Context: an optimization exercise on an open-source flow, tuned for small area. The choices shown serve that exercise and are no tape-out recipe. RTL that was checked went through simulation tests only; none was proved equivalent to the original. Not every run is shown, and edits may drop behaviour that the tests do not exercise. The RTL of runs 10 to 12, 15 and 16 was laid out without a check of its function. Power and IR drop assume default switching activity.

==> design.v <==
module fir_7_7(
    input clk,
    input rst,
    input [7:0] weight_data,
    input [2:0] weight_idx,
    input weight_valid,
    output weight_ready,
    input [7:0] input_data,
    input input_valid,
    output input_ready,
    output [15:0] output_data,
    input output_ready,
    output output_valid
    );
    reg rdy;
    reg ov_d, ov_r;
    reg [7:0] x0, x1, x2, x3, x4, x5, x6;
    reg [7:0] w0, w1, w2, w3, w4, w5, w6;
    reg [15:0] result;
    assign input_ready = rdy;
    assign weight_ready = rdy;
    assign output_valid = ov_r;
    assign output_data = result;
    wire acc = input_valid & rdy;
    wire wen = weight_valid & rdy;
    wire [15:0] sum;
    always @(posedge clk) begin
        ov_d <= acc;
        ov_r <= ov_d;
    end
    always @(posedge clk) begin
        if (rst) begin
            rdy <= 1'b0;
            x0 <= 8'd0; x1 <= 8'd0; x2 <= 8'd0; x3 <= 8'd0;
            x4 <= 8'd0; x5 <= 8'd0; x6 <= 8'd0;
            w0 <= 8'd0; w1 <= 8'd0; w2 <= 8'd0; w3 <= 8'd0;
            w4 <= 8'd0; w5 <= 8'd0; w6 <= 8'd0;
            result <= 16'd0;
        end else begin
            rdy <= 1'b1;
            if (wen && weight_idx == 3'd0) w0 <= weight_data;
            if (wen && weight_idx == 3'd1) w1 <= weight_data;
            if (wen && weight_idx == 3'd2) w2 <= weight_data;
            if (wen && weight_idx == 3'd3) w3 <= weight_data;
            if (wen && weight_idx == 3'd4) w4 <= weight_data;
            if (wen && weight_idx == 3'd5) w5 <= weight_data;
            if (wen && weight_idx == 3'd6) w6 <= weight_data;
            if (acc) begin
                x0 <= input_data;
                x1 <= x0; x2 <= x1; x3 <= x2;
                x4 <= x3; x5 <= x4; x6 <= x5;
            end
            if (ov_r & output_ready)
                result <= sum;
        end
    end
    wire pn0_0_0 = ~(x0[0] & w0[0]);
    wire pn0_0_1 = ~(x0[0] & w0[1]);
    wire pn0_0_2 = ~(x0[0] & w0[2]);
    wire pn0_0_3 = ~(x0[0] & w0[3]);
    wire pn0_0_4 = ~(x0[0] & w0[4]);
    wire pn0_0_5 = ~(x0[0] & w0[5]);
    wire pn0_0_6 = ~(x0[0] & w0[6]);
    wire pn0_0_7 = ~(x0[0] & w0[7]);
    wire pn0_1_0 = ~(x0[1] & w0[0]);
    wire pn0_1_1 = ~(x0[1] & w0[1]);
    wire pn0_1_2 = ~(x0[1] & w0[2]);
    wire pn0_1_3 = ~(x0[1] & w0[3]);
    wire pn0_1_4 = ~(x0[1] & w0[4]);
    wire pn0_1_5 = ~(x0[1] & w0[5]);
    wire pn0_1_6 = ~(x0[1] & w0[6]);
    wire pn0_1_7 = ~(x0[1] & w0[7]);
    wire pn0_2_0 = ~(x0[2] & w0[0]);
    wire pn0_2_1 = ~(x0[2] & w0[1]);
    wire pn0_2_2 = ~(x0[2] & w0[2]);
    wire pn0_2_3 = ~(x0[2] & w0[3]);
    wire pn0_2_4 = ~(x0[2] & w0[4]);
    wire pn0_2_5 = ~(x0[2] & w0[5]);
    wire pn0_2_6 = ~(x0[2] & w0[6]);
    wire pn0_2_7 = ~(x0[2] & w0[7]);
    wire pn0_3_0 = ~(x0[3] & w0[0]);
    wire pn0_3_1 = ~(x0[3] & w0[1]);
    wire pn0_3_2 = ~(x0[3] & w0[2]);
    wire pn0_3_3 = ~(x0[3] & w0[3]);
    wire pn0_3_4 = ~(x0[3] & w0[4]);
    wire pn0_3_5 = ~(x0[3] & w0[5]);
    wire pn0_3_6 = ~(x0[3] & w0[6]);
    wire pn0_3_7 = ~(x0[3] & w0[7]);
    wire pn0_4_0 = ~(x0[4] & w0[0]);
    wire pn0_4_1 = ~(x0[4] & w0[1]);
    wire pn0_4_2 = ~(x0[4] & w0[2]);
    wire pn0_4_3 = ~(x0[4] & w0[3]);
    wire pn0_4_4 = ~(x0[4] & w0[4]);
    wire pn0_4_5 = ~(x0[4] & w0[5]);
    wire pn0_4_6 = ~(x0[4] & w0[6]);
    wire pn0_4_7 = ~(x0[4] & w0[7]);
    wire pn0_5_0 = ~(x0[5] & w0[0]);
    wire pn0_5_1 = ~(x0[5] & w0[1]);
    wire pn0_5_2 = ~(x0[5] & w0[2]);
    wire pn0_5_3 = ~(x0[5] & w0[3]);
    wire pn0_5_4 = ~(x0[5] & w0[4]);
    wire pn0_5_5 = ~(x0[5] & w0[5]);
    wire pn0_5_6 = ~(x0[5] & w0[6]);
    wire pn0_5_7 = ~(x0[5] & w0[7]);
    wire pn0_6_0 = ~(x0[6] & w0[0]);
    wire pn0_6_1 = ~(x0[6] & w0[1]);
    wire pn0_6_2 = ~(x0[6] & w0[2]);
    wire pn0_6_3 = ~(x0[6] & w0[3]);
    wire pn0_6_4 = ~(x0[6] & w0[4]);
    wire pn0_6_5 = ~(x0[6] & w0[5]);
    wire pn0_6_6 = ~(x0[6] & w0[6]);
    wire pn0_6_7 = ~(x0[6] & w0[7]);
    wire pn0_7_0 = ~(x0[7] & w0[0]);
    wire pn0_7_1 = ~(x0[7] & w0[1]);
    wire pn0_7_2 = ~(x0[7] & w0[2]);
    wire pn0_7_3 = ~(x0[7] & w0[3]);
    wire pn0_7_4 = ~(x0[7] & w0[4]);
    wire pn0_7_5 = ~(x0[7] & w0[5]);
    wire pn0_7_6 = ~(x0[7] & w0[6]);
    wire pn0_7_7 = ~(x0[7] & w0[7]);
    wire pn1_0_0 = ~(x1[0] & w1[0]);
    wire pn1_0_1 = ~(x1[0] & w1[1]);
    wire pn1_0_2 = ~(x1[0] & w1[2]);
    wire pn1_0_3 = ~(x1[0] & w1[3]);
    wire pn1_0_4 = ~(x1[0] & w1[4]);
    wire pn1_0_5 = ~(x1[0] & w1[5]);
    wire pn1_0_6 = ~(x1[0] & w1[6]);
    wire pn1_0_7 = ~(x1[0] & w1[7]);
    wire pn1_1_0 = ~(x1[1] & w1[0]);
    wire pn1_1_1 = ~(x1[1] & w1[1]);
    wire pn1_1_2 = ~(x1[1] & w1[2]);
    wire pn1_1_3 = ~(x1[1] & w1[3]);
    wire pn1_1_4 = ~(x1[1] & w1[4]);
    wire pn1_1_5 = ~(x1[1] & w1[5]);
    wire pn1_1_6 = ~(x1[1] & w1[6]);
    wire pn1_1_7 = ~(x1[1] & w1[7]);
    wire pn1_2_0 = ~(x1[2] & w1[0]);
    wire pn1_2_1 = ~(x1[2] & w1[1]);
    wire pn1_2_2 = ~(x1[2] & w1[2]);
    wire pn1_2_3 = ~(x1[2] & w1[3]);
    wire pn1_2_4 = ~(x1[2] & w1[4]);
    wire pn1_2_5 = ~(x1[2] & w1[5]);
    wire pn1_2_6 = ~(x1[2] & w1[6]);
    wire pn1_2_7 = ~(x1[2] & w1[7]);
    wire pn1_3_0 = ~(x1[3] & w1[0]);
    wire pn1_3_1 = ~(x1[3] & w1[1]);
    wire pn1_3_2 = ~(x1[3] & w1[2]);
    wire pn1_3_3 = ~(x1[3] & w1[3]);
    wire pn1_3_4 = ~(x1[3] & w1[4]);
    wire pn1_3_5 = ~(x1[3] & w1[5]);
    wire pn1_3_6 = ~(x1[3] & w1[6]);
    wire pn1_3_7 = ~(x1[3] & w1[7]);
    wire pn1_4_0 = ~(x1[4] & w1[0]);
    wire pn1_4_1 = ~(x1[4] & w1[1]);
    wire pn1_4_2 = ~(x1[4] & w1[2]);
    wire pn1_4_3 = ~(x1[4] & w1[3]);
    wire pn1_4_4 = ~(x1[4] & w1[4]);
    wire pn1_4_5 = ~(x1[4] & w1[5]);
    wire pn1_4_6 = ~(x1[4] & w1[6]);
    wire pn1_4_7 = ~(x1[4] & w1[7]);
    wire pn1_5_0 = ~(x1[5] & w1[0]);
    wire pn1_5_1 = ~(x1[5] & w1[1]);
    wire pn1_5_2 = ~(x1[5] & w1[2]);
    wire pn1_5_3 = ~(x1[5] & w1[3]);
    wire pn1_5_4 = ~(x1[5] & w1[4]);
    wire pn1_5_5 = ~(x1[5] & w1[5]);
    wire pn1_5_6 = ~(x1[5] & w1[6]);
    wire pn1_5_7 = ~(x1[5] & w1[7]);
    wire pn1_6_0 = ~(x1[6] & w1[0]);
    wire pn1_6_1 = ~(x1[6] & w1[1]);
    wire pn1_6_2 = ~(x1[6] & w1[2]);
    wire pn1_6_3 = ~(x1[6] & w1[3]);
    wire pn1_6_4 = ~(x1[6] & w1[4]);
    wire pn1_6_5 = ~(x1[6] & w1[5]);
    wire pn1_6_6 = ~(x1[6] & w1[6]);
    wire pn1_6_7 = ~(x1[6] & w1[7]);
    wire pn1_7_0 = ~(x1[7] & w1[0]);
    wire pn1_7_1 = ~(x1[7] & w1[1]);
    wire pn1_7_2 = ~(x1[7] & w1[2]);
    wire pn1_7_3 = ~(x1[7] & w1[3]);
    wire pn1_7_4 = ~(x1[7] & w1[4]);
    wire pn1_7_5 = ~(x1[7] & w1[5]);
    wire pn1_7_6 = ~(x1[7] & w1[6]);
    wire pn1_7_7 = ~(x1[7] & w1[7]);
    wire pn2_0_0 = ~(x2[0] & w2[0]);
    wire pn2_0_1 = ~(x2[0] & w2[1]);
    wire pn2_0_2 = ~(x2[0] & w2[2]);
    wire pn2_0_3 = ~(x2[0] & w2[3]);
    wire pn2_0_4 = ~(x2[0] & w2[4]);
    wire pn2_0_5 = ~(x2[0] & w2[5]);
    wire pn2_0_6 = ~(x2[0] & w2[6]);
    wire pn2_0_7 = ~(x2[0] & w2[7]);
    wire pn2_1_0 = ~(x2[1] & w2[0]);
    wire pn2_1_1 = ~(x2[1] & w2[1]);
    wire pn2_1_2 = ~(x2[1] & w2[2]);
    wire pn2_1_3 = ~(x2[1] & w2[3]);
    wire pn2_1_4 = ~(x2[1] & w2[4]);
    wire pn2_1_5 = ~(x2[1] & w2[5]);
    wire pn2_1_6 = ~(x2[1] & w2[6]);
    wire pn2_1_7 = ~(x2[1] & w2[7]);
    wire pn2_2_0 = ~(x2[2] & w2[0]);
    wire pn2_2_1 = ~(x2[2] & w2[1]);
    wire pn2_2_2 = ~(x2[2] & w2[2]);
    wire pn2_2_3 = ~(x2[2] & w2[3]);
    wire pn2_2_4 = ~(x2[2] & w2[4]);
    wire pn2_2_5 = ~(x2[2] & w2[5]);
    wire pn2_2_6 = ~(x2[2] & w2[6]);
    wire pn2_2_7 = ~(x2[2] & w2[7]);
    wire pn2_3_0 = ~(x2[3] & w2[0]);
    wire pn2_3_1 = ~(x2[3] & w2[1]);
    wire pn2_3_2 = ~(x2[3] & w2[2]);
    wire pn2_3_3 = ~(x2[3] & w2[3]);
    wire pn2_3_4 = ~(x2[3] & w2[4]);
    wire pn2_3_5 = ~(x2[3] & w2[5]);
    wire pn2_3_6 = ~(x2[3] & w2[6]);
    wire pn2_3_7 = ~(x2[3] & w2[7]);
    wire pn2_4_0 = ~(x2[4] & w2[0]);
    wire pn2_4_1 = ~(x2[4] & w2[1]);
    wire pn2_4_2 = ~(x2[4] & w2[2]);
    wire pn2_4_3 = ~(x2[4] & w2[3]);
    wire pn2_4_4 = ~(x2[4] & w2[4]);
    wire pn2_4_5 = ~(x2[4] & w2[5]);
    wire pn2_4_6 = ~(x2[4] & w2[6]);
    wire pn2_4_7 = ~(x2[4] & w2[7]);
    wire pn2_5_0 = ~(x2[5] & w2[0]);
    wire pn2_5_1 = ~(x2[5] & w2[1]);
    wire pn2_5_2 = ~(x2[5] & w2[2]);
    wire pn2_5_3 = ~(x2[5] & w2[3]);
    wire pn2_5_4 = ~(x2[5] & w2[4]);
    wire pn2_5_5 = ~(x2[5] & w2[5]);
    wire pn2_5_6 = ~(x2[5] & w2[6]);
    wire pn2_5_7 = ~(x2[5] & w2[7]);
    wire pn2_6_0 = ~(x2[6] & w2[0]);
    wire pn2_6_1 = ~(x2[6] & w2[1]);
    wire pn2_6_2 = ~(x2[6] & w2[2]);
    wire pn2_6_3 = ~(x2[6] & w2[3]);
    wire pn2_6_4 = ~(x2[6] & w2[4]);
    wire pn2_6_5 = ~(x2[6] & w2[5]);
    wire pn2_6_6 = ~(x2[6] & w2[6]);
    wire pn2_6_7 = ~(x2[6] & w2[7]);
    wire pn2_7_0 = ~(x2[7] & w2[0]);
    wire pn2_7_1 = ~(x2[7] & w2[1]);
    wire pn2_7_2 = ~(x2[7] & w2[2]);
    wire pn2_7_3 = ~(x2[7] & w2[3]);
    wire pn2_7_4 = ~(x2[7] & w2[4]);
    wire pn2_7_5 = ~(x2[7] & w2[5]);
    wire pn2_7_6 = ~(x2[7] & w2[6]);
    wire pn2_7_7 = ~(x2[7] & w2[7]);
    wire pn3_0_0 = ~(x3[0] & w3[0]);
    wire pn3_0_1 = ~(x3[0] & w3[1]);
    wire pn3_0_2 = ~(x3[0] & w3[2]);
    wire pn3_0_3 = ~(x3[0] & w3[3]);
    wire pn3_0_4 = ~(x3[0] & w3[4]);
    wire pn3_0_5 = ~(x3[0] & w3[5]);
    wire pn3_0_6 = ~(x3[0] & w3[6]);
    wire pn3_0_7 = ~(x3[0] & w3[7]);
    wire pn3_1_0 = ~(x3[1] & w3[0]);
    wire pn3_1_1 = ~(x3[1] & w3[1]);
    wire pn3_1_2 = ~(x3[1] & w3[2]);
    wire pn3_1_3 = ~(x3[1] & w3[3]);
    wire pn3_1_4 = ~(x3[1] & w3[4]);
    wire pn3_1_5 = ~(x3[1] & w3[5]);
    wire pn3_1_6 = ~(x3[1] & w3[6]);
    wire pn3_1_7 = ~(x3[1] & w3[7]);
    wire pn3_2_0 = ~(x3[2] & w3[0]);
    wire pn3_2_1 = ~(x3[2] & w3[1]);
    wire pn3_2_2 = ~(x3[2] & w3[2]);
    wire pn3_2_3 = ~(x3[2] & w3[3]);
    wire pn3_2_4 = ~(x3[2] & w3[4]);
    wire pn3_2_5 = ~(x3[2] & w3[5]);
    wire pn3_2_6 = ~(x3[2] & w3[6]);
    wire pn3_2_7 = ~(x3[2] & w3[7]);
    wire pn3_3_0 = ~(x3[3] & w3[0]);
    wire pn3_3_1 = ~(x3[3] & w3[1]);
    wire pn3_3_2 = ~(x3[3] & w3[2]);
    wire pn3_3_3 = ~(x3[3] & w3[3]);
    wire pn3_3_4 = ~(x3[3] & w3[4]);
    wire pn3_3_5 = ~(x3[3] & w3[5]);
    wire pn3_3_6 = ~(x3[3] & w3[6]);
    wire pn3_3_7 = ~(x3[3] & w3[7]);
    wire pn3_4_0 = ~(x3[4] & w3[0]);
    wire pn3_4_1 = ~(x3[4] & w3[1]);
    wire pn3_4_2 = ~(x3[4] & w3[2]);
    wire pn3_4_3 = ~(x3[4] & w3[3]);
    wire pn3_4_4 = ~(x3[4] & w3[4]);
    wire pn3_4_5 = ~(x3[4] & w3[5]);
    wire pn3_4_6 = ~(x3[4] & w3[6]);
    wire pn3_4_7 = ~(x3[4] & w3[7]);
    wire pn3_5_0 = ~(x3[5] & w3[0]);
    wire pn3_5_1 = ~(x3[5] & w3[1]);
    wire pn3_5_2 = ~(x3[5] & w3[2]);
    wire pn3_5_3 = ~(x3[5] & w3[3]);
    wire pn3_5_4 = ~(x3[5] & w3[4]);
    wire pn3_5_5 = ~(x3[5] & w3[5]);
    wire pn3_5_6 = ~(x3[5] & w3[6]);
    wire pn3_5_7 = ~(x3[5] & w3[7]);
    wire pn3_6_0 = ~(x3[6] & w3[0]);
    wire pn3_6_1 = ~(x3[6] & w3[1]);
    wire pn3_6_2 = ~(x3[6] & w3[2]);
    wire pn3_6_3 = ~(x3[6] & w3[3]);
    wire pn3_6_4 = ~(x3[6] & w3[4]);
    wire pn3_6_5 = ~(x3[6] & w3[5]);
    wire pn3_6_6 = ~(x3[6] & w3[6]);
    wire pn3_6_7 = ~(x3[6] & w3[7]);
    wire pn3_7_0 = ~(x3[7] & w3[0]);
    wire pn3_7_1 = ~(x3[7] & w3[1]);
    wire pn3_7_2 = ~(x3[7] & w3[2]);
    wire pn3_7_3 = ~(x3[7] & w3[3]);
    wire pn3_7_4 = ~(x3[7] & w3[4]);
    wire pn3_7_5 = ~(x3[7] & w3[5]);
    wire pn3_7_6 = ~(x3[7] & w3[6]);
    wire pn3_7_7 = ~(x3[7] & w3[7]);
    wire pn4_0_0 = ~(x4[0] & w4[0]);
    wire pn4_0_1 = ~(x4[0] & w4[1]);
    wire pn4_0_2 = ~(x4[0] & w4[2]);
    wire pn4_0_3 = ~(x4[0] & w4[3]);
    wire pn4_0_4 = ~(x4[0] & w4[4]);
    wire pn4_0_5 = ~(x4[0] & w4[5]);
    wire pn4_0_6 = ~(x4[0] & w4[6]);
    wire pn4_0_7 = ~(x4[0] & w4[7]);
    wire pn4_1_0 = ~(x4[1] & w4[0]);
    wire pn4_1_1 = ~(x4[1] & w4[1]);
    wire pn4_1_2 = ~(x4[1] & w4[2]);
    wire pn4_1_3 = ~(x4[1] & w4[3]);
    wire pn4_1_4 = ~(x4[1] & w4[4]);
    wire pn4_1_5 = ~(x4[1] & w4[5]);
    wire pn4_1_6 = ~(x4[1] & w4[6]);
    wire pn4_1_7 = ~(x4[1] & w4[7]);
    wire pn4_2_0 = ~(x4[2] & w4[0]);
    wire pn4_2_1 = ~(x4[2] & w4[1]);
    wire pn4_2_2 = ~(x4[2] & w4[2]);
    wire pn4_2_3 = ~(x4[2] & w4[3]);
    wire pn4_2_4 = ~(x4[2] & w4[4]);
    wire pn4_2_5 = ~(x4[2] & w4[5]);
    wire pn4_2_6 = ~(x4[2] & w4[6]);
    wire pn4_2_7 = ~(x4[2] & w4[7]);
    wire pn4_3_0 = ~(x4[3] & w4[0]);
    wire pn4_3_1 = ~(x4[3] & w4[1]);
    wire pn4_3_2 = ~(x4[3] & w4[2]);
    wire pn4_3_3 = ~(x4[3] & w4[3]);
    wire pn4_3_4 = ~(x4[3] & w4[4]);
    wire pn4_3_5 = ~(x4[3] & w4[5]);
    wire pn4_3_6 = ~(x4[3] & w4[6]);
    wire pn4_3_7 = ~(x4[3] & w4[7]);
    wire pn4_4_0 = ~(x4[4] & w4[0]);
    wire pn4_4_1 = ~(x4[4] & w4[1]);
    wire pn4_4_2 = ~(x4[4] & w4[2]);
    wire pn4_4_3 = ~(x4[4] & w4[3]);
    wire pn4_4_4 = ~(x4[4] & w4[4]);
    wire pn4_4_5 = ~(x4[4] & w4[5]);
    wire pn4_4_6 = ~(x4[4] & w4[6]);
    wire pn4_4_7 = ~(x4[4] & w4[7]);
    wire pn4_5_0 = ~(x4[5] & w4[0]);
    wire pn4_5_1 = ~(x4[5] & w4[1]);
    wire pn4_5_2 = ~(x4[5] & w4[2]);
    wire pn4_5_3 = ~(x4[5] & w4[3]);
    wire pn4_5_4 = ~(x4[5] & w4[4]);
    wire pn4_5_5 = ~(x4[5] & w4[5]);
    wire pn4_5_6 = ~(x4[5] & w4[6]);
    wire pn4_5_7 = ~(x4[5] & w4[7]);
    wire pn4_6_0 = ~(x4[6] & w4[0]);
    wire pn4_6_1 = ~(x4[6] & w4[1]);
    wire pn4_6_2 = ~(x4[6] & w4[2]);
    wire pn4_6_3 = ~(x4[6] & w4[3]);
    wire pn4_6_4 = ~(x4[6] & w4[4]);
    wire pn4_6_5 = ~(x4[6] & w4[5]);
    wire pn4_6_6 = ~(x4[6] & w4[6]);
    wire pn4_6_7 = ~(x4[6] & w4[7]);
    wire pn4_7_0 = ~(x4[7] & w4[0]);
    wire pn4_7_1 = ~(x4[7] & w4[1]);
    wire pn4_7_2 = ~(x4[7] & w4[2]);
    wire pn4_7_3 = ~(x4[7] & w4[3]);
    wire pn4_7_4 = ~(x4[7] & w4[4]);
    wire pn4_7_5 = ~(x4[7] & w4[5]);
    wire pn4_7_6 = ~(x4[7] & w4[6]);
    wire pn4_7_7 = ~(x4[7] & w4[7]);
    wire pn5_0_0 = ~(x5[0] & w5[0]);
    wire pn5_0_1 = ~(x5[0] & w5[1]);
    wire pn5_0_2 = ~(x5[0] & w5[2]);
    wire pn5_0_3 = ~(x5[0] & w5[3]);
    wire pn5_0_4 = ~(x5[0] & w5[4]);
    wire pn5_0_5 = ~(x5[0] & w5[5]);
    wire pn5_0_6 = ~(x5[0] & w5[6]);
    wire pn5_0_7 = ~(x5[0] & w5[7]);
    wire pn5_1_0 = ~(x5[1] & w5[0]);
    wire pn5_1_1 = ~(x5[1] & w5[1]);
    wire pn5_1_2 = ~(x5[1] & w5[2]);
    wire pn5_1_3 = ~(x5[1] & w5[3]);
    wire pn5_1_4 = ~(x5[1] & w5[4]);
    wire pn5_1_5 = ~(x5[1] & w5[5]);
    wire pn5_1_6 = ~(x5[1] & w5[6]);
    wire pn5_1_7 = ~(x5[1] & w5[7]);
    wire pn5_2_0 = ~(x5[2] & w5[0]);
    wire pn5_2_1 = ~(x5[2] & w5[1]);
    wire pn5_2_2 = ~(x5[2] & w5[2]);
    wire pn5_2_3 = ~(x5[2] & w5[3]);
    wire pn5_2_4 = ~(x5[2] & w5[4]);
    wire pn5_2_5 = ~(x5[2] & w5[5]);
    wire pn5_2_6 = ~(x5[2] & w5[6]);
    wire pn5_2_7 = ~(x5[2] & w5[7]);
    wire pn5_3_0 = ~(x5[3] & w5[0]);
    wire pn5_3_1 = ~(x5[3] & w5[1]);
    wire pn5_3_2 = ~(x5[3] & w5[2]);
    wire pn5_3_3 = ~(x5[3] & w5[3]);
    wire pn5_3_4 = ~(x5[3] & w5[4]);
    wire pn5_3_5 = ~(x5[3] & w5[5]);
    wire pn5_3_6 = ~(x5[3] & w5[6]);
    wire pn5_3_7 = ~(x5[3] & w5[7]);
    wire pn5_4_0 = ~(x5[4] & w5[0]);
    wire pn5_4_1 = ~(x5[4] & w5[1]);
    wire pn5_4_2 = ~(x5[4] & w5[2]);
    wire pn5_4_3 = ~(x5[4] & w5[3]);
    wire pn5_4_4 = ~(x5[4] & w5[4]);
    wire pn5_4_5 = ~(x5[4] & w5[5]);
    wire pn5_4_6 = ~(x5[4] & w5[6]);
    wire pn5_4_7 = ~(x5[4] & w5[7]);
    wire pn5_5_0 = ~(x5[5] & w5[0]);
    wire pn5_5_1 = ~(x5[5] & w5[1]);
    wire pn5_5_2 = ~(x5[5] & w5[2]);
    wire pn5_5_3 = ~(x5[5] & w5[3]);
    wire pn5_5_4 = ~(x5[5] & w5[4]);
    wire pn5_5_5 = ~(x5[5] & w5[5]);
    wire pn5_5_6 = ~(x5[5] & w5[6]);
    wire pn5_5_7 = ~(x5[5] & w5[7]);
    wire pn5_6_0 = ~(x5[6] & w5[0]);
    wire pn5_6_1 = ~(x5[6] & w5[1]);
    wire pn5_6_2 = ~(x5[6] & w5[2]);
    wire pn5_6_3 = ~(x5[6] & w5[3]);
    wire pn5_6_4 = ~(x5[6] & w5[4]);
    wire pn5_6_5 = ~(x5[6] & w5[5]);
    wire pn5_6_6 = ~(x5[6] & w5[6]);
    wire pn5_6_7 = ~(x5[6] & w5[7]);
    wire pn5_7_0 = ~(x5[7] & w5[0]);
    wire pn5_7_1 = ~(x5[7] & w5[1]);
    wire pn5_7_2 = ~(x5[7] & w5[2]);
    wire pn5_7_3 = ~(x5[7] & w5[3]);
    wire pn5_7_4 = ~(x5[7] & w5[4]);
    wire pn5_7_5 = ~(x5[7] & w5[5]);
    wire pn5_7_6 = ~(x5[7] & w5[6]);
    wire pn5_7_7 = ~(x5[7] & w5[7]);
    wire pn6_0_0 = ~(x6[0] & w6[0]);
    wire pn6_0_1 = ~(x6[0] & w6[1]);
    wire pn6_0_2 = ~(x6[0] & w6[2]);
    wire pn6_0_3 = ~(x6[0] & w6[3]);
    wire pn6_0_4 = ~(x6[0] & w6[4]);
    wire pn6_0_5 = ~(x6[0] & w6[5]);
    wire pn6_0_6 = ~(x6[0] & w6[6]);
    wire pn6_0_7 = ~(x6[0] & w6[7]);
    wire pn6_1_0 = ~(x6[1] & w6[0]);
    wire pn6_1_1 = ~(x6[1] & w6[1]);
    wire pn6_1_2 = ~(x6[1] & w6[2]);
    wire pn6_1_3 = ~(x6[1] & w6[3]);
    wire pn6_1_4 = ~(x6[1] & w6[4]);
    wire pn6_1_5 = ~(x6[1] & w6[5]);
    wire pn6_1_6 = ~(x6[1] & w6[6]);
    wire pn6_1_7 = ~(x6[1] & w6[7]);
    wire pn6_2_0 = ~(x6[2] & w6[0]);
    wire pn6_2_1 = ~(x6[2] & w6[1]);
    wire pn6_2_2 = ~(x6[2] & w6[2]);
    wire pn6_2_3 = ~(x6[2] & w6[3]);
    wire pn6_2_4 = ~(x6[2] & w6[4]);
    wire pn6_2_5 = ~(x6[2] & w6[5]);
    wire pn6_2_6 = ~(x6[2] & w6[6]);
    wire pn6_2_7 = ~(x6[2] & w6[7]);
    wire pn6_3_0 = ~(x6[3] & w6[0]);
    wire pn6_3_1 = ~(x6[3] & w6[1]);
    wire pn6_3_2 = ~(x6[3] & w6[2]);
    wire pn6_3_3 = ~(x6[3] & w6[3]);
    wire pn6_3_4 = ~(x6[3] & w6[4]);
    wire pn6_3_5 = ~(x6[3] & w6[5]);
    wire pn6_3_6 = ~(x6[3] & w6[6]);
    wire pn6_3_7 = ~(x6[3] & w6[7]);
    wire pn6_4_0 = ~(x6[4] & w6[0]);
    wire pn6_4_1 = ~(x6[4] & w6[1]);
    wire pn6_4_2 = ~(x6[4] & w6[2]);
    wire pn6_4_3 = ~(x6[4] & w6[3]);
    wire pn6_4_4 = ~(x6[4] & w6[4]);
    wire pn6_4_5 = ~(x6[4] & w6[5]);
    wire pn6_4_6 = ~(x6[4] & w6[6]);
    wire pn6_4_7 = ~(x6[4] & w6[7]);
    wire pn6_5_0 = ~(x6[5] & w6[0]);
    wire pn6_5_1 = ~(x6[5] & w6[1]);
    wire pn6_5_2 = ~(x6[5] & w6[2]);
    wire pn6_5_3 = ~(x6[5] & w6[3]);
    wire pn6_5_4 = ~(x6[5] & w6[4]);
    wire pn6_5_5 = ~(x6[5] & w6[5]);
    wire pn6_5_6 = ~(x6[5] & w6[6]);
    wire pn6_5_7 = ~(x6[5] & w6[7]);
    wire pn6_6_0 = ~(x6[6] & w6[0]);
    wire pn6_6_1 = ~(x6[6] & w6[1]);
    wire pn6_6_2 = ~(x6[6] & w6[2]);
    wire pn6_6_3 = ~(x6[6] & w6[3]);
    wire pn6_6_4 = ~(x6[6] & w6[4]);
    wire pn6_6_5 = ~(x6[6] & w6[5]);
    wire pn6_6_6 = ~(x6[6] & w6[6]);
    wire pn6_6_7 = ~(x6[6] & w6[7]);
    wire pn6_7_0 = ~(x6[7] & w6[0]);
    wire pn6_7_1 = ~(x6[7] & w6[1]);
    wire pn6_7_2 = ~(x6[7] & w6[2]);
    wire pn6_7_3 = ~(x6[7] & w6[3]);
    wire pn6_7_4 = ~(x6[7] & w6[4]);
    wire pn6_7_5 = ~(x6[7] & w6[5]);
    wire pn6_7_6 = ~(x6[7] & w6[6]);
    wire pn6_7_7 = ~(x6[7] & w6[7]);
    wire s1, c2;
    fa u_s1 (pn0_0_0, pn1_0_0, pn2_0_0, s1, c2);
    wire s3, c4;
    fa u_s3 (pn3_0_0, pn4_0_0, pn5_0_0, s3, c4);
    wire s5, c6;
    fa u_s5 (pn6_0_0, s1, s3, s5, c6);
    wire s7, c8;
    fa u_s7 (pn0_0_1, pn0_1_0, pn1_0_1, s7, c8);
    wire s9, c10;
    fa u_s9 (pn1_1_0, pn2_0_1, pn2_1_0, s9, c10);
    wire s11, c12;
    fa u_s11 (pn3_0_1, pn3_1_0, pn4_0_1, s11, c12);
    wire s13, c14;
    fa u_s13 (pn4_1_0, pn5_0_1, pn5_1_0, s13, c14);
    wire s15, c16;
    fa u_s15 (pn6_0_1, pn6_1_0, c2, s15, c16);
    wire s17, c18;
    fa u_s17 (c4, s11, s13, s17, c18);
    wire s19, c20;
    fa u_s19 (s7, s9, s15, s19, c20);
    wire s21, c22;
    fa u_s21 (c6, s17, s19, s21, c22);
    wire s23, c24;
    fa u_s23 (pn0_0_2, pn0_1_1, pn0_2_0, s23, c24);
    wire s25, c26;
    fa u_s25 (pn1_0_2, pn1_1_1, pn1_2_0, s25, c26);
    wire s27, c28;
    fa u_s27 (pn2_0_2, pn2_1_1, pn2_2_0, s27, c28);
    wire s29, c30;
    fa u_s29 (pn3_0_2, pn3_1_1, pn3_2_0, s29, c30);
    wire s31, c32;
    fa u_s31 (pn4_0_2, pn4_1_1, pn4_2_0, s31, c32);
    wire s33, c34;
    fa u_s33 (pn5_0_2, pn5_1_1, pn5_2_0, s33, c34);
    wire s35, c36;
    fa u_s35 (pn6_0_2, pn6_1_1, pn6_2_0, s35, c36);
    wire s37, c38;
    fa u_s37 (c10, c12, c14, s37, c38);
    wire s39, c40;
    fa u_s39 (c8, s23, s25, s39, c40);
    wire s41, c42;
    fa u_s41 (s27, s29, s31, s41, c42);
    wire s43, c44;
    fa u_s43 (s33, s35, c16, s43, c44);
    wire s45, c46;
    fa u_s45 (c18, s37, s39, s45, c46);
    wire s47, c48;
    fa u_s47 (s41, s43, c20, s47, c48);
    wire s49, c50;
    fa u_s49 (s45, c22, s47, s49, c50);
    wire s51, c52;
    fa u_s51 (pn0_0_3, pn0_1_2, pn0_2_1, s51, c52);
    wire s53, c54;
    fa u_s53 (pn0_3_0, pn1_0_3, pn1_1_2, s53, c54);
    wire s55, c56;
    fa u_s55 (pn1_2_1, pn1_3_0, pn2_0_3, s55, c56);
    wire s57, c58;
    fa u_s57 (pn2_1_2, pn2_2_1, pn2_3_0, s57, c58);
    wire s59, c60;
    fa u_s59 (pn3_0_3, pn3_1_2, pn3_2_1, s59, c60);
    wire s61, c62;
    fa u_s61 (pn3_3_0, pn4_0_3, pn4_1_2, s61, c62);
    wire s63, c64;
    fa u_s63 (pn4_2_1, pn4_3_0, pn5_0_3, s63, c64);
    wire s65, c66;
    fa u_s65 (pn5_1_2, pn5_2_1, pn5_3_0, s65, c66);
    wire s67, c68;
    fa u_s67 (pn6_0_3, pn6_1_2, pn6_2_1, s67, c68);
    wire s69, c70;
    fa u_s69 (pn6_3_0, c24, c26, s69, c70);
    wire s71, c72;
    fa u_s71 (c28, c30, c32, s71, c72);
    wire s73, c74;
    fa u_s73 (c34, c36, s51, s73, c74);
    wire s75, c76;
    fa u_s75 (s53, s55, s57, s75, c76);
    wire s77, c78;
    fa u_s77 (s59, s61, s63, s77, c78);
    wire s79, c80;
    fa u_s79 (s65, s67, c38, s79, c80);
    wire s81, c82;
    fa u_s81 (c40, c42, s69, s81, c82);
    wire s83, c84;
    fa u_s83 (s71, s73, c44, s83, c84);
    wire s85, c86;
    fa u_s85 (s75, s77, s79, s85, c86);
    wire s87, c88;
    fa u_s87 (c46, s81, s83, s87, c88);
    wire s89, c90;
    fa u_s89 (c48, s85, s87, s89, c90);
    wire s91 = ~(c50 ^ s89);
    wire c92 = c50 | s89;
    wire s93, c94;
    fa u_s93 (pn0_0_4, pn0_1_3, pn0_2_2, s93, c94);
    wire s95, c96;
    fa u_s95 (pn0_3_1, pn0_4_0, pn1_0_4, s95, c96);
    wire s97, c98;
    fa u_s97 (pn1_1_3, pn1_2_2, pn1_3_1, s97, c98);
    wire s99, c100;
    fa u_s99 (pn1_4_0, pn2_0_4, pn2_1_3, s99, c100);
    wire s101, c102;
    fa u_s101 (pn2_2_2, pn2_3_1, pn2_4_0, s101, c102);
    wire s103, c104;
    fa u_s103 (pn3_0_4, pn3_1_3, pn3_2_2, s103, c104);
    wire s105, c106;
    fa u_s105 (pn3_3_1, pn3_4_0, pn4_0_4, s105, c106);
    wire s107, c108;
    fa u_s107 (pn4_1_3, pn4_2_2, pn4_3_1, s107, c108);
    wire s109, c110;
    fa u_s109 (pn4_4_0, pn5_0_4, pn5_1_3, s109, c110);
    wire s111, c112;
    fa u_s111 (pn5_2_2, pn5_3_1, pn5_4_0, s111, c112);
    wire s113, c114;
    fa u_s113 (pn6_0_4, pn6_1_3, pn6_2_2, s113, c114);
    wire s115, c116;
    fa u_s115 (pn6_3_1, pn6_4_0, c52, s115, c116);
    wire s117, c118;
    fa u_s117 (c54, c56, c58, s117, c118);
    wire s119, c120;
    fa u_s119 (c60, c62, c64, s119, c120);
    wire s121, c122;
    fa u_s121 (c66, c68, s101, s121, c122);
    wire s123, c124;
    fa u_s123 (s103, s105, s107, s123, c124);
    wire s125, c126;
    fa u_s125 (s109, s111, s113, s125, c126);
    wire s127, c128;
    fa u_s127 (s93, s95, s97, s127, c128);
    wire s129, c130;
    fa u_s129 (s99, c70, c72, s129, c130);
    wire s131, c132;
    fa u_s131 (s115, c74, c76, s131, c132);
    wire s133, c134;
    fa u_s133 (c78, s117, s119, s133, c134);
    wire s135, c136;
    fa u_s135 (s121, s123, s125, s135, c136);
    wire s137, c138;
    fa u_s137 (s127, c80, c82, s137, c138);
    wire s139, c140;
    fa u_s139 (s129, c84, s131, s139, c140);
    wire s141, c142;
    fa u_s141 (s133, c86, s135, s141, c142);
    wire s143, c144;
    fa u_s143 (s137, c88, s139, s143, c144);
    wire s145, c146;
    fa u_s145 (s141, c90, s143, s145, c146);
    wire s147 = ~(c92 ^ s145);
    wire c148 = c92 | s145;
    wire s149, c150;
    fa u_s149 (pn0_0_5, pn0_1_4, pn0_2_3, s149, c150);
    wire s151, c152;
    fa u_s151 (pn0_3_2, pn0_4_1, pn0_5_0, s151, c152);
    wire s153, c154;
    fa u_s153 (pn1_0_5, pn1_1_4, pn1_2_3, s153, c154);
    wire s155, c156;
    fa u_s155 (pn1_3_2, pn1_4_1, pn1_5_0, s155, c156);
    wire s157, c158;
    fa u_s157 (pn2_0_5, pn2_1_4, pn2_2_3, s157, c158);
    wire s159, c160;
    fa u_s159 (pn2_3_2, pn2_4_1, pn2_5_0, s159, c160);
    wire s161, c162;
    fa u_s161 (pn3_0_5, pn3_1_4, pn3_2_3, s161, c162);
    wire s163, c164;
    fa u_s163 (pn3_3_2, pn3_4_1, pn3_5_0, s163, c164);
    wire s165, c166;
    fa u_s165 (pn4_0_5, pn4_1_4, pn4_2_3, s165, c166);
    wire s167, c168;
    fa u_s167 (pn4_3_2, pn4_4_1, pn4_5_0, s167, c168);
    wire s169, c170;
    fa u_s169 (pn5_0_5, pn5_1_4, pn5_2_3, s169, c170);
    wire s171, c172;
    fa u_s171 (pn5_3_2, pn5_4_1, pn5_5_0, s171, c172);
    wire s173, c174;
    fa u_s173 (pn6_0_5, pn6_1_4, pn6_2_3, s173, c174);
    wire s175, c176;
    fa u_s175 (pn6_3_2, pn6_4_1, pn6_5_0, s175, c176);
    wire s177, c178;
    fa u_s177 (c100, c102, c104, s177, c178);
    wire s179, c180;
    fa u_s179 (c106, c108, c110, s179, c180);
    wire s181, c182;
    fa u_s181 (c112, c114, c94, s181, c182);
    wire s183, c184;
    fa u_s183 (c96, c98, s149, s183, c184);
    wire s185, c186;
    fa u_s185 (s151, s153, s155, s185, c186);
    wire s187, c188;
    fa u_s187 (s157, s159, s161, s187, c188);
    wire s189, c190;
    fa u_s189 (s163, s165, s167, s189, c190);
    wire s191, c192;
    fa u_s191 (s169, s171, s173, s191, c192);
    wire s193, c194;
    fa u_s193 (s175, c116, c118, s193, c194);
    wire s195, c196;
    fa u_s195 (c120, c122, c124, s195, c196);
    wire s197, c198;
    fa u_s197 (c126, c128, s177, s197, c198);
    wire s199, c200;
    fa u_s199 (s179, s181, s183, s199, c200);
    wire s201, c202;
    fa u_s201 (s185, s187, s189, s201, c202);
    wire s203, c204;
    fa u_s203 (s191, c130, c132, s203, c204);
    wire s205, c206;
    fa u_s205 (s193, c134, s195, s205, c206);
    wire s207, c208;
    fa u_s207 (c136, s197, s199, s207, c208);
    wire s209, c210;
    fa u_s209 (s201, c138, s203, s209, c210);
    wire s211, c212;
    fa u_s211 (c140, s205, c142, s211, c212);
    wire s213, c214;
    fa u_s213 (s207, s209, c144, s213, c214);
    wire s215, c216;
    fa u_s215 (s211, c146, s213, s215, c216);
    wire s217 = ~(c148 ^ s215);
    wire c218 = c148 | s215;
    wire s219, c220;
    fa u_s219 (pn0_0_6, pn0_1_5, pn0_2_4, s219, c220);
    wire s221, c222;
    fa u_s221 (pn0_3_3, pn0_4_2, pn0_5_1, s221, c222);
    wire s223, c224;
    fa u_s223 (pn0_6_0, pn1_0_6, pn1_1_5, s223, c224);
    wire s225, c226;
    fa u_s225 (pn1_2_4, pn1_3_3, pn1_4_2, s225, c226);
    wire s227, c228;
    fa u_s227 (pn1_5_1, pn1_6_0, pn2_0_6, s227, c228);
    wire s229, c230;
    fa u_s229 (pn2_1_5, pn2_2_4, pn2_3_3, s229, c230);
    wire s231, c232;
    fa u_s231 (pn2_4_2, pn2_5_1, pn2_6_0, s231, c232);
    wire s233, c234;
    fa u_s233 (pn3_0_6, pn3_1_5, pn3_2_4, s233, c234);
    wire s235, c236;
    fa u_s235 (pn3_3_3, pn3_4_2, pn3_5_1, s235, c236);
    wire s237, c238;
    fa u_s237 (pn3_6_0, pn4_0_6, pn4_1_5, s237, c238);
    wire s239, c240;
    fa u_s239 (pn4_2_4, pn4_3_3, pn4_4_2, s239, c240);
    wire s241, c242;
    fa u_s241 (pn4_5_1, pn4_6_0, pn5_0_6, s241, c242);
    wire s243, c244;
    fa u_s243 (pn5_1_5, pn5_2_4, pn5_3_3, s243, c244);
    wire s245, c246;
    fa u_s245 (pn5_4_2, pn5_5_1, pn5_6_0, s245, c246);
    wire s247, c248;
    fa u_s247 (pn6_0_6, pn6_1_5, pn6_2_4, s247, c248);
    wire s249, c250;
    fa u_s249 (pn6_3_3, pn6_4_2, pn6_5_1, s249, c250);
    wire s251, c252;
    fa u_s251 (pn6_6_0, c150, c152, s251, c252);
    wire s253, c254;
    fa u_s253 (c154, c156, c158, s253, c254);
    wire s255, c256;
    fa u_s255 (c160, c162, c164, s255, c256);
    wire s257, c258;
    fa u_s257 (c166, c168, c170, s257, c258);
    wire s259, c260;
    fa u_s259 (c172, c174, c176, s259, c260);
    wire s261, c262;
    fa u_s261 (s219, s221, s223, s261, c262);
    wire s263, c264;
    fa u_s263 (s225, s227, s229, s263, c264);
    wire s265, c266;
    fa u_s265 (s231, s233, s235, s265, c266);
    wire s267, c268;
    fa u_s267 (s237, s239, s241, s267, c268);
    wire s269, c270;
    fa u_s269 (s243, s245, s247, s269, c270);
    wire s271, c272;
    fa u_s271 (s249, c178, c180, s271, c272);
    wire s273, c274;
    fa u_s273 (c182, c184, c186, s273, c274);
    wire s275, c276;
    fa u_s275 (c188, c190, c192, s275, c276);
    wire s277, c278;
    fa u_s277 (s251, s253, s255, s277, c278);
    wire s279, c280;
    fa u_s279 (s257, s259, s261, s279, c280);
    wire s281, c282;
    fa u_s281 (s263, s265, s267, s281, c282);
    wire s283, c284;
    fa u_s283 (s269, c194, c196, s283, c284);
    wire s285, c286;
    fa u_s285 (c198, c200, s271, s285, c286);
    wire s287, c288;
    fa u_s287 (s273, c202, s275, s287, c288);
    wire s289, c290;
    fa u_s289 (s277, s279, c204, s289, c290);
    wire s291, c292;
    fa u_s291 (s281, s283, c206, s291, c292);
    wire s293, c294;
    fa u_s293 (c208, s285, s287, s293, c294);
    wire s295, c296;
    fa u_s295 (s289, c210, s291, s295, c296);
    wire s297, c298;
    fa u_s297 (c212, s293, c214, s297, c298);
    wire s299, c300;
    fa u_s299 (s295, s297, c216, s299, c300);
    wire s301 = ~(c218 ^ s299);
    wire c302 = c218 | s299;
    wire s303, c304;
    fa u_s303 (pn0_0_7, pn0_1_6, pn0_2_5, s303, c304);
    wire s305, c306;
    fa u_s305 (pn0_3_4, pn0_4_3, pn0_5_2, s305, c306);
    wire s307, c308;
    fa u_s307 (pn0_6_1, pn0_7_0, pn1_0_7, s307, c308);
    wire s309, c310;
    fa u_s309 (pn1_1_6, pn1_2_5, pn1_3_4, s309, c310);
    wire s311, c312;
    fa u_s311 (pn1_4_3, pn1_5_2, pn1_6_1, s311, c312);
    wire s313, c314;
    fa u_s313 (pn1_7_0, pn2_0_7, pn2_1_6, s313, c314);
    wire s315, c316;
    fa u_s315 (pn2_2_5, pn2_3_4, pn2_4_3, s315, c316);
    wire s317, c318;
    fa u_s317 (pn2_5_2, pn2_6_1, pn2_7_0, s317, c318);
    wire s319, c320;
    fa u_s319 (pn3_0_7, pn3_1_6, pn3_2_5, s319, c320);
    wire s321, c322;
    fa u_s321 (pn3_3_4, pn3_4_3, pn3_5_2, s321, c322);
    wire s323, c324;
    fa u_s323 (pn3_6_1, pn3_7_0, pn4_0_7, s323, c324);
    wire s325, c326;
    fa u_s325 (pn4_1_6, pn4_2_5, pn4_3_4, s325, c326);
    wire s327, c328;
    fa u_s327 (pn4_4_3, pn4_5_2, pn4_6_1, s327, c328);
    wire s329, c330;
    fa u_s329 (pn4_7_0, pn5_0_7, pn5_1_6, s329, c330);
    wire s331, c332;
    fa u_s331 (pn5_2_5, pn5_3_4, pn5_4_3, s331, c332);
    wire s333, c334;
    fa u_s333 (pn5_5_2, pn5_6_1, pn5_7_0, s333, c334);
    wire s335, c336;
    fa u_s335 (pn6_0_7, pn6_1_6, pn6_2_5, s335, c336);
    wire s337, c338;
    fa u_s337 (pn6_3_4, pn6_4_3, pn6_5_2, s337, c338);
    wire s339, c340;
    fa u_s339 (pn6_6_1, pn6_7_0, c220, s339, c340);
    wire s341, c342;
    fa u_s341 (c222, c224, c226, s341, c342);
    wire s343, c344;
    fa u_s343 (c228, c230, c232, s343, c344);
    wire s345, c346;
    fa u_s345 (c234, c236, c238, s345, c346);
    wire s347, c348;
    fa u_s347 (c240, c242, c244, s347, c348);
    wire s349, c350;
    fa u_s349 (c246, c248, c250, s349, c350);
    wire s351, c352;
    fa u_s351 (s303, s305, s307, s351, c352);
    wire s353, c354;
    fa u_s353 (s309, s311, s313, s353, c354);
    wire s355, c356;
    fa u_s355 (s315, s317, s319, s355, c356);
    wire s357, c358;
    fa u_s357 (s321, s323, s325, s357, c358);
    wire s359, c360;
    fa u_s359 (s327, s329, s331, s359, c360);
    wire s361, c362;
    fa u_s361 (s333, s335, s337, s361, c362);
    wire s363, c364;
    fa u_s363 (c252, c254, c256, s363, c364);
    wire s365, c366;
    fa u_s365 (c258, c260, s339, s365, c366);
    wire s367, c368;
    fa u_s367 (c262, c264, c266, s367, c368);
    wire s369, c370;
    fa u_s369 (c268, c270, s341, s369, c370);
    wire s371, c372;
    fa u_s371 (s343, s345, s347, s371, c372);
    wire s373, c374;
    fa u_s373 (s349, s351, s353, s373, c374);
    wire s375, c376;
    fa u_s375 (s355, s357, s359, s375, c376);
    wire s377, c378;
    fa u_s377 (s361, c272, c274, s377, c378);
    wire s379, c380;
    fa u_s379 (c276, c278, s363, s379, c380);
    wire s381, c382;
    fa u_s381 (s365, c280, c282, s381, c382);
    wire s383, c384;
    fa u_s383 (s367, s369, s371, s383, c384);
    wire s385, c386;
    fa u_s385 (c284, s373, s375, s385, c386);
    wire s387, c388;
    fa u_s387 (c286, s377, c288, s387, c388);
    wire s389, c390;
    fa u_s389 (s379, c290, s381, s389, c390);
    wire s391, c392;
    fa u_s391 (s383, c292, s385, s391, c392);
    wire s393, c394;
    fa u_s393 (s387, c294, s389, s393, c394);
    wire s395, c396;
    fa u_s395 (c296, s391, s393, s395, c396);
    wire s397, c398;
    fa u_s397 (c298, s395, c300, s397, c398);
    wire s399 = ~(c302 ^ s397);
    wire c400 = c302 | s397;
    wire s401, c402;
    fa u_s401 (pn0_1_7, pn0_2_6, pn0_3_5, s401, c402);
    wire s403, c404;
    fa u_s403 (pn0_4_4, pn0_5_3, pn0_6_2, s403, c404);
    wire s405, c406;
    fa u_s405 (pn0_7_1, pn1_1_7, pn1_2_6, s405, c406);
    wire s407, c408;
    fa u_s407 (pn1_3_5, pn1_4_4, pn1_5_3, s407, c408);
    wire s409, c410;
    fa u_s409 (pn1_6_2, pn1_7_1, pn2_1_7, s409, c410);
    wire s411, c412;
    fa u_s411 (pn2_2_6, pn2_3_5, pn2_4_4, s411, c412);
    wire s413, c414;
    fa u_s413 (pn2_5_3, pn2_6_2, pn2_7_1, s413, c414);
    wire s415, c416;
    fa u_s415 (pn3_1_7, pn3_2_6, pn3_3_5, s415, c416);
    wire s417, c418;
    fa u_s417 (pn3_4_4, pn3_5_3, pn3_6_2, s417, c418);
    wire s419, c420;
    fa u_s419 (pn3_7_1, pn4_1_7, pn4_2_6, s419, c420);
    wire s421, c422;
    fa u_s421 (pn4_3_5, pn4_4_4, pn4_5_3, s421, c422);
    wire s423, c424;
    fa u_s423 (pn4_6_2, pn4_7_1, pn5_1_7, s423, c424);
    wire s425, c426;
    fa u_s425 (pn5_2_6, pn5_3_5, pn5_4_4, s425, c426);
    wire s427, c428;
    fa u_s427 (pn5_5_3, pn5_6_2, pn5_7_1, s427, c428);
    wire s429, c430;
    fa u_s429 (pn6_1_7, pn6_2_6, pn6_3_5, s429, c430);
    wire s431, c432;
    fa u_s431 (pn6_4_4, pn6_5_3, pn6_6_2, s431, c432);
    wire s433, c434;
    fa u_s433 (pn6_7_1, c304, c306, s433, c434);
    wire s435, c436;
    fa u_s435 (c308, c310, c312, s435, c436);
    wire s437, c438;
    fa u_s437 (c314, c316, c318, s437, c438);
    wire s439, c440;
    fa u_s439 (c320, c322, c324, s439, c440);
    wire s441, c442;
    fa u_s441 (c326, c328, c330, s441, c442);
    wire s443, c444;
    fa u_s443 (c332, c334, c336, s443, c444);
    wire s445, c446;
    fa u_s445 (c338, s401, s403, s445, c446);
    wire s447, c448;
    fa u_s447 (s405, s407, s409, s447, c448);
    wire s449, c450;
    fa u_s449 (s411, s413, s415, s449, c450);
    wire s451, c452;
    fa u_s451 (s417, s419, s421, s451, c452);
    wire s453, c454;
    fa u_s453 (s423, s425, s427, s453, c454);
    wire s455, c456;
    fa u_s455 (s429, s431, c340, s455, c456);
    wire s457, c458;
    fa u_s457 (c342, c344, c346, s457, c458);
    wire s459, c460;
    fa u_s459 (c348, c350, c352, s459, c460);
    wire s461, c462;
    fa u_s461 (c354, c356, c358, s461, c462);
    wire s463, c464;
    fa u_s463 (c360, c362, s433, s463, c464);
    wire s465, c466;
    fa u_s465 (s435, s437, s439, s465, c466);
    wire s467, c468;
    fa u_s467 (s441, s443, s445, s467, c468);
    wire s469, c470;
    fa u_s469 (s447, s449, s451, s469, c470);
    wire s471, c472;
    fa u_s471 (s453, s455, c364, s471, c472);
    wire s473, c474;
    fa u_s473 (c366, c368, c370, s473, c474);
    wire s475, c476;
    fa u_s475 (c372, s457, s459, s475, c476);
    wire s477, c478;
    fa u_s477 (c374, c376, s461, s477, c478);
    wire s479, c480;
    fa u_s479 (s463, s465, s467, s479, c480);
    wire s481, c482;
    fa u_s481 (c378, s469, s471, s481, c482);
    wire s483, c484;
    fa u_s483 (c380, c382, c384, s483, c484);
    wire s485, c486;
    fa u_s485 (s473, s475, c386, s485, c486);
    wire s487, c488;
    fa u_s487 (s477, s479, s481, s487, c488);
    wire s489, c490;
    fa u_s489 (c388, c390, s483, s489, c490);
    wire s491, c492;
    fa u_s491 (s485, c392, s487, s491, c492);
    wire s493, c494;
    fa u_s493 (c394, s489, s491, s493, c494);
    wire s495, c496;
    fa u_s495 (c396, s493, c398, s495, c496);
    wire s497, c498;
    fa u_s497 (pn0_2_7, pn0_3_6, pn0_4_5, s497, c498);
    wire s499, c500;
    fa u_s499 (pn0_5_4, pn0_6_3, pn0_7_2, s499, c500);
    wire s501, c502;
    fa u_s501 (pn1_2_7, pn1_3_6, pn1_4_5, s501, c502);
    wire s503, c504;
    fa u_s503 (pn1_5_4, pn1_6_3, pn1_7_2, s503, c504);
    wire s505, c506;
    fa u_s505 (pn2_2_7, pn2_3_6, pn2_4_5, s505, c506);
    wire s507, c508;
    fa u_s507 (pn2_5_4, pn2_6_3, pn2_7_2, s507, c508);
    wire s509, c510;
    fa u_s509 (pn3_2_7, pn3_3_6, pn3_4_5, s509, c510);
    wire s511, c512;
    fa u_s511 (pn3_5_4, pn3_6_3, pn3_7_2, s511, c512);
    wire s513, c514;
    fa u_s513 (pn4_2_7, pn4_3_6, pn4_4_5, s513, c514);
    wire s515, c516;
    fa u_s515 (pn4_5_4, pn4_6_3, pn4_7_2, s515, c516);
    wire s517, c518;
    fa u_s517 (pn5_2_7, pn5_3_6, pn5_4_5, s517, c518);
    wire s519, c520;
    fa u_s519 (pn5_5_4, pn5_6_3, pn5_7_2, s519, c520);
    wire s521, c522;
    fa u_s521 (pn6_2_7, pn6_3_6, pn6_4_5, s521, c522);
    wire s523, c524;
    fa u_s523 (pn6_5_4, pn6_6_3, pn6_7_2, s523, c524);
    wire s525, c526;
    fa u_s525 (c402, c404, c406, s525, c526);
    wire s527, c528;
    fa u_s527 (c408, c410, c412, s527, c528);
    wire s529, c530;
    fa u_s529 (c414, c416, c418, s529, c530);
    wire s531, c532;
    fa u_s531 (c420, c422, c424, s531, c532);
    wire s533, c534;
    fa u_s533 (c426, c428, c430, s533, c534);
    wire s535, c536;
    fa u_s535 (c432, s497, s499, s535, c536);
    wire s537, c538;
    fa u_s537 (s501, s503, s505, s537, c538);
    wire s539, c540;
    fa u_s539 (s507, s509, s511, s539, c540);
    wire s541, c542;
    fa u_s541 (s513, s515, s517, s541, c542);
    wire s543, c544;
    fa u_s543 (s519, s521, s523, s543, c544);
    wire s545, c546;
    fa u_s545 (c434, c436, c438, s545, c546);
    wire s547, c548;
    fa u_s547 (c440, c442, c444, s547, c548);
    wire s549, c550;
    fa u_s549 (c446, c448, c450, s549, c550);
    wire s551, c552;
    fa u_s551 (c452, c454, s525, s551, c552);
    wire s553, c554;
    fa u_s553 (s527, s529, s531, s553, c554);
    wire s555, c556;
    fa u_s555 (s533, c456, s535, s555, c556);
    wire s557, c558;
    fa u_s557 (s537, s539, s541, s557, c558);
    wire s559, c560;
    fa u_s559 (s543, c458, c460, s559, c560);
    wire s561, c562;
    fa u_s561 (c462, c464, c466, s561, c562);
    wire s563, c564;
    fa u_s563 (s545, s547, c468, s563, c564);
    wire s565, c566;
    fa u_s565 (c470, s549, s551, s565, c566);
    wire s567, c568;
    fa u_s567 (s553, c472, s555, s567, c568);
    wire s569, c570;
    fa u_s569 (s557, c474, c476, s569, c570);
    wire s571, c572;
    fa u_s571 (s559, c478, c480, s571, c572);
    wire s573, c574;
    fa u_s573 (s561, s563, s565, s573, c574);
    wire s575, c576;
    fa u_s575 (c482, s567, c484, s575, c576);
    wire s577, c578;
    fa u_s577 (s569, c486, s571, s577, c578);
    wire s579, c580;
    fa u_s579 (s573, c488, s575, s579, c580);
    wire s581, c582;
    fa u_s581 (c490, s577, c492, s581, c582);
    wire s583, c584;
    fa u_s583 (s579, c494, s581, s583, c584);
    wire s585, c586;
    fa u_s585 (pn0_3_7, pn0_4_6, pn0_5_5, s585, c586);
    wire s587, c588;
    fa u_s587 (pn0_6_4, pn0_7_3, pn1_3_7, s587, c588);
    wire s589, c590;
    fa u_s589 (pn1_4_6, pn1_5_5, pn1_6_4, s589, c590);
    wire s591, c592;
    fa u_s591 (pn1_7_3, pn2_3_7, pn2_4_6, s591, c592);
    wire s593, c594;
    fa u_s593 (pn2_5_5, pn2_6_4, pn2_7_3, s593, c594);
    wire s595, c596;
    fa u_s595 (pn3_3_7, pn3_4_6, pn3_5_5, s595, c596);
    wire s597, c598;
    fa u_s597 (pn3_6_4, pn3_7_3, pn4_3_7, s597, c598);
    wire s599, c600;
    fa u_s599 (pn4_4_6, pn4_5_5, pn4_6_4, s599, c600);
    wire s601, c602;
    fa u_s601 (pn4_7_3, pn5_3_7, pn5_4_6, s601, c602);
    wire s603, c604;
    fa u_s603 (pn5_5_5, pn5_6_4, pn5_7_3, s603, c604);
    wire s605, c606;
    fa u_s605 (pn6_3_7, pn6_4_6, pn6_5_5, s605, c606);
    wire s607, c608;
    fa u_s607 (pn6_6_4, pn6_7_3, c498, s607, c608);
    wire s609, c610;
    fa u_s609 (c500, c502, c504, s609, c610);
    wire s611, c612;
    fa u_s611 (c506, c508, c510, s611, c612);
    wire s613, c614;
    fa u_s613 (c512, c514, c516, s613, c614);
    wire s615, c616;
    fa u_s615 (c518, c520, c522, s615, c616);
    wire s617, c618;
    fa u_s617 (c524, s585, s587, s617, c618);
    wire s619, c620;
    fa u_s619 (s589, s591, s593, s619, c620);
    wire s621, c622;
    fa u_s621 (s595, s597, s599, s621, c622);
    wire s623, c624;
    fa u_s623 (s601, s603, s605, s623, c624);
    wire s625, c626;
    fa u_s625 (c526, c528, c530, s625, c626);
    wire s627, c628;
    fa u_s627 (c532, c534, s607, s627, c628);
    wire s629, c630;
    fa u_s629 (c536, c538, c540, s629, c630);
    wire s631, c632;
    fa u_s631 (c542, c544, s609, s631, c632);
    wire s633, c634;
    fa u_s633 (s611, s613, s615, s633, c634);
    wire s635, c636;
    fa u_s635 (s617, s619, s621, s635, c636);
    wire s637, c638;
    fa u_s637 (s623, c546, c548, s637, c638);
    wire s639, c640;
    fa u_s639 (c550, c552, c554, s639, c640);
    wire s641, c642;
    fa u_s641 (s625, s627, c556, s641, c642);
    wire s643, c644;
    fa u_s643 (c558, s629, s631, s643, c644);
    wire s645, c646;
    fa u_s645 (s633, c560, s635, s645, c646);
    wire s647, c648;
    fa u_s647 (c562, s637, c564, s647, c648);
    wire s649, c650;
    fa u_s649 (c566, s639, s641, s649, c650);
    wire s651, c652;
    fa u_s651 (c568, s643, c570, s651, c652);
    wire s653, c654;
    fa u_s653 (s645, c572, s647, s653, c654);
    wire s655, c656;
    fa u_s655 (c574, s649, c576, s655, c656);
    wire s657, c658;
    fa u_s657 (s651, c578, s653, s657, c658);
    wire s659, c660;
    fa u_s659 (c580, s655, s657, s659, c660);
    wire s661, c662;
    fa u_s661 (c582, s659, c584, s661, c662);
    wire s663, c664;
    fa u_s663 (pn0_4_7, pn0_5_6, pn0_6_5, s663, c664);
    wire s665, c666;
    fa u_s665 (pn0_7_4, pn1_4_7, pn1_5_6, s665, c666);
    wire s667, c668;
    fa u_s667 (pn1_6_5, pn1_7_4, pn2_4_7, s667, c668);
    wire s669, c670;
    fa u_s669 (pn2_5_6, pn2_6_5, pn2_7_4, s669, c670);
    wire s671, c672;
    fa u_s671 (pn3_4_7, pn3_5_6, pn3_6_5, s671, c672);
    wire s673, c674;
    fa u_s673 (pn3_7_4, pn4_4_7, pn4_5_6, s673, c674);
    wire s675, c676;
    fa u_s675 (pn4_6_5, pn4_7_4, pn5_4_7, s675, c676);
    wire s677, c678;
    fa u_s677 (pn5_5_6, pn5_6_5, pn5_7_4, s677, c678);
    wire s679, c680;
    fa u_s679 (pn6_4_7, pn6_5_6, pn6_6_5, s679, c680);
    wire s681, c682;
    fa u_s681 (pn6_7_4, c586, c588, s681, c682);
    wire s683, c684;
    fa u_s683 (c590, c592, c594, s683, c684);
    wire s685, c686;
    fa u_s685 (c596, c598, c600, s685, c686);
    wire s687, c688;
    fa u_s687 (c602, c604, c606, s687, c688);
    wire s689, c690;
    fa u_s689 (s663, s665, s667, s689, c690);
    wire s691, c692;
    fa u_s691 (s669, s671, s673, s691, c692);
    wire s693, c694;
    fa u_s693 (s675, s677, s679, s693, c694);
    wire s695, c696;
    fa u_s695 (c608, c610, c612, s695, c696);
    wire s697, c698;
    fa u_s697 (c614, c616, c618, s697, c698);
    wire s699, c700;
    fa u_s699 (c620, c622, c624, s699, c700);
    wire s701, c702;
    fa u_s701 (s681, s683, s685, s701, c702);
    wire s703, c704;
    fa u_s703 (s687, s689, s691, s703, c704);
    wire s705, c706;
    fa u_s705 (s693, c626, c628, s705, c706);
    wire s707, c708;
    fa u_s707 (c630, c632, c634, s707, c708);
    wire s709, c710;
    fa u_s709 (s695, s697, c636, s709, c710);
    wire s711, c712;
    fa u_s711 (s699, s701, c638, s711, c712);
    wire s713, c714;
    fa u_s713 (s703, c640, s705, s713, c714);
    wire s715, c716;
    fa u_s715 (c642, c644, s707, s715, c716);
    wire s717, c718;
    fa u_s717 (s709, c646, s711, s717, c718);
    wire s719, c720;
    fa u_s719 (c648, c650, s713, s719, c720);
    wire s721, c722;
    fa u_s721 (s715, c652, s717, s721, c722);
    wire s723, c724;
    fa u_s723 (c654, s719, c656, s723, c724);
    wire s725, c726;
    fa u_s725 (s721, c658, s723, s725, c726);
    wire s727, c728;
    fa u_s727 (c660, s725, c662, s727, c728);
    wire s729, c730;
    fa u_s729 (pn0_5_7, pn0_6_6, pn0_7_5, s729, c730);
    wire s731, c732;
    fa u_s731 (pn1_5_7, pn1_6_6, pn1_7_5, s731, c732);
    wire s733, c734;
    fa u_s733 (pn2_5_7, pn2_6_6, pn2_7_5, s733, c734);
    wire s735, c736;
    fa u_s735 (pn3_5_7, pn3_6_6, pn3_7_5, s735, c736);
    wire s737, c738;
    fa u_s737 (pn4_5_7, pn4_6_6, pn4_7_5, s737, c738);
    wire s739, c740;
    fa u_s739 (pn5_5_7, pn5_6_6, pn5_7_5, s739, c740);
    wire s741, c742;
    fa u_s741 (pn6_5_7, pn6_6_6, pn6_7_5, s741, c742);
    wire s743, c744;
    fa u_s743 (c664, c666, c668, s743, c744);
    wire s745, c746;
    fa u_s745 (c670, c672, c674, s745, c746);
    wire s747, c748;
    fa u_s747 (c676, c678, c680, s747, c748);
    wire s749, c750;
    fa u_s749 (s729, s731, s733, s749, c750);
    wire s751, c752;
    fa u_s751 (s735, s737, s739, s751, c752);
    wire s753, c754;
    fa u_s753 (s741, c682, c684, s753, c754);
    wire s755, c756;
    fa u_s755 (c686, c688, c690, s755, c756);
    wire s757, c758;
    fa u_s757 (c692, c694, s743, s757, c758);
    wire s759, c760;
    fa u_s759 (s745, s747, s749, s759, c760);
    wire s761, c762;
    fa u_s761 (s751, c696, c698, s761, c762);
    wire s763, c764;
    fa u_s763 (c700, c702, s753, s763, c764);
    wire s765, c766;
    fa u_s765 (s755, c704, s757, s765, c766);
    wire s767, c768;
    fa u_s767 (s759, c706, c708, s767, c768);
    wire s769, c770;
    fa u_s769 (s761, c710, s763, s769, c770);
    wire s771, c772;
    fa u_s771 (c712, s765, c714, s771, c772);
    wire s773, c774;
    fa u_s773 (s767, c716, s769, s773, c774);
    wire s775, c776;
    fa u_s775 (c718, s771, c720, s775, c776);
    wire s777, c778;
    fa u_s777 (s773, c722, s775, s777, c778);
    wire s779, c780;
    fa u_s779 (c724, s777, c726, s779, c780);
    wire s781, c782;
    fa u_s781 (pn0_6_7, pn0_7_6, pn1_6_7, s781, c782);
    wire s783, c784;
    fa u_s783 (pn1_7_6, pn2_6_7, pn2_7_6, s783, c784);
    wire s785, c786;
    fa u_s785 (pn3_6_7, pn3_7_6, pn4_6_7, s785, c786);
    wire s787, c788;
    fa u_s787 (pn4_7_6, pn5_6_7, pn5_7_6, s787, c788);
    wire s789, c790;
    fa u_s789 (pn6_6_7, pn6_7_6, c730, s789, c790);
    wire s791, c792;
    fa u_s791 (c732, c734, c736, s791, c792);
    wire s793, c794;
    fa u_s793 (c738, c740, c742, s793, c794);
    wire s795, c796;
    fa u_s795 (s781, s783, s785, s795, c796);
    wire s797, c798;
    fa u_s797 (s787, c744, c746, s797, c798);
    wire s799, c800;
    fa u_s799 (c748, s789, c750, s799, c800);
    wire s801, c802;
    fa u_s801 (c752, s791, s793, s801, c802);
    wire s803, c804;
    fa u_s803 (s795, c754, c756, s803, c804);
    wire s805, c806;
    fa u_s805 (c758, s797, s799, s805, c806);
    wire s807, c808;
    fa u_s807 (c760, s801, c762, s807, c808);
    wire s809, c810;
    fa u_s809 (c764, s803, c766, s809, c810);
    wire s811, c812;
    fa u_s811 (s805, s807, c768, s811, c812);
    wire s813, c814;
    fa u_s813 (c770, s809, c772, s813, c814);
    wire s815, c816;
    fa u_s815 (s811, c774, s813, s815, c816);
    wire s817, c818;
    fa u_s817 (c776, s815, c778, s817, c818);
    wire s819, c820;
    fa u_s819 (pn0_7_7, pn1_7_7, pn2_7_7, s819, c820);
    wire s821, c822;
    fa u_s821 (pn3_7_7, pn4_7_7, pn5_7_7, s821, c822);
    wire s823, c824;
    fa u_s823 (pn6_7_7, c782, c784, s823, c824);
    wire s825, c826;
    fa u_s825 (c786, c788, s819, s825, c826);
    wire s827, c828;
    fa u_s827 (s821, c790, c792, s827, c828);
    wire s829, c830;
    fa u_s829 (c794, c796, s823, s829, c830);
    wire s831, c832;
    fa u_s831 (s825, c798, c800, s831, c832);
    wire s833, c834;
    fa u_s833 (s827, c802, s829, s833, c834);
    wire s835, c836;
    fa u_s835 (c804, c806, s831, s835, c836);
    wire s837, c838;
    fa u_s837 (s833, c808, c810, s837, c838);
    wire s839, c840;
    fa u_s839 (s835, c812, s837, s839, c840);
    wire s841, c842;
    fa u_s841 (c814, s839, c816, s841, c842);
    assign sum[0] = ~s5;
    assign sum[1] = ~s21;
    assign sum[2] = ~s49;
    assign sum[3] = ~s91;
    assign sum[4] = ~s147;
    assign sum[5] = ~s217;
    assign sum[6] = ~s301;
    assign sum[7] = ~s399;
    wire [7:0] hi_a = {1'b0, ~s841, ~s817, ~s779, ~s727, ~s661, ~s583, ~s495};
    wire [7:0] hi_b = {1'b0, ~c818, ~c780, ~c728, 1'b0, 1'b0, ~c496, ~c400};
    wire [7:0] hi = hi_a + hi_b;
    assign sum[14:8] = hi[6:0];
    assign sum[15] = hi[7] ^ ~c820 ^ ~c822 ^ ~c824 ^ ~c826 ^ ~c828 ^ ~c830 ^ ~c832 ^ ~c834 ^ ~c836 ^ ~c838 ^ ~c840 ^ ~c842;
endmodule
module fa(input a, input b, input c, output s, output co);
    assign s = a ^ b ^ c;
    assign co = (a & b) | (a & c) | (b & c);
endmodule
==> config.mk <==
export PLATFORM = sky130hd
export DESIGN_NAME = fir_7_7
export DESIGN_NICKNAME = fir_7_7
export VERILOG_FILES = /design/flow/design.v
export SDC_FILE = /design/flow/constraint.sdc
export NUM_CORES = 4
export LEC_CHECK = 0
export CAP_MARGIN = 20
export CORE_MARGIN = 2
export CORE_UTILIZATION = 40
export CTS_BUF_LIST = sky130_fd_sc_hd__clkbuf_8
export GPL_TIMING_DRIVEN = 1
export SLEW_MARGIN = 20
export SYNTH_HIERARCHICAL = 1
export SYNTH_MINIMUM_KEEP_SIZE = 0
==> run.sh <==
#!/bin/bash
# synth_recipe.tcl (not shown) runs the flow's synth.tcl, then flattens the netlist and writes it again
# the make line also repeats each setting of config.mk as NAME=value (left out here)
make -C /OpenROAD-flow-scripts/flow DESIGN_CONFIG=/design/flow/config.mk WORK_HOME=/design/flow/orfs CLKGATE_MAP_FILE= SYNTH_SCRIPT=/design/flow/synth_recipe.tcl finish
==> constraint.sdc <==
create_clock -name core_clock -period 8.0 [get_ports {clk}]
set_input_delay 1.6000 -clock core_clock [delete_from_list [all_inputs] [get_ports {clk}]]
set_output_delay 1.6000 -clock core_clock [all_outputs]
set_load 0.01 [all_outputs]
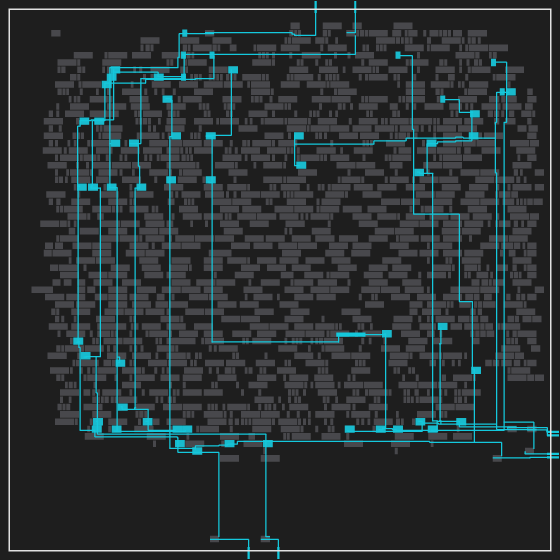
**Above:** run 1 (nets reached from selected ports).
Cyan is weight_data, bits 8, direction input, end cells 56, buffers 8, wire 2580 µm.
port bufs: 42
number of placed I/O pins: 43

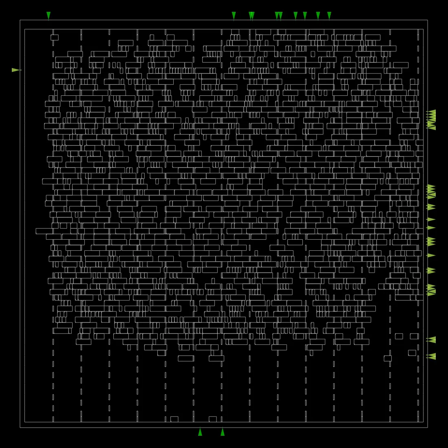
**Above:** run 1 (cell outlines without signal wires).
utilization of the core after routing: 43.6%
layout filler cell count: 3663
placeable core region: 37800 µm²
share of cell area taken by flip-flops and latches: 15.9%
number of tapcells: 511

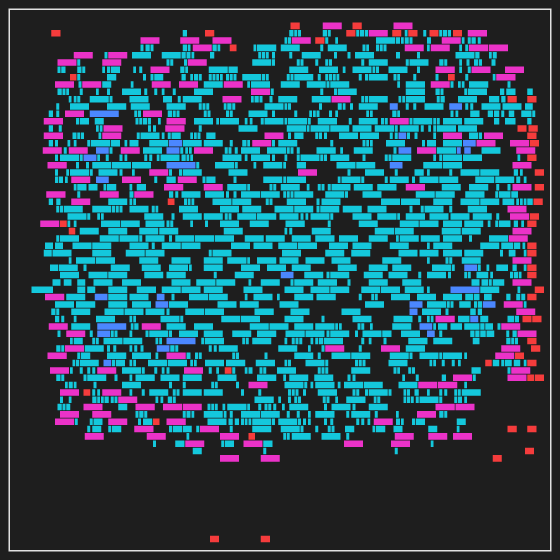
**Above:** run 1 (placed cells, one color a class).
Red is other buffers and delay cells, cells 53. Cyan is all other logic, cells 1266. Magenta is flops, cells 131. Blue is clock drivers and dummy loads, cells 32.
finished layout cell area: 16500 µm²
total number of placement rows: 71

==> out/metrics.yaml, run 1 <==
rsz_0062_raised_after_global_routing: "false"
critical-path-top-delay-family: "adder cells"
drc_errors: 0
multi_input_gates: 1248
place_hpwl_um: 39800
drt_first_pass_iters: 6
cts_max_level: 4
synth_sequential_area_ratio_pct: 17.0
min_period_over_period_pct: 88.6
ant_cells: 0
cpPeakStageDelay_ns: 0.56
power.density_nw_per_um2: 89.4
mostFrequentLayoutCell: "sky130_fd_sc_hd__nand2_1"
worst_skew_pair.late_latency_ns: 0.49
inverters: 18
wl_um: 48700
yosysUniqueCellTypes: 31
seq_power_share_pct: 46.4
grt_pass1_wl_um: 75400
nNonClkBuffers: 53
dominant_power_group: "the clock network"
number_of_setup_violations_in_the_final_report: 0
global_route.usage.total_pct: 25.7
yosysWarningCount: 7
timing.setup.tns_ns: 0
setup_fix_buffers_added_after_clock_tree_synthesis: 0
total_power_uw: 1470
initial_core_util_pct: 40.8
cts_repair_resize_count: 0
synth_area_per_cell_um2: 10.0
hold-worst-slack_ns: 0.338
timing.critical_path.cells: "nand2_1 -> fa_1 -> fa_1 -> fa_1 -> fa_1 -> fa_1 -> fa_1 -> fa_1 -> fa_1 -> fa_1 -> fa_1 -> fa_1 -> inv_1 -> ha_1 -> inv_1 -> fa_1 -> nor3_1 -> a21o_1 -> a21oi_1 -> xor2_1 -> o31ai_1"
combinational_fraction_of_design_power_pct: 5.9
layout_min_cycle_time_ns: 7.09
wire_per_inst_um: 24.4
routabilityCongestion: 0.938
outcome: "finished clean"
gr-total-overflow: 0
synthToLayoutAreaGrowth_pct: 6.91
synth_xor_area_share_pct: 0.998
top_library_cells_by_usage_in_the_layout_fill_and_taps_aside: "587 x sky130_fd_sc_hd__nand2_1, 417 x sky130_fd_sc_hd__fa_1, 131 x sky130_fd_sc_hd__dfxtp_1, 74 x sky130_fd_sc_hd__a21oi_1, 56 x sky130_fd_sc_hd__nor2_1"
die_width_um: 200
cts.path.max_buffers: 2
timing_limited_maximum_frequency_mhz: 141
clock-root-buffer: "sky130_fd_sc_hd__clkbuf_8"
worst_path_max_delay_cell: "sky130_fd_sc_hd__dfxtp_1"
comb_cell_power_uw: 86.2
simple_gate_share_of_the_synthesized_area_pct: 16.9
max_flop_register: "result"
hold_buffers: 0
cellLeakagePower_uw: 0.00304
sequentialPower_uw: 684
crit_path_start_kind: "flip-flop"
nNetsFinal: 1920
largest_register_ff_count: 16
arrival_ns: 7.47
post_synth_mux_area_share_pct: 3.11
cts_tree: "built"
postSynthCellCount: 1540
n_sequential_cell: 131
clkSlewWorstSetupHoldPaths_ns: 0.09
cts.sinks: 131
cpMostUsedCell: "sky130_fd_sc_hd__fa_1"
pg_clk_uw: 703
main_combinational_cell_family_by_area_after_synthesis: "adder cells"
antenna_found_initial: 1
sequential_cell_area_um2: 2620
mappedNetlistArea_um2: 15400
hp-class: "flip-flop to flip-flop"
worstSetupPathType: "flip-flop to flip-flop"
flip_flop_and_latch_count_after_synthesis: 131
-- run 1: path summary, 6_finish.rpt --
check	from	end	slack (ns)
min reg2reg	ov_d	ov_r	0.34
min	ov_d	ov_r	0.34
max reg2reg	x0[0]	result[14]	0.91
max	x0[0]	result[14]	0.91
-- run 1: Yosys cell counts --
master / n
sky130_fd_sc_hd__nor3_1: 2
sky130_fd_sc_hd__buf_2: 3
sky130_fd_sc_hd__a21oi_1: 74
sky130_fd_sc_hd__inv_1: 17
sky130_fd_sc_hd__dfxtp_1: 131
sky130_fd_sc_hd__nor2_8: 2
sky130_fd_sc_hd__or2_4: 1
sky130_fd_sc_hd__xor2_1: 2
sky130_fd_sc_hd__clkbuf_1: 131
sky130_fd_sc_hd__xnor3_1: 1
sky130_fd_sc_hd__a21o_1: 2
sky130_fd_sc_hd__nor2_1: 56
sky130_fd_sc_hd__fa_1: 417
sky130_fd_sc_hd__and3_1: 1
sky130_fd_sc_hd__nor2_4: 3
sky130_fd_sc_hd__a21oi_4: 1
sky130_fd_sc_hd__nand2_1: 588
sky130_fd_sc_hd__o21ai_0: 2
sky130_fd_sc_hd__nand3_1: 11
sky130_fd_sc_hd__ha_1: 10
sky130_fd_sc_hd__inv_2: 1
sky130_fd_sc_hd__a211oi_1: 6
sky130_fd_sc_hd__buf_1: 7
sky130_fd_sc_hd__nand2b_1: 4
sky130_fd_sc_hd__buf_4: 2
sky130_fd_sc_hd__o31ai_1: 1
sky130_fd_sc_hd__mux2i_1: 48
sky130_fd_sc_hd__a31oi_1: 1
sky130_fd_sc_hd__or3_1: 1
sky130_fd_sc_hd__xnor2_1: 13
sky130_fd_sc_hd__and2_0: 1
-- run 1: Yosys stat by module, one instance, submodules excluded --
module	cells	flops+latches	cell area [µm²]
fir_7_7	1124	131	7100
fa	1	0	20.0
-- run 1: routing by layer --
layer  routed length, µm  vias to the layer above  GRT usage (%)
met5                   9                        -              0
met4                2300                        2           11.1
met3                4110                      105           5.32
met2               23400                      567           41.7
met1               18800                     5645           33.6
li1                    -                     4510              -
-- run 1: metrics by stage --
step                utilization [%]  std cells  setup WS, ns  instance area (µm²)
global placement               42.3       1961          1.06                16000
global route                   43.6       1993         0.592                16500
finish                         43.6       1993         0.913                16500
floorplan                         -       1540          1.31                15400
CTS                            43.6       1993         0.893                16500
detailed placement             42.3       1961         0.946                16000
==> run 2, diff against run 1 <==
--- a/config.mk
+++ b/config.mk
@@ -11,3 +11,3 @@
 export CTS_BUF_LIST = sky130_fd_sc_hd__clkbuf_8
-export GPL_TIMING_DRIVEN = 1
+export GPL_TIMING_DRIVEN = 0
 export SLEW_MARGIN = 20
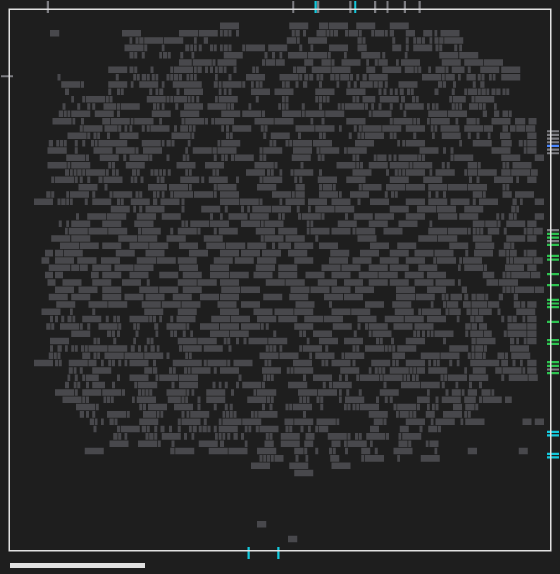
**Above:** run 2 (pin placement).
Bar = 50 µm. Pins as bars across the die edge, other pins in gray.
Blue is weight_ready, pins 1, direction output, edge east. Green is output_data, pins 16, direction output, edge east. Cyan is weight_data, pins 8, direction input, edge 4 east, 2 north, 2 south.
height of the die: 200 µm
port bufs: 41

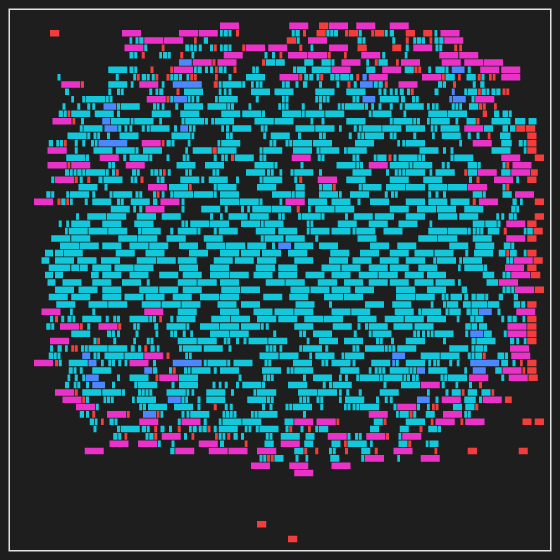
**Above:** run 2 (placed cells, one color a class).
Magenta is flops, cells 131. Cyan is all other logic, cells 1266. Blue is clock drivers and dummy loads, cells 32. Red is other buffers and delay cells, cells 184.
utilization of the core after routing: 44.7%
finished layout cell area: 16900 µm²

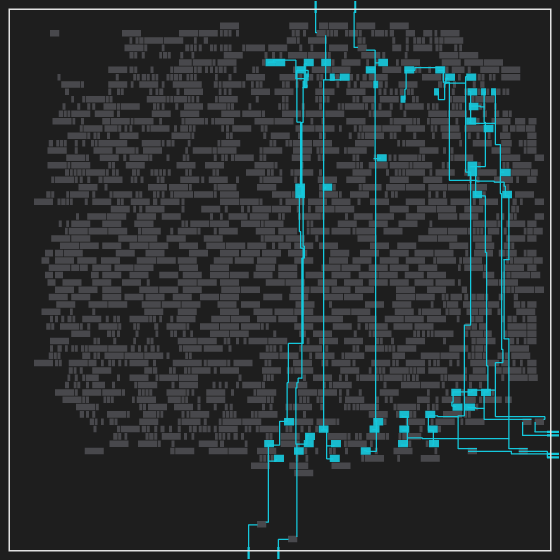
**Above:** run 2 (nets reached from selected ports).
Cyan is weight_data, bits 8, direction input, end cells 56, buffers 8, wire 1680 µm.

==> run 2 against run 1 <==
Still clean. Critical path depth rose by 1. Sequential power is 3.1% lower. Via count up 5.4%. Flip-flop and latch count is the same. Final cell count rose by 6.6%. Combinational power is 32% higher. Power decreased by 2.5%. Non-clock buffer count rose by 131. Clock-buffer cell count stayed put. Clock power decreased by 6.1%. Global-route usage is essentially flat. Critical path type unchanged. Largest cell class unchanged. Largest power group is now sequential cells. Highest routed layer unchanged.
==> out/metrics.yaml, run 2 <==
outcome: "finished clean"
synth_area_per_cell_um2: 10.0  # unchanged
min_period_over_period_pct: 94.0  # +5.4 points
arrival_ns: 7.96  # +0.49 ns
global_route.usage.total_pct: 25.7  # about the same
timing.max_slew.rel_slack_pct: 26.6
rr_worst_depth: 22
design.die.area_um2: 40100
hold-worst-slack_ns: 0.335  # -0.00365 ns
synth_most_common_cell: "sky130_fd_sc_hd__nand2_1"
cts_tree: "built"
max_flop_register: "result"
finalClockSkew_ns: 0.0189
finalHoldViolCount: 0
cts_max_level: 4  # unchanged
grt_pass1_wl_um: 75400  # about the same
wl_um: 49200  # +1.1%
routed-via-count: 11400
drc_errors: 0  # unchanged
worstSetupPathType: "flip-flop to flip-flop"
timing.setup.tns_ns: 0  # unchanged
share_of_the_synthesized_area_in_the_top_cell_type_pct: 54.1
drt_first_pass_iters: 6  # unchanged
max_fo_critical_path: 10
clock-root-buffer: "sky130_fd_sc_hd__clkbuf_8"
synth_largest_area_cell: "sky130_fd_sc_hd__fa_1"
timing_limited_maximum_frequency_mhz: 133  # -5.8%
crit_path_start_kind: "flip-flop"
wire_per_inst_um: 23.2  # -5.1%
drt.antenna.violating_nets: 0
worstHoldPathCells: 0
top_library_cells_by_usage_in_the_layout_fill_and_taps_aside: "588 x sky130_fd_sc_hd__nand2_1, 417 x sky130_fd_sc_hd__fa_1, 131 x sky130_fd_sc_hd__clkbuf_1, 131 x sky130_fd_sc_hd__dfxtp_1, 74 x sky130_fd_sc_hd__a21oi_1"
setup_fix_buffers_added_after_clock_tree_synthesis: 0  # unchanged
crit_required_ns: 8.44
crit-reg2reg-capture: "result[14]"
cts.sinks: 131  # unchanged
synth-async-reset-ratio_pct: 0  # unchanged
ant_cells: 0  # unchanged
yosysWarningCount: 7  # unchanged
clkSlewWorstSetupHoldPaths_ns: 0.08  # about the same
antenna_found_initial: 2  # +1
rsz_0062_raised_after_global_routing: "false"
detailedPlace.worstSlack_ns: 0.557  # -0.389 ns
timing.critical_path.to_type: "flip-flop"
worst_skew_pair.late_latency_ns: 0.53  # +0.04 ns
mostFrequentLayoutCell: "sky130_fd_sc_hd__nand2_1"
final_max_slew_viol_count: 0
synthToLayoutAreaGrowth_pct: 9.64
rrSetupSlack_ns: 0.48  # -0.43 ns
hold_buffers: 0  # unchanged
routabilityCongestion: 0.942  # +0.43%
power.ir.vdd_worst_uv: 107
ios: 43  # unchanged
nNetsFinal: 2051  # +6.8%
cpPeakStageDelay_ns: 0.55  # about the same
cpMostUsedCell: "sky130_fd_sc_hd__fa_1"
dominantRegCellSynth: "sky130_fd_sc_hd__dfxtp_1"
launching_point_of_the_worst_reg2reg_path: "x0[0]"
hold_path_startpoint: "ov_d"
layout-drive-gt1-share_pct: 2.60
drv.max_cap_violation_count: 0
netlist_top_cells_area: "sky130_fd_sc_hd__fa_1 54%, sky130_fd_sc_hd__dfxtp_1 17%, sky130_fd_sc_hd__nand2_1 14%"
grt_start_max_net_pins: 17
whs_endpoint: "ov_r"
place_hpwl_um: 41000  # +3.2%
largest_register_ff_count: 16  # unchanged
initialDrtViolationCount: 1113
cts.path.max_buffers: 2  # unchanged
worst_path_max_delay_cell: "sky130_fd_sc_hd__fa_1"
initial_core_util_pct: 40.8  # unchanged
die_width_um: 200  # unchanged
layout_min_cycle_time_ns: 7.52  # +0.433 ns
cts_made_buffers: 17
timing.critical_path.cells: "clkbuf_1 -> nand2_1 -> fa_1 -> fa_1 -> fa_1 -> fa_1 -> fa_1 -> fa_1 -> fa_1 -> fa_1 -> fa_1 -> fa_1 -> fa_1 -> inv_1 -> ha_1 -> inv_1 -> fa_1 -> nor3_1 -> a21o_1 -> a21oi_1 -> xor2_1 -> o31ai_1"
hp-class: "flip-flop to flip-flop"
cellLeakagePower_uw: 0.00315  # +3.9%
power.density_nw_per_um2: 85.0  # -4.9%
number_of_setup_violations_in_the_final_report: 0  # unchanged
synth_sequential_area_ratio_pct: 17.0  # unchanged
synth_edf_count: 0  # unchanged
synth.top_cells.by_count: "588 x sky130_fd_sc_hd__nand2_1, 417 x sky130_fd_sc_hd__fa_1, 131 x sky130_fd_sc_hd__clkbuf_1, 131 x sky130_fd_sc_hd__dfxtp_1, 74 x sky130_fd_sc_hd__a21oi_1"
flip_flop_and_latch_count_after_synthesis: 131  # unchanged
mappedNetlistArea_um2: 15400  # unchanged
worst-slew-pin-transition_ns: 1.10
yosysUniqueCellTypes: 31  # unchanged
routed_via_density: 5.38
postSynthCellCount: 1540  # unchanged
gr-total-overflow: 0  # unchanged
cts_repair_resize_count: 0  # unchanged
placeableCoreArea_um2: 37800  # unchanged
grt_pass1_vias: 12400
finalWorstSetupSlack_ns: 0.480  # -0.433 ns
placementRows: 71  # unchanged
==> run 2: cell counts after synthesis <==
Identical to the previous run, type by type.
==> run 2: final cells by class <==
type,count,area [µm²]
Timing Repair Buffer,41,410
Inverter,18,67.6
Buffer,143,548
Clock buffer,18,248
Multi-Input combinational cell,1248,12200
Fill cell,3660,20900
Clock inverter,14,189
Tap cell,511,639
Sequential cell,131,2620
==> run 2: worst max path at each step <==
stage / cells after the start / from / endpoint
after floorplan: 22 / x0[0] / result[14]
after global placement: 22 / x0[0] / result[14]
after detailed placement: 22 / x0[0] / result[14]
after CTS: 22 / x0[0] / result[14]
after global routing: 22 / x1[0] / result[14]
final: 22 / x0[0] / result[14]
==> run 2: cell families (layout without fill, tap and decap cells) <==
logic type	after synthesis	in the layout	synth area share, %
adder cells (fa/ha/maj)	427	427	54.9
AND/OR/NAND/NOR	670	670	16.9
multiplexers	48	48	3.11
AO/OA/AOI/OAI	87	87	3.05
XOR/XNOR	16	16	0.998
flip-flops	131	131	17.0
buffers and inverters	161	234	3.99
==> run 2: metal layers <==
layer	wire, µm	global-route usage (%)	part of all wire, %
met5	26	0	0.053
met4	2380	11.5	4.8
met3	4020	5.37	8.2
met2	24400	43.2	49
met1	18500	32.1	37
==> run 2: per-stage QoR <==
stage | total power, µW | instances | instance area (µm²) | util (%)
final | 1440 | 2124 | 16900 | 44.7
after global routing | 1480 | 2124 | 16900 | 44.7
after global placement | 789 | 2092 | 16500 | 43.5
after CTS | 1440 | 2124 | 16900 | 44.7
after floorplan | 734 | 1540 | 15400 | -
after detailed placement | 791 | 2092 | 16500 | 43.5
==> run 2: modules after synthesis, one instance, submodules excluded <==
module   area [µm²]  flops+latches  cells inside  times used
fa             20.0              0             1         416
fir_7_7        7100            131          1124           1
==> run 2: report_power, final <==
group,switching [µW],internal (µW)
clock network,313,346
logic,81.3,32.4
registers,2.85,660
total,397,1040
==> run 2: critical path: cells and delay by family (launching register included) <==
family          cells  cell delay [ns]
compound gates      3             0.41
xor+xnor            1             0.15
fa+ha+maj          13             5.43
buf+inv             3             0.62
flops               1             0.31
simple gates        2             0.52
==> run 3, diff against run 2 <==
--- a/config.mk
+++ b/config.mk
@@ -10,3 +10,2 @@
 export CORE_UTILIZATION = 40
-export CTS_BUF_LIST = sky130_fd_sc_hd__clkbuf_8
 export GPL_TIMING_DRIVEN = 0
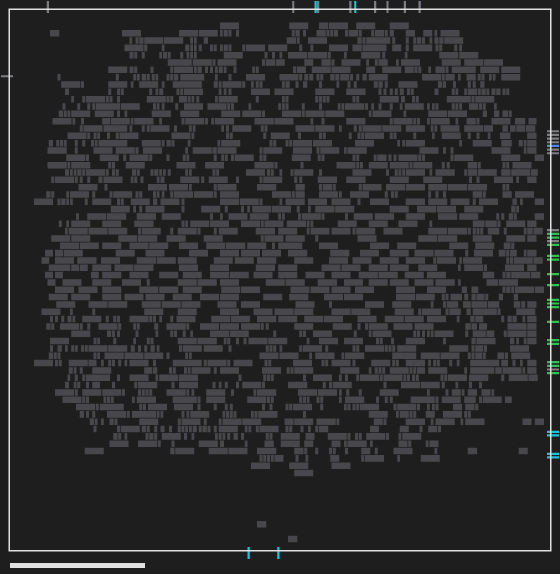
**Above:** run 3 (pin placement).
Bar = 50 µm. Pins as bars across the die edge, other pins in gray.
Green is output_data, pins 16, direction output, edge east. Blue is weight_ready, pins 1, direction output, edge east. Cyan is weight_data, pins 8, direction input, edge 4 east, 2 north, 2 south.
All pins by edge: 30 east, 10 north, 2 south, 1 west.
width of the chip: 200 µm

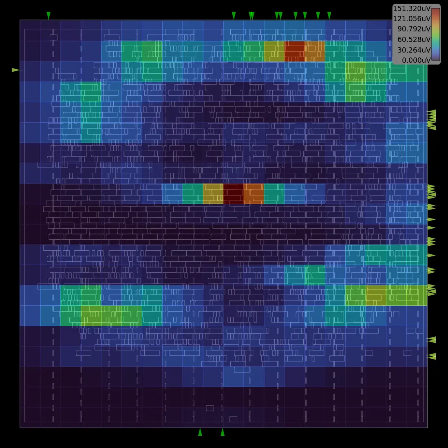
**Above:** run 3 (supply voltage drop heat map).
Power, Total: 1650 µW
reported net switching power: 421 µW
cell internal power dissipation: 1230 µW
power density over cell area: 96.3 nW/µm²

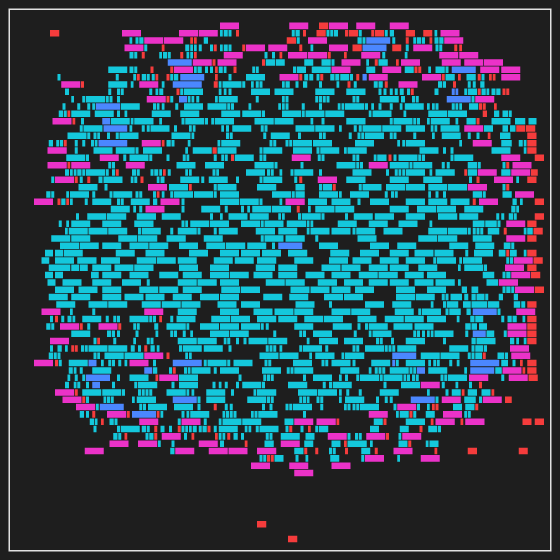
**Above:** run 3 (placed cells, one color a class).
finished layout cell area: 17100 µm²
utilization of the core after routing: 45.2%
share of cell area taken by flip-flops and latches: 15.3%

==> run 3 against run 2 <==
Clock-buffer cell count is 3 higher. Final cell count is essentially flat. Critical path depth unchanged. Register-to-register slack got worse by 0.05 ns. Utilization up 0.52 points. Sequential share of layout area decreased by 0.18 points. Largest cell class unchanged. Largest power group is now the clock network. Highest routed layer unchanged.
==> out/metrics.yaml, run 3 <==
mappedNetlistArea_um2: 15400  # unchanged
post_synth_fa_ha_maj_area_fraction_pct: 54.9  # unchanged
cellLeakagePower_uw: 0.00323  # +2.4%
cts.path.max_buffers: 2  # unchanged
crit_path_start_kind: "flip-flop"
flip_flop_and_latch_count_after_synthesis: 131  # unchanged
final.fill_count: 3627  # -0.90%
clkSlewWorstSetupHoldPaths_ns: 0.07  # about the same
routed-via-count: 11400  # +0.21%
critical-path-top-delay-family: "adder cells"
crit_required_ns: 8.38  # -0.06 ns
synth_largest_area_cell: "sky130_fd_sc_hd__fa_1"
arrival_ns: 7.95  # about the same
worst_skew_pair.late_latency_ns: 0.47  # -0.06 ns
synth-async-reset-ratio_pct: 0  # unchanged
design.die.area_um2: 40100  # unchanged
synth_most_common_cell: "sky130_fd_sc_hd__nand2_1"
cpPeakStageDelay_ns: 0.53  # -0.02 ns
share_of_the_synthesized_area_in_the_top_cell_type_pct: 54.1  # unchanged
timing_limited_maximum_frequency_mhz: 132  # -0.72%
synth_area_per_cell_um2: 10.0  # unchanged
cpMostUsedCell: "sky130_fd_sc_hd__fa_1"
rsz_0062_raised_after_global_routing: "false"
simple_gate_share_of_the_synthesized_area_pct: 16.9  # unchanged
final_max_slew_viol_count: 0  # unchanged
max_fo_critical_path: 10  # unchanged
top_library_cells_by_usage_in_the_layout_fill_and_taps_aside: "588 x sky130_fd_sc_hd__nand2_1, 417 x sky130_fd_sc_hd__fa_1, 134 x sky130_fd_sc_hd__clkbuf_1, 131 x sky130_fd_sc_hd__dfxtp_1, 74 x sky130_fd_sc_hd__a21oi_1"
routabilityCongestion: 0.942  # unchanged
wire_per_inst_um: 23.3  # +0.30%
timing.max_slew.rel_slack_pct: 26.7  # +0.082 points
power.ir.vdd_worst_uv: 140  # +31%
routed_via_density: 5.38  # +0.12%
hp-class: "flip-flop to flip-flop"
synth_sequential_area_ratio_pct: 17.0  # unchanged
largest_register_ff_count: 16  # unchanged
netlist_top_cells_area: "sky130_fd_sc_hd__fa_1 54%, sky130_fd_sc_hd__dfxtp_1 17%, sky130_fd_sc_hd__nand2_1 14%"
mostFrequentLayoutCell: "sky130_fd_sc_hd__nand2_1"
cts_tree: "built"
timing.setup.tns_ns: 0  # unchanged
outcome: "finished clean"
timing.critical_path.cells: "clkbuf_1 -> nand2_1 -> fa_1 -> fa_1 -> fa_1 -> fa_1 -> fa_1 -> fa_1 -> fa_1 -> fa_1 -> fa_1 -> fa_1 -> fa_1 -> inv_1 -> ha_1 -> inv_1 -> fa_1 -> nor3_1 -> a21o_1 -> a21oi_1 -> xor2_1 -> o31ai_1"
run 3: cell counts after synthesis:
Identical to the previous run, type by type.
run 3: final timing paths:
kind,startpoint,to,slack (ns),cells after the start
hold reg to reg,ov_d,ov_r,0.33,0
setup / recovery,x1[0],result[14],0.43,22
setup reg to reg,x1[0],result[14],0.43,22
hold / removal,ov_d,ov_r,0.33,0
run 3: Yosys stat by module, one instance, submodules excluded:
module   flip-flops and latches  area (µm²)
fa                            0        20.0
fir_7_7                     131        7100
run 3: cell families (layout without fill, tap and decap cells):
group	Yosys count	after routing
flops	131	131
simple gates	670	670
buf+inv	161	234
compound gates	87	87
other cells	0	2
mux	48	48
fa+ha+maj	427	427
xor+xnor	16	16
run 3: where the power goes:
part,switching [µW],internal (µW),total (µW)
clock network,337,532,869
registers,2.84,661,664
logic,81.4,32.4,114
run 3: routing by layer:
layer / track usage (%) / share of wire [%] / vias up / wire [µm]
met4: 11.2 / 4.6 / 2 / 2290
met5: 0 / 0.024 / - / 12
met2: 43.8 / 50 / 632 / 24600
met3: 5.40 / 8.5 / 104 / 4220
met1: 32.1 / 37 / 5914 / 18300
li1: - / - / 4790 / -
run 3: stage by stage:
step / power [µW] / area [µm²] / hold WS (ns) / worst slack (ns)
4_1_cts: 1650 / 17100 / 0.333 / 0.480
2_1_floorplan: 734 / 15400 / 0.310 / 1.31
6_report: 1650 / 17100 / 0.330 / 0.425
3_3_place_gp: 789 / 16500 / 0.316 / 0.621
3_5_place_dp: 791 / 16500 / 0.319 / 0.557
5_1_grt: 1690 / 17100 / 0.338 / 0.110
run 3: cell type report:
class	instances	area, µm²	area share [%]
Buffer	143	548	3.20
Sequential cell	131	2620	15.3
Clock buffer	21	450	2.63
Antenna cell	2	5.00	0.0293
Tap cell	511	639	3.74
Timing Repair Buffer	41	410	2.40
Inverter	18	67.6	0.395
Clock inverter	11	178	1.04
Multi-Input combinational cell	1248	12200	71.2
==> run 4, diff against run 3 <==
--- a/config.mk
+++ b/config.mk
@@ -10,3 +10,4 @@
 export CORE_UTILIZATION = 40
-export GPL_TIMING_DRIVEN = 0
+export CTS_BUF_LIST = sky130_fd_sc_hd__clkbuf_4 sky130_fd_sc_hd__clkbuf_8
+export GPL_TIMING_DRIVEN = 1
 export SLEW_MARGIN = 20
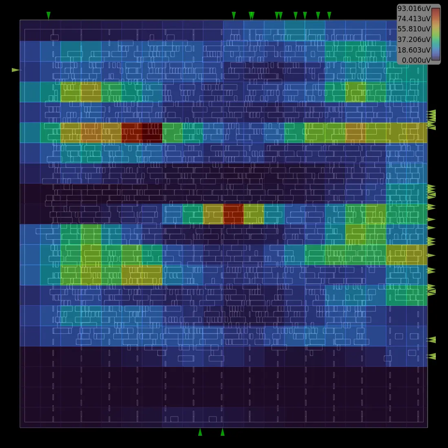
**Above:** run 4 (supply voltage drop heat map).
cell internal power dissipation: 1070 µW
power density over cell area: 89.4 nW/µm²
Power, Total: 1470 µW
reported net switching power: 401 µW

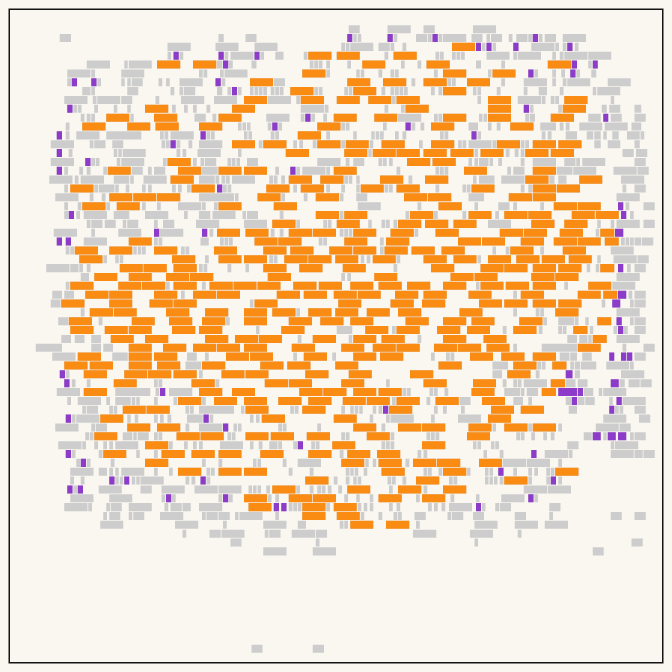
**Above:** run 4 (gate families picked out).
Purple is inverting AOI/OAI gates, cells 85, most used a21oi_1, where widely spread. Orange is adder and majority cells, cells 427, most used fa_1.
final instance count without filler cells: 1993
commonest non-fill, non-tap cell in the layout: sky130_fd_sc_hd__nand2_1
multi-input gate share of total cell area: 73.9%

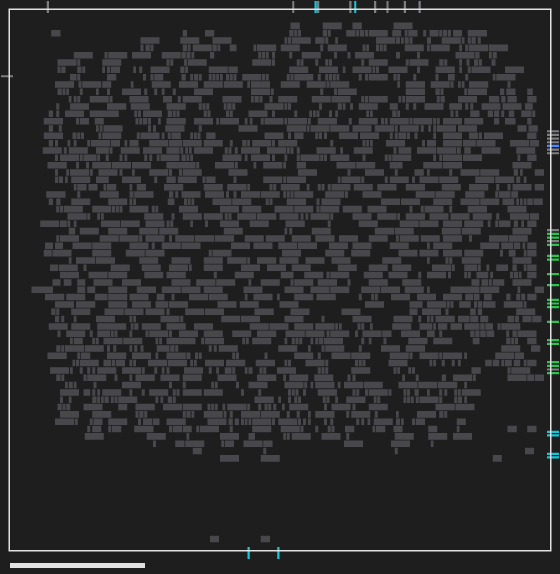
**Above:** run 4 (pin placement).
Bar = 50 µm. Pins as bars across the die edge, other pins in gray.
Green is output_data, pins 16, direction output, edge east. Blue is weight_ready, pins 1, direction output, edge east. Cyan is weight_data, pins 8, direction input, edge 4 east, 2 north, 2 south.
All pins by edge: 30 east, 10 north, 2 south, 1 west.
port bufs: 42

==> run 4 against run 3 <==
Area after synthesis unchanged. Die area unchanged. Utilization shrank 1.6 points. Highest routed layer unchanged. Critical endpoint unchanged. Sequential share of layout area increased by 0.57 points. Worst hold slack improved by 0.0080 ns. Still clean on timing, DRC and antenna. Worst setup slack better by 0.49 ns. Maximum frequency is 6.9% higher. Wire length down 1.5%. Via count decreased by 5.4%. Largest cell class unchanged. Sequential power grew 3.0%. Clock-buffer cell count decreased by 3. Combinational power is 24% lower.
==> out/metrics.yaml, run 4 <==
rsz_0062_raised_after_global_routing: "false"
finalClockSkew_ns: 0.0239
worst_skew_pair.late_latency_ns: 0.49  # +0.02 ns
arrival_ns: 7.47  # -0.48 ns
cpMostUsedCell: "sky130_fd_sc_hd__fa_1"
timing_limited_maximum_frequency_mhz: 141  # +6.9%
design.die.area_um2: 40100  # unchanged
wire_per_inst_um: 24.4  # +5.1%
sequential_cell_area_um2: 2620  # unchanged
power.ir.vdd_worst_uv: 88.6  # -37%
cpPeakStageDelay_ns: 0.56  # +0.03 ns
grtUsageMet2_pct: 41.7  # -2.2 points
max_fo_critical_path: 10  # unchanged
nNetsFinal: 1920
die_width_um: 200  # unchanged
detailedPlace.worstSlack_ns: 0.946  # +0.389 ns
largest_register_ff_count: 16  # unchanged
routed-via-count: 10800  # -5.4%
synth_area_per_cell_um2: 10.0  # unchanged
busiest_layer: "met2"
top_library_cells_by_usage_in_the_layout_fill_and_taps_aside: "587 x sky130_fd_sc_hd__nand2_1, 417 x sky130_fd_sc_hd__fa_1, 131 x sky130_fd_sc_hd__dfxtp_1, 74 x sky130_fd_sc_hd__a21oi_1, 56 x sky130_fd_sc_hd__nor2_1"
grt_pass1_wl_um: 75400
crit_required_ns: 8.38  # about the same
timing.max_slew.rel_slack_pct: 29.7  # +3.0 points
flip_flop_and_latch_count_after_synthesis: 131  # unchanged
finalWorstSetupSlack_ns: 0.913  # +0.488 ns
multiInputGateArea_um2: 12200  # about the same
netlist_top_cells_area: "sky130_fd_sc_hd__fa_1 54%, sky130_fd_sc_hd__dfxtp_1 17%, sky130_fd_sc_hd__nand2_1 14%"
routabilityCongestion: 0.938  # -0.42%
final.fill_count: 3663  # +0.99%
grt_pass1_vias: 11700
routed_via_density: 5.43  # +0.96%
met3_usage_pct: 5.32  # -0.081 points
crit_path_start_kind: "flip-flop"
placementRows: 71
cellLeakagePower_uw: 0.00304  # -5.9%
synth_largest_area_cell: "sky130_fd_sc_hd__fa_1"
synth.top_cells.by_count: "588 x sky130_fd_sc_hd__nand2_1, 417 x sky130_fd_sc_hd__fa_1, 131 x sky130_fd_sc_hd__clkbuf_1, 131 x sky130_fd_sc_hd__dfxtp_1, 74 x sky130_fd_sc_hd__a21oi_1"
drt_first_pass_iters: 6
cts.path.max_buffers: 2  # unchanged
grt_met1_use_pct: 33.6  # +1.6 points
critical-path-top-delay-family: "adder cells"
hold_buffers: 0
final_max_slew_viol_count: 0  # unchanged
mappedNetlistArea_um2: 15400  # unchanged
timing.setup.tns_ns: 0  # unchanged
outcome: "finished clean"
hp-class: "flip-flop to flip-flop"
clkSlewWorstSetupHoldPaths_ns: 0.09  # +0.02 ns
wl_um: 48700
synth-async-reset-ratio_pct: 0  # unchanged
cts_tree: "built"
synth_most_common_cell: "sky130_fd_sc_hd__nand2_1"
synth_sequential_area_ratio_pct: 17.0  # unchanged
share_of_the_synthesized_area_in_the_top_cell_type_pct: 54.1  # unchanged
timing.critical_path.cells: "nand2_1 -> fa_1 -> fa_1 -> fa_1 -> fa_1 -> fa_1 -> fa_1 -> fa_1 -> fa_1 -> fa_1 -> fa_1 -> fa_1 -> inv_1 -> ha_1 -> inv_1 -> fa_1 -> nor3_1 -> a21o_1 -> a21oi_1 -> xor2_1 -> o31ai_1"
ant_cells: 0  # -2
-- run 4: cell counts after synthesis --
Identical to the previous run, type by type.
-- run 4: worst register-to-register path: cells and delay by family (launching register included) --
family	cells	cell delay, ns
buf+inv	2	0.13
simple gates	2	0.49
xor+xnor	1	0.15
compound gates	3	0.43
fa+ha+maj	13	5.27
flops	1	0.56
-- run 4: kinds of logic after synthesis --
| group | after synthesis | share of synthesized area, % |
|---|---|---|
| AO/OA/AOI/OAI | 87 | 3.05 |
| flip-flops | 131 | 17.0 |
| buffers and inverters | 161 | 3.99 |
| multiplexers | 48 | 3.11 |
| adder cells (fa/ha/maj) | 427 | 54.9 |
| AND/OR/NAND/NOR | 670 | 16.9 |
| XOR/XNOR | 16 | 0.998 |
-- run 4: per-stage QoR --
step	area, µm²	cells	util [%]	hold slack [ns]
floorplan	15400	1540	-	0.310
global placement	16000	1961	42.3	0.312
global route	16500	1993	43.6	0.353
finish	16500	1993	43.6	0.338
CTS	16500	1993	43.6	0.337
detailed placement	16000	1961	42.3	0.320
-- run 4: path summary, 6_finish.rpt --
check	start	end	slack (ns)	cells after the start
setup / recovery	x0[0]	result[14]	0.91	21
hold / removal	ov_d	ov_r	0.34	0
setup reg to reg	x0[0]	result[14]	0.91	21
hold reg to reg	ov_d	ov_r	0.34	0
-- run 4: report_power, final --
group / switching (µW) / internal (µW) / leakage, µW
combinational: 58.1 / 28.2 / 0.00174
sequential: 23.5 / 660 / 0.00106
clock: 320 / 384 / 0.000234
-- run 4: modules after synthesis (local to each module, per instance) --
module   cells inside  copies in the design
fa                  1                   416
fir_7_7          1124                     1
-- run 4: cell type report --
| cell class | count | share of cell area (%) |
|---|---|---|
| multi-input combinational | 1248 | 73.9 |
| sequential | 131 | 15.9 |
| tap | 511 | 3.88 |
| timing repair buffer | 53 | 3.03 |
| clock buffer | 18 | 1.50 |
| clock inverter | 14 | 1.36 |
| inverter | 18 | 0.410 |
-- run 4: per-layer routing --
metal | up-vias | part of all wire, %
li1 | 4510 | -
met5 | - | 0.018
met1 | 5645 | 39
met4 | 2 | 4.7
met2 | 567 | 48
met3 | 105 | 8.4
==> run 5, diff against run 4 <==
--- a/design.v
+++ b/design.v
@@ -26,2 +26,17 @@
     wire [15:0] sum;
+    wire x_ld = acc & ~rst;
+    wire x_hd = ~acc & ~rst;
+    wire [6:0] w_sel;
+    assign w_sel[0] = wen & (weight_idx == 3'd0);
+    assign w_sel[1] = wen & (weight_idx == 3'd1);
+    assign w_sel[2] = wen & (weight_idx == 3'd2);
+    assign w_sel[3] = wen & (weight_idx == 3'd3);
+    assign w_sel[4] = wen & (weight_idx == 3'd4);
+    assign w_sel[5] = wen & (weight_idx == 3'd5);
+    assign w_sel[6] = wen & (weight_idx == 3'd6);
+    wire [6:0] w_ld = w_sel & {7{~rst}};
+    wire [6:0] w_hd = ~w_sel & {7{~rst}};
+    wire r_en = ov_r & output_ready;
+    wire r_ld = r_en & ~rst;
+    wire r_hd = ~r_en & ~rst;
     always @(posedge clk) begin
@@ -29,28 +44,18 @@
         ov_r <= ov_d;
-    end
-    always @(posedge clk) begin
-        if (rst) begin
-            rdy <= 1'b0;
-            x0 <= 8'd0; x1 <= 8'd0; x2 <= 8'd0; x3 <= 8'd0;
-            x4 <= 8'd0; x5 <= 8'd0; x6 <= 8'd0;
-            w0 <= 8'd0; w1 <= 8'd0; w2 <= 8'd0; w3 <= 8'd0;
-            w4 <= 8'd0; w5 <= 8'd0; w6 <= 8'd0;
-            result <= 16'd0;
-        end else begin
-            rdy <= 1'b1;
-            if (wen && weight_idx == 3'd0) w0 <= weight_data;
-            if (wen && weight_idx == 3'd1) w1 <= weight_data;
-            if (wen && weight_idx == 3'd2) w2 <= weight_data;
-            if (wen && weight_idx == 3'd3) w3 <= weight_data;
-            if (wen && weight_idx == 3'd4) w4 <= weight_data;
-            if (wen && weight_idx == 3'd5) w5 <= weight_data;
-            if (wen && weight_idx == 3'd6) w6 <= weight_data;
-            if (acc) begin
-                x0 <= input_data;
-                x1 <= x0; x2 <= x1; x3 <= x2;
-                x4 <= x3; x5 <= x4; x6 <= x5;
-            end
-            if (ov_r & output_ready)
-                result <= sum;
-        end
+        rdy <= ~rst;
+        x0 <= ({8{x_ld}} & input_data) | ({8{x_hd}} & x0);
+        x1 <= ({8{x_ld}} & x0) | ({8{x_hd}} & x1);
+        x2 <= ({8{x_ld}} & x1) | ({8{x_hd}} & x2);
+        x3 <= ({8{x_ld}} & x2) | ({8{x_hd}} & x3);
+        x4 <= ({8{x_ld}} & x3) | ({8{x_hd}} & x4);
+        x5 <= ({8{x_ld}} & x4) | ({8{x_hd}} & x5);
+        x6 <= ({8{x_ld}} & x5) | ({8{x_hd}} & x6);
+        w0 <= ({8{w_ld[0]}} & weight_data) | ({8{w_hd[0]}} & w0);
+        w1 <= ({8{w_ld[1]}} & weight_data) | ({8{w_hd[1]}} & w1);
+        w2 <= ({8{w_ld[2]}} & weight_data) | ({8{w_hd[2]}} & w2);
+        w3 <= ({8{w_ld[3]}} & weight_data) | ({8{w_hd[3]}} & w3);
+        w4 <= ({8{w_ld[4]}} & weight_data) | ({8{w_hd[4]}} & w4);
+        w5 <= ({8{w_ld[5]}} & weight_data) | ({8{w_hd[5]}} & w5);
+        w6 <= ({8{w_ld[6]}} & weight_data) | ({8{w_hd[6]}} & w6);
+        result <= ({16{r_ld}} & sum) | ({16{r_hd}} & result);
     end
--- a/config.mk
+++ b/config.mk
@@ -10,3 +10,3 @@
 export CORE_UTILIZATION = 40
-export CTS_BUF_LIST = sky130_fd_sc_hd__clkbuf_4 sky130_fd_sc_hd__clkbuf_8
+export CTS_BUF_LIST = sky130_fd_sc_hd__clkbuf_8
 export GPL_TIMING_DRIVEN = 1
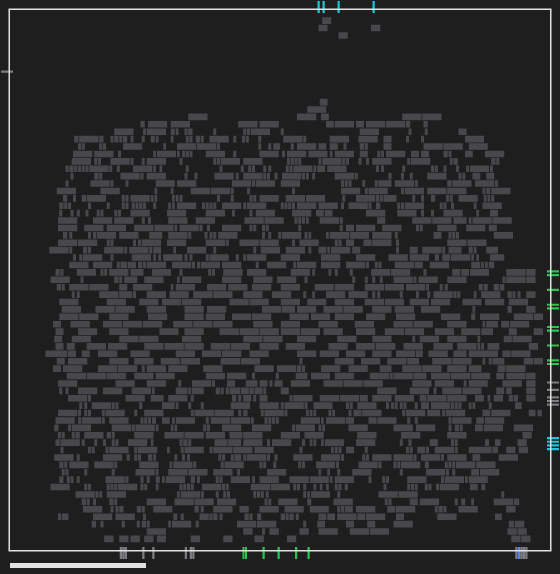
**Above:** run 5 (pin placement).
Bar = 50 µm. Pins as bars across the die edge, other pins in gray.
Green is output_data, pins 16, direction output, edge 10 east, 6 south. Blue is weight_ready, pins 1, direction output, edge south. Cyan is weight_data, pins 8, direction input, edge 4 east, 4 north.
All pins by edge: 19 south, 19 east, 4 north, 1 west.
height of the die: 198 µm
width of the chip: 198 µm

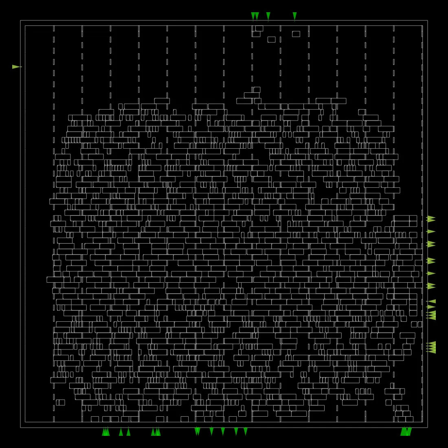
**Above:** run 5 (cell outlines without signal wires).
placeable core region: 37400 µm²
utilization of the core after routing: 42.8%
final instance count without filler cells: 1914
layout filler cell count: 3520
total number of sequential cells: 131

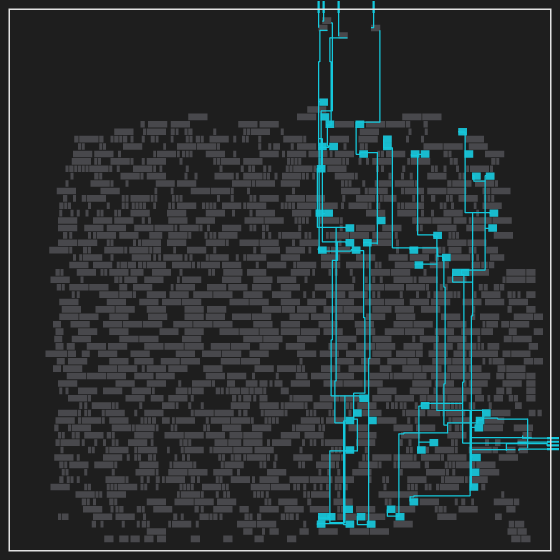
**Above:** run 5 (nets reached from selected ports).

==> run 5 against run 4 <==
Still clean. Flip-flop and latch count unchanged. Register-to-register slack improved by 0.13 ns. Power shrank 11%. Final cell count decreased by 4.0%. Clock power decreased by about 20%. Combinational power decreased by 16%. Clock skew decreased by 0.012 ns. Wire length down 6.4%. Worst hold slack improved by 0.0035 ns. Via count shrank 2.5%. Critical path depth fell by 2. Die area fell by 2.0%. Critical path type unchanged. Critical endpoint is now result[14]. Largest power group is now sequential cells. Highest routed layer is now met4.
==> out/metrics.yaml, run 5 <==
synth_xor_area_share_pct: 1.02  # +0.020 points
top_library_cells_by_usage_in_the_layout_fill_and_taps_aside: "572 x sky130_fd_sc_hd__nand2_1, 417 x sky130_fd_sc_hd__fa_1, 131 x sky130_fd_sc_hd__dfxtp_1, 63 x sky130_fd_sc_hd__a21oi_1, 63 x sky130_fd_sc_hd__a22o_1"
timing.setup.tns_ns: 0  # unchanged
max_fo_critical_path: 10  # unchanged
place_area_um2: 15700  # -2.2%
routed_via_density: 5.52  # +1.5%
multiInputGateArea_um2: 11900  # -2.5%
timing.max_slew.rel_slack_pct: 32.7  # +2.9 points
crit_path_start_kind: "flip-flop"
netlist_top_cells_area: "sky130_fd_sc_hd__fa_1 55%, sky130_fd_sc_hd__dfxtp_1 17%, sky130_fd_sc_hd__nand2_1 14%"
power.density_nw_per_um2: 81.9  # -8.3%
postLayoutCellArea_um2: 16000  # -2.8%
met3_wirelength_um: 3720  # -9.5%
port_buffers: 42  # unchanged
hold_path_startpoint: "ov_d"
placementRows: 71  # unchanged
routabilityCongestion: 0.918  # -2.2%
synth.top_cells.by_count: "573 x sky130_fd_sc_hd__nand2_1, 417 x sky130_fd_sc_hd__fa_1, 131 x sky130_fd_sc_hd__dfxtp_1"
sequential_cell_area_um2: 2620  # unchanged
cpPeakStageDelay_ns: 0.54  # -0.02 ns
flip_flop_and_latch_count_after_synthesis: 131  # unchanged
largest_register_ff_count: 16  # unchanged
grt_pass1_wl_um: 70400  # -6.7%
power.ir.vdd_worst_uv: 85.2  # -3.8%
detailedPlace.worstSlack_ns: 1.09  # +0.145 ns
cts_tree: "built"
routed-via-count: 10600  # -2.5%
setup.worst_path.start: "x0[0]"
cts.path.max_buffers: 2  # unchanged
synth_largest_area_cell: "sky130_fd_sc_hd__fa_1"
simple_gate_share_of_the_synthesized_area_pct: 15.3  # -1.6 points
synth_compound_gate_area_share_pct: 6.21  # +3.2 points
design.die.area_um2: 39400  # -2.0%
synth_most_common_cell: "sky130_fd_sc_hd__nand2_1"
ant_cells: 0  # unchanged
dp_cells: 1884  # -3.9%
outcome: "finished clean"
hold_buffers: 0  # unchanged
arrival_ns: 7.29  # -0.18 ns
share_of_the_synthesized_area_in_the_top_cell_type_pct: 55.2  # +1.1 points
post_synth_fa_ha_maj_area_fraction_pct: 56.1  # +1.1 points
finalClockSkew_ns: 0.0119  # -0.0119 ns
dr_wl_met2_um: 22600  # -3.5%
[run 5: cell count changes in the layout (fill, tap and decap cells not counted), sizes merged, moves of 6 or more]
cell | before | now
a22o | 0 | 63
mux2i | 48 | 0
a21oi | 75 | 63
nor2 | 61 | 10
nand2 | 588 | 573
nand3 | 11 | 1
o21ai | 2 | 9
a211oi | 6 | 0
buf | 12 | 6
[run 5: logic make-up after synthesis]
| kind of cell | count (synthesis) |
|---|---|
| AND/OR/NAND/NOR | 597 |
| adder cells (fa/ha/maj) | 427 |
| buffers and inverters | 156 |
| AO/OA/AOI/OAI | 138 |
| flip-flops | 131 |
| XOR/XNOR | 16 |
[run 5: critical path: cells and delay by family, from the launching register on]
family | cells | cell delay (ns)
xor+xnor | 1 | 0.16
fa+ha+maj | 13 | 5.43
flops | 1 | 0.54
compound gates | 3 | 0.48
buf+inv | 1 | 0.04
simple gates | 1 | 0.15
[run 5: routing by layer]
| metal | up-vias | track usage (%) |
|---|---|---|
| met5 | - | 0 |
| met3 | 123 | 3.80 |
| li1 | 4345 | - |
| met1 | 5503 | 31.8 |
| met2 | 588 | 41.8 |
| met4 | 0 | 12.9 |
[run 5: worst paths after layout]
kind	endpoint	depth (start not counted)
worst max-delay path	result[14]	19
worst max register to register	result[14]	19
worst min register to register	ov_r	0
worst min-delay path	ov_r	0
[run 5: layout make-up]
class / count / area share [%]
multi-input combinational: 1178 / 74.2
clock buffer: 18 / 1.55
clock inverter: 12 / 0.679
inverter: 17 / 0.398
tap: 511 / 3.99
sequential: 131 / 16.4
timing repair buffer: 47 / 2.83
[run 5: stage by stage]
stage,utilization [%],total power (µW)
after floorplan,-,725
after global placement,41.9,767
after detailed placement,41.9,768
after CTS,42.8,1320
after global routing,42.8,1350
final,42.8,1310
[run 5: per-module statistics from Yosys, one instance, submodules excluded]
module   cells  copies in the design  area, µm²  flip-flops and latches
fir_7_7   1049                     1       6790                     131
fa           1                   416       20.0                       0
[run 5: power by group]
group / internal, µW / switching [µW]
Combinational: 22.7 / 49.4
Clock: 251 / 308
Sequential: 659 / 23.2
Total: 932 / 380
==> run 6, diff against run 5 <==
==> flow/run.sh (new file) <==
#!/bin/bash
# Layout flow: the standard ORFS flow (standard.sh: the standard
# synthesis and every ORFS step), with two settings changed:
#  - the port buffers buffer_ports inserts are the smallest buffer, buf_1;
#  - clock tree synthesis is run without dummy load cells.
# The output of the whole run is kept in standard_flow.log; ORFS keeps each
# step's own log under orfs/logs/.
set -euo pipefail
cd "$(dirname "$0")/.."
export BUFFER_PORTS_ARGS="-buffer_cell sky130_fd_sc_hd__buf_1"
export CTS_ARGS="-sink_clustering_enable -repair_clock_nets -buf_list sky130_fd_sc_hd__clkbuf_8 -dont_use_dummy_load -sink_clustering_size 30 -sink_clustering_max_diameter 100"
bash standard.sh finish > standard_flow.log 2>&1
==> standard.sh (new file) <==
#!/bin/bash
# synth_recipe.tcl (not shown) runs the flow's synth.tcl, then flattens the netlist and writes it again
# the make line also repeats each setting of config.mk as NAME=value (left out here)
make -C /OpenROAD-flow-scripts/flow DESIGN_CONFIG=/design/flow/config.mk WORK_HOME=/design/flow/orfs CLKGATE_MAP_FILE= SYNTH_SCRIPT=/design/flow/synth_recipe.tcl "${@:-finish}"
removed: run.sh
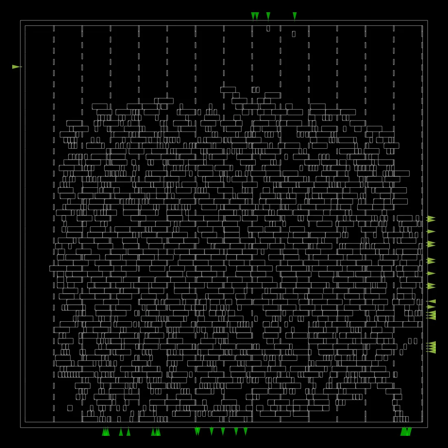
**Above:** run 6 (cell outlines without signal wires).
final instance count without filler cells: 1901
share of cell area taken by flip-flops and latches: 16.8%
layout filler cell count: 3593
utilization of the core after routing: 41.8%

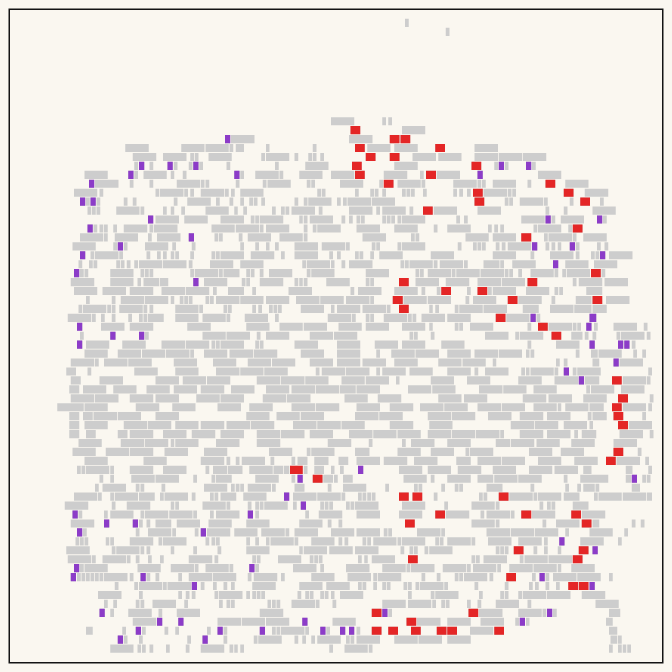
**Above:** run 6 (gate families picked out).
Red is AND-OR and OR-AND gates, cells 65, most used a22o_1. Purple is inverting AOI/OAI gates, cells 73, most used a21oi_1, where widely spread.
multi-input gate share of total cell area: 76.0%

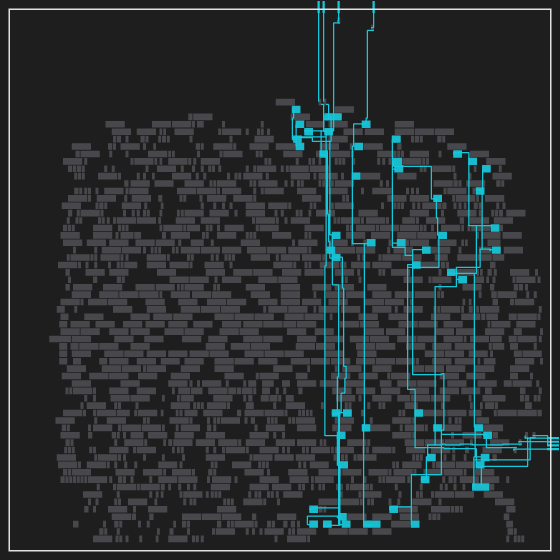
**Above:** run 6 (nets reached from selected ports).

==> run 6 against run 5 <==
Clock-buffer cell count fell by 1. Utilization is 1.0 points lower. Register-to-register slack about the same. Largest cell class unchanged. Highest routed layer unchanged.
==> out/metrics.yaml, run 6 <==
placementRows: 71  # unchanged
timing.max_slew.rel_slack_pct: 30.1  # -2.5 points
synth.top_cells.by_count: "573 x sky130_fd_sc_hd__nand2_1, 417 x sky130_fd_sc_hd__fa_1, 131 x sky130_fd_sc_hd__dfxtp_1"
cts.path.max_buffers: 2  # unchanged
hold_path_startpoint: "ov_d"
netlist_top_cells_area: "sky130_fd_sc_hd__fa_1 55%, sky130_fd_sc_hd__dfxtp_1 17%, sky130_fd_sc_hd__nand2_1 14%"
max_fo_critical_path: 10  # unchanged
synth_most_common_cell: "sky130_fd_sc_hd__nand2_1"
outcome: "finished clean"
grt_pass1_vias: 11100
routabilityCongestion: 0.907  # -1.1%
rr_worst_depth: 19  # unchanged
wire_per_inst_um: 23.8
design.die.area_um2: 39400  # unchanged
synth_largest_area_cell: "sky130_fd_sc_hd__fa_1"
rrSetupSlack_ns: 1.03
crit-reg2reg-capture: "result[14]"
power.ir.vdd_worst_uv: 85.9  # +0.89%
yosysWarningCount: 7
setup_fix_buffers_added_after_clock_tree_synthesis: 0
drv.max_cap_violation_count: 0
finalClockSkew_ns: 0.0408  # +0.0288 ns
max_flop_register: "result"
min_period_over_period_pct: 87.1
ios: 43
clock-root-buffer: "sky130_fd_sc_hd__clkbuf_8"
whs_endpoint: "ov_r"
antenna_found_initial: 0
die_width_um: 198  # unchanged
cts_max_level: 4
power.density_nw_per_um2: 76.0  # -7.2%
cts_repair_resize_count: 0
cpPeakStageDelay_ns: 0.56  # +0.02 ns
initial_core_util_pct: 40.4
hp-class: "flip-flop to flip-flop"
drt.antenna.violating_nets: 0
arrival_ns: 7.28  # about the same
crit_required_ns: 8.31
worstHoldPathCells: 0  # unchanged
drt_first_pass_iters: 5
largest_register_ff_count: 16  # unchanged
die_h_um: 198  # unchanged
global_route.usage.total_pct: 24.9
port_buffers: 42  # unchanged
timing.setup.tns_ns: 0  # unchanged
clkSlewWorstSetupHoldPaths_ns: 0.09
share_of_the_synthesized_area_in_the_top_cell_type_pct: 55.2  # unchanged
grt_pass1_wl_um: 70400  # about the same
top_library_cells_by_usage_in_the_layout_fill_and_taps_aside: "572 x sky130_fd_sc_hd__nand2_1, 417 x sky130_fd_sc_hd__fa_1, 131 x sky130_fd_sc_hd__dfxtp_1, 63 x sky130_fd_sc_hd__a21oi_1, 63 x sky130_fd_sc_hd__a22o_1"
final_max_slew_viol_count: 0
placeableCoreArea_um2: 37400  # unchanged
hold_buffers: 0  # unchanged
routed-via-count: 10500  # -0.55%
dp_cells: 1884  # unchanged
initialDrtViolationCount: 873
cts_tree: "built"
flip_flop_and_latch_count_after_synthesis: 131  # unchanged
crit_path_start_kind: "flip-flop"
routed_via_density: 5.52  # +0.13%
ant_cells: 0  # unchanged
==> run 6: per-stage QoR <==
stage / total power, µW / utilization [%] / hold WS [ns] / area (µm²) / setup slack, ns
floorplan: 725 / - / 0.310 / 15100 / 1.42
global placement: 758 / 41.2 / 0.312 / 15400 / 1.16
detailed placement: 759 / 41.2 / 0.312 / 15400 / 1.08
CTS: 1200 / 41.8 / 0.325 / 15600 / 1.04
global route: 1230 / 41.8 / 0.348 / 15600 / 0.749
finish: 1190 / 41.8 / 0.325 / 15600 / 1.03
==> run 6: final cells by class <==
class,instances,area (µm²),area share [%]
Clock buffer,17,234,1.50
Inverter,17,66.3,0.424
Multi-Input combinational cell,1178,11900,76.0
Sequential cell,131,2620,16.8
Tap cell,511,639,4.09
Timing Repair Buffer,47,196,1.26
==> run 6: modules after synthesis, one instance, submodules excluded <==
| module | area (µm²) | cells inside | flops+latches |
|---|---|---|---|
| fir_7_7 | 6790 | 1049 | 131 |
| fa | 20.0 | 1 | 0 |
==> run 6: worst max-delay path by stage <==
stage | startpoint | end | slack, ns | cells past startpoint
after floorplan | x0[0] | result[14] | 1.42 | 20
after detailed placement | x0[0] | result[14] | 1.08 | 19
after global placement | x0[0] | result[14] | 1.16 | 19
final | x0[0] | result[14] | 1.03 | 19
after CTS | x0[0] | result[14] | 1.04 | 19
after global routing | x0[0] | result[14] | 0.75 | 19
==> run 6: logic make-up after synthesis <==
logic type / count (synthesis) / synth area share [%]
and+or+nand+nor: 597 / 15.3
DFF: 131 / 17.3
buffers and inverters: 156 / 4.03
adders and majority gates: 427 / 56.1
xor gates and xnor gates: 16 / 1.02
AOI/OAI and AO/OA: 138 / 6.21
==> run 6: critical path, delay by kind of cell (launching register included) <==
family	cells	cell delay [ns]
AOI/OAI and AO/OA	3	0.47
xor gates and xnor gates	1	0.16
adders and majority gates	13	5.44
buffers and inverters	1	0.04
DFF	1	0.56
and+or+nand+nor	1	0.16
==> run 6: per-layer routing <==
layer  up-vias  share of wire [%]  GRT usage, %
li1       4326                  -             -
met1      5550                 38          32.8
met2       547                 51          42.3
met3        78                7.5          2.87
met4         0                3.9          9.69
met5         -                  0             0
==> run 6: where the power goes <==
part / leakage [µW] / switching (µW) / total, µW / internal, µW
Combinational: 0.00155 / 49.6 / 63.9 / 14.3
Clock: 0.000122 / 256 / 443 / 187
Sequential: 0.00106 / 23.1 / 682 / 659
==> run 7, diff against run 6 <==
--- a/flow/run.sh
+++ b/flow/run.sh
@@ -10,3 +10,3 @@
 export BUFFER_PORTS_ARGS="-buffer_cell sky130_fd_sc_hd__buf_1"
-export CTS_ARGS="-sink_clustering_enable -repair_clock_nets -buf_list sky130_fd_sc_hd__clkbuf_8 -dont_use_dummy_load -sink_clustering_size 30 -sink_clustering_max_diameter 100"
+export CTS_ARGS="-sink_clustering_enable -repair_clock_nets -buf_list {sky130_fd_sc_hd__clkbuf_4 sky130_fd_sc_hd__clkbuf_8} -dont_use_dummy_load -sink_clustering_size 12"
 bash standard.sh finish > standard_flow.log 2>&1
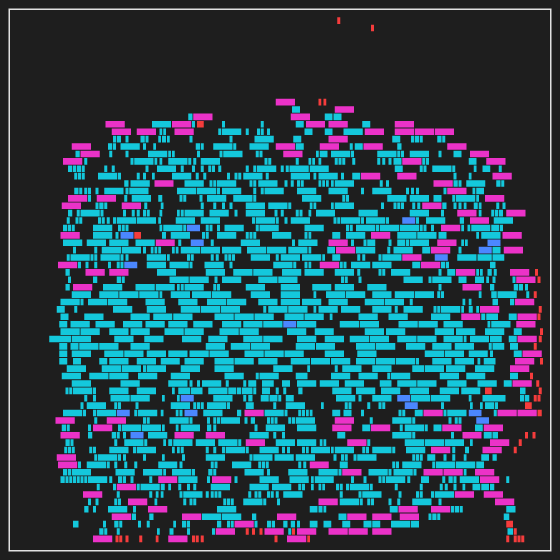
**Above:** run 7 (placed cells, one color a class).
finished layout cell area: 15600 µm²

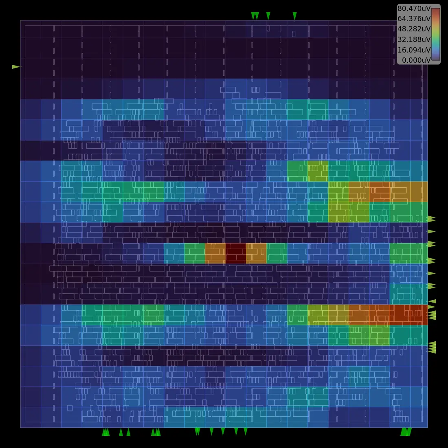
**Above:** run 7 (supply voltage drop heat map).
cell internal power dissipation: 861 µW
reported net switching power: 328 µW
power density over cell area: 76.0 nW/µm²

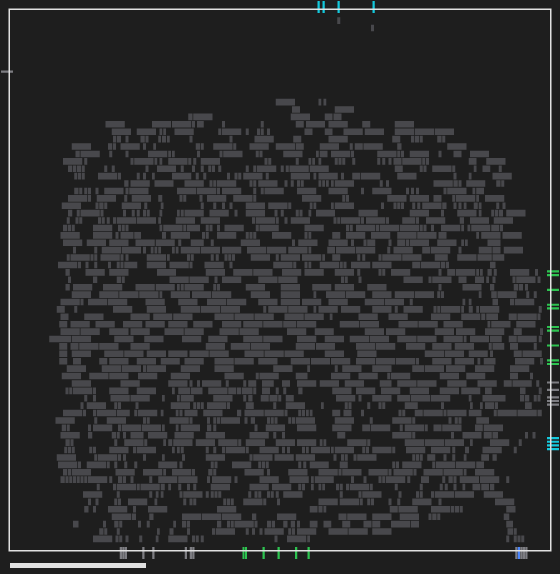
**Above:** run 7 (pin placement).
Bar = 50 µm. Pins as bars across the die edge, other pins in gray.
Blue is weight_ready, pins 1, direction output, edge south. Green is output_data, pins 16, direction output, edge 10 east, 6 south. Cyan is weight_data, pins 8, direction input, edge 4 east, 4 north.
All pins by edge: 19 south, 19 east, 4 north, 1 west.

==> run 7 against run 6 <==
Still clean. Clock skew did not move. Area after synthesis unchanged. Final cell count did not move. Wire length unchanged. First-iteration DRC count unchanged. Critical path depth is the same. Non-clock buffer count unchanged. Cell area did not move. Die area unchanged. Register-to-register slack barely moved. Critical endpoint unchanged. Largest cell class unchanged. Largest power group unchanged.
==> out/metrics.yaml, run 7 <==
grt_pass1_vias: 11100  # unchanged
crit_required_ns: 8.31  # about the same
min_period_over_period_pct: 87.1  # unchanged
ios: 43  # unchanged
outcome: "finished clean"
sequentialPower_uw: 682  # about the same
design.die.area_um2: 39400  # unchanged
simple_gate_share_of_the_synthesized_area_pct: 15.3  # unchanged
ant_cells: 0  # unchanged
routed_via_density: 5.52  # unchanged
die_width_um: 198  # unchanged
global_route.usage.total_pct: 24.9  # unchanged
cts_tree: "built"
hold_path_startpoint: "ov_d"
hold-worst-slack_ns: 0.325  # unchanged
port_buffers: 42  # unchanged
pg_clk_uw: 443  # about the same
timing_limited_maximum_frequency_mhz: 144
drt_first_pass_iters: 5  # unchanged
synth.top_cells.by_count: "573 x sky130_fd_sc_hd__nand2_1, 417 x sky130_fd_sc_hd__fa_1, 131 x sky130_fd_sc_hd__dfxtp_1"
setup.worst_path.start: "x0[0]"
finalClockSkew_ns: 0.0408  # unchanged
cts_repair_resize_count: 0  # unchanged
die_h_um: 198  # unchanged
max_fo_critical_path: 10  # unchanged
drc_errors: 0
main_combinational_cell_family_by_area_after_synthesis: "adder cells"
seq_power_share_pct: 57.4  # about the same
max_flop_register: "result"
yosysUniqueCellTypes: 31
layout-drive-gt1-share_pct: 2.30
cts_max_level: 4  # unchanged
synth_xor_area_share_pct: 1.02  # unchanged
clkSlewWorstSetupHoldPaths_ns: 0.09  # about the same
placeableCoreArea_um2: 37400  # unchanged
dominant_power_group: "sequential cells"
yosysWarningCount: 7  # unchanged
cts.path.max_buffers: 2  # unchanged
share_of_the_synthesized_area_in_the_top_cell_type_pct: 55.2  # unchanged
wire_per_inst_um: 23.8  # unchanged
initial_core_util_pct: 40.4  # unchanged
setup_fix_buffers_added_after_clock_tree_synthesis: 0  # unchanged
timing.setup.tns_ns: 0  # unchanged
synth_largest_area_cell: "sky130_fd_sc_hd__fa_1"
grt_pass1_wl_um: 70400  # unchanged
wl_um: 45200
antenna_found_initial: 0  # unchanged
worstSetupPathType: "flip-flop to flip-flop"
post_synth_mux_area_share_pct: 0  # unchanged
initialDrtViolationCount: 873  # unchanged
placementRows: 71  # unchanged
crit_path_start_kind: "flip-flop"
place_area_um2: 15400  # unchanged
synth_compound_gate_area_share_pct: 6.21  # unchanged
hold_buffers: 0  # unchanged
arrival_ns: 7.28  # about the same
switching_share_pct: 27.6  # unchanged
combinational_fraction_of_design_power_pct: 5.4  # about the same
top_library_cells_by_usage_in_the_layout_fill_and_taps_aside: "572 x sky130_fd_sc_hd__nand2_1, 417 x sky130_fd_sc_hd__fa_1, 131 x sky130_fd_sc_hd__dfxtp_1, 63 x sky130_fd_sc_hd__a21oi_1, 63 x sky130_fd_sc_hd__a22o_1"
hp-class: "flip-flop to flip-flop"
synth_most_common_cell: "sky130_fd_sc_hd__nand2_1"
finish.utilization_pct: 41.8  # unchanged
p_clk_share_pct: 37.2  # about the same
netlist_top_cells_area: "sky130_fd_sc_hd__fa_1 55%, sky130_fd_sc_hd__dfxtp_1 17%, sky130_fd_sc_hd__nand2_1 14%"
final_max_slew_viol_count: 0  # unchanged
routed-via-count: 10500  # unchanged
flip_flop_and_latch_count_after_synthesis: 131  # unchanged
timing.max_slew.rel_slack_pct: 30.1  # unchanged
power.ir.vdd_worst_uv: 85.9  # unchanged
post_synth_fa_ha_maj_area_fraction_pct: 56.1  # unchanged
routabilityCongestion: 0.907  # unchanged
final.fill_count: 3593  # unchanged
drt.antenna.violating_nets: 0  # unchanged
==> run 7: final cells by class <==
class | instances | area [µm²] | area share [%]
multi-input cells | 1178 | 11900 | 76.0
flip-flops and latches | 131 | 2620 | 16.8
well taps | 511 | 639 | 4.09
clock buffers | 17 | 234 | 1.50
repair buffers | 47 | 196 | 1.26
inverters | 17 | 66.3 | 0.424
==> run 7: worst max-delay path, cell delays in order (launching register included) <==
cell	delay [ns]
sky130_fd_sc_hd__dfxtp_1	0.56
sky130_fd_sc_hd__nand2_1	0.16
sky130_fd_sc_hd__fa_1	0.49
sky130_fd_sc_hd__fa_1	0.41
sky130_fd_sc_hd__fa_1	0.39
sky130_fd_sc_hd__fa_1	0.51
sky130_fd_sc_hd__fa_1	0.43
sky130_fd_sc_hd__fa_1	0.41
sky130_fd_sc_hd__fa_1	0.43
sky130_fd_sc_hd__fa_1	0.43
sky130_fd_sc_hd__fa_1	0.40
sky130_fd_sc_hd__fa_1	0.39
sky130_fd_sc_hd__fa_1	0.49
sky130_fd_sc_hd__inv_1	0.04
sky130_fd_sc_hd__ha_1	0.23
sky130_fd_sc_hd__fa_1	0.43
sky130_fd_sc_hd__a31o_2	0.22
sky130_fd_sc_hd__a21oi_1	0.16
sky130_fd_sc_hd__xor2_1	0.16
sky130_fd_sc_hd__o21ai_0	0.09
==> run 7: per-stage QoR <==
| step | setup WS [ns] | cells | total power [µW] |
|---|---|---|---|
| floorplan | 1.42 | 1465 | 725 |
| global placement | 1.16 | 1884 | 758 |
| detailed placement | 1.08 | 1884 | 759 |
| CTS | 1.04 | 1901 | 1200 |
| global route | 0.749 | 1901 | 1230 |
| finish | 1.03 | 1901 | 1190 |
==> run 7: layer usage <==
layer	global-route usage, %	wire, µm	vias to the layer above
li1	-	-	4326
met1	32.8	17000	5550
met2	42.3	23100	547
met3	2.87	3370	78
met4	9.69	1750	0
met5	0	0	-
==> run 7: path summary, 6_finish.rpt <==
kind,end,slack (ns),depth (start not counted)
setup / recovery,result[14],1.03,19
hold / removal,ov_r,0.32,0
setup reg to reg,result[14],1.03,19
hold reg to reg,ov_r,0.32,0
==> run 7: Yosys stat by module, one instance, submodules excluded <==
module   cells  times used  cell area, µm²
fa           1         416            20.0
fir_7_7   1049           1            6790
==> run 8, diff against run 7 <==
--- a/flow/run.sh
+++ b/flow/run.sh
@@ -10,3 +10,3 @@
 export BUFFER_PORTS_ARGS="-buffer_cell sky130_fd_sc_hd__buf_1"
-export CTS_ARGS="-sink_clustering_enable -repair_clock_nets -buf_list {sky130_fd_sc_hd__clkbuf_4 sky130_fd_sc_hd__clkbuf_8} -dont_use_dummy_load -sink_clustering_size 12"
+export CTS_ARGS="-sink_clustering_enable -repair_clock_nets -buf_list sky130_fd_sc_hd__clkbuf_16 -dont_use_dummy_load"
 bash standard.sh finish > standard_flow.log 2>&1
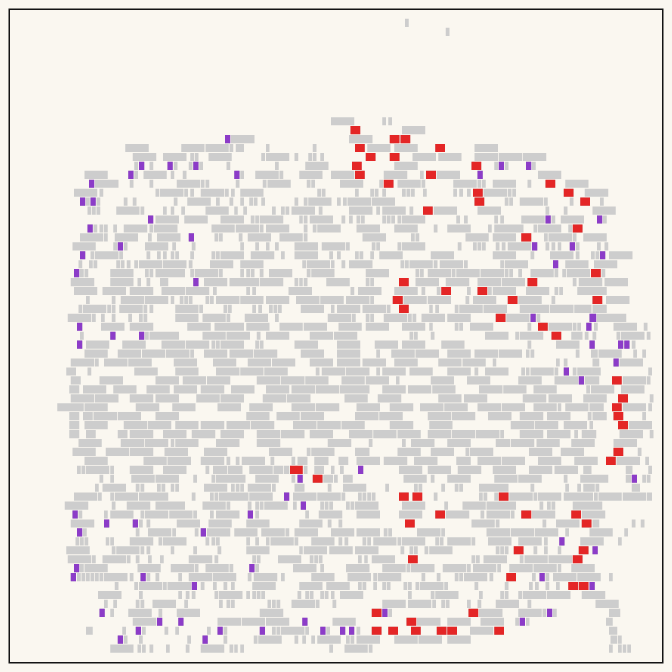
**Above:** run 8 (gate families picked out).
Red is AND-OR and OR-AND gates, cells 65, most used a22o_1. Purple is inverting AOI/OAI gates, cells 73, most used a21oi_1, where widely spread.
multi-input gate share of total cell area: 75.1%

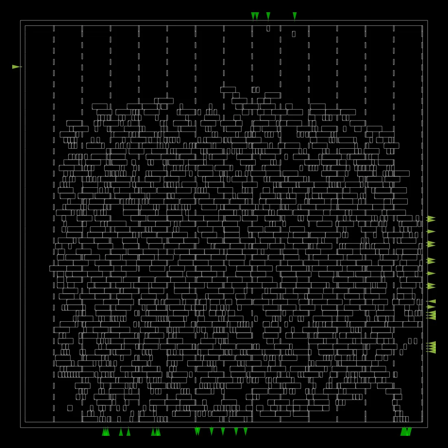
**Above:** run 8 (cell outlines without signal wires).
share of cell area taken by flip-flops and latches: 16.6%
layout filler cell count: 3559
utilization of the core after routing: 42.3%

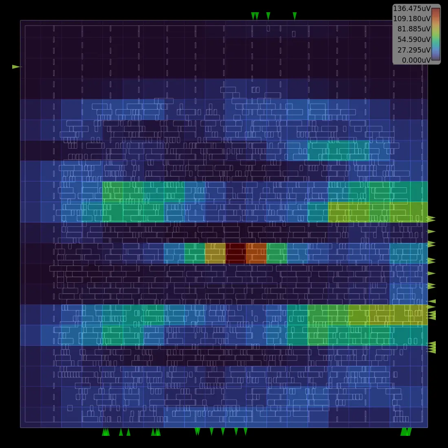
**Above:** run 8 (supply voltage drop heat map).
cell internal power dissipation: 1040 µW
power density over cell area: 88.1 nW/µm²

==> run 8 against run 7 <==
Still clean on timing, DRC and antenna. Register-to-register slack about the same. Clock power increased by 47%. Synthesized cell count did not move. Worst setup slack about the same. Area after synthesis did not move. Maximum frequency unchanged. Critical path depth did not move. Clock-buffer cell count unchanged. Wire length rose by 0.17%. Largest power group unchanged.
==> out/metrics.yaml, run 8 <==
crit_path_start_kind: "flip-flop"
ant_cells: 0  # unchanged
flip_flop_and_latch_count_after_synthesis: 131  # unchanged
ios: 43  # unchanged
design.die.area_um2: 39400  # unchanged
initial_core_util_pct: 40.4  # unchanged
netSwitchingPower_uw: 354  # +8.0%
combinational_fraction_of_design_power_pct: 4.6  # -0.8 points
dominantRegCellSynth: "sky130_fd_sc_hd__dfxtp_1"
finalWorstSetupSlack_ns: 1.03  # -0.0000100 ns
rrSetupSlack_ns: 1.03  # about the same
number_of_setup_violations_in_the_final_report: 0
finalClockSkew_ns: 0.0269  # -0.0139 ns
netlist_top_cells_area: "sky130_fd_sc_hd__fa_1 55%, sky130_fd_sc_hd__dfxtp_1 17%, sky130_fd_sc_hd__nand2_1 14%"
antenna_found_initial: 0  # unchanged
wl_um: 45300  # +0.17%
timing.critical_path.cells: "nand2_1 -> fa_1 -> fa_1 -> fa_1 -> fa_1 -> fa_1 -> fa_1 -> fa_1 -> fa_1 -> fa_1 -> fa_1 -> fa_1 -> inv_1 -> ha_1 -> fa_1 -> a31o_2 -> a21oi_1 -> xor2_1 -> o21ai_0"
crit_required_ns: 8.28  # -0.03 ns
synth-async-reset-ratio_pct: 0
critical-path-top-delay-family: "adder cells"
setup_fix_buffers_added_after_clock_tree_synthesis: 0  # unchanged
max_flop_register: "result"
worst_skew_pair.late_latency_ns: 0.45
placementRows: 71  # unchanged
grt_start_max_net_pins: 58
mostFrequentLayoutCell: "sky130_fd_sc_hd__nand2_1"
timing.setup.tns_ns: 0  # unchanged
power.ir.vdd_worst_uv: 115  # +34%
min_period_over_period_pct: 87.1  # about the same
place_hpwl_um: 38200
gr-total-overflow: 0
mappedNetlistArea_um2: 15100
routed-via-count: 10500  # -0.49%
drt_first_pass_iters: 5  # unchanged
drv.max_cap_violation_count: 0
layout-drive-gt1-share_pct: 2.30  # unchanged
cts.path.max_buffers: 2  # unchanged
grt_pass1_wl_um: 70400  # +0.13%
postLayoutCellArea_um2: 15800  # +1.2%
seq_power_share_pct: 48.9  # -8.5 points
outcome: "finished clean"
hold_buffers: 0  # unchanged
final_max_slew_viol_count: 0  # unchanged
drt.antenna.violating_nets: 0  # unchanged
wire_per_inst_um: 23.8  # +0.17%
cts_repair_resize_count: 0  # unchanged
synthToLayoutAreaGrowth_pct: 4.77
synth.top_cells.by_count: "573 x sky130_fd_sc_hd__nand2_1, 417 x sky130_fd_sc_hd__fa_1, 131 x sky130_fd_sc_hd__dfxtp_1"
yosysUniqueCellTypes: 31  # unchanged
place_area_um2: 15400  # unchanged
initialDrtViolationCount: 915  # +4.8%
worst_path_max_delay_cell: "sky130_fd_sc_hd__dfxtp_1"
switching_share_pct: 25.4  # -2.2 points
synth_largest_area_cell: "sky130_fd_sc_hd__fa_1"
detailedPlace.worstSlack_ns: 1.08  # unchanged
timing_limited_maximum_frequency_mhz: 144  # unchanged
rsz_0062_raised_after_global_routing: "false"
cts_max_level: 4  # unchanged
die_width_um: 198  # unchanged
cpMostUsedCell: "sky130_fd_sc_hd__fa_1"
clkSlewWorstSetupHoldPaths_ns: 0.06  # -0.03 ns
yosysWarningCount: 7  # unchanged
p_clk_share_pct: 46.5  # +9.3 points
placeableCoreArea_um2: 37400  # unchanged
hp-class: "flip-flop to flip-flop"
cts_tree: "built"
clock-root-buffer: "sky130_fd_sc_hd__clkbuf_16"
largest_register_ff_count: 16
cellLeakagePower_uw: 0.00282
routed_via_density: 5.50  # -0.49%
cpPeakStageDelay_ns: 0.55  # about the same
synth_area_per_cell_um2: 10.3
max_fo_critical_path: 10  # unchanged
critical_path.n_buffers_inverters: 1  # unchanged
routabilityCongestion: 0.907  # unchanged
timing.critical_path.to_type: "flip-flop"
crit_cells: 19  # unchanged
die_h_um: 198  # unchanged
timing.max_slew.rel_slack_pct: 33.2  # +3.0 points
top_library_cells_by_usage_in_the_layout_fill_and_taps_aside: "572 x sky130_fd_sc_hd__nand2_1, 417 x sky130_fd_sc_hd__fa_1, 131 x sky130_fd_sc_hd__dfxtp_1, 63 x sky130_fd_sc_hd__a21oi_1, 63 x sky130_fd_sc_hd__a22o_1"
worstHoldPathCells: 0  # unchanged
rr_worst_depth: 19  # unchanged
drc_errors: 0  # unchanged
worstSetupPathType: "flip-flop to flip-flop"
synth_edf_count: 0
nNetsFinal: 1843
port_buffers: 42  # unchanged
worst-slew-pin-transition_ns: 1.00
share_of_the_synthesized_area_in_the_top_cell_type_pct: 55.2  # unchanged
grt_pass1_vias: 11100  # +0.29%
cts_made_buffers: 17
cts.sinks: 131
global_route.usage.total_pct: 25.0  # +0.065 points
arrival_ns: 7.25  # -0.03 ns
synth_most_common_cell: "sky130_fd_sc_hd__nand2_1"
postSynthCellCount: 1465
synth_sequential_area_ratio_pct: 17.3
finalHoldViolCount: 0
layout_min_cycle_time_ns: 6.97
==> run 8: modules after synthesis, one instance, submodules excluded <==
module   cell area [µm²]  cells
fa                  20.0      1
fir_7_7             6790   1049
==> run 8: layout make-up <==
class | instances | area [µm²] | share of cell area, %
multi-input combinational | 1178 | 11900 | 75.1
clock buffer | 17 | 425 | 2.69
timing repair buffer | 47 | 196 | 1.24
tap | 511 | 639 | 4.04
inverter | 17 | 66.3 | 0.419
sequential | 131 | 2620 | 16.6
==> run 8: per-layer routing <==
metal	track usage [%]	vias to the layer above	part of all wire, %
met4	10.1	0	4.0
li1	-	4328	-
met2	42.2	504	51
met5	0	-	0
met1	32.8	5531	38
met3	3.03	87	7.1
==> run 8: cell families (layout without fill, tap and decap cells) <==
kind of cell | Yosys count | in the layout | share of synthesized area [%]
AO/OA/AOI/OAI | 138 | 138 | 6.21
XOR/XNOR | 16 | 16 | 1.02
adder cells (fa/ha/maj) | 427 | 427 | 56.1
buffers and inverters | 156 | 81 | 4.03
flip-flops | 131 | 131 | 17.3
AND/OR/NAND/NOR | 597 | 597 | 15.3
==> run 8: path summary, 6_finish.rpt <==
kind | startpoint | to
max | x0[0] | result[14]
min | ov_d | ov_r
max reg2reg | x0[0] | result[14]
min reg2reg | ov_d | ov_r
==> run 8: power by group through the flow <==
stage	sequential, µW	combinational, µW	clock (µW)
4_1_cts	681	63.8	662
3_3_place_gp	695	62.8	0
5_1_grt	684	68.3	688
2_1_floorplan	676	48.9	0
3_5_place_dp	696	63.6	0
6_report	683	64.2	649
==> run 8: stage by stage <==
stage	total power (µW)	instances	util [%]	hold slack (ns)
2_1_floorplan	725	1465	-	0.310
3_3_place_gp	758	1884	41.2	0.312
3_5_place_dp	759	1884	41.2	0.312
4_1_cts	1410	1901	42.3	0.322
5_1_grt	1440	1901	42.3	0.345
6_report	1400	1901	42.3	0.322
==> run 9, diff against run 8 <==
--- a/flow/run.sh
+++ b/flow/run.sh
@@ -10,3 +10,3 @@
 export BUFFER_PORTS_ARGS="-buffer_cell sky130_fd_sc_hd__buf_1"
-export CTS_ARGS="-sink_clustering_enable -repair_clock_nets -buf_list sky130_fd_sc_hd__clkbuf_16 -dont_use_dummy_load"
+export CTS_ARGS="-sink_clustering_enable -repair_clock_nets -buf_list sky130_fd_sc_hd__clkbuf_8 -dont_use_dummy_load"
 bash standard.sh finish > standard_flow.log 2>&1
==> run 9 against run 8 <==
Still clean on timing, DRC and antenna. Flip-flop and latch count unchanged. Cell area decreased by 1.2%. First-iteration DRC count decreased by 4.6%. Via count increased by 0.49%. Synthesized cell count unchanged. Sequential power about the same. Register-to-register slack about the same. Area after synthesis unchanged. Power decreased by 15%. Critical path depth unchanged. Critical path type unchanged. Largest cell class unchanged. Largest power group unchanged.
==> out/metrics.yaml, run 9 <==
outcome: "finished clean"
yosysWarningCount: 7  # unchanged
crit_path_start_kind: "flip-flop"
synth_area_per_cell_um2: 10.3  # unchanged
cts_max_level: 4  # unchanged
main_combinational_cell_family_by_area_after_synthesis: "adder cells"
worstHoldPathCells: 0  # unchanged
setup.worst_path.start: "x0[0]"
place_area_um2: 15400  # unchanged
launching_point_of_the_worst_reg2reg_path: "x0[0]"
synth_most_common_cell: "sky130_fd_sc_hd__nand2_1"
detailedPlace.worstSlack_ns: 1.08  # unchanged
worst_skew_pair.late_latency_ns: 0.48  # +0.03 ns
synth_edf_count: 0  # unchanged
power.density_nw_per_um2: 76.0  # -14%
hold_path_startpoint: "ov_d"
share_of_the_synthesized_area_in_the_top_cell_type_pct: 55.2  # unchanged
timing.max_slew.rel_slack_pct: 30.1  # -3.0 points
post_synth_fa_ha_maj_area_fraction_pct: 56.1  # unchanged
mappedNetlistArea_um2: 15100  # unchanged
cts.path.max_buffers: 2  # unchanged
finalClockSkew_ns: 0.0408  # +0.0139 ns
die_width_um: 198  # unchanged
wl_um: 45200  # -0.17%
min_period_over_period_pct: 87.1  # about the same
netlist_top_cells_area: "sky130_fd_sc_hd__fa_1 55%, sky130_fd_sc_hd__dfxtp_1 17%, sky130_fd_sc_hd__nand2_1 14%"
worst-slew-pin-transition_ns: 1.05  # +0.0454 ns
critical_path.n_buffers_inverters: 1  # unchanged
mostFrequentLayoutCell: "sky130_fd_sc_hd__nand2_1"
flip_flop_and_latch_count_after_synthesis: 131  # unchanged
arrival_ns: 7.28  # +0.03 ns
max_fo_critical_path: 10  # unchanged
grt_pass1_vias: 11100  # -0.29%
routed-via-count: 10500  # +0.49%
timing.critical_path.to_type: "flip-flop"
cts.sinks: 131  # unchanged
drt.antenna.violating_nets: 0  # unchanged
rrSetupSlack_ns: 1.03  # about the same
yosysUniqueCellTypes: 31  # unchanged
largest_register_ff_count: 16  # unchanged
timing.setup.tns_ns: 0  # unchanged
hp-class: "flip-flop to flip-flop"
crit_cells: 19  # unchanged
number_of_setup_violations_in_the_final_report: 0  # unchanged
cts_repair_resize_count: 0  # unchanged
gr-total-overflow: 0  # unchanged
placeableCoreArea_um2: 37400  # unchanged
design.die.area_um2: 39400  # unchanged
drc_errors: 0  # unchanged
finalHoldViolCount: 0  # unchanged
grt_pass1_wl_um: 70400  # -0.13%
final_max_slew_viol_count: 0  # unchanged
## run 9: cell counts after synthesis
No cell type changed its count.
## run 9: cells by family (layout without fill, tap and decap cells)
kind of cell	Yosys count	after routing
simple gates	597	597
xor+xnor	16	16
flops	131	131
compound gates	138	138
buf+inv	156	81
fa+ha+maj	427	427
## run 9: worst max path at each step
stage	slack (ns)	to
2_1_floorplan	1.42	result[14]
3_3_place_gp	1.16	result[14]
3_5_place_dp	1.08	result[14]
4_1_cts	1.04	result[14]
5_1_grt	0.75	result[14]
6_report	1.03	result[14]
## run 9: cell type report
type / instances / area (µm²)
tap: 511 / 639
fill: 3593 / 21800
clock buffer: 17 / 234
timing repair buffer: 47 / 196
sequential: 131 / 2620
multi-input combinational: 1178 / 11900
inverter: 17 / 66.3
## run 9: where the power goes
part / internal (µW) / total (µW) / leakage (µW) / switching [µW]
registers: 659 / 682 / 0.00106 / 23.1
clock network: 187 / 443 / 0.000122 / 256
logic: 14.3 / 63.9 / 0.00155 / 49.6
## run 9: metal layers
layer  track usage (%)  share of wire [%]  up-vias
li1                  -                  -     4326
met1              32.8                 38     5550
met2              42.3                 51      547
met5                 0                  0        -
met4              9.69                3.9        0
met3              2.87                7.5       78
## run 9: modules after synthesis (local to each module, per instance)
module	area [µm²]	cells	times used
fa	20.0	1	416
fir_7_7	6790	1049	1
## run 9: worst register-to-register path, stage by stage, from the launching register on
cell and delay (ns):
sky130_fd_sc_hd__dfxtp_1 0.56, sky130_fd_sc_hd__nand2_1 0.16, sky130_fd_sc_hd__fa_1 0.49, sky130_fd_sc_hd__fa_1 0.41, sky130_fd_sc_hd__fa_1 0.39, sky130_fd_sc_hd__fa_1 0.51, sky130_fd_sc_hd__fa_1 0.43, sky130_fd_sc_hd__fa_1 0.41
sky130_fd_sc_hd__fa_1 0.43, sky130_fd_sc_hd__fa_1 0.43, sky130_fd_sc_hd__fa_1 0.40, sky130_fd_sc_hd__fa_1 0.39, sky130_fd_sc_hd__fa_1 0.49, sky130_fd_sc_hd__inv_1 0.04, sky130_fd_sc_hd__ha_1 0.23, sky130_fd_sc_hd__fa_1 0.43
sky130_fd_sc_hd__a31o_2 0.22, sky130_fd_sc_hd__a21oi_1 0.16, sky130_fd_sc_hd__xor2_1 0.16, sky130_fd_sc_hd__o21ai_0 0.09
==> run 10: a larger rewrite; changed files in full <==
removed: flow/run.sh
removed: standard.sh
==> design.v <==
`timescale 1ns / 1ps
module fir_7_7(
    input clk,
    input rst,
    input [7:0] weight_data,
    input [2:0] weight_idx,
    input weight_valid,
    output weight_ready,
    input [7:0] input_data,
    input input_valid,
    output input_ready,
    output [15:0] output_data,
    input output_ready,
    output output_valid 
    );
    reg i_ready;
    reg w_ready;
    assign input_ready = i_ready;
    assign weight_ready = w_ready;
    wire [15:0] products [6:0];
    wire [15:0] sums [ 5:0];
    reg [7:0] inputs [6:0];
    reg [7:0] weights [6:0];
    reg [15:0] result;
    assign output_data = result;
    reg output_valid_delay;
    reg output_valid_r;
    assign output_valid = output_valid_r;
    always@(posedge clk)
    begin
        if(input_valid & input_ready)
            output_valid_delay <= 1;
        else
            output_valid_delay <= 0;
        output_valid_r <= output_valid_delay;
    end
    always@(posedge clk)
    begin
        if(rst)
        begin
            inputs[0] <= 0;
            inputs[1] <= 0;
            inputs[2] <= 0;
            inputs[3] <= 0;
            inputs[4] <= 0;
            inputs[5] <= 0;
            inputs[6] <= 0;
            weights[0] <= 0;
            weights[1] <= 0;
            weights[2] <= 0;
            weights[3] <= 0;
            weights[4] <= 0;
            weights[5] <= 0;
            weights[6] <= 0;
            result <= 0;
            i_ready <= 0;
            w_ready <= 0;
        end else begin
            i_ready <= 1;
            w_ready <= 1;
            if(weight_ready & weight_valid)begin
                weights[weight_idx] <= weight_data;
            end
            if(input_valid & input_ready)begin
                inputs[0] <= input_data;
                inputs[1] <= inputs[0];
                inputs[2] <= inputs[1];
                inputs[3] <= inputs[2];
                inputs[4] <= inputs[3];
                inputs[5] <= inputs[4];
                inputs[6] <= inputs[5];
            end
            if(output_valid & output_ready)begin
                result <= sums[5];
            end
        end
    end
    multiplier m0(inputs[0], weights[0], products[0]);
    multiplier m1(inputs[1], weights[1], products[1]);
    multiplier m2(inputs[2], weights[2], products[2]);
    multiplier m3(inputs[3], weights[3], products[3]);
    multiplier m4(inputs[4], weights[4], products[4]);
    multiplier m5(inputs[5], weights[5], products[5]);
    multiplier m6(inputs[6], weights[6], products[6]);
    adder a0(products[0], products[1], sums[0]);
    adder a1(products[2], products[3], sums[1]);
    adder a2(products[4], products[5], sums[2]);
    adder a3(products[6], sums[0], sums[3]);
    adder a4(sums[1], sums[2], sums[4]);
    adder a5(sums[3], sums[4], sums[5]);
endmodule
module adder(
    input [15:0] addend1,
    input [15:0] addend2,
    output [15:0] sum
    );
    assign sum = addend1 + addend2;
endmodule
module multiplier(
    input [7:0] weight_data,
    input [7:0] input_data,
    output [15:0] product
    );
    assign product = weight_data * input_data;
endmodule
==> run.sh <==
#!/bin/bash
# synth_recipe.tcl (not shown) runs the flow's synth.tcl, then flattens the netlist and writes it again
# the make line also repeats each setting of config.mk as NAME=value (left out here)
make -C /OpenROAD-flow-scripts/flow DESIGN_CONFIG=/design/flow/config.mk WORK_HOME=/design/flow/orfs CLKGATE_MAP_FILE= SYNTH_SCRIPT=/design/flow/synth_recipe.tcl finish
==> config.mk <==
export PLATFORM = sky130hd
export DESIGN_NAME = fir_7_7
export DESIGN_NICKNAME = fir_7_7
export VERILOG_FILES = /design/flow/design.v
export SDC_FILE = /design/flow/constraint.sdc
export NUM_CORES = 4
export LEC_CHECK = 0
export CAP_MARGIN = 20
export CORE_MARGIN = 2
export CORE_UTILIZATION = 40
export SLEW_MARGIN = 20
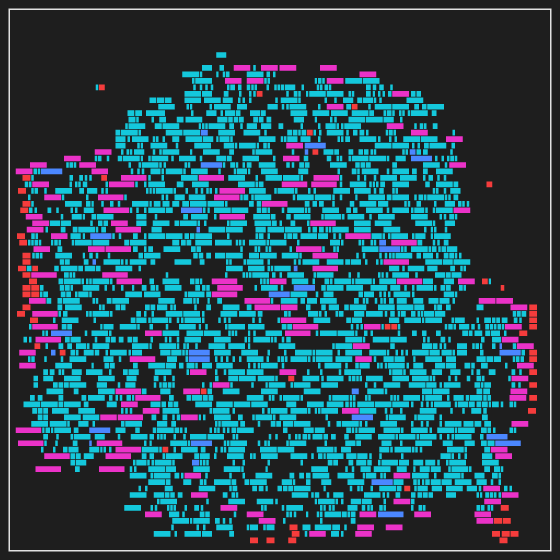
**Above:** run 10 (placed cells, one color a class).
Cyan is all other logic, cells 1911. Red is other buffers and delay cells, cells 59. Blue is clock drivers and dummy loads, cells 32. Magenta is flops, cells 131.
finished layout cell area: 21600 µm²
utilization of the core after routing: 44.0%
placeable core region: 49100 µm²
total number of placement rows: 81
share of cell area taken by flip-flops and latches: 14.4%

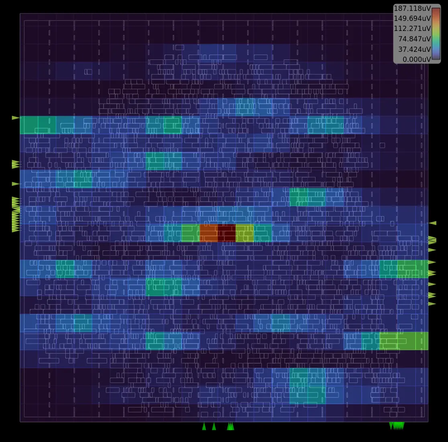
**Above:** run 10 (supply voltage drop heat map).
reported net switching power: 498 µW
power density over cell area: 80.7 nW/µm²

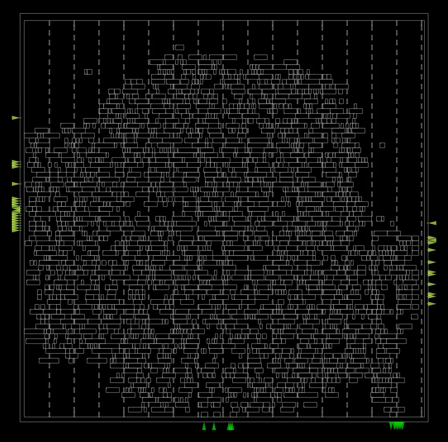
**Above:** run 10 (cell outlines without signal wires).
number of tapcells: 664
layout filler cell count: 4852

==> run 10 against run 9 <==
Worst setup slack worse by 0.44 ns. Synthesized cell count is 44% higher. Final cell count up 47%. Wire length rose by 22%. Critical path depth increased by 2. Register-to-register slack got worse by 0.44 ns. Sequential power rose by 7.6%. Area after synthesis is 32% higher. Utilization up 2.1 points. Via count rose by 30%. Combinational power rose to 2.8 times the previous value. Critical path type unchanged. Critical endpoint is now result[14]. Largest power group is now the clock network. Highest routed layer is now met5.
==> out/metrics.yaml, run 10 <==
outcome: "finished clean"
launching_point_of_the_worst_reg2reg_path: "weights[0][4]"
flip_flop_and_latch_count_after_synthesis: 131  # unchanged
final_max_slew_viol_count: 0  # unchanged
gr-total-overflow: 0  # unchanged
place_area_um2: 21000  # +36%
grt_pass1_wl_um: 88000  # +25%
main_combinational_cell_family_by_area_after_synthesis: "adder cells"
yosysUniqueCellTypes: 37  # +19%
setup_fix_buffers_added_after_clock_tree_synthesis: 0
worst_skew_pair.late_latency_ns: 0.50  # +0.02 ns
crit_path_start_kind: "flip-flop"
post_synth_fa_ha_maj_area_fraction_pct: 51.9  # -4.2 points
seq_power_share_pct: 42.2  # -15 points
grt_pass1_vias: 15000  # +36%
critical_path.n_buffers_inverters: 4  # +3
hold_path_startpoint: "output_valid_delay"
drc_errors: 0  # unchanged
worst-slew-pin-transition_ns: 1.02  # -0.0281 ns
finalHoldViolCount: 0  # unchanged
cts_repair_resize_count: 0  # unchanged
drt.antenna.violating_nets: 0  # unchanged
setup.worst_path.start: "weights[0][4]"
crit_required_ns: 8.37
ant_cells: 0
max_fo_critical_path: 8  # -2
synth_most_common_cell: "sky130_fd_sc_hd__inv_1"
yosysWarningCount: 3  # -4
netlist_top_cells_area: "sky130_fd_sc_hd__fa_1 40%, sky130_fd_sc_hd__ha_1 12%, sky130_fd_sc_hd__inv_1 9.6%"
number_of_setup_violations_in_the_final_report: 0  # unchanged
finalClockSkew_ns: 0.0189  # -0.0219 ns
cts.sinks: 131  # unchanged
routed-via-count: 13700  # +30%
arrival_ns: 7.78  # +0.50 ns
cts_max_level: 4  # unchanged
power_report.internal_total_uw: 1240  # +44%
cts.path.max_buffers: 2  # unchanged
p_clk_share_pct: 47.7  # +10 points
share_of_the_synthesized_area_in_the_top_cell_type_pct: 40.4  # -15 points
combinational_fraction_of_design_power_pct: 10.1  # +4.7 points
==> run 10: final cells by class <==
class,count,area [µm²],area share (%)
multi-input cells,1404,14600,67.7
flip-flops and latches,131,3100,14.4
inverters,507,1900,8.82
well taps,664,831,3.85
repair buffers,59,543,2.52
clock buffers,20,458,2.12
clock inverters,12,129,0.597
==> run 10: final timing paths <==
path	to	slack [ns]	cells after the start
hold reg to reg	output_valid_r	0.33	0
setup / recovery	result[14]	0.59	21
setup reg to reg	result[14]	0.59	21
hold / removal	output_valid_r	0.33	0
==> run 10: routing by layer <==
| metal | wire [µm] | part of all wire (%) | vias to the layer above | track usage [%] |
|---|---|---|---|---|
| met5 | 12 | 0.022 | - | 0 |
| met4 | 1590 | 2.9 | 2 | 7.13 |
| met3 | 3540 | 6.4 | 70 | 4.14 |
| met2 | 25800 | 47 | 396 | 38.0 |
| met1 | 24400 | 44 | 7027 | 32.0 |
| li1 | - | - | 6189 | - |
==> run 10: logic make-up (layout without fill, tap and decap cells) <==
group / Yosys count / after routing
compound gates: 110 / 110
xor+xnor: 28 / 28
fa+ha+maj: 584 / 584
buf+inv: 579 / 598
flops: 131 / 131
mux: 9 / 9
simple gates: 673 / 673
==> run 10: power groups by stage <==
stage,clock [µW],combinational [µW],sequential (µW)
5_1_grt,869,195,736
6_report,831,176,734
4_1_cts,849,176,734
3_3_place_gp,0,173,747
3_5_place_dp,0,175,748
2_1_floorplan,0,104,732
==> run 10: stage by stage <==
| step | total power [µW] | cells | utilization (%) | hold WS [ns] |
|---|---|---|---|---|
| finish | 1740 | 2797 | 44.0 | 0.326 |
| global route | 1800 | 2797 | 44.0 | 0.336 |
| CTS | 1760 | 2797 | 44.0 | 0.326 |
| detailed placement | 923 | 2765 | 42.8 | 0.312 |
| global placement | 920 | 2765 | 42.8 | 0.317 |
| floorplan | 836 | 2114 | - | 0.310 |
--- run 11: outline of the changes from run 10 ---
design.v: 105 -> 1393 lines; modules unchanged: 0
  fir_7_7: edited, 90 -> 1389 lines
  fa: new, 4 lines
  removed: adder, multiplier
==> module fa as of run 11 <==
module fa(input a, input b, input c, output s, output co);
    assign s = a ^ b ^ c;
    assign co = (a & b) | (a & c) | (b & c);
endmodule
--- a/config.mk
+++ b/config.mk
@@ -10,2 +10,4 @@
 export CORE_UTILIZATION = 40
 export SLEW_MARGIN = 20
+export SYNTH_HIERARCHICAL = 1
+export SYNTH_MINIMUM_KEEP_SIZE = 0
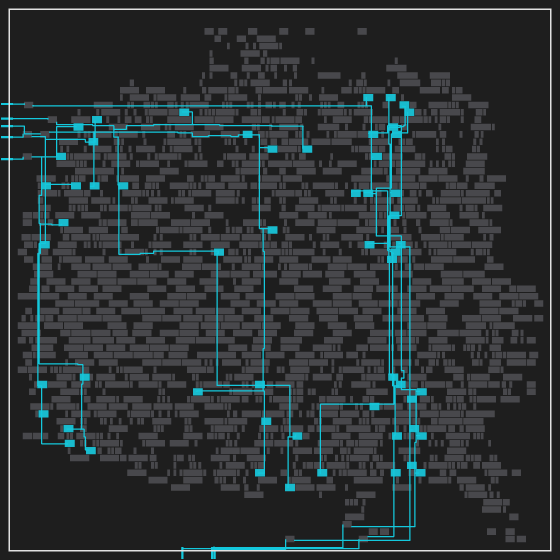
**Above:** run 11 (nets reached from selected ports).
Cyan is weight_data, bits 8, direction input, end cells 56, buffers 8, wire 2080 µm.

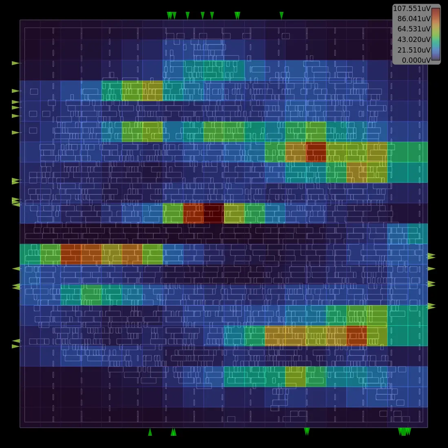
**Above:** run 11 (supply voltage drop heat map).
power density over cell area: 94.4 nW/µm²
Power, Total: 1670 µW
reported net switching power: 466 µW
cell internal power dissipation: 1210 µW

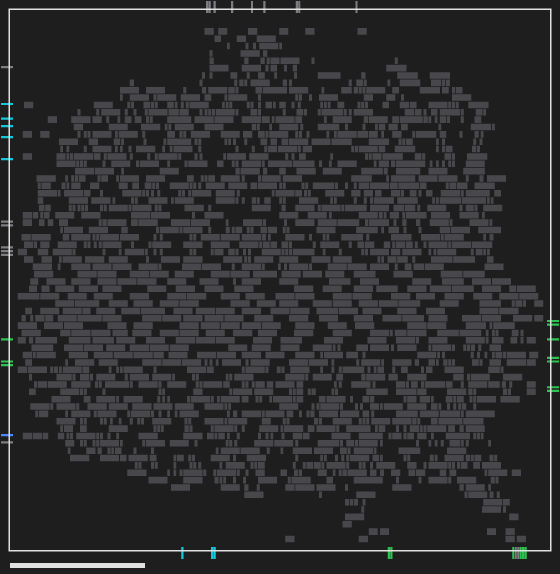
**Above:** run 11 (pin placement).
Bar = 50 µm. Pins as bars across the die edge, other pins in gray.
Green is output_data, pins 16, direction output, edge 7 east, 6 south, 3 west. Cyan is weight_data, pins 8, direction input, edge 5 west, 3 south. Blue is weight_ready, pins 1, direction output, edge west.
height of the die: 200 µm
width of the chip: 200 µm

==> run 11 against run 10 <==
Wire length decreased by 11%. Critical path depth increased by 5. Utilization increased by 3.1 points. Flip-flop and latch count unchanged. Cell area decreased by 18%. Via count decreased by 19%. Worst hold slack improved by 0.0029 ns. Non-clock buffer count increased by 125. Critical path type unchanged.
==> out/metrics.yaml, run 11 <==
layout-drive-gt1-share_pct: 16.1
number_of_setup_violations_in_the_final_report: 0  # unchanged
synth_edf_count: 0
ant_cells: 0  # unchanged
finalHoldViolCount: 0  # unchanged
grt_pass1_wl_um: 74800  # -15%
launching_point_of_the_worst_reg2reg_path: "x1[0]"
cellLeakagePower_uw: 0.00386
cpMostUsedCell: "sky130_fd_sc_hd__fa_2"
arrival_ns: 8.09  # +0.31 ns
timing.max_slew.rel_slack_pct: 38.3
hold_path_startpoint: "ov_d"
cts_made_buffers: 17
crit_path_start_kind: "flip-flop"
grt_pass1_vias: 12200  # -19%
crit_required_ns: 8.31  # -0.06 ns
cts_max_level: 4  # unchanged
nNetsFinal: 2020
postSynthCellCount: 1509
drc_errors: 0  # unchanged
place_area_um2: 16900  # -20%
clock-root-buffer: "sky130_fd_sc_hd__clkbuf_16"
wl_um: 49100
routed_via_density: 5.31
mappedNetlistArea_um2: 15300
drt_first_pass_iters: 5
max_fo_critical_path: 5  # -3
clkSlewWorstSetupHoldPaths_ns: 0.07
layout_min_cycle_time_ns: 7.78
final_max_slew_viol_count: 0  # unchanged
worst_path_max_delay_cell: "sky130_fd_sc_hd__fa_1"
top_library_cells_by_usage_in_the_layout_fill_and_taps_aside: "578 x sky130_fd_sc_hd__nand2_1, 383 x sky130_fd_sc_hd__fa_1, 129 x sky130_fd_sc_hd__buf_4, 100 x sky130_fd_sc_hd__dfxtp_1, 65 x sky130_fd_sc_hd__a21oi_1"
drv.max_cap_violation_count: 0
postLayoutCellArea_um2: 17700  # -18%
initial_core_util_pct: 40.7
initialDrtViolationCount: 988
synth_largest_area_cell: "sky130_fd_sc_hd__fa_1"
placementRows: 71  # -12%
outcome: "finished clean"
max_flop_register: "result"
share_of_the_synthesized_area_in_the_top_cell_type_pct: 54.9  # +15 points
yosysWarningCount: 7  # +4
flip_flop_and_latch_count_after_synthesis: 131  # unchanged
power.ir.vdd_worst_uv: 150
synth_most_common_cell: "sky130_fd_sc_hd__nand2_1"
synth.top_cells.by_count: "579 x sky130_fd_sc_hd__nand2_1, 420 x sky130_fd_sc_hd__fa_1, 134 x sky130_fd_sc_hd__clkbuf_1"
routed-via-count: 11100  # -19%
global_route.usage.total_pct: 26.6
grt_start_max_net_pins: 75
synthToLayoutAreaGrowth_pct: 15.7
cts_tree: "built"
routabilityCongestion: 0.968
place_hpwl_um: 41200
final.fill_count: 3571  # -26%
mostFrequentLayoutCell: "sky130_fd_sc_hd__nand2_1"
worstSetupPathType: "flip-flop to flip-flop"
setup_fix_buffers_added_after_clock_tree_synthesis: 0  # unchanged
worst-slew-pin-transition_ns: 0.925  # -0.0928 ns
placeableCoreArea_um2: 37700  # -23%
ios: 43
largest_register_ff_count: 16
yosysUniqueCellTypes: 24  # -35%
netlist_top_cells_area: "sky130_fd_sc_hd__fa_1 55%, sky130_fd_sc_hd__dfxtp_1 17%, sky130_fd_sc_hd__nand2_1 14%"
gr-total-overflow: 0  # unchanged
min_period_over_period_pct: 97.2
timing_limited_maximum_frequency_mhz: 129
cts.path.max_buffers: 2  # unchanged
cts.sinks: 131  # unchanged
finalClockSkew_ns: 0.0103  # -0.00853 ns
design.die.area_um2: 39900
detailedPlace.worstSlack_ns: -0.312
drt.antenna.violating_nets: 0  # unchanged
cpPeakStageDelay_ns: 0.62
antenna_found_initial: 0
hold-worst-slack_ns: 0.329  # +0.00285 ns
synth-async-reset-ratio_pct: 0
synth_sequential_area_ratio_pct: 17.1
worst_skew_pair.late_latency_ns: 0.45  # -0.05 ns
setup.worst_path.start: "x1[0]"
-- run 11: cell families (layout without fill, tap and decap cells) --
| logic type | count (synthesis) | after routing | synth area share [%] |
|---|---|---|---|
| buf+inv | 158 | 230 | 3.95 |
| fa+ha+maj | 428 | 428 | 55.6 |
| compound gates | 73 | 73 | 2.50 |
| simple gates | 654 | 654 | 16.4 |
| flops | 131 | 131 | 17.1 |
| xor+xnor | 9 | 9 | 0.784 |
| mux | 56 | 56 | 3.66 |
-- run 11: repair_timing --
| action | CTS | global route |
|---|---|---|
| pin swaps | 6 | 17 |
| endpoints found under the setup margin | 1 | 1 |
| hold endpoints to repair | 0 | 0 |
| hold buffers | 0 | 0 |
| resized for setup | 24 | 62 |
-- run 11: cell type report --
class / instances / area [µm²] / area share, %
Multi-Input combinational cell: 1220 / 12200 / 68.8
Clock buffer: 17 / 425 / 2.40
Timing Repair Buffer: 184 / 1540 / 8.67
Clock inverter: 15 / 211 / 1.19
Inverter: 14 / 52.6 / 0.297
Tap cell: 511 / 639 / 3.61
Sequential cell: 131 / 2670 / 15.1
-- run 11: worst paths after layout --
| check | end | slack (ns) | cells after the start |
|---|---|---|---|
| worst min-delay path | ov_r | 0.33 | 0 |
| worst max-delay path | result[15] | 0.22 | 26 |
| worst max register to register | result[15] | 0.22 | 26 |
| worst min register to register | ov_r | 0.33 | 0 |
-- run 11: modules after synthesis (local to each module, per instance) --
module   area (µm²)  copies in the design
fir_7_7        6900                     1
fa             20.0                   420
-- run 11: critical path, delay by kind of cell, from the launching register on --
family,cells,cell delay (ns)
compound gates,1,0.08
xor+xnor,3,0.56
fa+ha+maj,17,6.32
buf+inv,4,0.23
flops,1,0.36
simple gates,1,0.09
-- run 11: through the flow --
step | setup TNS (ns) | power (µW) | cells | utilization [%]
global route | -0.0603 | 1720 | 2092 | 47.1
CTS | 0 | 1680 | 2092 | 46.6
finish | 0 | 1670 | 2092 | 47.1
global placement | -0.228 | 793 | 2060 | 44.8
detailed placement | -0.312 | 794 | 2060 | 44.8
floorplan | 0 | 733 | 1509 | -
-- run 11: layer usage --
| metal | wire, µm | global-route usage [%] |
|---|---|---|
| met4 | 2440 | 12.1 |
| met5 | 0 | 0 |
| met2 | 23600 | 42.8 |
| met1 | 18900 | 34.4 |
| met3 | 4210 | 5.87 |
-- run 11: report_power, final --
group,switching (µW),internal (µW)
registers,9.94,661
clock network,385,507
logic,71.5,38.9
==> run 12, diff against run 11 <==
--- a/config.mk
+++ b/config.mk
@@ -10,2 +10,3 @@
 export CORE_UTILIZATION = 40
+export GPL_TIMING_DRIVEN = 0
 export SLEW_MARGIN = 20
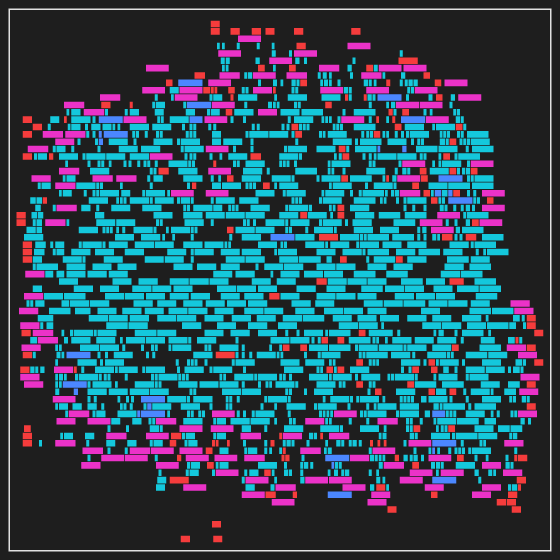
**Above:** run 12 (placed cells, one color a class).
finished layout cell area: 17700 µm²
share of cell area taken by flip-flops and latches: 16.5%
utilization of the core after routing: 46.9%
placeable core region: 37700 µm²
total number of placement rows: 71

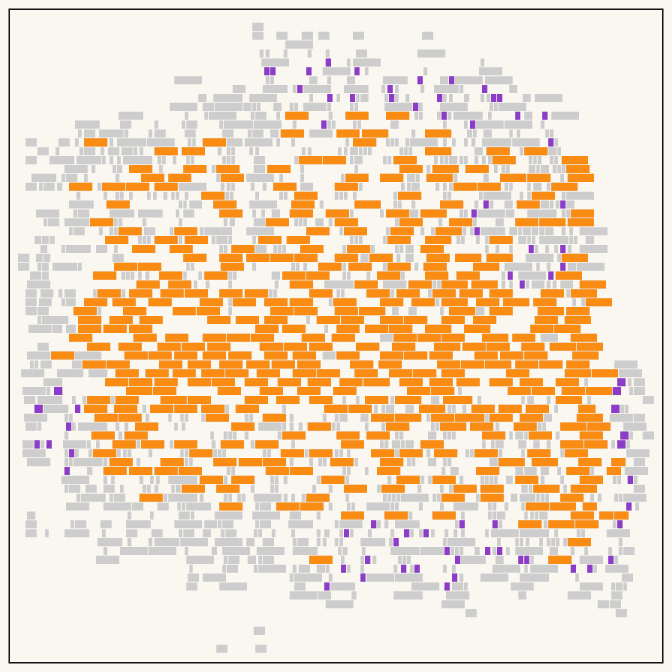
**Above:** run 12 (gate families picked out).
multi-input gate share of total cell area: 69.6%
final instance count without filler cells: 2065

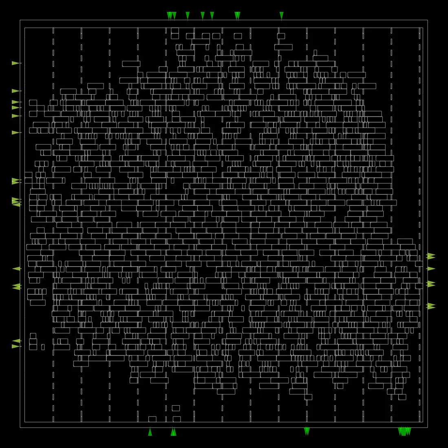
**Above:** run 12 (cell outlines without signal wires).
number of tapcells: 511
layout filler cell count: 3575

==> run 12 against run 11 <==
Clock skew is 0.0019 ns lower. Utilization down 0.11 points. Register-to-register slack worse by 0.04 ns. Critical path type unchanged. Critical endpoint unchanged. Largest power group unchanged.
==> out/metrics.yaml, run 12 <==
drc_errors: 0  # unchanged
finalClockSkew_ns: 0.00844  # -0.00190 ns
ios: 43  # unchanged
cts_max_level: 4  # unchanged
layout_min_cycle_time_ns: 7.82  # +0.0411 ns
outcome: "finished clean"
mostFrequentLayoutCell: "sky130_fd_sc_hd__nand2_1"
synth_most_common_cell: "sky130_fd_sc_hd__nand2_1"
timing.setup.tns_ns: 0  # unchanged
max_fo_critical_path: 7  # +2
launching_point_of_the_worst_reg2reg_path: "w3[1]"
total_power_uw: 1470  # -12%
postSynthCellCount: 1509  # unchanged
cts_made_buffers: 17  # unchanged
routed_via_density: 5.46  # +2.7%
seq_power_share_pct: 45.3  # +5.2 points
cpMostUsedCell: "sky130_fd_sc_hd__fa_2"
worst_path_max_delay_cell: "sky130_fd_sc_hd__fa_1"
finalHoldViolCount: 0  # unchanged
cpPeakStageDelay_ns: 0.56  # -0.06 ns
mappedNetlistArea_um2: 15300  # unchanged
critical-path-top-delay-family: "adder cells"
grt_met1_use_pct: 34.6  # +0.25 points
switching_share_pct: 26.0  # -1.9 points
grtUsageMet2_pct: 43.8  # +1.0 points
synthToLayoutAreaGrowth_pct: 15.5
hold_path_startpoint: "ov_d"
global_route.usage.total_pct: 27.1  # +0.54 points
netSwitchingPower_uw: 381  # -18%
initial_core_util_pct: 40.7  # unchanged
die_h_um: 200  # unchanged
critical_path.n_buffers_inverters: 4  # unchanged
busiest_layer: "met2"
cts_tree: "built"
met3_usage_pct: 5.57  # -0.30 points
top_layer: "met4"
cts.sinks: 131  # unchanged
drt_first_pass_iters: 5  # unchanged
timing.max_slew.rel_slack_pct: 29.1  # -9.2 points
nNetsFinal: 1995  # -1.2%
place_hpwl_um: 40400  # -2.1%
synth.top_cells.by_count: "579 x sky130_fd_sc_hd__nand2_1, 420 x sky130_fd_sc_hd__fa_1, 134 x sky130_fd_sc_hd__clkbuf_1"
synth_largest_area_cell: "sky130_fd_sc_hd__fa_1"
cellLeakagePower_uw: 0.00365  # -5.3%
synth-async-reset-ratio_pct: 0  # unchanged
gr-total-overflow: 0  # unchanged
die_width_um: 200  # unchanged
largest_register_ff_count: 16  # unchanged
power_report.internal_total_uw: 1080  # -10%
==> run 12: cell types whose count changed in the layout (fill, tap and decap cells not counted), sizes merged <==
cell,delta
buf,-51
inv,-9
bufinv,-3
clkinv,+3
clkbuf,+33
==> run 12: stage by stage <==
stage,hold WS [ns],std cells,setup WS (ns),util [%]
after detailed placement,0.333,2061,-0.986,43.4
after floorplan,0.310,1509,0.0316,-
final,0.338,2065,0.180,46.9
after global routing,0.352,2065,-0.0414,46.9
after global placement,0.318,2061,-0.953,43.4
after CTS,0.346,2029,0.00767,45.4
==> run 12: worst paths after layout <==
check / slack (ns) / end / cells past startpoint
worst max register to register: 0.18 / result[15] / 26
worst min-delay path: 0.34 / ov_r / 0
worst max-delay path: 0.18 / result[15] / 26
worst min register to register: 0.34 / ov_r / 0
==> run 12: logic make-up after synthesis <==
logic type	share of synthesized area, %
xor+xnor	0.784
fa+ha+maj	55.6
flops	17.1
mux	3.66
compound gates	2.50
simple gates	16.4
buf+inv	3.95
==> run 12: power by group through the flow <==
| stage | sequential, µW | combinational (µW) | clock [µW] |
|---|---|---|---|
| 2_1_floorplan | 680 | 53.3 | 0 |
| 3_5_place_dp | 679 | 111 | 0 |
| 6_report | 665 | 100 | 701 |
| 5_1_grt | 665 | 107 | 757 |
| 4_1_cts | 668 | 97.5 | 720 |
| 3_3_place_gp | 679 | 109 | 0 |
==> run 12: area by class of cell <==
| cell class | instances | area [µm²] |
|---|---|---|
| Fill cell | 3575 | 20000 |
| Multi-Input combinational cell | 1220 | 12300 |
| Sequential cell | 131 | 2910 |
| Timing Repair Buffer | 125 | 1120 |
| Tap cell | 511 | 639 |
| Clock buffer | 24 | 472 |
| Buffer | 34 | 140 |
| Inverter | 14 | 52.6 |
| Clock inverter | 6 | 32.5 |
==> run 12: what timing repair did <==
| item | in CTS | in global routing |
|---|---|---|
| setup buffers | 40 | 44 |
| resized for setup | 169 | 93 |
| endpoints found under the setup margin | 2 | 1 |
| pin swaps | 17 | 58 |
==> run 12: modules after synthesis, one instance, submodules excluded <==
module | copies in the design | cells inside | cell area (µm²) | flops+latches
fa | 420 | 1 | 20.0 | 0
fir_7_7 | 1 | 1089 | 6900 | 131
## Run 13: large edit since run 12, in outline
design.v: 1393 -> 1165 lines; modules unchanged: 1
  fir_7_7: edited, 1389 -> 1135 lines
  sel3: new, 3 lines
  add8: new, 23 lines
==> module add8 as of run 13 <==
module add8(input [7:0] a, input [7:0] b, output [8:0] s);
    wire [7:0] g = a & b;
    wire [7:0] p = a ^ b;
    wire g10 = g[1] | (p[1] & g[0]);
    wire g32 = g[3] | (p[3] & g[2]);
    wire p32 = p[3] & p[2];
    wire g54 = g[5] | (p[5] & g[4]);
    wire p54 = p[5] & p[4];
    wire g76 = g[7] | (p[7] & g[6]);
    wire p76 = p[7] & p[6];
    wire g20 = g[2] | (p[2] & g10);
    wire g30 = g32 | (p32 & g10);
    wire g64 = g[6] | (p[6] & g54);
    wire p64 = p[6] & p54;
    wire g74 = g76 | (p76 & g54);
    wire p74 = p76 & p54;
    wire g40 = g[4] | (p[4] & g30);
    wire g50 = g54 | (p54 & g30);
    wire g60 = g64 | (p64 & g30);
    wire g70 = g74 | (p74 & g30);
    assign s = {g70, p[7] ^ g60, p[6] ^ g50, p[5] ^ g40, p[4] ^ g30,
                p[3] ^ g20, p[2] ^ g10, p[1] ^ g[0], p[0]};
endmodule
==> module sel3 as of run 13 <==
module sel3(input sa, input sb, input sab, input a, input b, input ab, output y);
    assign y = ~((sa & a) | (sb & b) | (sab & ab));
endmodule
==> flow/run.sh (new file) <==
#!/bin/bash
# Layout flow: the standard ORFS flow (standard.sh: the standard
# synthesis and every ORFS step), with two settings changed:
#  - the port buffers buffer_ports inserts are the smallest buffer, buf_1;
#  - clock tree synthesis is run without dummy load cells.
# The output of the whole run is kept in standard_flow.log; ORFS keeps each
# step's own log under orfs/logs/.
set -euo pipefail
cd "$(dirname "$0")/.."
export BUFFER_PORTS_ARGS="-buffer_cell sky130_fd_sc_hd__buf_1"
export CTS_ARGS="-sink_clustering_enable -repair_clock_nets -buf_list sky130_fd_sc_hd__clkbuf_8 -dont_use_dummy_load"
bash standard.sh finish > standard_flow.log 2>&1
==> standard.sh (new file) <==
#!/bin/bash
# synth_recipe.tcl (not shown) runs the flow's synth.tcl, then flattens the netlist and writes it again
# the make line also repeats each setting of config.mk as NAME=value (left out here)
make -C /OpenROAD-flow-scripts/flow DESIGN_CONFIG=/design/flow/config.mk WORK_HOME=/design/flow/orfs CLKGATE_MAP_FILE= SYNTH_SCRIPT=/design/flow/synth_recipe.tcl "${@:-finish}"
--- a/config.mk
+++ b/config.mk
@@ -9,5 +9,6 @@
 export CORE_MARGIN = 2
 export CORE_UTILIZATION = 40
-export GPL_TIMING_DRIVEN = 0
+export CTS_BUF_LIST = sky130_fd_sc_hd__clkbuf_8
+export GPL_TIMING_DRIVEN = 1
 export SLEW_MARGIN = 20
 export SYNTH_HIERARCHICAL = 1
removed: run.sh
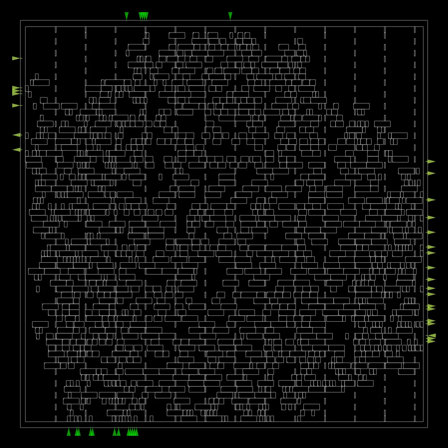
**Above:** run 13 (cell outlines without signal wires).
layout filler cell count: 3185
utilization of the core after routing: 45.1%
share of cell area taken by flip-flops and latches: 17.4%

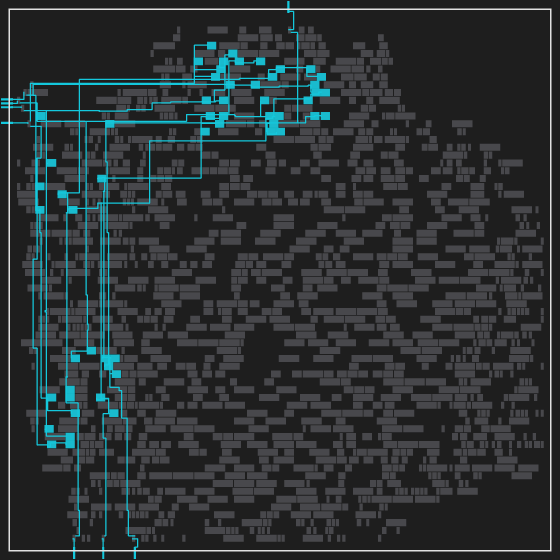
**Above:** run 13 (nets reached from selected ports).
Cyan is weight_data, bits 8, direction input, end cells 56, buffers 8, wire 1890 µm.

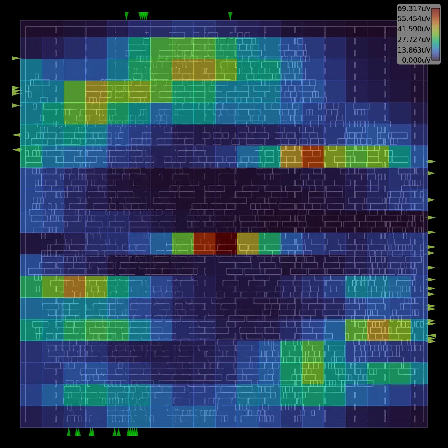
**Above:** run 13 (supply voltage drop heat map).
Power, Total: 1220 µW
reported net switching power: 344 µW
power density over cell area: 80.8 nW/µm²
cell internal power dissipation: 874 µW

==> run 13 against run 12 <==
Still clean. Power down 17%. Clock skew up 0.024 ns. Flip-flop and latch count unchanged. Area after synthesis down 12%. Global-route usage up 4.3 points. Non-clock buffer count down 9. Wire length up 8.4%. Combinational power up 13%. Cell area down 15%. Sequential power up 0.8%. Final cell count down 13%. Die area down 11%. Highest routed layer unchanged.
==> out/metrics.yaml, run 13 <==
max_fo_critical_path: 3  # -4
worst_skew_pair.late_latency_ns: 0.50
rrSetupSlack_ns: 0.34  # +0.16 ns
dominantRegCellSynth: "sky130_fd_sc_hd__dfxtp_1"
hold_buffers: 0
grt_pass1_vias: 12300
flip_flop_and_latch_count_after_synthesis: 131
placementRows: 67  # -5.6%
clock-root-buffer: "sky130_fd_sc_hd__clkbuf_8"
initial_core_util_pct: 40.4  # -0.23 points
place_hpwl_um: 44000  # +9.2%
setup.worst_path.start: "w0[0]"
arrival_ns: 8.07
postLayoutCellArea_um2: 15100  # -15%
synth_sequential_area_ratio_pct: 19.4
setup_fix_buffers_added_after_clock_tree_synthesis: 0  # -100%
placeableCoreArea_um2: 33400  # -11%
synth_area_per_cell_um2: 10.9
synth-async-reset-ratio_pct: 0  # unchanged
timing.setup.tns_ns: 0  # unchanged
timing.max_slew.rel_slack_pct: 33.8  # +4.7 points
initialDrtViolationCount: 2962
worstSetupPathType: "flip-flop to flip-flop"
mostFrequentLayoutCell: "sky130_fd_sc_hd__fa_1"
rr_worst_depth: 26  # unchanged
crit_cells: 26  # unchanged
routed_via_density: 6.77  # +24%
cts.path.max_buffers: 2
drt.antenna.violating_nets: 0
place_area_um2: 14800
sequential_cell_area_um2: 2620  # -10%
critical-path-top-delay-family: "adder cells"
postSynthCellCount: 1237  # -18%
yosysUniqueCellTypes: 44
outcome: "finished clean"
drc_errors: 0  # unchanged
timing.critical_path.to_type: "flip-flop"
hold-worst-slack_ns: 0.326  # -0.0119 ns
cts_repair_resize_count: 0  # -100%
gr-total-overflow: 0  # unchanged
die_h_um: 188  # -5.9%
cpMostUsedCell: "sky130_fd_sc_hd__fa_1"
top_library_cells_by_usage_in_the_layout_fill_and_taps_aside: "257 x sky130_fd_sc_hd__fa_1, 226 x sky130_fd_sc_hd__nand2_1, 192 x sky130_fd_sc_hd__a222oi_1, 131 x sky130_fd_sc_hd__dfxtp_1, 108 x sky130_fd_sc_hd__buf_4"
cts_tree: "built"
synth_most_common_cell: "sky130_fd_sc_hd__fa_1"
grt_pass1_wl_um: 80600
design.die.area_um2: 35300
cts_made_buffers: 17  # unchanged
rsz_0062_raised_after_global_routing: "false"
number_of_setup_violations_in_the_final_report: 0
detailedPlace.worstSlack_ns: 0.303  # +1.29 ns
timing_limited_maximum_frequency_mhz: 131
critical_path.endpoint: "result[15]"
final_max_slew_viol_count: 0
critical_path.n_buffers_inverters: 3  # -1
clkSlewWorstSetupHoldPaths_ns: 0.06
nNetsFinal: 1672  # -16%
finalClockSkew_ns: 0.0324  # +0.0240 ns
yosysWarningCount: 7
worst_path_max_delay_cell: "sky130_fd_sc_hd__a222oi_1"
share_of_the_synthesized_area_in_the_top_cell_type_pct: 38.2
multiInputGateArea_um2: 10500  # -14%
launching_point_of_the_worst_reg2reg_path: "w0[0]"
cellLeakagePower_uw: 0.00399  # +9.3%
ios: 43  # unchanged
global_route.usage.total_pct: 31.4  # +4.3 points
finalHoldViolCount: 0  # unchanged
crit_required_ns: 8.41
synth_edf_count: 0
min_period_over_period_pct: 95.8
layout_min_cycle_time_ns: 7.66  # -0.158 ns
cts_max_level: 4  # unchanged
cts.sinks: 131  # unchanged
mappedNetlistArea_um2: 13500  # -12%
synthToLayoutAreaGrowth_pct: 11.5
ant_cells: 0
worst-slew-pin-transition_ns: 0.993
crit-reg2reg-capture: "result[15]"
antenna_found_initial: 0
drt_first_pass_iters: 17  # +12
finalWorstSetupSlack_ns: 0.338  # +0.158 ns
synth.top_cells.by_count: "258 x sky130_fd_sc_hd__fa_1, 227 x sky130_fd_sc_hd__nand2_1, 192 x sky130_fd_sc_hd__a222oi_1"
synth_largest_area_cell: "sky130_fd_sc_hd__fa_1"
die_width_um: 188  # -5.9%
drv.max_cap_violation_count: 0
power.ir.vdd_worst_uv: 98.0
cpPeakStageDelay_ns: 0.57  # about the same
wire_per_inst_um: 30.4
routabilityCongestion: 1.02
wl_um: 54900
largest_register_ff_count: 16  # unchanged
## run 13: power by group
group          total, µW  switching [µW]  internal [µW]
logic                113            84.8           27.9
registers            670            10.6            660
clock network        435             249            186
## run 13: metal layers
metal  part of all wire, %  GRT usage [%]
met4                   6.3           15.6
met3                    12           8.85
met1                    38           40.4
met5                     0              0
met2                    44           48.6
## run 13: cell families after synthesis
group / count (synthesis) / synth area share (%)
compound gates: 362 / 23.0
xor+xnor: 21 / 1.56
flops: 131 / 19.4
fa+ha+maj: 291 / 41.3
buf+inv: 89 / 2.75
simple gates: 343 / 12.1
## run 13: through the flow
stage	util [%]	cells	power [µW]
global route	45.1	1803	1260
CTS	45.0	1803	1230
finish	45.1	1803	1220
global placement	44.3	1786	793
floorplan	-	1237	740
detailed placement	44.3	1786	794
## run 13: layout make-up
type                            instances  area share [%]
Clock buffer                           17            1.55
Inverter                               40           0.996
Multi-Input combinational cell       1017            69.9
Sequential cell                       131            17.4
Tap cell                              448            3.72
Timing Repair Buffer                  150            6.45
## run 13: worst min path at each step
stage | start | to | slack, ns | cells past startpoint
floorplan | ov_d | ov_r | 0.31 | 0
global placement | ov_d | ov_r | 0.31 | 0
detailed placement | ov_d | ov_r | 0.31 | 0
CTS | ov_d | ov_r | 0.33 | 0
global route | ov_d | ov_r | 0.34 | 0
finish | ov_d | ov_r | 0.33 | 0
## run 13: per-module statistics from Yosys, one instance, submodules excluded
| module | cell area (µm²) | times used | cells inside | flip-flops and latches |
|---|---|---|---|---|
| fir_7_7 | 5710 | 1 | 698 | 131 |
| add8 | 308 | 3 | 33 | 0 |
| fa | 20.0 | 248 | 1 | 0 |
| sel3 | 10.0 | 192 | 1 | 0 |
==> run 14, diff against run 13 <==
--- a/flow/run.sh
+++ b/flow/run.sh
@@ -2,5 +2,9 @@
 # Layout flow: the standard ORFS flow (standard.sh: the standard
-# synthesis and every ORFS step), with two settings changed:
+# synthesis and every ORFS step), with these settings changed:
+#  - the buffers Yosys/ABC inserted are removed at floorplan
+#    (REMOVE_ABC_BUFFERS; global placement is not timing driven, so it
+#    would not remove them itself), and timing is then repaired by the
+#    usual repair steps after placement, CTS and global routing;
 #  - the port buffers buffer_ports inserts are the smallest buffer, buf_1;
-#  - clock tree synthesis is run without dummy load cells.
+#  - clock tree synthesis uses clkbuf_8 and no dummy load cells.
 # The output of the whole run is kept in standard_flow.log; ORFS keeps each
@@ -9,2 +13,3 @@
 cd "$(dirname "$0")/.."
+export REMOVE_ABC_BUFFERS=1
 export BUFFER_PORTS_ARGS="-buffer_cell sky130_fd_sc_hd__buf_1"
--- a/config.mk
+++ b/config.mk
@@ -11,3 +11,3 @@
 export CTS_BUF_LIST = sky130_fd_sc_hd__clkbuf_8
-export GPL_TIMING_DRIVEN = 1
+export GPL_TIMING_DRIVEN = 0
 export SLEW_MARGIN = 20
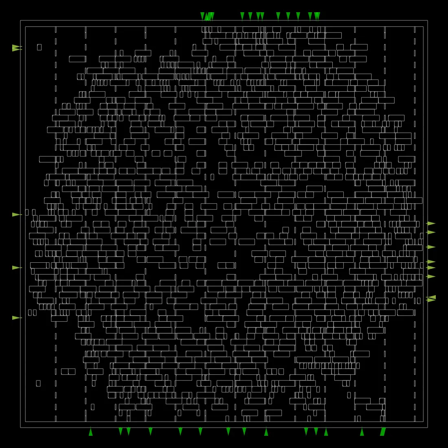
**Above:** run 14 (cell outlines without signal wires).
final instance count without filler cells: 1705
utilization of the core after routing: 43.3%

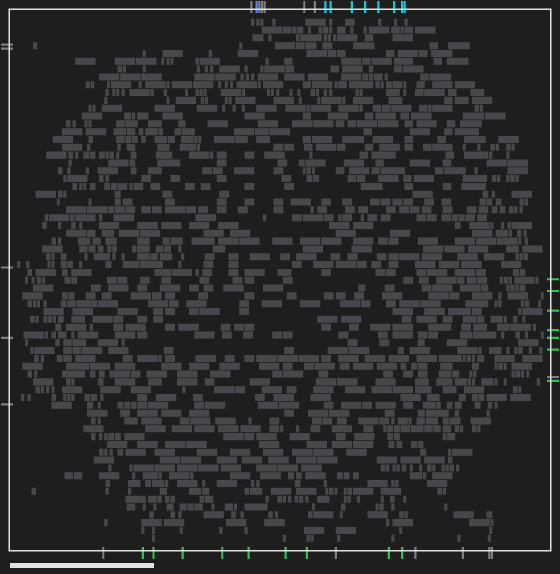
**Above:** run 14 (pin placement).
Bar = 50 µm. Pins as bars across the die edge, other pins in gray.
Green is output_data, pins 16, direction output, edge 9 south, 7 east. Blue is weight_ready, pins 1, direction output, edge north. Cyan is weight_data, pins 8, direction input, edge north.
width of the chip: 188 µm
height of the die: 188 µm

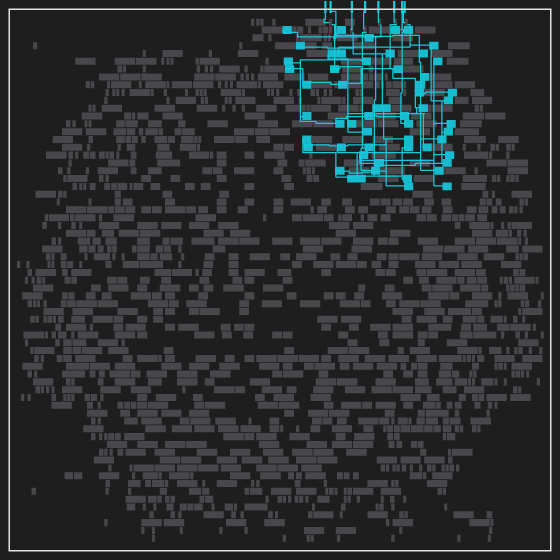
**Above:** run 14 (nets reached from selected ports).
Cyan is weight_data, bits 8, direction input, end cells 56, buffers 8, wire 1080 µm.

==> run 14 against run 13 <==
Cell area decreased by 4.0%. Power decreased by 0.95%. Final cell count shrank 5.4%. Critical path depth down 5. Maximum frequency down 1.9%. Global-route usage fell by 2.2 points. Still clean on timing, DRC and antenna. Worst hold slack improved by 0.00058 ns.
==> out/metrics.yaml, run 14 <==
drt.antenna.violating_nets: 0  # unchanged
synth-async-reset-ratio_pct: 0  # unchanged
setup.worst_path.start: "w3[5]"
launching_point_of_the_worst_reg2reg_path: "w3[5]"
seq_power_share_pct: 56.3  # +1.3 points
rr_worst_depth: 21  # -19%
share_of_the_synthesized_area_in_the_top_cell_type_pct: 38.2  # unchanged
gr-total-overflow: 0  # unchanged
min_period_over_period_pct: 97.7  # +1.9 points
outcome: "finished clean"
worst_path_max_delay_cell: "sky130_fd_sc_hd__xor2_1"
place_hpwl_um: 39200  # -11%
largest_register_ff_count: 16  # unchanged
final_max_slew_viol_count: 0  # unchanged
placeableCoreArea_um2: 33400  # unchanged
finalHoldViolCount: 0  # unchanged
cts.path.max_buffers: 2  # unchanged
initial_core_util_pct: 40.4  # unchanged
mappedNetlistArea_um2: 13500  # unchanged
ios: 43  # unchanged
synthToLayoutAreaGrowth_pct: 7.08
netSwitchingPower_uw: 338  # -1.7%
grt_pass1_vias: 11800  # -3.8%
hold_buffers: 0  # unchanged
postSynthCellCount: 1237  # unchanged
postLayoutCellArea_um2: 14500  # -4.0%
clkSlewWorstSetupHoldPaths_ns: 0.07  # about the same
cpMostUsedCell: "sky130_fd_sc_hd__fa_1"
routed_via_density: 6.74  # -0.51%
rsz_0062_raised_after_global_routing: "false"
crit_cells: 21  # -19%
ant_cells: 0  # unchanged
worst_skew_pair.late_latency_ns: 0.50  # about the same
nNetsFinal: 1574  # -5.9%
sequential_cell_area_um2: 2660  # +1.3%
clock-root-buffer: "sky130_fd_sc_hd__clkbuf_8"
synth_most_common_cell: "sky130_fd_sc_hd__fa_1"
combinational_fraction_of_design_power_pct: 8.0  # -1.3 points
switching_share_pct: 28.1  # -0.20 points
mostFrequentLayoutCell: "sky130_fd_sc_hd__fa_1"
drt_first_pass_iters: 12  # -5
arrival_ns: 8.21  # +0.14 ns
power.density_nw_per_um2: 83.3  # +3.1%
top_library_cells_by_usage_in_the_layout_fill_and_taps_aside: "248 x sky130_fd_sc_hd__fa_1, 226 x sky130_fd_sc_hd__nand2_1, 192 x sky130_fd_sc_hd__a222oi_1, 115 x sky130_fd_sc_hd__dfxtp_1, 78 x sky130_fd_sc_hd__a21oi_1"
cts_made_buffers: 17  # unchanged
worstSetupPathType: "flip-flop to flip-flop"
wire_per_inst_um: 29.9  # -1.7%
dominantRegCellSynth: "sky130_fd_sc_hd__dfxtp_1"
worstHoldPathCells: 0  # unchanged
routabilityCongestion: 0.967  # -4.8%
crit_required_ns: 8.40  # about the same
synth.top_cells.by_count: "258 x sky130_fd_sc_hd__fa_1, 227 x sky130_fd_sc_hd__nand2_1, 192 x sky130_fd_sc_hd__a222oi_1"
max_fo_critical_path: 10  # +7
cts_max_level: 4  # unchanged
yosysUniqueCellTypes: 44  # unchanged
final.fill_count: 3190  # +0.16%
antenna_found_initial: 0  # unchanged
synth_area_per_cell_um2: 10.9  # unchanged
global_route.usage.total_pct: 29.2  # -2.2 points
timing_limited_maximum_frequency_mhz: 128  # -1.9%
cpPeakStageDelay_ns: 0.83  # +0.26 ns
drv.max_cap_violation_count: 0  # unchanged
synth_largest_area_cell: "sky130_fd_sc_hd__fa_1"
yosysWarningCount: 7  # unchanged
grt_pass1_wl_um: 75900  # -5.9%
==> run 14: cell counts after synthesis <==
Identical to the previous run, type by type.
==> run 14: kinds of logic (layout without fill, tap and decap cells) <==
| logic type | count (synthesis) | in the layout | synth area share (%) |
|---|---|---|---|
| buffers and inverters | 89 | 109 | 2.75 |
| AOI/OAI and AO/OA | 362 | 362 | 23.0 |
| xor gates and xnor gates | 21 | 21 | 1.56 |
| adders and majority gates | 291 | 291 | 41.3 |
| DFF | 131 | 131 | 19.4 |
| and+or+nand+nor | 343 | 343 | 12.1 |
==> run 14: power groups by stage <==
stage	registers, µW	logic, µW	clock network [µW]
CTS	680	91.8	451
global route	679	102	472
floorplan	685	44.0	0
detailed placement	694	90.9	0
global placement	694	87.5	0
finish	679	95.9	431
==> run 14: timing repair <==
| action | CTS | global route |
|---|---|---|
| buffers inserted | 0 | 8 |
| endpoints found under the setup margin | 2 | 2 |
| pin swaps | 3 | 13 |
| resized for setup | 15 | 25 |
| endpoints found under the hold margin | 0 | 0 |
==> run 14: layer usage <==
| metal | vias up | track usage [%] | wire (µm) |
|---|---|---|---|
| met5 | - | 0 | 0 |
| met4 | 0 | 16.8 | 3110 |
| met3 | 151 | 7.07 | 5560 |
| met2 | 796 | 45.1 | 23300 |
| met1 | 5775 | 37.6 | 19100 |
| li1 | 4765 | - | - |
==> run 14: worst min path at each step <==
stage / startpoint / to
3_5_place_dp: ov_d / ov_r
4_1_cts: ov_d / ov_r
6_report: ov_d / ov_r
5_1_grt: ov_d / ov_r
3_3_place_gp: ov_d / ov_r
2_1_floorplan: ov_d / ov_r
==> run 14: through the flow <==
stage | hold slack, ns | power (µW) | worst slack (ns) | cells
floorplan | 0.310 | 729 | 0.706 | 1188
global placement | 0.311 | 782 | -0.267 | 1678
detailed placement | 0.314 | 785 | -0.241 | 1680
CTS | 0.331 | 1220 | 0.00505 | 1697
global route | 0.335 | 1250 | 0.00235 | 1705
finish | 0.327 | 1210 | 0.188 | 1705
==> run 14: cell type report <==
| cell class | count | share of cell area (%) |
|---|---|---|
| multi-input cells | 1017 | 73.3 |
| flip-flops and latches | 131 | 18.4 |
| well taps | 448 | 3.87 |
| repair buffers | 52 | 1.79 |
| clock buffers | 17 | 1.62 |
| inverters | 40 | 1.07 |
--- run 15: outline of the changes from run 14 ---
design.v: 1165 -> 1154 lines; modules unchanged: 2
  fir_7_7: edited, 1135 -> 1135 lines
  add8: edited, 23 -> 12 lines
==> module add8 as of run 15 <==
module add8(input [7:0] a, input [7:0] b, output [8:0] s);
    wire [7:0] g = a & b;
    wire [7:0] p = a ^ b;
    wire [8:0] c;
    assign c[0] = 1'b0;
    assign c[1] = g[0];
    genvar i;
    generate for (i = 1; i < 8; i = i + 1) begin : rc
        assign c[i + 1] = g[i] | (p[i] & c[i]);
    end endgenerate
    assign s = {c[8], p ^ c[7:0]};
endmodule
==> flow/run.sh (replaced) <==
#!/bin/bash
# Layout flow: the standard ORFS flow (standard.sh: the standard
# synthesis and every ORFS step), with two settings changed:
#  - the port buffers buffer_ports inserts are the smallest buffer, buf_1;
#  - clock tree synthesis is run without dummy load cells.
# The output of the whole run is kept in standard_flow.log; ORFS keeps each
# step's own log under orfs/logs/.
set -euo pipefail
cd "$(dirname "$0")/.."
export BUFFER_PORTS_ARGS="-buffer_cell sky130_fd_sc_hd__buf_1"
export CTS_ARGS="-sink_clustering_enable -repair_clock_nets -buf_list sky130_fd_sc_hd__clkbuf_8 -dont_use_dummy_load"
bash standard.sh finish > standard_flow.log 2>&1
--- a/config.mk
+++ b/config.mk
@@ -10,5 +10,5 @@
 export CORE_UTILIZATION = 40
 export CTS_BUF_LIST = sky130_fd_sc_hd__clkbuf_8
-export GPL_TIMING_DRIVEN = 0
+export GPL_TIMING_DRIVEN = 1
 export SLEW_MARGIN = 20
 export SYNTH_HIERARCHICAL = 1
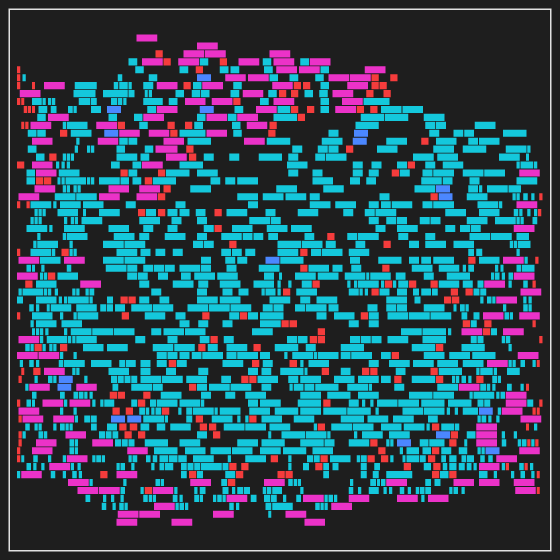
**Above:** run 15 (placed cells, one color a class).
total number of placement rows: 66
finished layout cell area: 15100 µm²

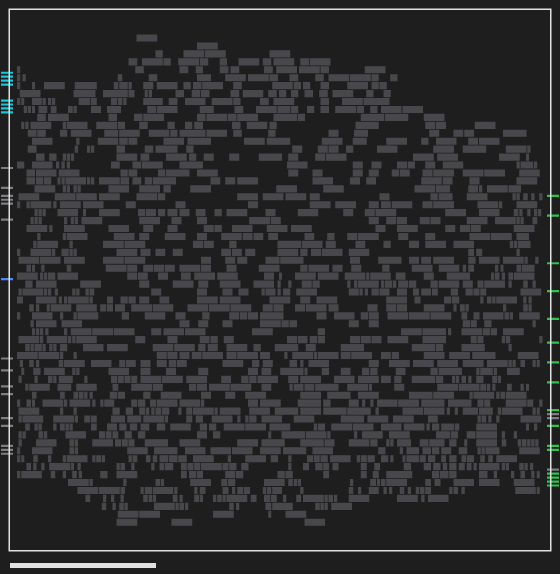
**Above:** run 15 (pin placement).
Bar = 50 µm. Pins as bars across the die edge, other pins in gray.
Green is output_data, pins 16, direction output, edge east. Blue is weight_ready, pins 1, direction output, edge west. Cyan is weight_data, pins 8, direction input, edge west.
All pins by edge: 24 west, 19 east.
height of the die: 185 µm
width of the chip: 185 µm

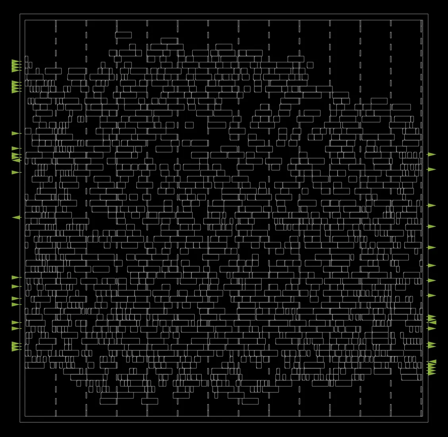
**Above:** run 15 (cell outlines without signal wires).
share of cell area taken by flip-flops and latches: 17.4%
final instance count without filler cells: 1777

==> run 15 against run 14 <==
Sequential share of layout area down 0.98 points. Area after synthesis is 3.0% lower. Clock power up 2%. Flip-flop and latch count unchanged. Largest power group unchanged. Combinational power up 15%. Highest routed layer unchanged. Worst hold slack lost 0.00058 ns. Still clean. Critical path type unchanged.
==> out/metrics.yaml, run 15 <==
worst_skew_pair.late_latency_ns: 0.51  # about the same
drt_first_pass_iters: 15  # +3
timing_limited_maximum_frequency_mhz: 127  # -0.58%
synth.top_cells.by_count: "270 x sky130_fd_sc_hd__fa_1, 227 x sky130_fd_sc_hd__nand2_1, 192 x sky130_fd_sc_hd__a222oi_1"
launching_point_of_the_worst_reg2reg_path: "w2[0]"
worstSetupPathType: "flip-flop to flip-flop"
synth_largest_area_cell: "sky130_fd_sc_hd__fa_1"
route.layer.met1.wl_um: 20500  # +7.6%
hold_buffers: 0  # unchanged
synthToLayoutAreaGrowth_pct: 15.1
cts_max_level: 4  # unchanged
place_hpwl_um: 43700  # +11%
worstHoldPathCells: 0  # unchanged
rr_worst_depth: 26  # +24%
total_power_uw: 1220  # +1.4%
finalHoldViolCount: 0  # unchanged
drv.max_cap_violation_count: 0  # unchanged
met3_usage_pct: 11.5  # +4.5 points
hold_path_startpoint: "ov_d"
setup.worst_path.start: "w2[0]"
busiest_layer: "met2"
min_period_over_period_pct: 98.2  # +0.57 points
routabilityCongestion: 1.08  # +11%
dr_wl_met2_um: 24100  # +3.5%
dominantRegCellSynth: "sky130_fd_sc_hd__dfxtp_1"
sequential_cell_area_um2: 2620  # -1.3%
nNetsFinal: 1646  # +4.6%
synth_most_common_cell: "sky130_fd_sc_hd__fa_1"
global_route.usage.total_pct: 33.4  # +4.2 points
outcome: "finished clean"
dp_cells: 1757  # +4.6%
clock-root-buffer: "sky130_fd_sc_hd__clkbuf_8"
wire_per_inst_um: 31.3  # +4.8%
antenna_found_initial: 0  # unchanged
top_library_cells_by_usage_in_the_layout_fill_and_taps_aside: "229 x sky130_fd_sc_hd__fa_1, 226 x sky130_fd_sc_hd__nand2_1, 192 x sky130_fd_sc_hd__a222oi_1, 145 x sky130_fd_sc_hd__buf_4, 130 x sky130_fd_sc_hd__dfxtp_1"
grtUsageMet2_pct: 50.7  # +5.6 points
drt.antenna.violating_nets: 0  # unchanged
routed_via_density: 6.75  # +0.16%
synth-async-reset-ratio_pct: 0  # unchanged
crit_required_ns: 8.41  # about the same
power.density_nw_per_um2: 81.0  # -2.8%
gr-total-overflow: 0  # unchanged
grt_met1_use_pct: 41.4  # +3.8 points
share_of_the_synthesized_area_in_the_top_cell_type_pct: 41.2  # +3.0 points
postSynthCellCount: 1177  # -4.9%
grt_pass1_vias: 12200  # +3.4%
placeableCoreArea_um2: 32400  # -3.2%
largest_register_ff_count: 16  # unchanged
cts_made_buffers: 17  # unchanged
==> run 15: kinds of logic after synthesis <==
kind of cell	synth area share (%)
flip-flops	20.0
adder cells (fa/ha/maj)	42.7
AO/OA/AOI/OAI	21.8
XOR/XNOR	1.01
buffers and inverters	2.66
AND/OR/NAND/NOR	11.8
==> run 15: report_power, final <==
group / internal (µW) / switching, µW
sequential: 659 / 13.8
clock: 186 / 253
combinational: 30.1 / 80.0
total: 876 / 347
==> run 15: cell type report <==
class / instances / area share (%)
Inverter: 40 / 0.995
Multi-Input combinational cell: 960 / 68.1
Tap cell: 442 / 3.66
Timing Repair Buffer: 187 / 8.28
Sequential cell: 131 / 17.4
Clock buffer: 17 / 1.55
==> run 15: Yosys stat by module (local to each module, per instance) <==
module | cell area, µm² | flip-flops and latches
fa | 20.0 | 0
add8 | 171 | 0
fir_7_7 | 5710 | 131
sel3 | 10.0 | 0
==> run 15: repair_timing <==
action / 4_1_cts / 5_1_grt
endpoints found under the setup margin: 4 / 4
gates resized for setup: 27 / 26
pin swaps: 21 / 43
setup buffers: 2 / 1
==> run 15: critical path, cell delays in order (launching register included) <==
cell                       delay [ns]
sky130_fd_sc_hd__dfxtp_1         0.33
sky130_fd_sc_hd__ha_4            0.16
sky130_fd_sc_hd__fa_1            0.38
sky130_fd_sc_hd__fa_2            0.35
sky130_fd_sc_hd__fa_2            0.35
sky130_fd_sc_hd__fa_2            0.38
sky130_fd_sc_hd__fa_2            0.36
sky130_fd_sc_hd__fa_1            0.54
sky130_fd_sc_hd__a222oi_1        0.52
sky130_fd_sc_hd__fa_2            0.57
sky130_fd_sc_hd__fa_1            0.49
sky130_fd_sc_hd__fa_2            0.36
sky130_fd_sc_hd__fa_1            0.48
sky130_fd_sc_hd__fa_1            0.51
sky130_fd_sc_hd__inv_1           0.04
sky130_fd_sc_hd__ha_1            0.18
sky130_fd_sc_hd__inv_1           0.06
sky130_fd_sc_hd__fa_1            0.15
sky130_fd_sc_hd__inv_1           0.04
sky130_fd_sc_hd__ha_2            0.19
sky130_fd_sc_hd__fa_2            0.34
sky130_fd_sc_hd__and3b_2         0.22
sky130_fd_sc_hd__a221oi_2        0.23
sky130_fd_sc_hd__xnor2_1         0.16
sky130_fd_sc_hd__xnor2_1         0.15
sky130_fd_sc_hd__nand2_1         0.09
sky130_fd_sc_hd__a21oi_2         0.13
--- run 16: outline of the changes from run 15 ---
design.v: 1154 -> 1167 lines; modules unchanged: 3
  fir_7_7: edited, 1135 -> 1148 lines
==> flow/run.sh (replaced) <==
#!/bin/bash
# Layout flow: the standard ORFS flow (standard.sh: the standard
# synthesis and every ORFS step), with these settings changed:
#  - the buffers Yosys/ABC inserted are removed at floorplan
#    (REMOVE_ABC_BUFFERS; global placement is not timing driven, so it
#    would not remove them itself), and timing is then repaired by the
#    usual repair steps after placement, CTS and global routing;
#  - the port buffers buffer_ports inserts are the smallest buffer, buf_1;
#  - clock tree synthesis uses clkbuf_8 and no dummy load cells.
# The output of the whole run is kept in standard_flow.log; ORFS keeps each
# step's own log under orfs/logs/.
set -euo pipefail
cd "$(dirname "$0")/.."
export REMOVE_ABC_BUFFERS=1
export BUFFER_PORTS_ARGS="-buffer_cell sky130_fd_sc_hd__buf_1"
export CTS_ARGS="-sink_clustering_enable -repair_clock_nets -buf_list sky130_fd_sc_hd__clkbuf_8 -dont_use_dummy_load"
bash standard.sh finish > standard_flow.log 2>&1
--- a/config.mk
+++ b/config.mk
@@ -7,8 +7,10 @@
 export LEC_CHECK = 0
 export CAP_MARGIN = 20
+export CELL_PAD_IN_SITES_DETAIL_PLACEMENT = 1
+export CELL_PAD_IN_SITES_GLOBAL_PLACEMENT = 1
 export CORE_MARGIN = 2
 export CORE_UTILIZATION = 40
 export CTS_BUF_LIST = sky130_fd_sc_hd__clkbuf_8
-export GPL_TIMING_DRIVEN = 1
+export GPL_TIMING_DRIVEN = 0
 export SLEW_MARGIN = 20
 export SYNTH_HIERARCHICAL = 1
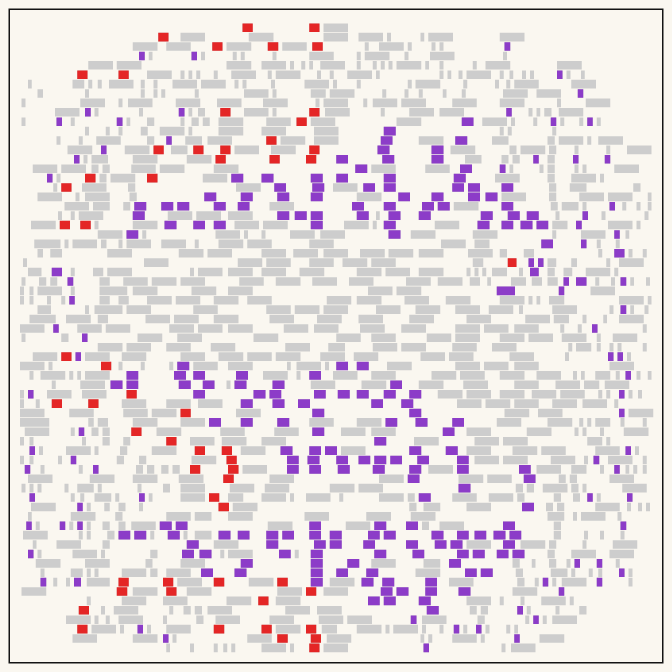
**Above:** run 16 (gate families picked out).
multi-input gate share of total cell area: 70.1%
final instance count without filler cells: 1668
commonest non-fill, non-tap cell in the layout: sky130_fd_sc_hd__fa_1

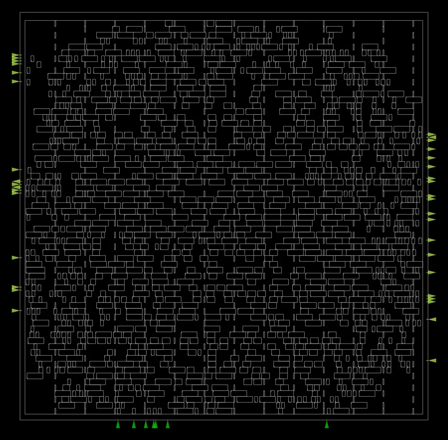
**Above:** run 16 (cell outlines without signal wires).
total number of placement rows: 67
layout filler cell count: 3639
utilization of the core after routing: 43.2%
total number of sequential cells: 158
placeable core region: 33500 µm²

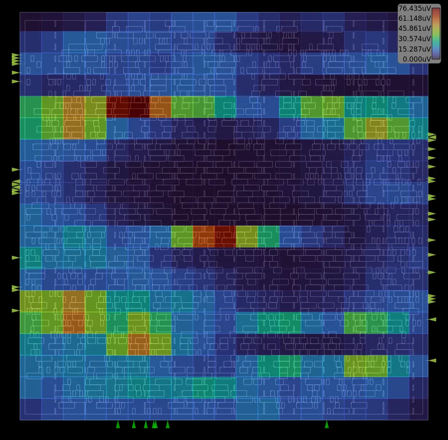
**Above:** run 16 (supply voltage drop heat map).
reported net switching power: 382 µW
Power, Total: 1390 µW
cell internal power dissipation: 1000 µW

==> run 16 against run 15 <==
Still clean. Worst hold slack improved by 0.0055 ns. Maximum frequency rose by 7.8%. Clock skew fell by 0.0040 ns. Area after synthesis rose by 4.1%. Sequential power rose by 22%. Global-route usage fell by 5.1 points. Die area rose by 4.0%. Register-to-register slack improved by 0.57 ns. Largest cell class unchanged.
==> out/metrics.yaml, run 16 <==
die_width_um: 189  # +2.0%
synth.top_cells.by_count: "270 x sky130_fd_sc_hd__fa_1, 227 x sky130_fd_sc_hd__nand2_1, 192 x sky130_fd_sc_hd__a222oi_1"
worstSetupPathType: "flip-flop to flip-flop"
share_of_the_synthesized_area_in_the_top_cell_type_pct: 39.6  # -1.6 points
synth_most_common_cell: "sky130_fd_sc_hd__fa_1"
drt_first_pass_iters: 14  # -1
antenna_found_initial: 0  # unchanged
hold_path_startpoint: "ov_d"
worst_path_max_delay_cell: "sky130_fd_sc_hd__nor2b_1"
dominantRegCellSynth: "sky130_fd_sc_hd__dfxtp_1"
crit_required_ns: 8.42  # about the same
postSynthCellCount: 1204  # +2.3%
switching_share_pct: 27.6  # -0.83 points
routed_via_density: 6.67  # -1.2%
combinational_fraction_of_design_power_pct: 5.9  # -3.1 points
nNetsFinal: 1531  # -7.0%
top_library_cells_by_usage_in_the_layout_fill_and_taps_aside: "270 x sky130_fd_sc_hd__fa_1, 226 x sky130_fd_sc_hd__nand2_1, 192 x sky130_fd_sc_hd__a222oi_1, 158 x sky130_fd_sc_hd__dfxtp_1, 75 x sky130_fd_sc_hd__a21oi_1"
cts_made_buffers: 17  # unchanged
worstHoldPathCells: 0  # unchanged
global_route.usage.total_pct: 28.3  # -5.1 points
worst_skew_pair.late_latency_ns: 0.51  # about the same
cts_max_level: 4  # unchanged
setup_fix_buffers_added_after_clock_tree_synthesis: 0  # -2
power.density_nw_per_um2: 95.7  # +18%
largest_register_ff_count: 16  # unchanged
seq_power_share_pct: 59.4  # +4.4 points
drv.max_cap_violation_count: 0  # unchanged
min_period_over_period_pct: 91.1  # -7.1 points
synthToLayoutAreaGrowth_pct: 6.04
routabilityCongestion: 0.914  # -15%
timing_limited_maximum_frequency_mhz: 137  # +7.8%
cpPeakStageDelay_ns: 0.59  # +0.02 ns
cts_repair_resize_count: 0  # -100%
grt_pass1_vias: 11700  # -3.9%
drt.antenna.violating_nets: 0  # unchanged
launching_point_of_the_worst_reg2reg_path: "x0[0]"
gr-total-overflow: 0  # unchanged
critical-path-top-delay-family: "adder cells"
outcome: "finished clean"
clock-root-buffer: "sky130_fd_sc_hd__clkbuf_8"
synth_largest_area_cell: "sky130_fd_sc_hd__fa_1"
die_h_um: 189  # +2.0%
critical_path.n_buffers_inverters: 5  # +2
hold_buffers: 0  # unchanged
wire_per_inst_um: 28.9  # -7.7%
==> run 16: cell types whose count changed in the layout (fill, tap and decap cells not counted), sizes merged <==
cell	delta
clkbuf	-1
buf	-141
dfxtp	+27
==> run 16: worst max-delay path by stage <==
| stage | from | endpoint | slack [ns] | depth (start not counted) |
|---|---|---|---|---|
| floorplan | w6[5] | result[15] | 1.36 | 23 |
| global placement | rst | wab2[7] | -1.68 | 13 |
| detailed placement | x0[0] | result[15] | 0.68 | 26 |
| CTS | x0[0] | result[15] | 0.66 | 26 |
| global route | x0[0] | result[15] | 0.32 | 26 |
| finish | x0[0] | result[15] | 0.71 | 26 |
==> run 16: cell type report <==
class                           instances  share of cell area [%]
Clock buffer                           17                    1.62
Timing Repair Buffer                   45                    1.51
Sequential cell                       158                    21.9
Inverter                               40                    1.05
Tap cell                              448                    3.87
Multi-Input combinational cell        960                    70.1
==> run 16: kinds of logic after synthesis <==
kind of cell / after synthesis / share of synthesized area [%]
XOR/XNOR: 12 / 0.972
adder cells (fa/ha/maj): 285 / 41.0
flip-flops: 158 / 23.2
buffers and inverters: 86 / 2.56
AND/OR/NAND/NOR: 331 / 11.4
AO/OA/AOI/OAI: 332 / 21.0
==> run 16: metal layers <==
layer	GRT usage, %	wire, µm
met5	0	0
met4	16.9	3230
met3	5.46	4130
met2	43.8	21900
met1	37.1	19000
==> run 16: power by group through the flow <==
stage	Combinational, µW	Sequential, µW	Clock, µW
after floorplan	35.8	829	0
after global placement	77.5	839	0
after detailed placement	82.1	839	0
after CTS	82.3	821	495
after global routing	89.1	824	525
final	81.8	823	481
==> run 16: through the flow <==
step,util (%),TNS (ns),std cells,area [µm²],setup WS [ns]
floorplan,-,0,1158,13500,1.36
global placement,42.3,-17.15,1648,14200,-1.68
detailed placement,42.5,0,1651,14200,0.677
CTS,43.2,0,1668,14500,0.659
global route,43.2,0,1668,14500,0.325
finish,43.2,0,1668,14500,0.712
==> run 16: per-module statistics from Yosys (local to each module, per instance) <==
module,flops+latches,cell area (µm²)
add8,0,171
fa,0,20.0
fir_7_7,158,6250
sel3,0,10.0
==> run 17, diff against run 16 <==
--- a/design.v
+++ b/design.v
@@ -626,4 +626,5 @@
     fa u_s1 (pn6_0_0, pp0_0_0, pp1_0_0, s1, c2);
-    wire s3 = ~(pp2_0_0 ^ s1);
-    wire c4 = pp2_0_0 | s1;
+    wire s3, c4;
+    xnor2m u_s3 (pp2_0_0, s1, s3);
+    or2m u_c4 (pp2_0_0, s1, c4);
     wire s5, c6;
@@ -636,4 +637,5 @@
     fa u_s11 (s5, s7, c4, s11, c12);
-    wire s13 = ~(s9 ^ s11);
-    wire c14 = s9 | s11;
+    wire s13, c14;
+    xnor2m u_s13 (s9, s11, s13);
+    or2m u_c14 (s9, s11, c14);
     wire s15, c16;
@@ -676,4 +678,5 @@
     fa u_s51 (s47, c28, s49, s51, c52);
-    wire s53 = ~(c30 ^ s51);
-    wire c54 = c30 | s51;
+    wire s53, c54;
+    xnor2m u_s53 (c30, s51, s53);
+    or2m u_c54 (c30, s51, c54);
     wire s55, c56;
@@ -708,4 +711,5 @@
     fa u_s83 (s79, c52, s81, s83, c84);
-    wire s85 = ~(c54 ^ s83);
-    wire c86 = c54 | s83;
+    wire s85, c86;
+    xnor2m u_s85 (c54, s83, s85);
+    or2m u_c86 (c54, s83, c86);
     wire s87, c88;
@@ -748,4 +752,5 @@
     fa u_s123 (s119, s121, c84, s123, c124);
-    wire s125 = ~(c86 ^ s123);
-    wire c126 = c86 | s123;
+    wire s125, c126;
+    xnor2m u_s125 (c86, s123, s125);
+    or2m u_c126 (c86, s123, c126);
     wire s127, c128;
@@ -796,4 +801,5 @@
     fa u_s171 (c122, s169, c124, s171, c172);
-    wire s173 = ~(c126 ^ s171);
-    wire c174 = c126 | s171;
+    wire s173, c174;
+    xnor2m u_s173 (c126, s171, s173);
+    or2m u_c174 (c126, s171, c174);
     wire s175, c176;
@@ -852,4 +858,5 @@
     fa u_s227 (c170, s225, c172, s227, c228);
-    wire s229 = ~(c174 ^ s227);
-    wire c230 = c174 | s227;
+    wire s229, c230;
+    xnor2m u_s229 (c174, s227, s229);
+    or2m u_c230 (c174, s227, c230);
     wire s231, c232;
@@ -1152,2 +1159,8 @@
 endmodule
+module xnor2m(input a, input b, output y);
+    assign y = ~(a ^ b);
+endmodule
+module or2m(input a, input b, output y);
+    assign y = a | b;
+endmodule
 module sel3(input sa, input sb, input sab, input a, input b, input ab, output y);
@@ -1156,12 +1169,10 @@
 module add8(input [7:0] a, input [7:0] b, output [8:0] s);
-    wire [7:0] g = a & b;
-    wire [7:0] p = a ^ b;
-    wire [8:0] c;
-    assign c[0] = 1'b0;
-    assign c[1] = g[0];
+    wire [7:1] c;
+    assign s[0] = a[0] ^ b[0];
+    assign c[1] = a[0] & b[0];
     genvar i;
-    generate for (i = 1; i < 8; i = i + 1) begin : rc
-        assign c[i + 1] = g[i] | (p[i] & c[i]);
+    generate for (i = 1; i < 7; i = i + 1) begin : rc
+        fa u_fa (a[i], b[i], c[i], s[i], c[i + 1]);
     end endgenerate
-    assign s = {c[8], p ^ c[7:0]};
+    fa u_fa7 (a[7], b[7], c[7], s[7], s[8]);
 endmodule
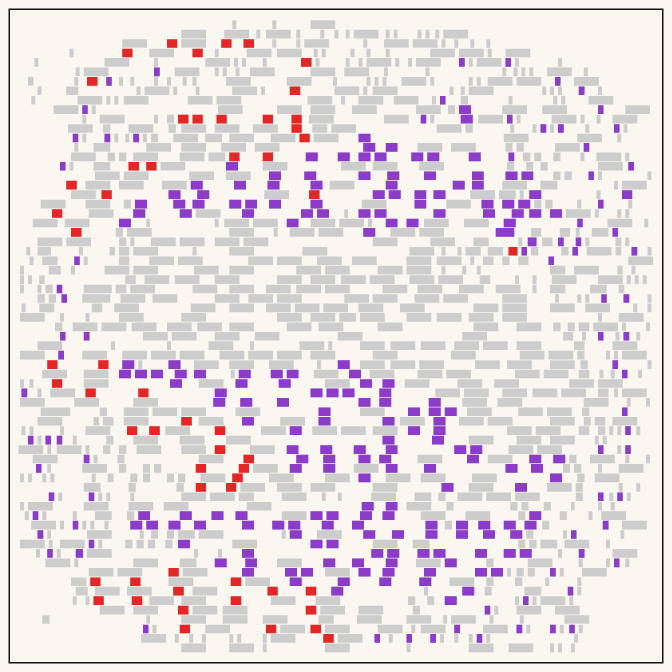
**Above:** run 17 (gate families picked out).
multi-input gate share of total cell area: 70.6%
final instance count without filler cells: 1647

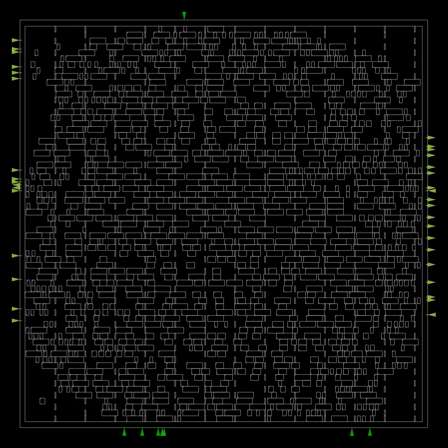
**Above:** run 17 (cell outlines without signal wires).
share of cell area taken by flip-flops and latches: 22.0%
layout filler cell count: 3665

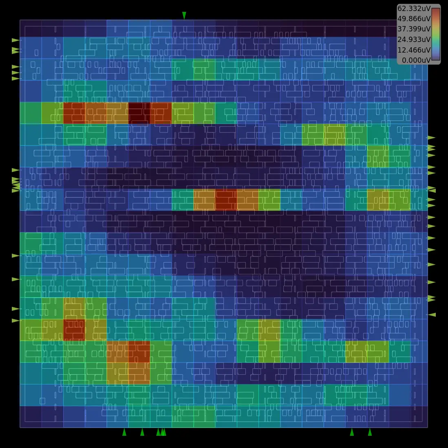
**Above:** run 17 (supply voltage drop heat map).
reported net switching power: 368 µW
Power, Total: 1370 µW
power density over cell area: 95.5 nW/µm²
cell internal power dissipation: 1000 µW

==> run 17 against run 16 <==
Register-to-register slack improved by 0.04 ns. Combinational power is 3.8% lower. Utilization decreased by 0.15 points. Flip-flop and latch count unchanged. Via count fell by 1.5%. Non-clock buffer count stayed put.
==> out/metrics.yaml, run 17 <==
outcome: "finished clean"
flip_flop_and_latch_count_after_synthesis: 158
mappedNetlistArea_um2: 13500
cts_max_level: 4  # unchanged
synth_largest_area_cell: "sky130_fd_sc_hd__fa_1"
crit_path_start_kind: "flip-flop"
die_h_um: 188  # -0.48%
design.die.area_um2: 35300
place_area_um2: 14100  # -0.86%
synth_edf_count: 0
min_period_over_period_pct: 90.7  # -0.45 points
mostFrequentLayoutCell: "sky130_fd_sc_hd__fa_1"
finalHoldViolCount: 0
grt_pass1_vias: 11700  # -0.37%
hold_buffers: 0  # unchanged
hold_path_startpoint: "ov_d"
placementRows: 67  # unchanged
die_width_um: 188  # -0.48%
crit_required_ns: 8.42  # about the same
max_fo_critical_path: 9
cts.path.max_buffers: 2
global_route.usage.total_pct: 28.3  # about the same
arrival_ns: 7.67
cts_tree: "built"
top_library_cells_by_usage_in_the_layout_fill_and_taps_aside: "270 x sky130_fd_sc_hd__fa_1, 205 x sky130_fd_sc_hd__nand2_1, 192 x sky130_fd_sc_hd__a222oi_1, 158 x sky130_fd_sc_hd__dfxtp_1, 78 x sky130_fd_sc_hd__a21oi_1"
top_layer: "met4"
cts_made_buffers: 17  # unchanged
clkSlewWorstSetupHoldPaths_ns: 0.08
critical-path-top-delay-family: "adder cells"
route.layer.met1.wl_um: 19200  # +0.95%
routabilityCongestion: 0.946  # +3.5%
synth_most_common_cell: "sky130_fd_sc_hd__fa_1"
wire_per_inst_um: 29.1  # +0.66%
timing.critical_path.to_type: "flip-flop"
dr_wl_met2_um: 23000  # +4.9%
grt_start_max_net_pins: 58
wl_um: 48000
cpPeakStageDelay_ns: 0.56  # -0.03 ns
worstHoldPathCells: 0  # unchanged
timing.critical_path.cells: "nand2_1 -> fa_1 -> fa_1 -> fa_1 -> fa_1 -> fa_1 -> fa_1 -> fa_1 -> fa_1 -> fa_1 -> or2_1 -> fa_1 -> inv_1 -> ha_1 -> fa_1 -> and3b_1 -> a221oi_2 -> xnor2_1 -> xnor2_1 -> nand3_1 -> a21oi_2"
met3_wirelength_um: 4010  # -2.8%
worst-slew-pin-transition_ns: 1.00
max_flop_register: "result"
synth-async-reset-ratio_pct: 0
cts_repair_resize_count: 0  # unchanged
worst_skew_pair.late_latency_ns: 0.52  # about the same
postSynthCellCount: 1182  # -1.8%
synthToLayoutAreaGrowth_pct: 6.18
launching_point_of_the_worst_reg2reg_path: "w6[5]"
final_max_slew_viol_count: 0
rr_worst_depth: 21
critical_path.n_buffers_inverters: 1  # -4
routed_via_density: 6.65  # -0.24%
setup_fix_buffers_added_after_clock_tree_synthesis: 0  # unchanged
yosysUniqueCellTypes: 35
hp-class: "flip-flop to flip-flop"
drc_errors: 0
clock-root-buffer: "sky130_fd_sc_hd__clkbuf_8"
crit_cells: 21  # -19%
largest_register_ff_count: 16  # unchanged
share_of_the_synthesized_area_in_the_top_cell_type_pct: 40.0  # +0.39 points
synth_area_per_cell_um2: 11.4
cellLeakagePower_uw: 0.00320
layout_min_cycle_time_ns: 7.25
cts.sinks: 158
worstSetupPathType: "flip-flop to flip-flop"
worst_path_max_delay_cell: "sky130_fd_sc_hd__dfxtp_1"
power.ir.vdd_worst_uv: 101
initial_core_util_pct: 40.5
placeableCoreArea_um2: 33400  # -0.50%
initialDrtViolationCount: 2565
timing_limited_maximum_frequency_mhz: 138  # +0.49%
drt.antenna.violating_nets: 0  # unchanged
dominantRegCellSynth: "sky130_fd_sc_hd__dfxtp_1"
gr-total-overflow: 0  # unchanged
number_of_setup_violations_in_the_final_report: 0
postLayoutCellArea_um2: 14400  # -0.85%
synth.top_cells.by_count: "270 x sky130_fd_sc_hd__fa_1, 206 x sky130_fd_sc_hd__nand2_1, 192 x sky130_fd_sc_hd__a222oi_1"
drt_first_pass_iters: 14  # unchanged
drv.max_cap_violation_count: 0  # unchanged
nNetsFinal: 1503  # -1.8%
antenna_found_initial: 0  # unchanged
rrSetupSlack_ns: 0.75
## run 17: cell type report
cell class	count	area (µm²)	share of cell area (%)
Sequential cell	158	3160	22.0
Tap cell	448	561	3.91
Timing Repair Buffer	45	219	1.53
Clock buffer	17	234	1.63
Inverter	12	47.5	0.331
Multi-Input combinational cell	967	10100	70.6
## run 17: worst register-to-register path: cells and delay by family, from the launching register on
kind	cells	cell delay, ns
AOI/OAI and AO/OA	2	0.40
xor gates and xnor gates	2	0.36
adders and majority gates	12	5.17
buffers and inverters	1	0.04
DFF	1	0.56
and+or+nand+nor	4	0.65
## run 17: logic make-up (layout without fill, tap and decap cells)
kind of cell / Yosys count / after routing / synth area share, %
buffers and inverters: 57 / 74 / 1.72
xor gates and xnor gates: 20 / 20 / 1.50
DFF: 158 / 158 / 23.4
adders and majority gates: 278 / 278 / 40.7
and+or+nand+nor: 337 / 337 / 11.5
AOI/OAI and AO/OA: 332 / 332 / 21.1
## run 17: metal layers
metal	global-route usage (%)	vias to the layer above
li1	-	4551
met1	38.2	5744
met2	46.4	604
met3	4.14	58
met4	10.8	0
met5	0	-
## run 17: worst max path at each step
stage | start | end | slack, ns
4_1_cts | w6[5] | result[15] | 0.70
2_1_floorplan | w6[5] | result[15] | 1.45
6_report | w6[5] | result[15] | 0.75
3_3_place_gp | rst | wab2[7] | -1.55
5_1_grt | w6[4] | result[15] | 0.40
3_5_place_dp | w6[5] | result[15] | 0.74
## run 17: per-module statistics from Yosys, one instance, submodules excluded
module | cell area [µm²] | flip-flops and latches | cells | times used
add8 | 12.5 | 0 | 1 | 3
fa | 20.0 | 0 | 1 | 269
fir_7_7 | 6070 | 158 | 704 | 1
xnor2m | 8.76 | 0 | 1 | 7
or2m | 6.26 | 0 | 1 | 7
sel3 | 10.0 | 0 | 1 | 192
## run 17: per-stage QoR
stage               util, %  hold WS [ns]  setup WS, ns  cells  TNS [ns]
finish                 43.0         0.330         0.748   1647         0
CTS                    43.0         0.333         0.700   1647         0
floorplan                 -         0.310          1.45   1137         0
detailed placement     42.3         0.315         0.738   1630         0
global route           43.0         0.347         0.404   1647         0
global placement       42.1         0.311         -1.55   1627    -15.46
## run 17: power breakdown
group	switching [µW]	total [µW]	internal, µW
combinational	59.6	78.7	19.1
clock	281	468	187
sequential	26.8	823	797
total	368	1370	1000
==> run 18, diff against run 17 <==
--- a/design.v
+++ b/design.v
@@ -68,6 +68,7 @@
     end
-    wire [8:0] wabn0;
-    add8 u_add0 (wn0, wn1, wabn0);
-    reg [8:0] wab0;
-    always @(posedge clk) wab0 <= wabn0;
+    wire [8:1] wabn0;
+    add8h u_add0 (wn0, wn1, wabn0);
+    reg [8:1] wabr0;
+    always @(posedge clk) wabr0 <= wabn0;
+    wire [8:0] wab0 = {wabr0, w0[0] ^ w1[0]};
     wire sa0_0 = x0[0] & ~x1[0];
@@ -232,6 +233,7 @@
     wire pp0_7_8 = ~(sab0_7 & wab0[8]);
-    wire [8:0] wabn1;
-    add8 u_add1 (wn2, wn3, wabn1);
-    reg [8:0] wab1;
-    always @(posedge clk) wab1 <= wabn1;
+    wire [8:1] wabn1;
+    add8h u_add1 (wn2, wn3, wabn1);
+    reg [8:1] wabr1;
+    always @(posedge clk) wabr1 <= wabn1;
+    wire [8:0] wab1 = {wabr1, w2[0] ^ w3[0]};
     wire sa1_0 = x2[0] & ~x3[0];
@@ -396,6 +398,7 @@
     wire pp1_7_8 = ~(sab1_7 & wab1[8]);
-    wire [8:0] wabn2;
-    add8 u_add2 (wn4, wn5, wabn2);
-    reg [8:0] wab2;
-    always @(posedge clk) wab2 <= wabn2;
+    wire [8:1] wabn2;
+    add8h u_add2 (wn4, wn5, wabn2);
+    reg [8:1] wabr2;
+    always @(posedge clk) wabr2 <= wabn2;
+    wire [8:0] wab2 = {wabr2, w4[0] ^ w5[0]};
     wire sa2_0 = x4[0] & ~x5[0];
@@ -1168,2 +1171,11 @@
 endmodule
+module add8h(input [7:0] a, input [7:0] b, output [8:1] s);
+    wire [7:1] c;
+    assign c[1] = a[0] & b[0];
+    genvar i;
+    generate for (i = 1; i < 7; i = i + 1) begin : rc
+        fa u_fa (a[i], b[i], c[i], s[i], c[i + 1]);
+    end endgenerate
+    fa u_fa7 (a[7], b[7], c[7], s[7], s[8]);
+endmodule
 module add8(input [7:0] a, input [7:0] b, output [8:0] s);
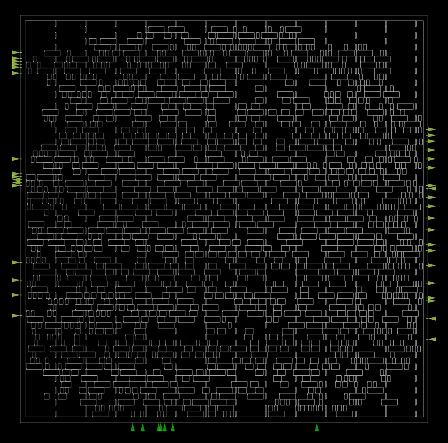
**Above:** run 18 (cell outlines without signal wires).
layout filler cell count: 3696
placeable core region: 33400 µm²
number of tapcells: 448

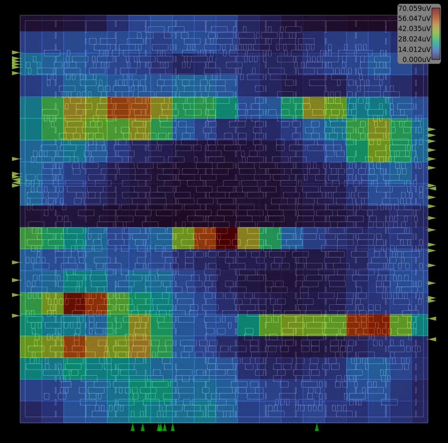
**Above:** run 18 (supply voltage drop heat map).
reported net switching power: 359 µW
Power, Total: 1350 µW
cell internal power dissipation: 988 µW
power density over cell area: 94.2 nW/µm²

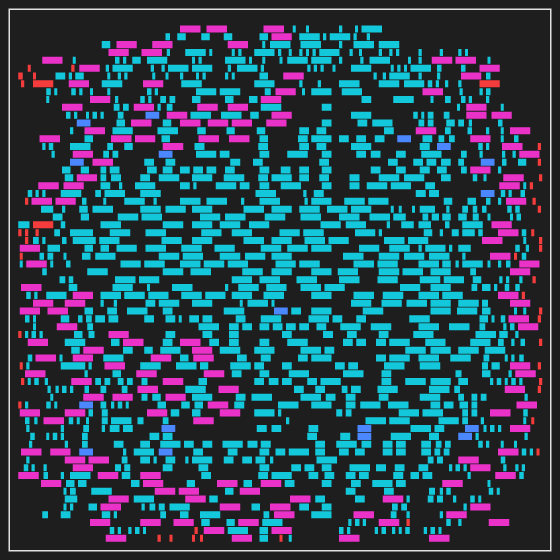
**Above:** run 18 (placed cells, one color a class).
Red is other buffers and delay cells, cells 45. Magenta is flops, cells 155. Blue is cells driving clock nets, cells 17. Cyan is all other logic, cells 982.
share of cell area taken by flip-flops and latches: 21.7%
utilization of the core after routing: 42.9%
finished layout cell area: 14300 µm²

==> run 18 against run 17 <==
Still clean. Sequential share of layout area is 0.34 points lower. Final cell count stayed put. Global-route usage is 0.16 points lower. Via count is 0.34% lower. Clock-buffer cell count stayed put. Worst setup slack worse by 0.29 ns. Worst hold slack worse by 0.0010 ns. Power is 1.7% lower. Flip-flop and latch count is 3 lower. Critical path type unchanged. Largest cell class unchanged. Highest routed layer unchanged.
==> out/metrics.yaml, run 18 <==
place_area_um2: 14100  # -0.37%
cts.sinks: 155  # -1.9%
worst_path_max_delay_cell: "sky130_fd_sc_hd__xor2_1"
dp_cells: 1630  # unchanged
flip_flop_and_latch_count_after_synthesis: 155  # -1.9%
mappedNetlistArea_um2: 13500  # -0.39%
timing.critical_path.to_type: "flip-flop"
wire_per_inst_um: 28.9  # -0.79%
min_period_over_period_pct: 94.3  # +3.6 points
design.die.area_um2: 35100  # -0.38%
synth_most_common_cell: "sky130_fd_sc_hd__fa_1"
outcome: "finished clean"
drc_errors: 0  # unchanged
largest_register_ff_count: 16  # unchanged
synth_edf_count: 0  # unchanged
sequentialPower_uw: 807  # -2%
mostFrequentLayoutCell: "sky130_fd_sc_hd__fa_1"
nNetsFinal: 1500  # -0.20%
hp-class: "flip-flop to flip-flop"
die_width_um: 187  # -0.19%
finalHoldViolCount: 0  # unchanged
pg_clk_uw: 461  # -1%
post_synth_fa_ha_maj_area_fraction_pct: 40.6  # -0.12 points
synth.top_cells.by_count: "270 x sky130_fd_sc_hd__fa_1, 206 x sky130_fd_sc_hd__nand2_1, 192 x sky130_fd_sc_hd__a222oi_1"
synth_xor_area_share_pct: 1.70  # +0.20 points
gr-total-overflow: 0  # unchanged
number_of_setup_violations_in_the_final_report: 0  # unchanged
initialDrtViolationCount: 2270  # -12%
global_route.usage.total_pct: 28.2  # -0.16 points
hold_path_startpoint: "ov_d"
cts_repair_resize_count: 0  # unchanged
setup.worst_path.start: "w3[0]"
top_library_cells_by_usage_in_the_layout_fill_and_taps_aside: "270 x sky130_fd_sc_hd__fa_1, 205 x sky130_fd_sc_hd__nand2_1, 192 x sky130_fd_sc_hd__a222oi_1, 155 x sky130_fd_sc_hd__dfxtp_1, 78 x sky130_fd_sc_hd__a21oi_1"
hold-worst-slack_ns: 0.329  # -0.00103 ns
hold_buffers: 0  # unchanged
crit_cells: 22  # +4.8%
routed_via_density: 6.63  # -0.34%
cts_tree: "built"
max_fo_critical_path: 10  # +1
finalWorstSetupSlack_ns: 0.457  # -0.290 ns
clkSlewWorstSetupHoldPaths_ns: 0.07  # about the same
die_h_um: 187  # -0.19%
max_flop_register: "result"
arrival_ns: 7.95  # +0.28 ns
postSynthCellCount: 1182  # unchanged
grt_pass1_vias: 11600  # -1.0%
drt.antenna.violating_nets: 0  # unchanged
comb_cell_power_uw: 79.1  # +0.5%
combinational_fraction_of_design_power_pct: 5.9  # +0.2 points
critical_path.n_buffers_inverters: 1  # unchanged
placementRows: 67  # unchanged
timing.critical_path.cells: "xor2_1 -> a222oi_1 -> fa_1 -> or2_1 -> fa_1 -> fa_1 -> fa_1 -> fa_1 -> fa_1 -> fa_1 -> fa_1 -> or2_1 -> fa_1 -> inv_1 -> ha_1 -> fa_1 -> and3b_1 -> a221oi_2 -> xnor2_1 -> xnor2_1 -> nand3_1 -> a21oi_2"
detailedPlace.worstSlack_ns: 0.649  # -0.0893 ns
synthToLayoutAreaGrowth_pct: 6.21  # about the same
simple_gate_share_of_the_synthesized_area_pct: 11.7  # +0.18 points
cts.path.max_buffers: 2  # unchanged
worstHoldPathCells: 0  # unchanged
antenna_found_initial: 0  # unchanged
[run 18: cell count changes after synthesis]
cell / previous run / this run
sky130_fd_sc_hd__dfxtp_1: 158 / 155
sky130_fd_sc_hd__ha_1: 8 / 5
sky130_fd_sc_hd__and2_1: 25 / 28
sky130_fd_sc_hd__xor2_1: 3 / 6
[run 18: Yosys stat by module, one instance, submodules excluded]
module,cells,flip-flops and latches
add8h,1,0
fa,1,0
fir_7_7,704,155
or2m,1,0
sel3,1,0
xnor2m,1,0
[run 18: per-layer routing]
| layer | wire length (µm) | track usage (%) | share of wire [%] | vias up |
|---|---|---|---|---|
| met5 | 0 | 0 | 0 | - |
| met3 | 3760 | 4.60 | 7.9 | 74 |
| met1 | 19200 | 37.6 | 40 | 5659 |
| met4 | 2160 | 12.1 | 4.5 | 0 |
| li1 | - | - | - | 4544 |
| met2 | 22500 | 45.7 | 47 | 643 |
[run 18: worst reg2reg max path, cell delays in order, from the launching register on]
cell and delay [ns]:
sky130_fd_sc_hd__dfxtp_1 0.63, sky130_fd_sc_hd__xor2_1 0.73, sky130_fd_sc_hd__a222oi_1 0.31, sky130_fd_sc_hd__fa_1 0.53, sky130_fd_sc_hd__or2_1 0.25, sky130_fd_sc_hd__fa_1 0.38
sky130_fd_sc_hd__fa_1 0.40, sky130_fd_sc_hd__fa_1 0.42, sky130_fd_sc_hd__fa_1 0.43, sky130_fd_sc_hd__fa_1 0.40, sky130_fd_sc_hd__fa_1 0.40, sky130_fd_sc_hd__fa_1 0.52
sky130_fd_sc_hd__or2_1 0.12, sky130_fd_sc_hd__fa_1 0.16, sky130_fd_sc_hd__inv_1 0.04, sky130_fd_sc_hd__ha_1 0.22, sky130_fd_sc_hd__fa_1 0.40, sky130_fd_sc_hd__and3b_1 0.23
sky130_fd_sc_hd__a221oi_2 0.27, sky130_fd_sc_hd__xnor2_1 0.14, sky130_fd_sc_hd__xnor2_1 0.25, sky130_fd_sc_hd__nand3_1 0.14, sky130_fd_sc_hd__a21oi_2 0.12
[run 18: layout make-up]
| type | instances | area (µm²) |
|---|---|---|
| Multi-Input combinational cell | 970 | 10100 |
| Inverter | 12 | 47.5 |
| Tap cell | 448 | 561 |
| Clock buffer | 17 | 234 |
| Fill cell | 3696 | 19100 |
| Sequential cell | 155 | 3100 |
| Timing Repair Buffer | 45 | 219 |

## Gallery

Supply voltage drop heat map.
image #1
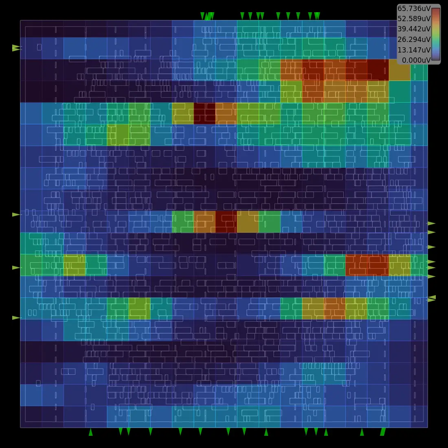
image #2
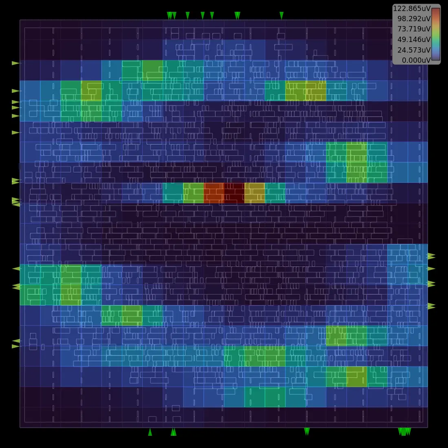
image #3
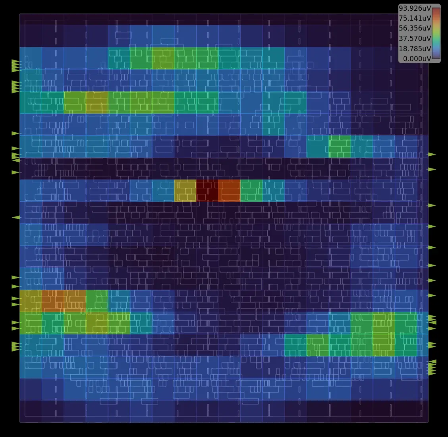
image #4
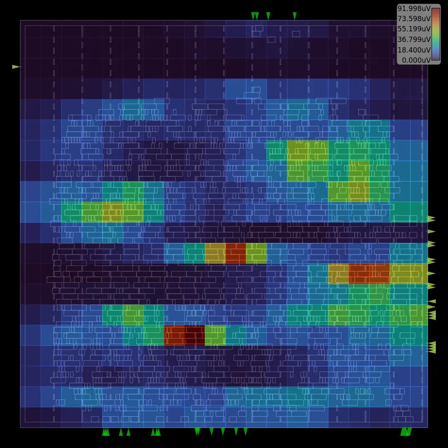
image #5
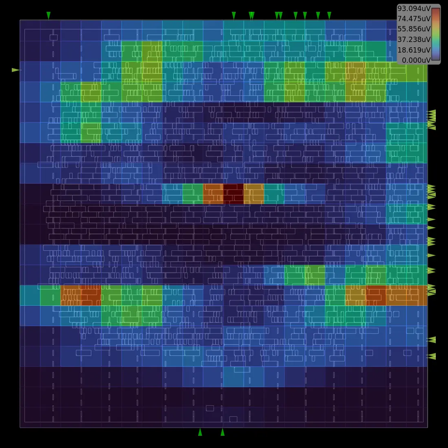
Run 5 is image #4.
Run 2 is image #5.
Run 14 is image #1.
Run 12 is image #2.
Run 15 is image #3.


==> screenshots <==
Pin placement.
Bar = 50 µm. Pins as bars across the die edge, other pins in gray.
panel A
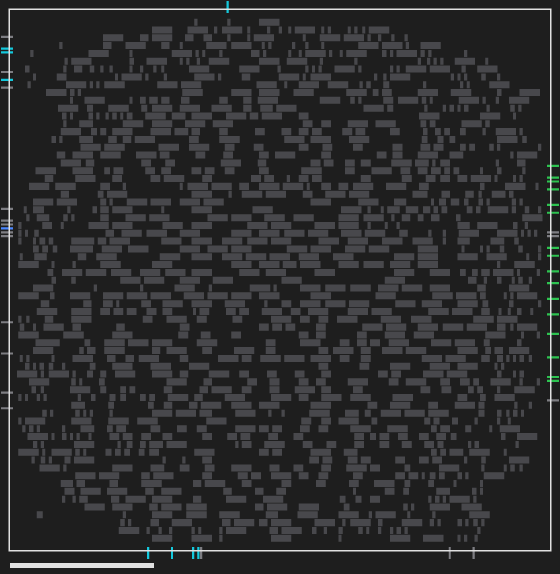
panel B
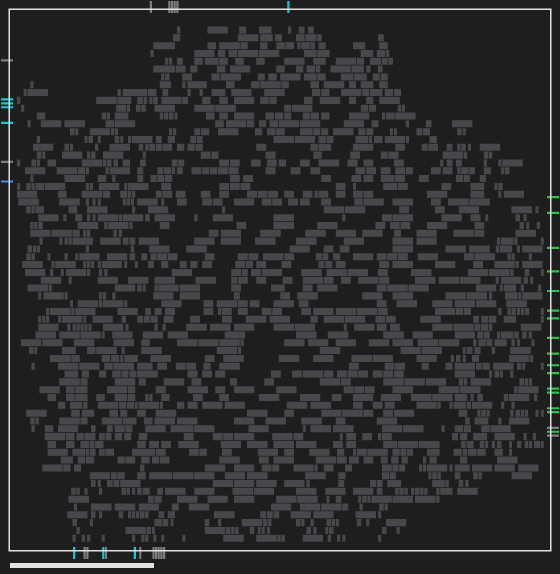
panel C
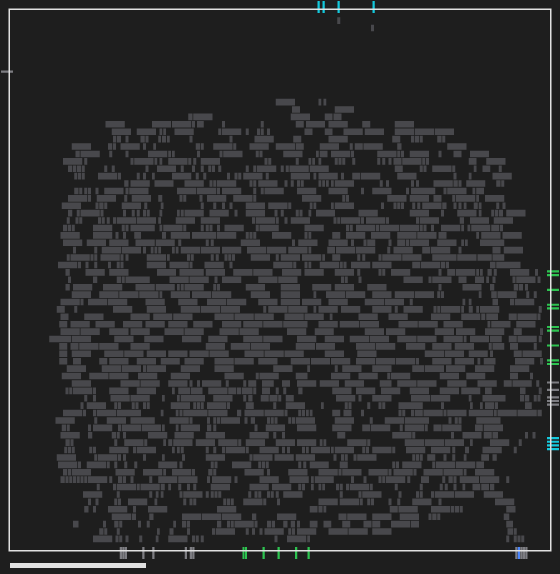
panel D
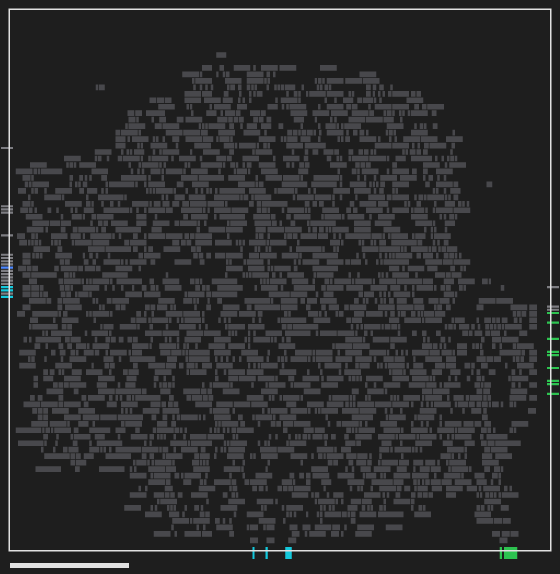
run 10 -> panel D
run 17 -> panel A
run 13 -> panel B
run 8 -> panel C

Key to panel A:
Blue is weight_ready, pins 1, direction output, edge west. Cyan is weight_data, pins 8, direction input, edge 4 south, 3 west, 1 north. Green is output_data, pins 16, direction output, edge east.
All pins by edge: 19 east, 16 west, 7 south, 1 north.

-- port drivers added, routing unchanged --
In the flow no input, the clock included, has a driving cell. The finished layouts below were timed again as built, in two steps. Step 1 sets driving cells, clkbuf_16 on the clock port and buf_2 on the other inputs (assumed; they add their load-dependent delay and slew). Step 2, shift: input delay + t, output delay - t, t = (earliest + latest rising clock arrival at the registers) / 2. This alone moves slack from input paths to output paths. a / b / c = no drivers / after step 1 / after step 2; a / b = the first two.
run | t (ns) | setup WS [ns] | worst setup path after step 2 | clock arrival spread, ns
run 1 | 0.528 | 0.913 / 0.913 / 0.913 | register to register | 0.024 / 0.024
run 2 | 0.567 | 0.480 / 0.480 / 0.480 | register to register | 0.020 / 0.020
run 3 | 0.516 | 0.425 / 0.425 / 0.425 | register to register | 0.016 / 0.016
run 4 | 0.528 | 0.913 / 0.913 / 0.913 | register to register | 0.024 / 0.024
run 5 | 0.514 | 1.043 / 1.043 / 1.043 | register to register | 0.012 / 0.012
run 6 | 0.512 | 1.033 / 1.033 / 1.033 | register to register | 0.042 / 0.041
run 7 | 0.512 | 1.033 / 1.033 / 1.033 | register to register | 0.042 / 0.041
run 8 | 0.485 | 1.033 / 1.033 / 1.033 | register to register | 0.027 / 0.028
run 9 | 0.512 | 1.033 / 1.033 / 1.033 | register to register | 0.042 / 0.041
run 10 | 0.539 | 0.594 / 0.594 / 0.594 | register to register | 0.019 / 0.018
run 11 | 0.496 | 0.221 / 0.221 / 0.221 | register to register | 0.013 / 0.013
run 12 | 0.498 | 0.180 / 0.180 / 0.180 | register to register | 0.009 / 0.009
run 13 | 0.532 | 0.338 / 0.338 / 0.338 | register to register | 0.036 / 0.035
run 14 | 0.528 | 0.188 / 0.188 / 0.188 | register to register | 0.041 / 0.041
run 15 | 0.542 | 0.142 / 0.142 / 0.142 | register to register | 0.035 / 0.036
run 16 | 0.540 | 0.712 / 0.712 / 0.712 | register to register | 0.032 / 0.031
run 17 | 0.547 | 0.748 / 0.748 / 0.748 | register to register | 0.047 / 0.047
run 18 | 0.539 | 0.457 / 0.457 / 0.457 | register to register | 0.045 / 0.046
After both steps setup and hold are still met in every run listed.
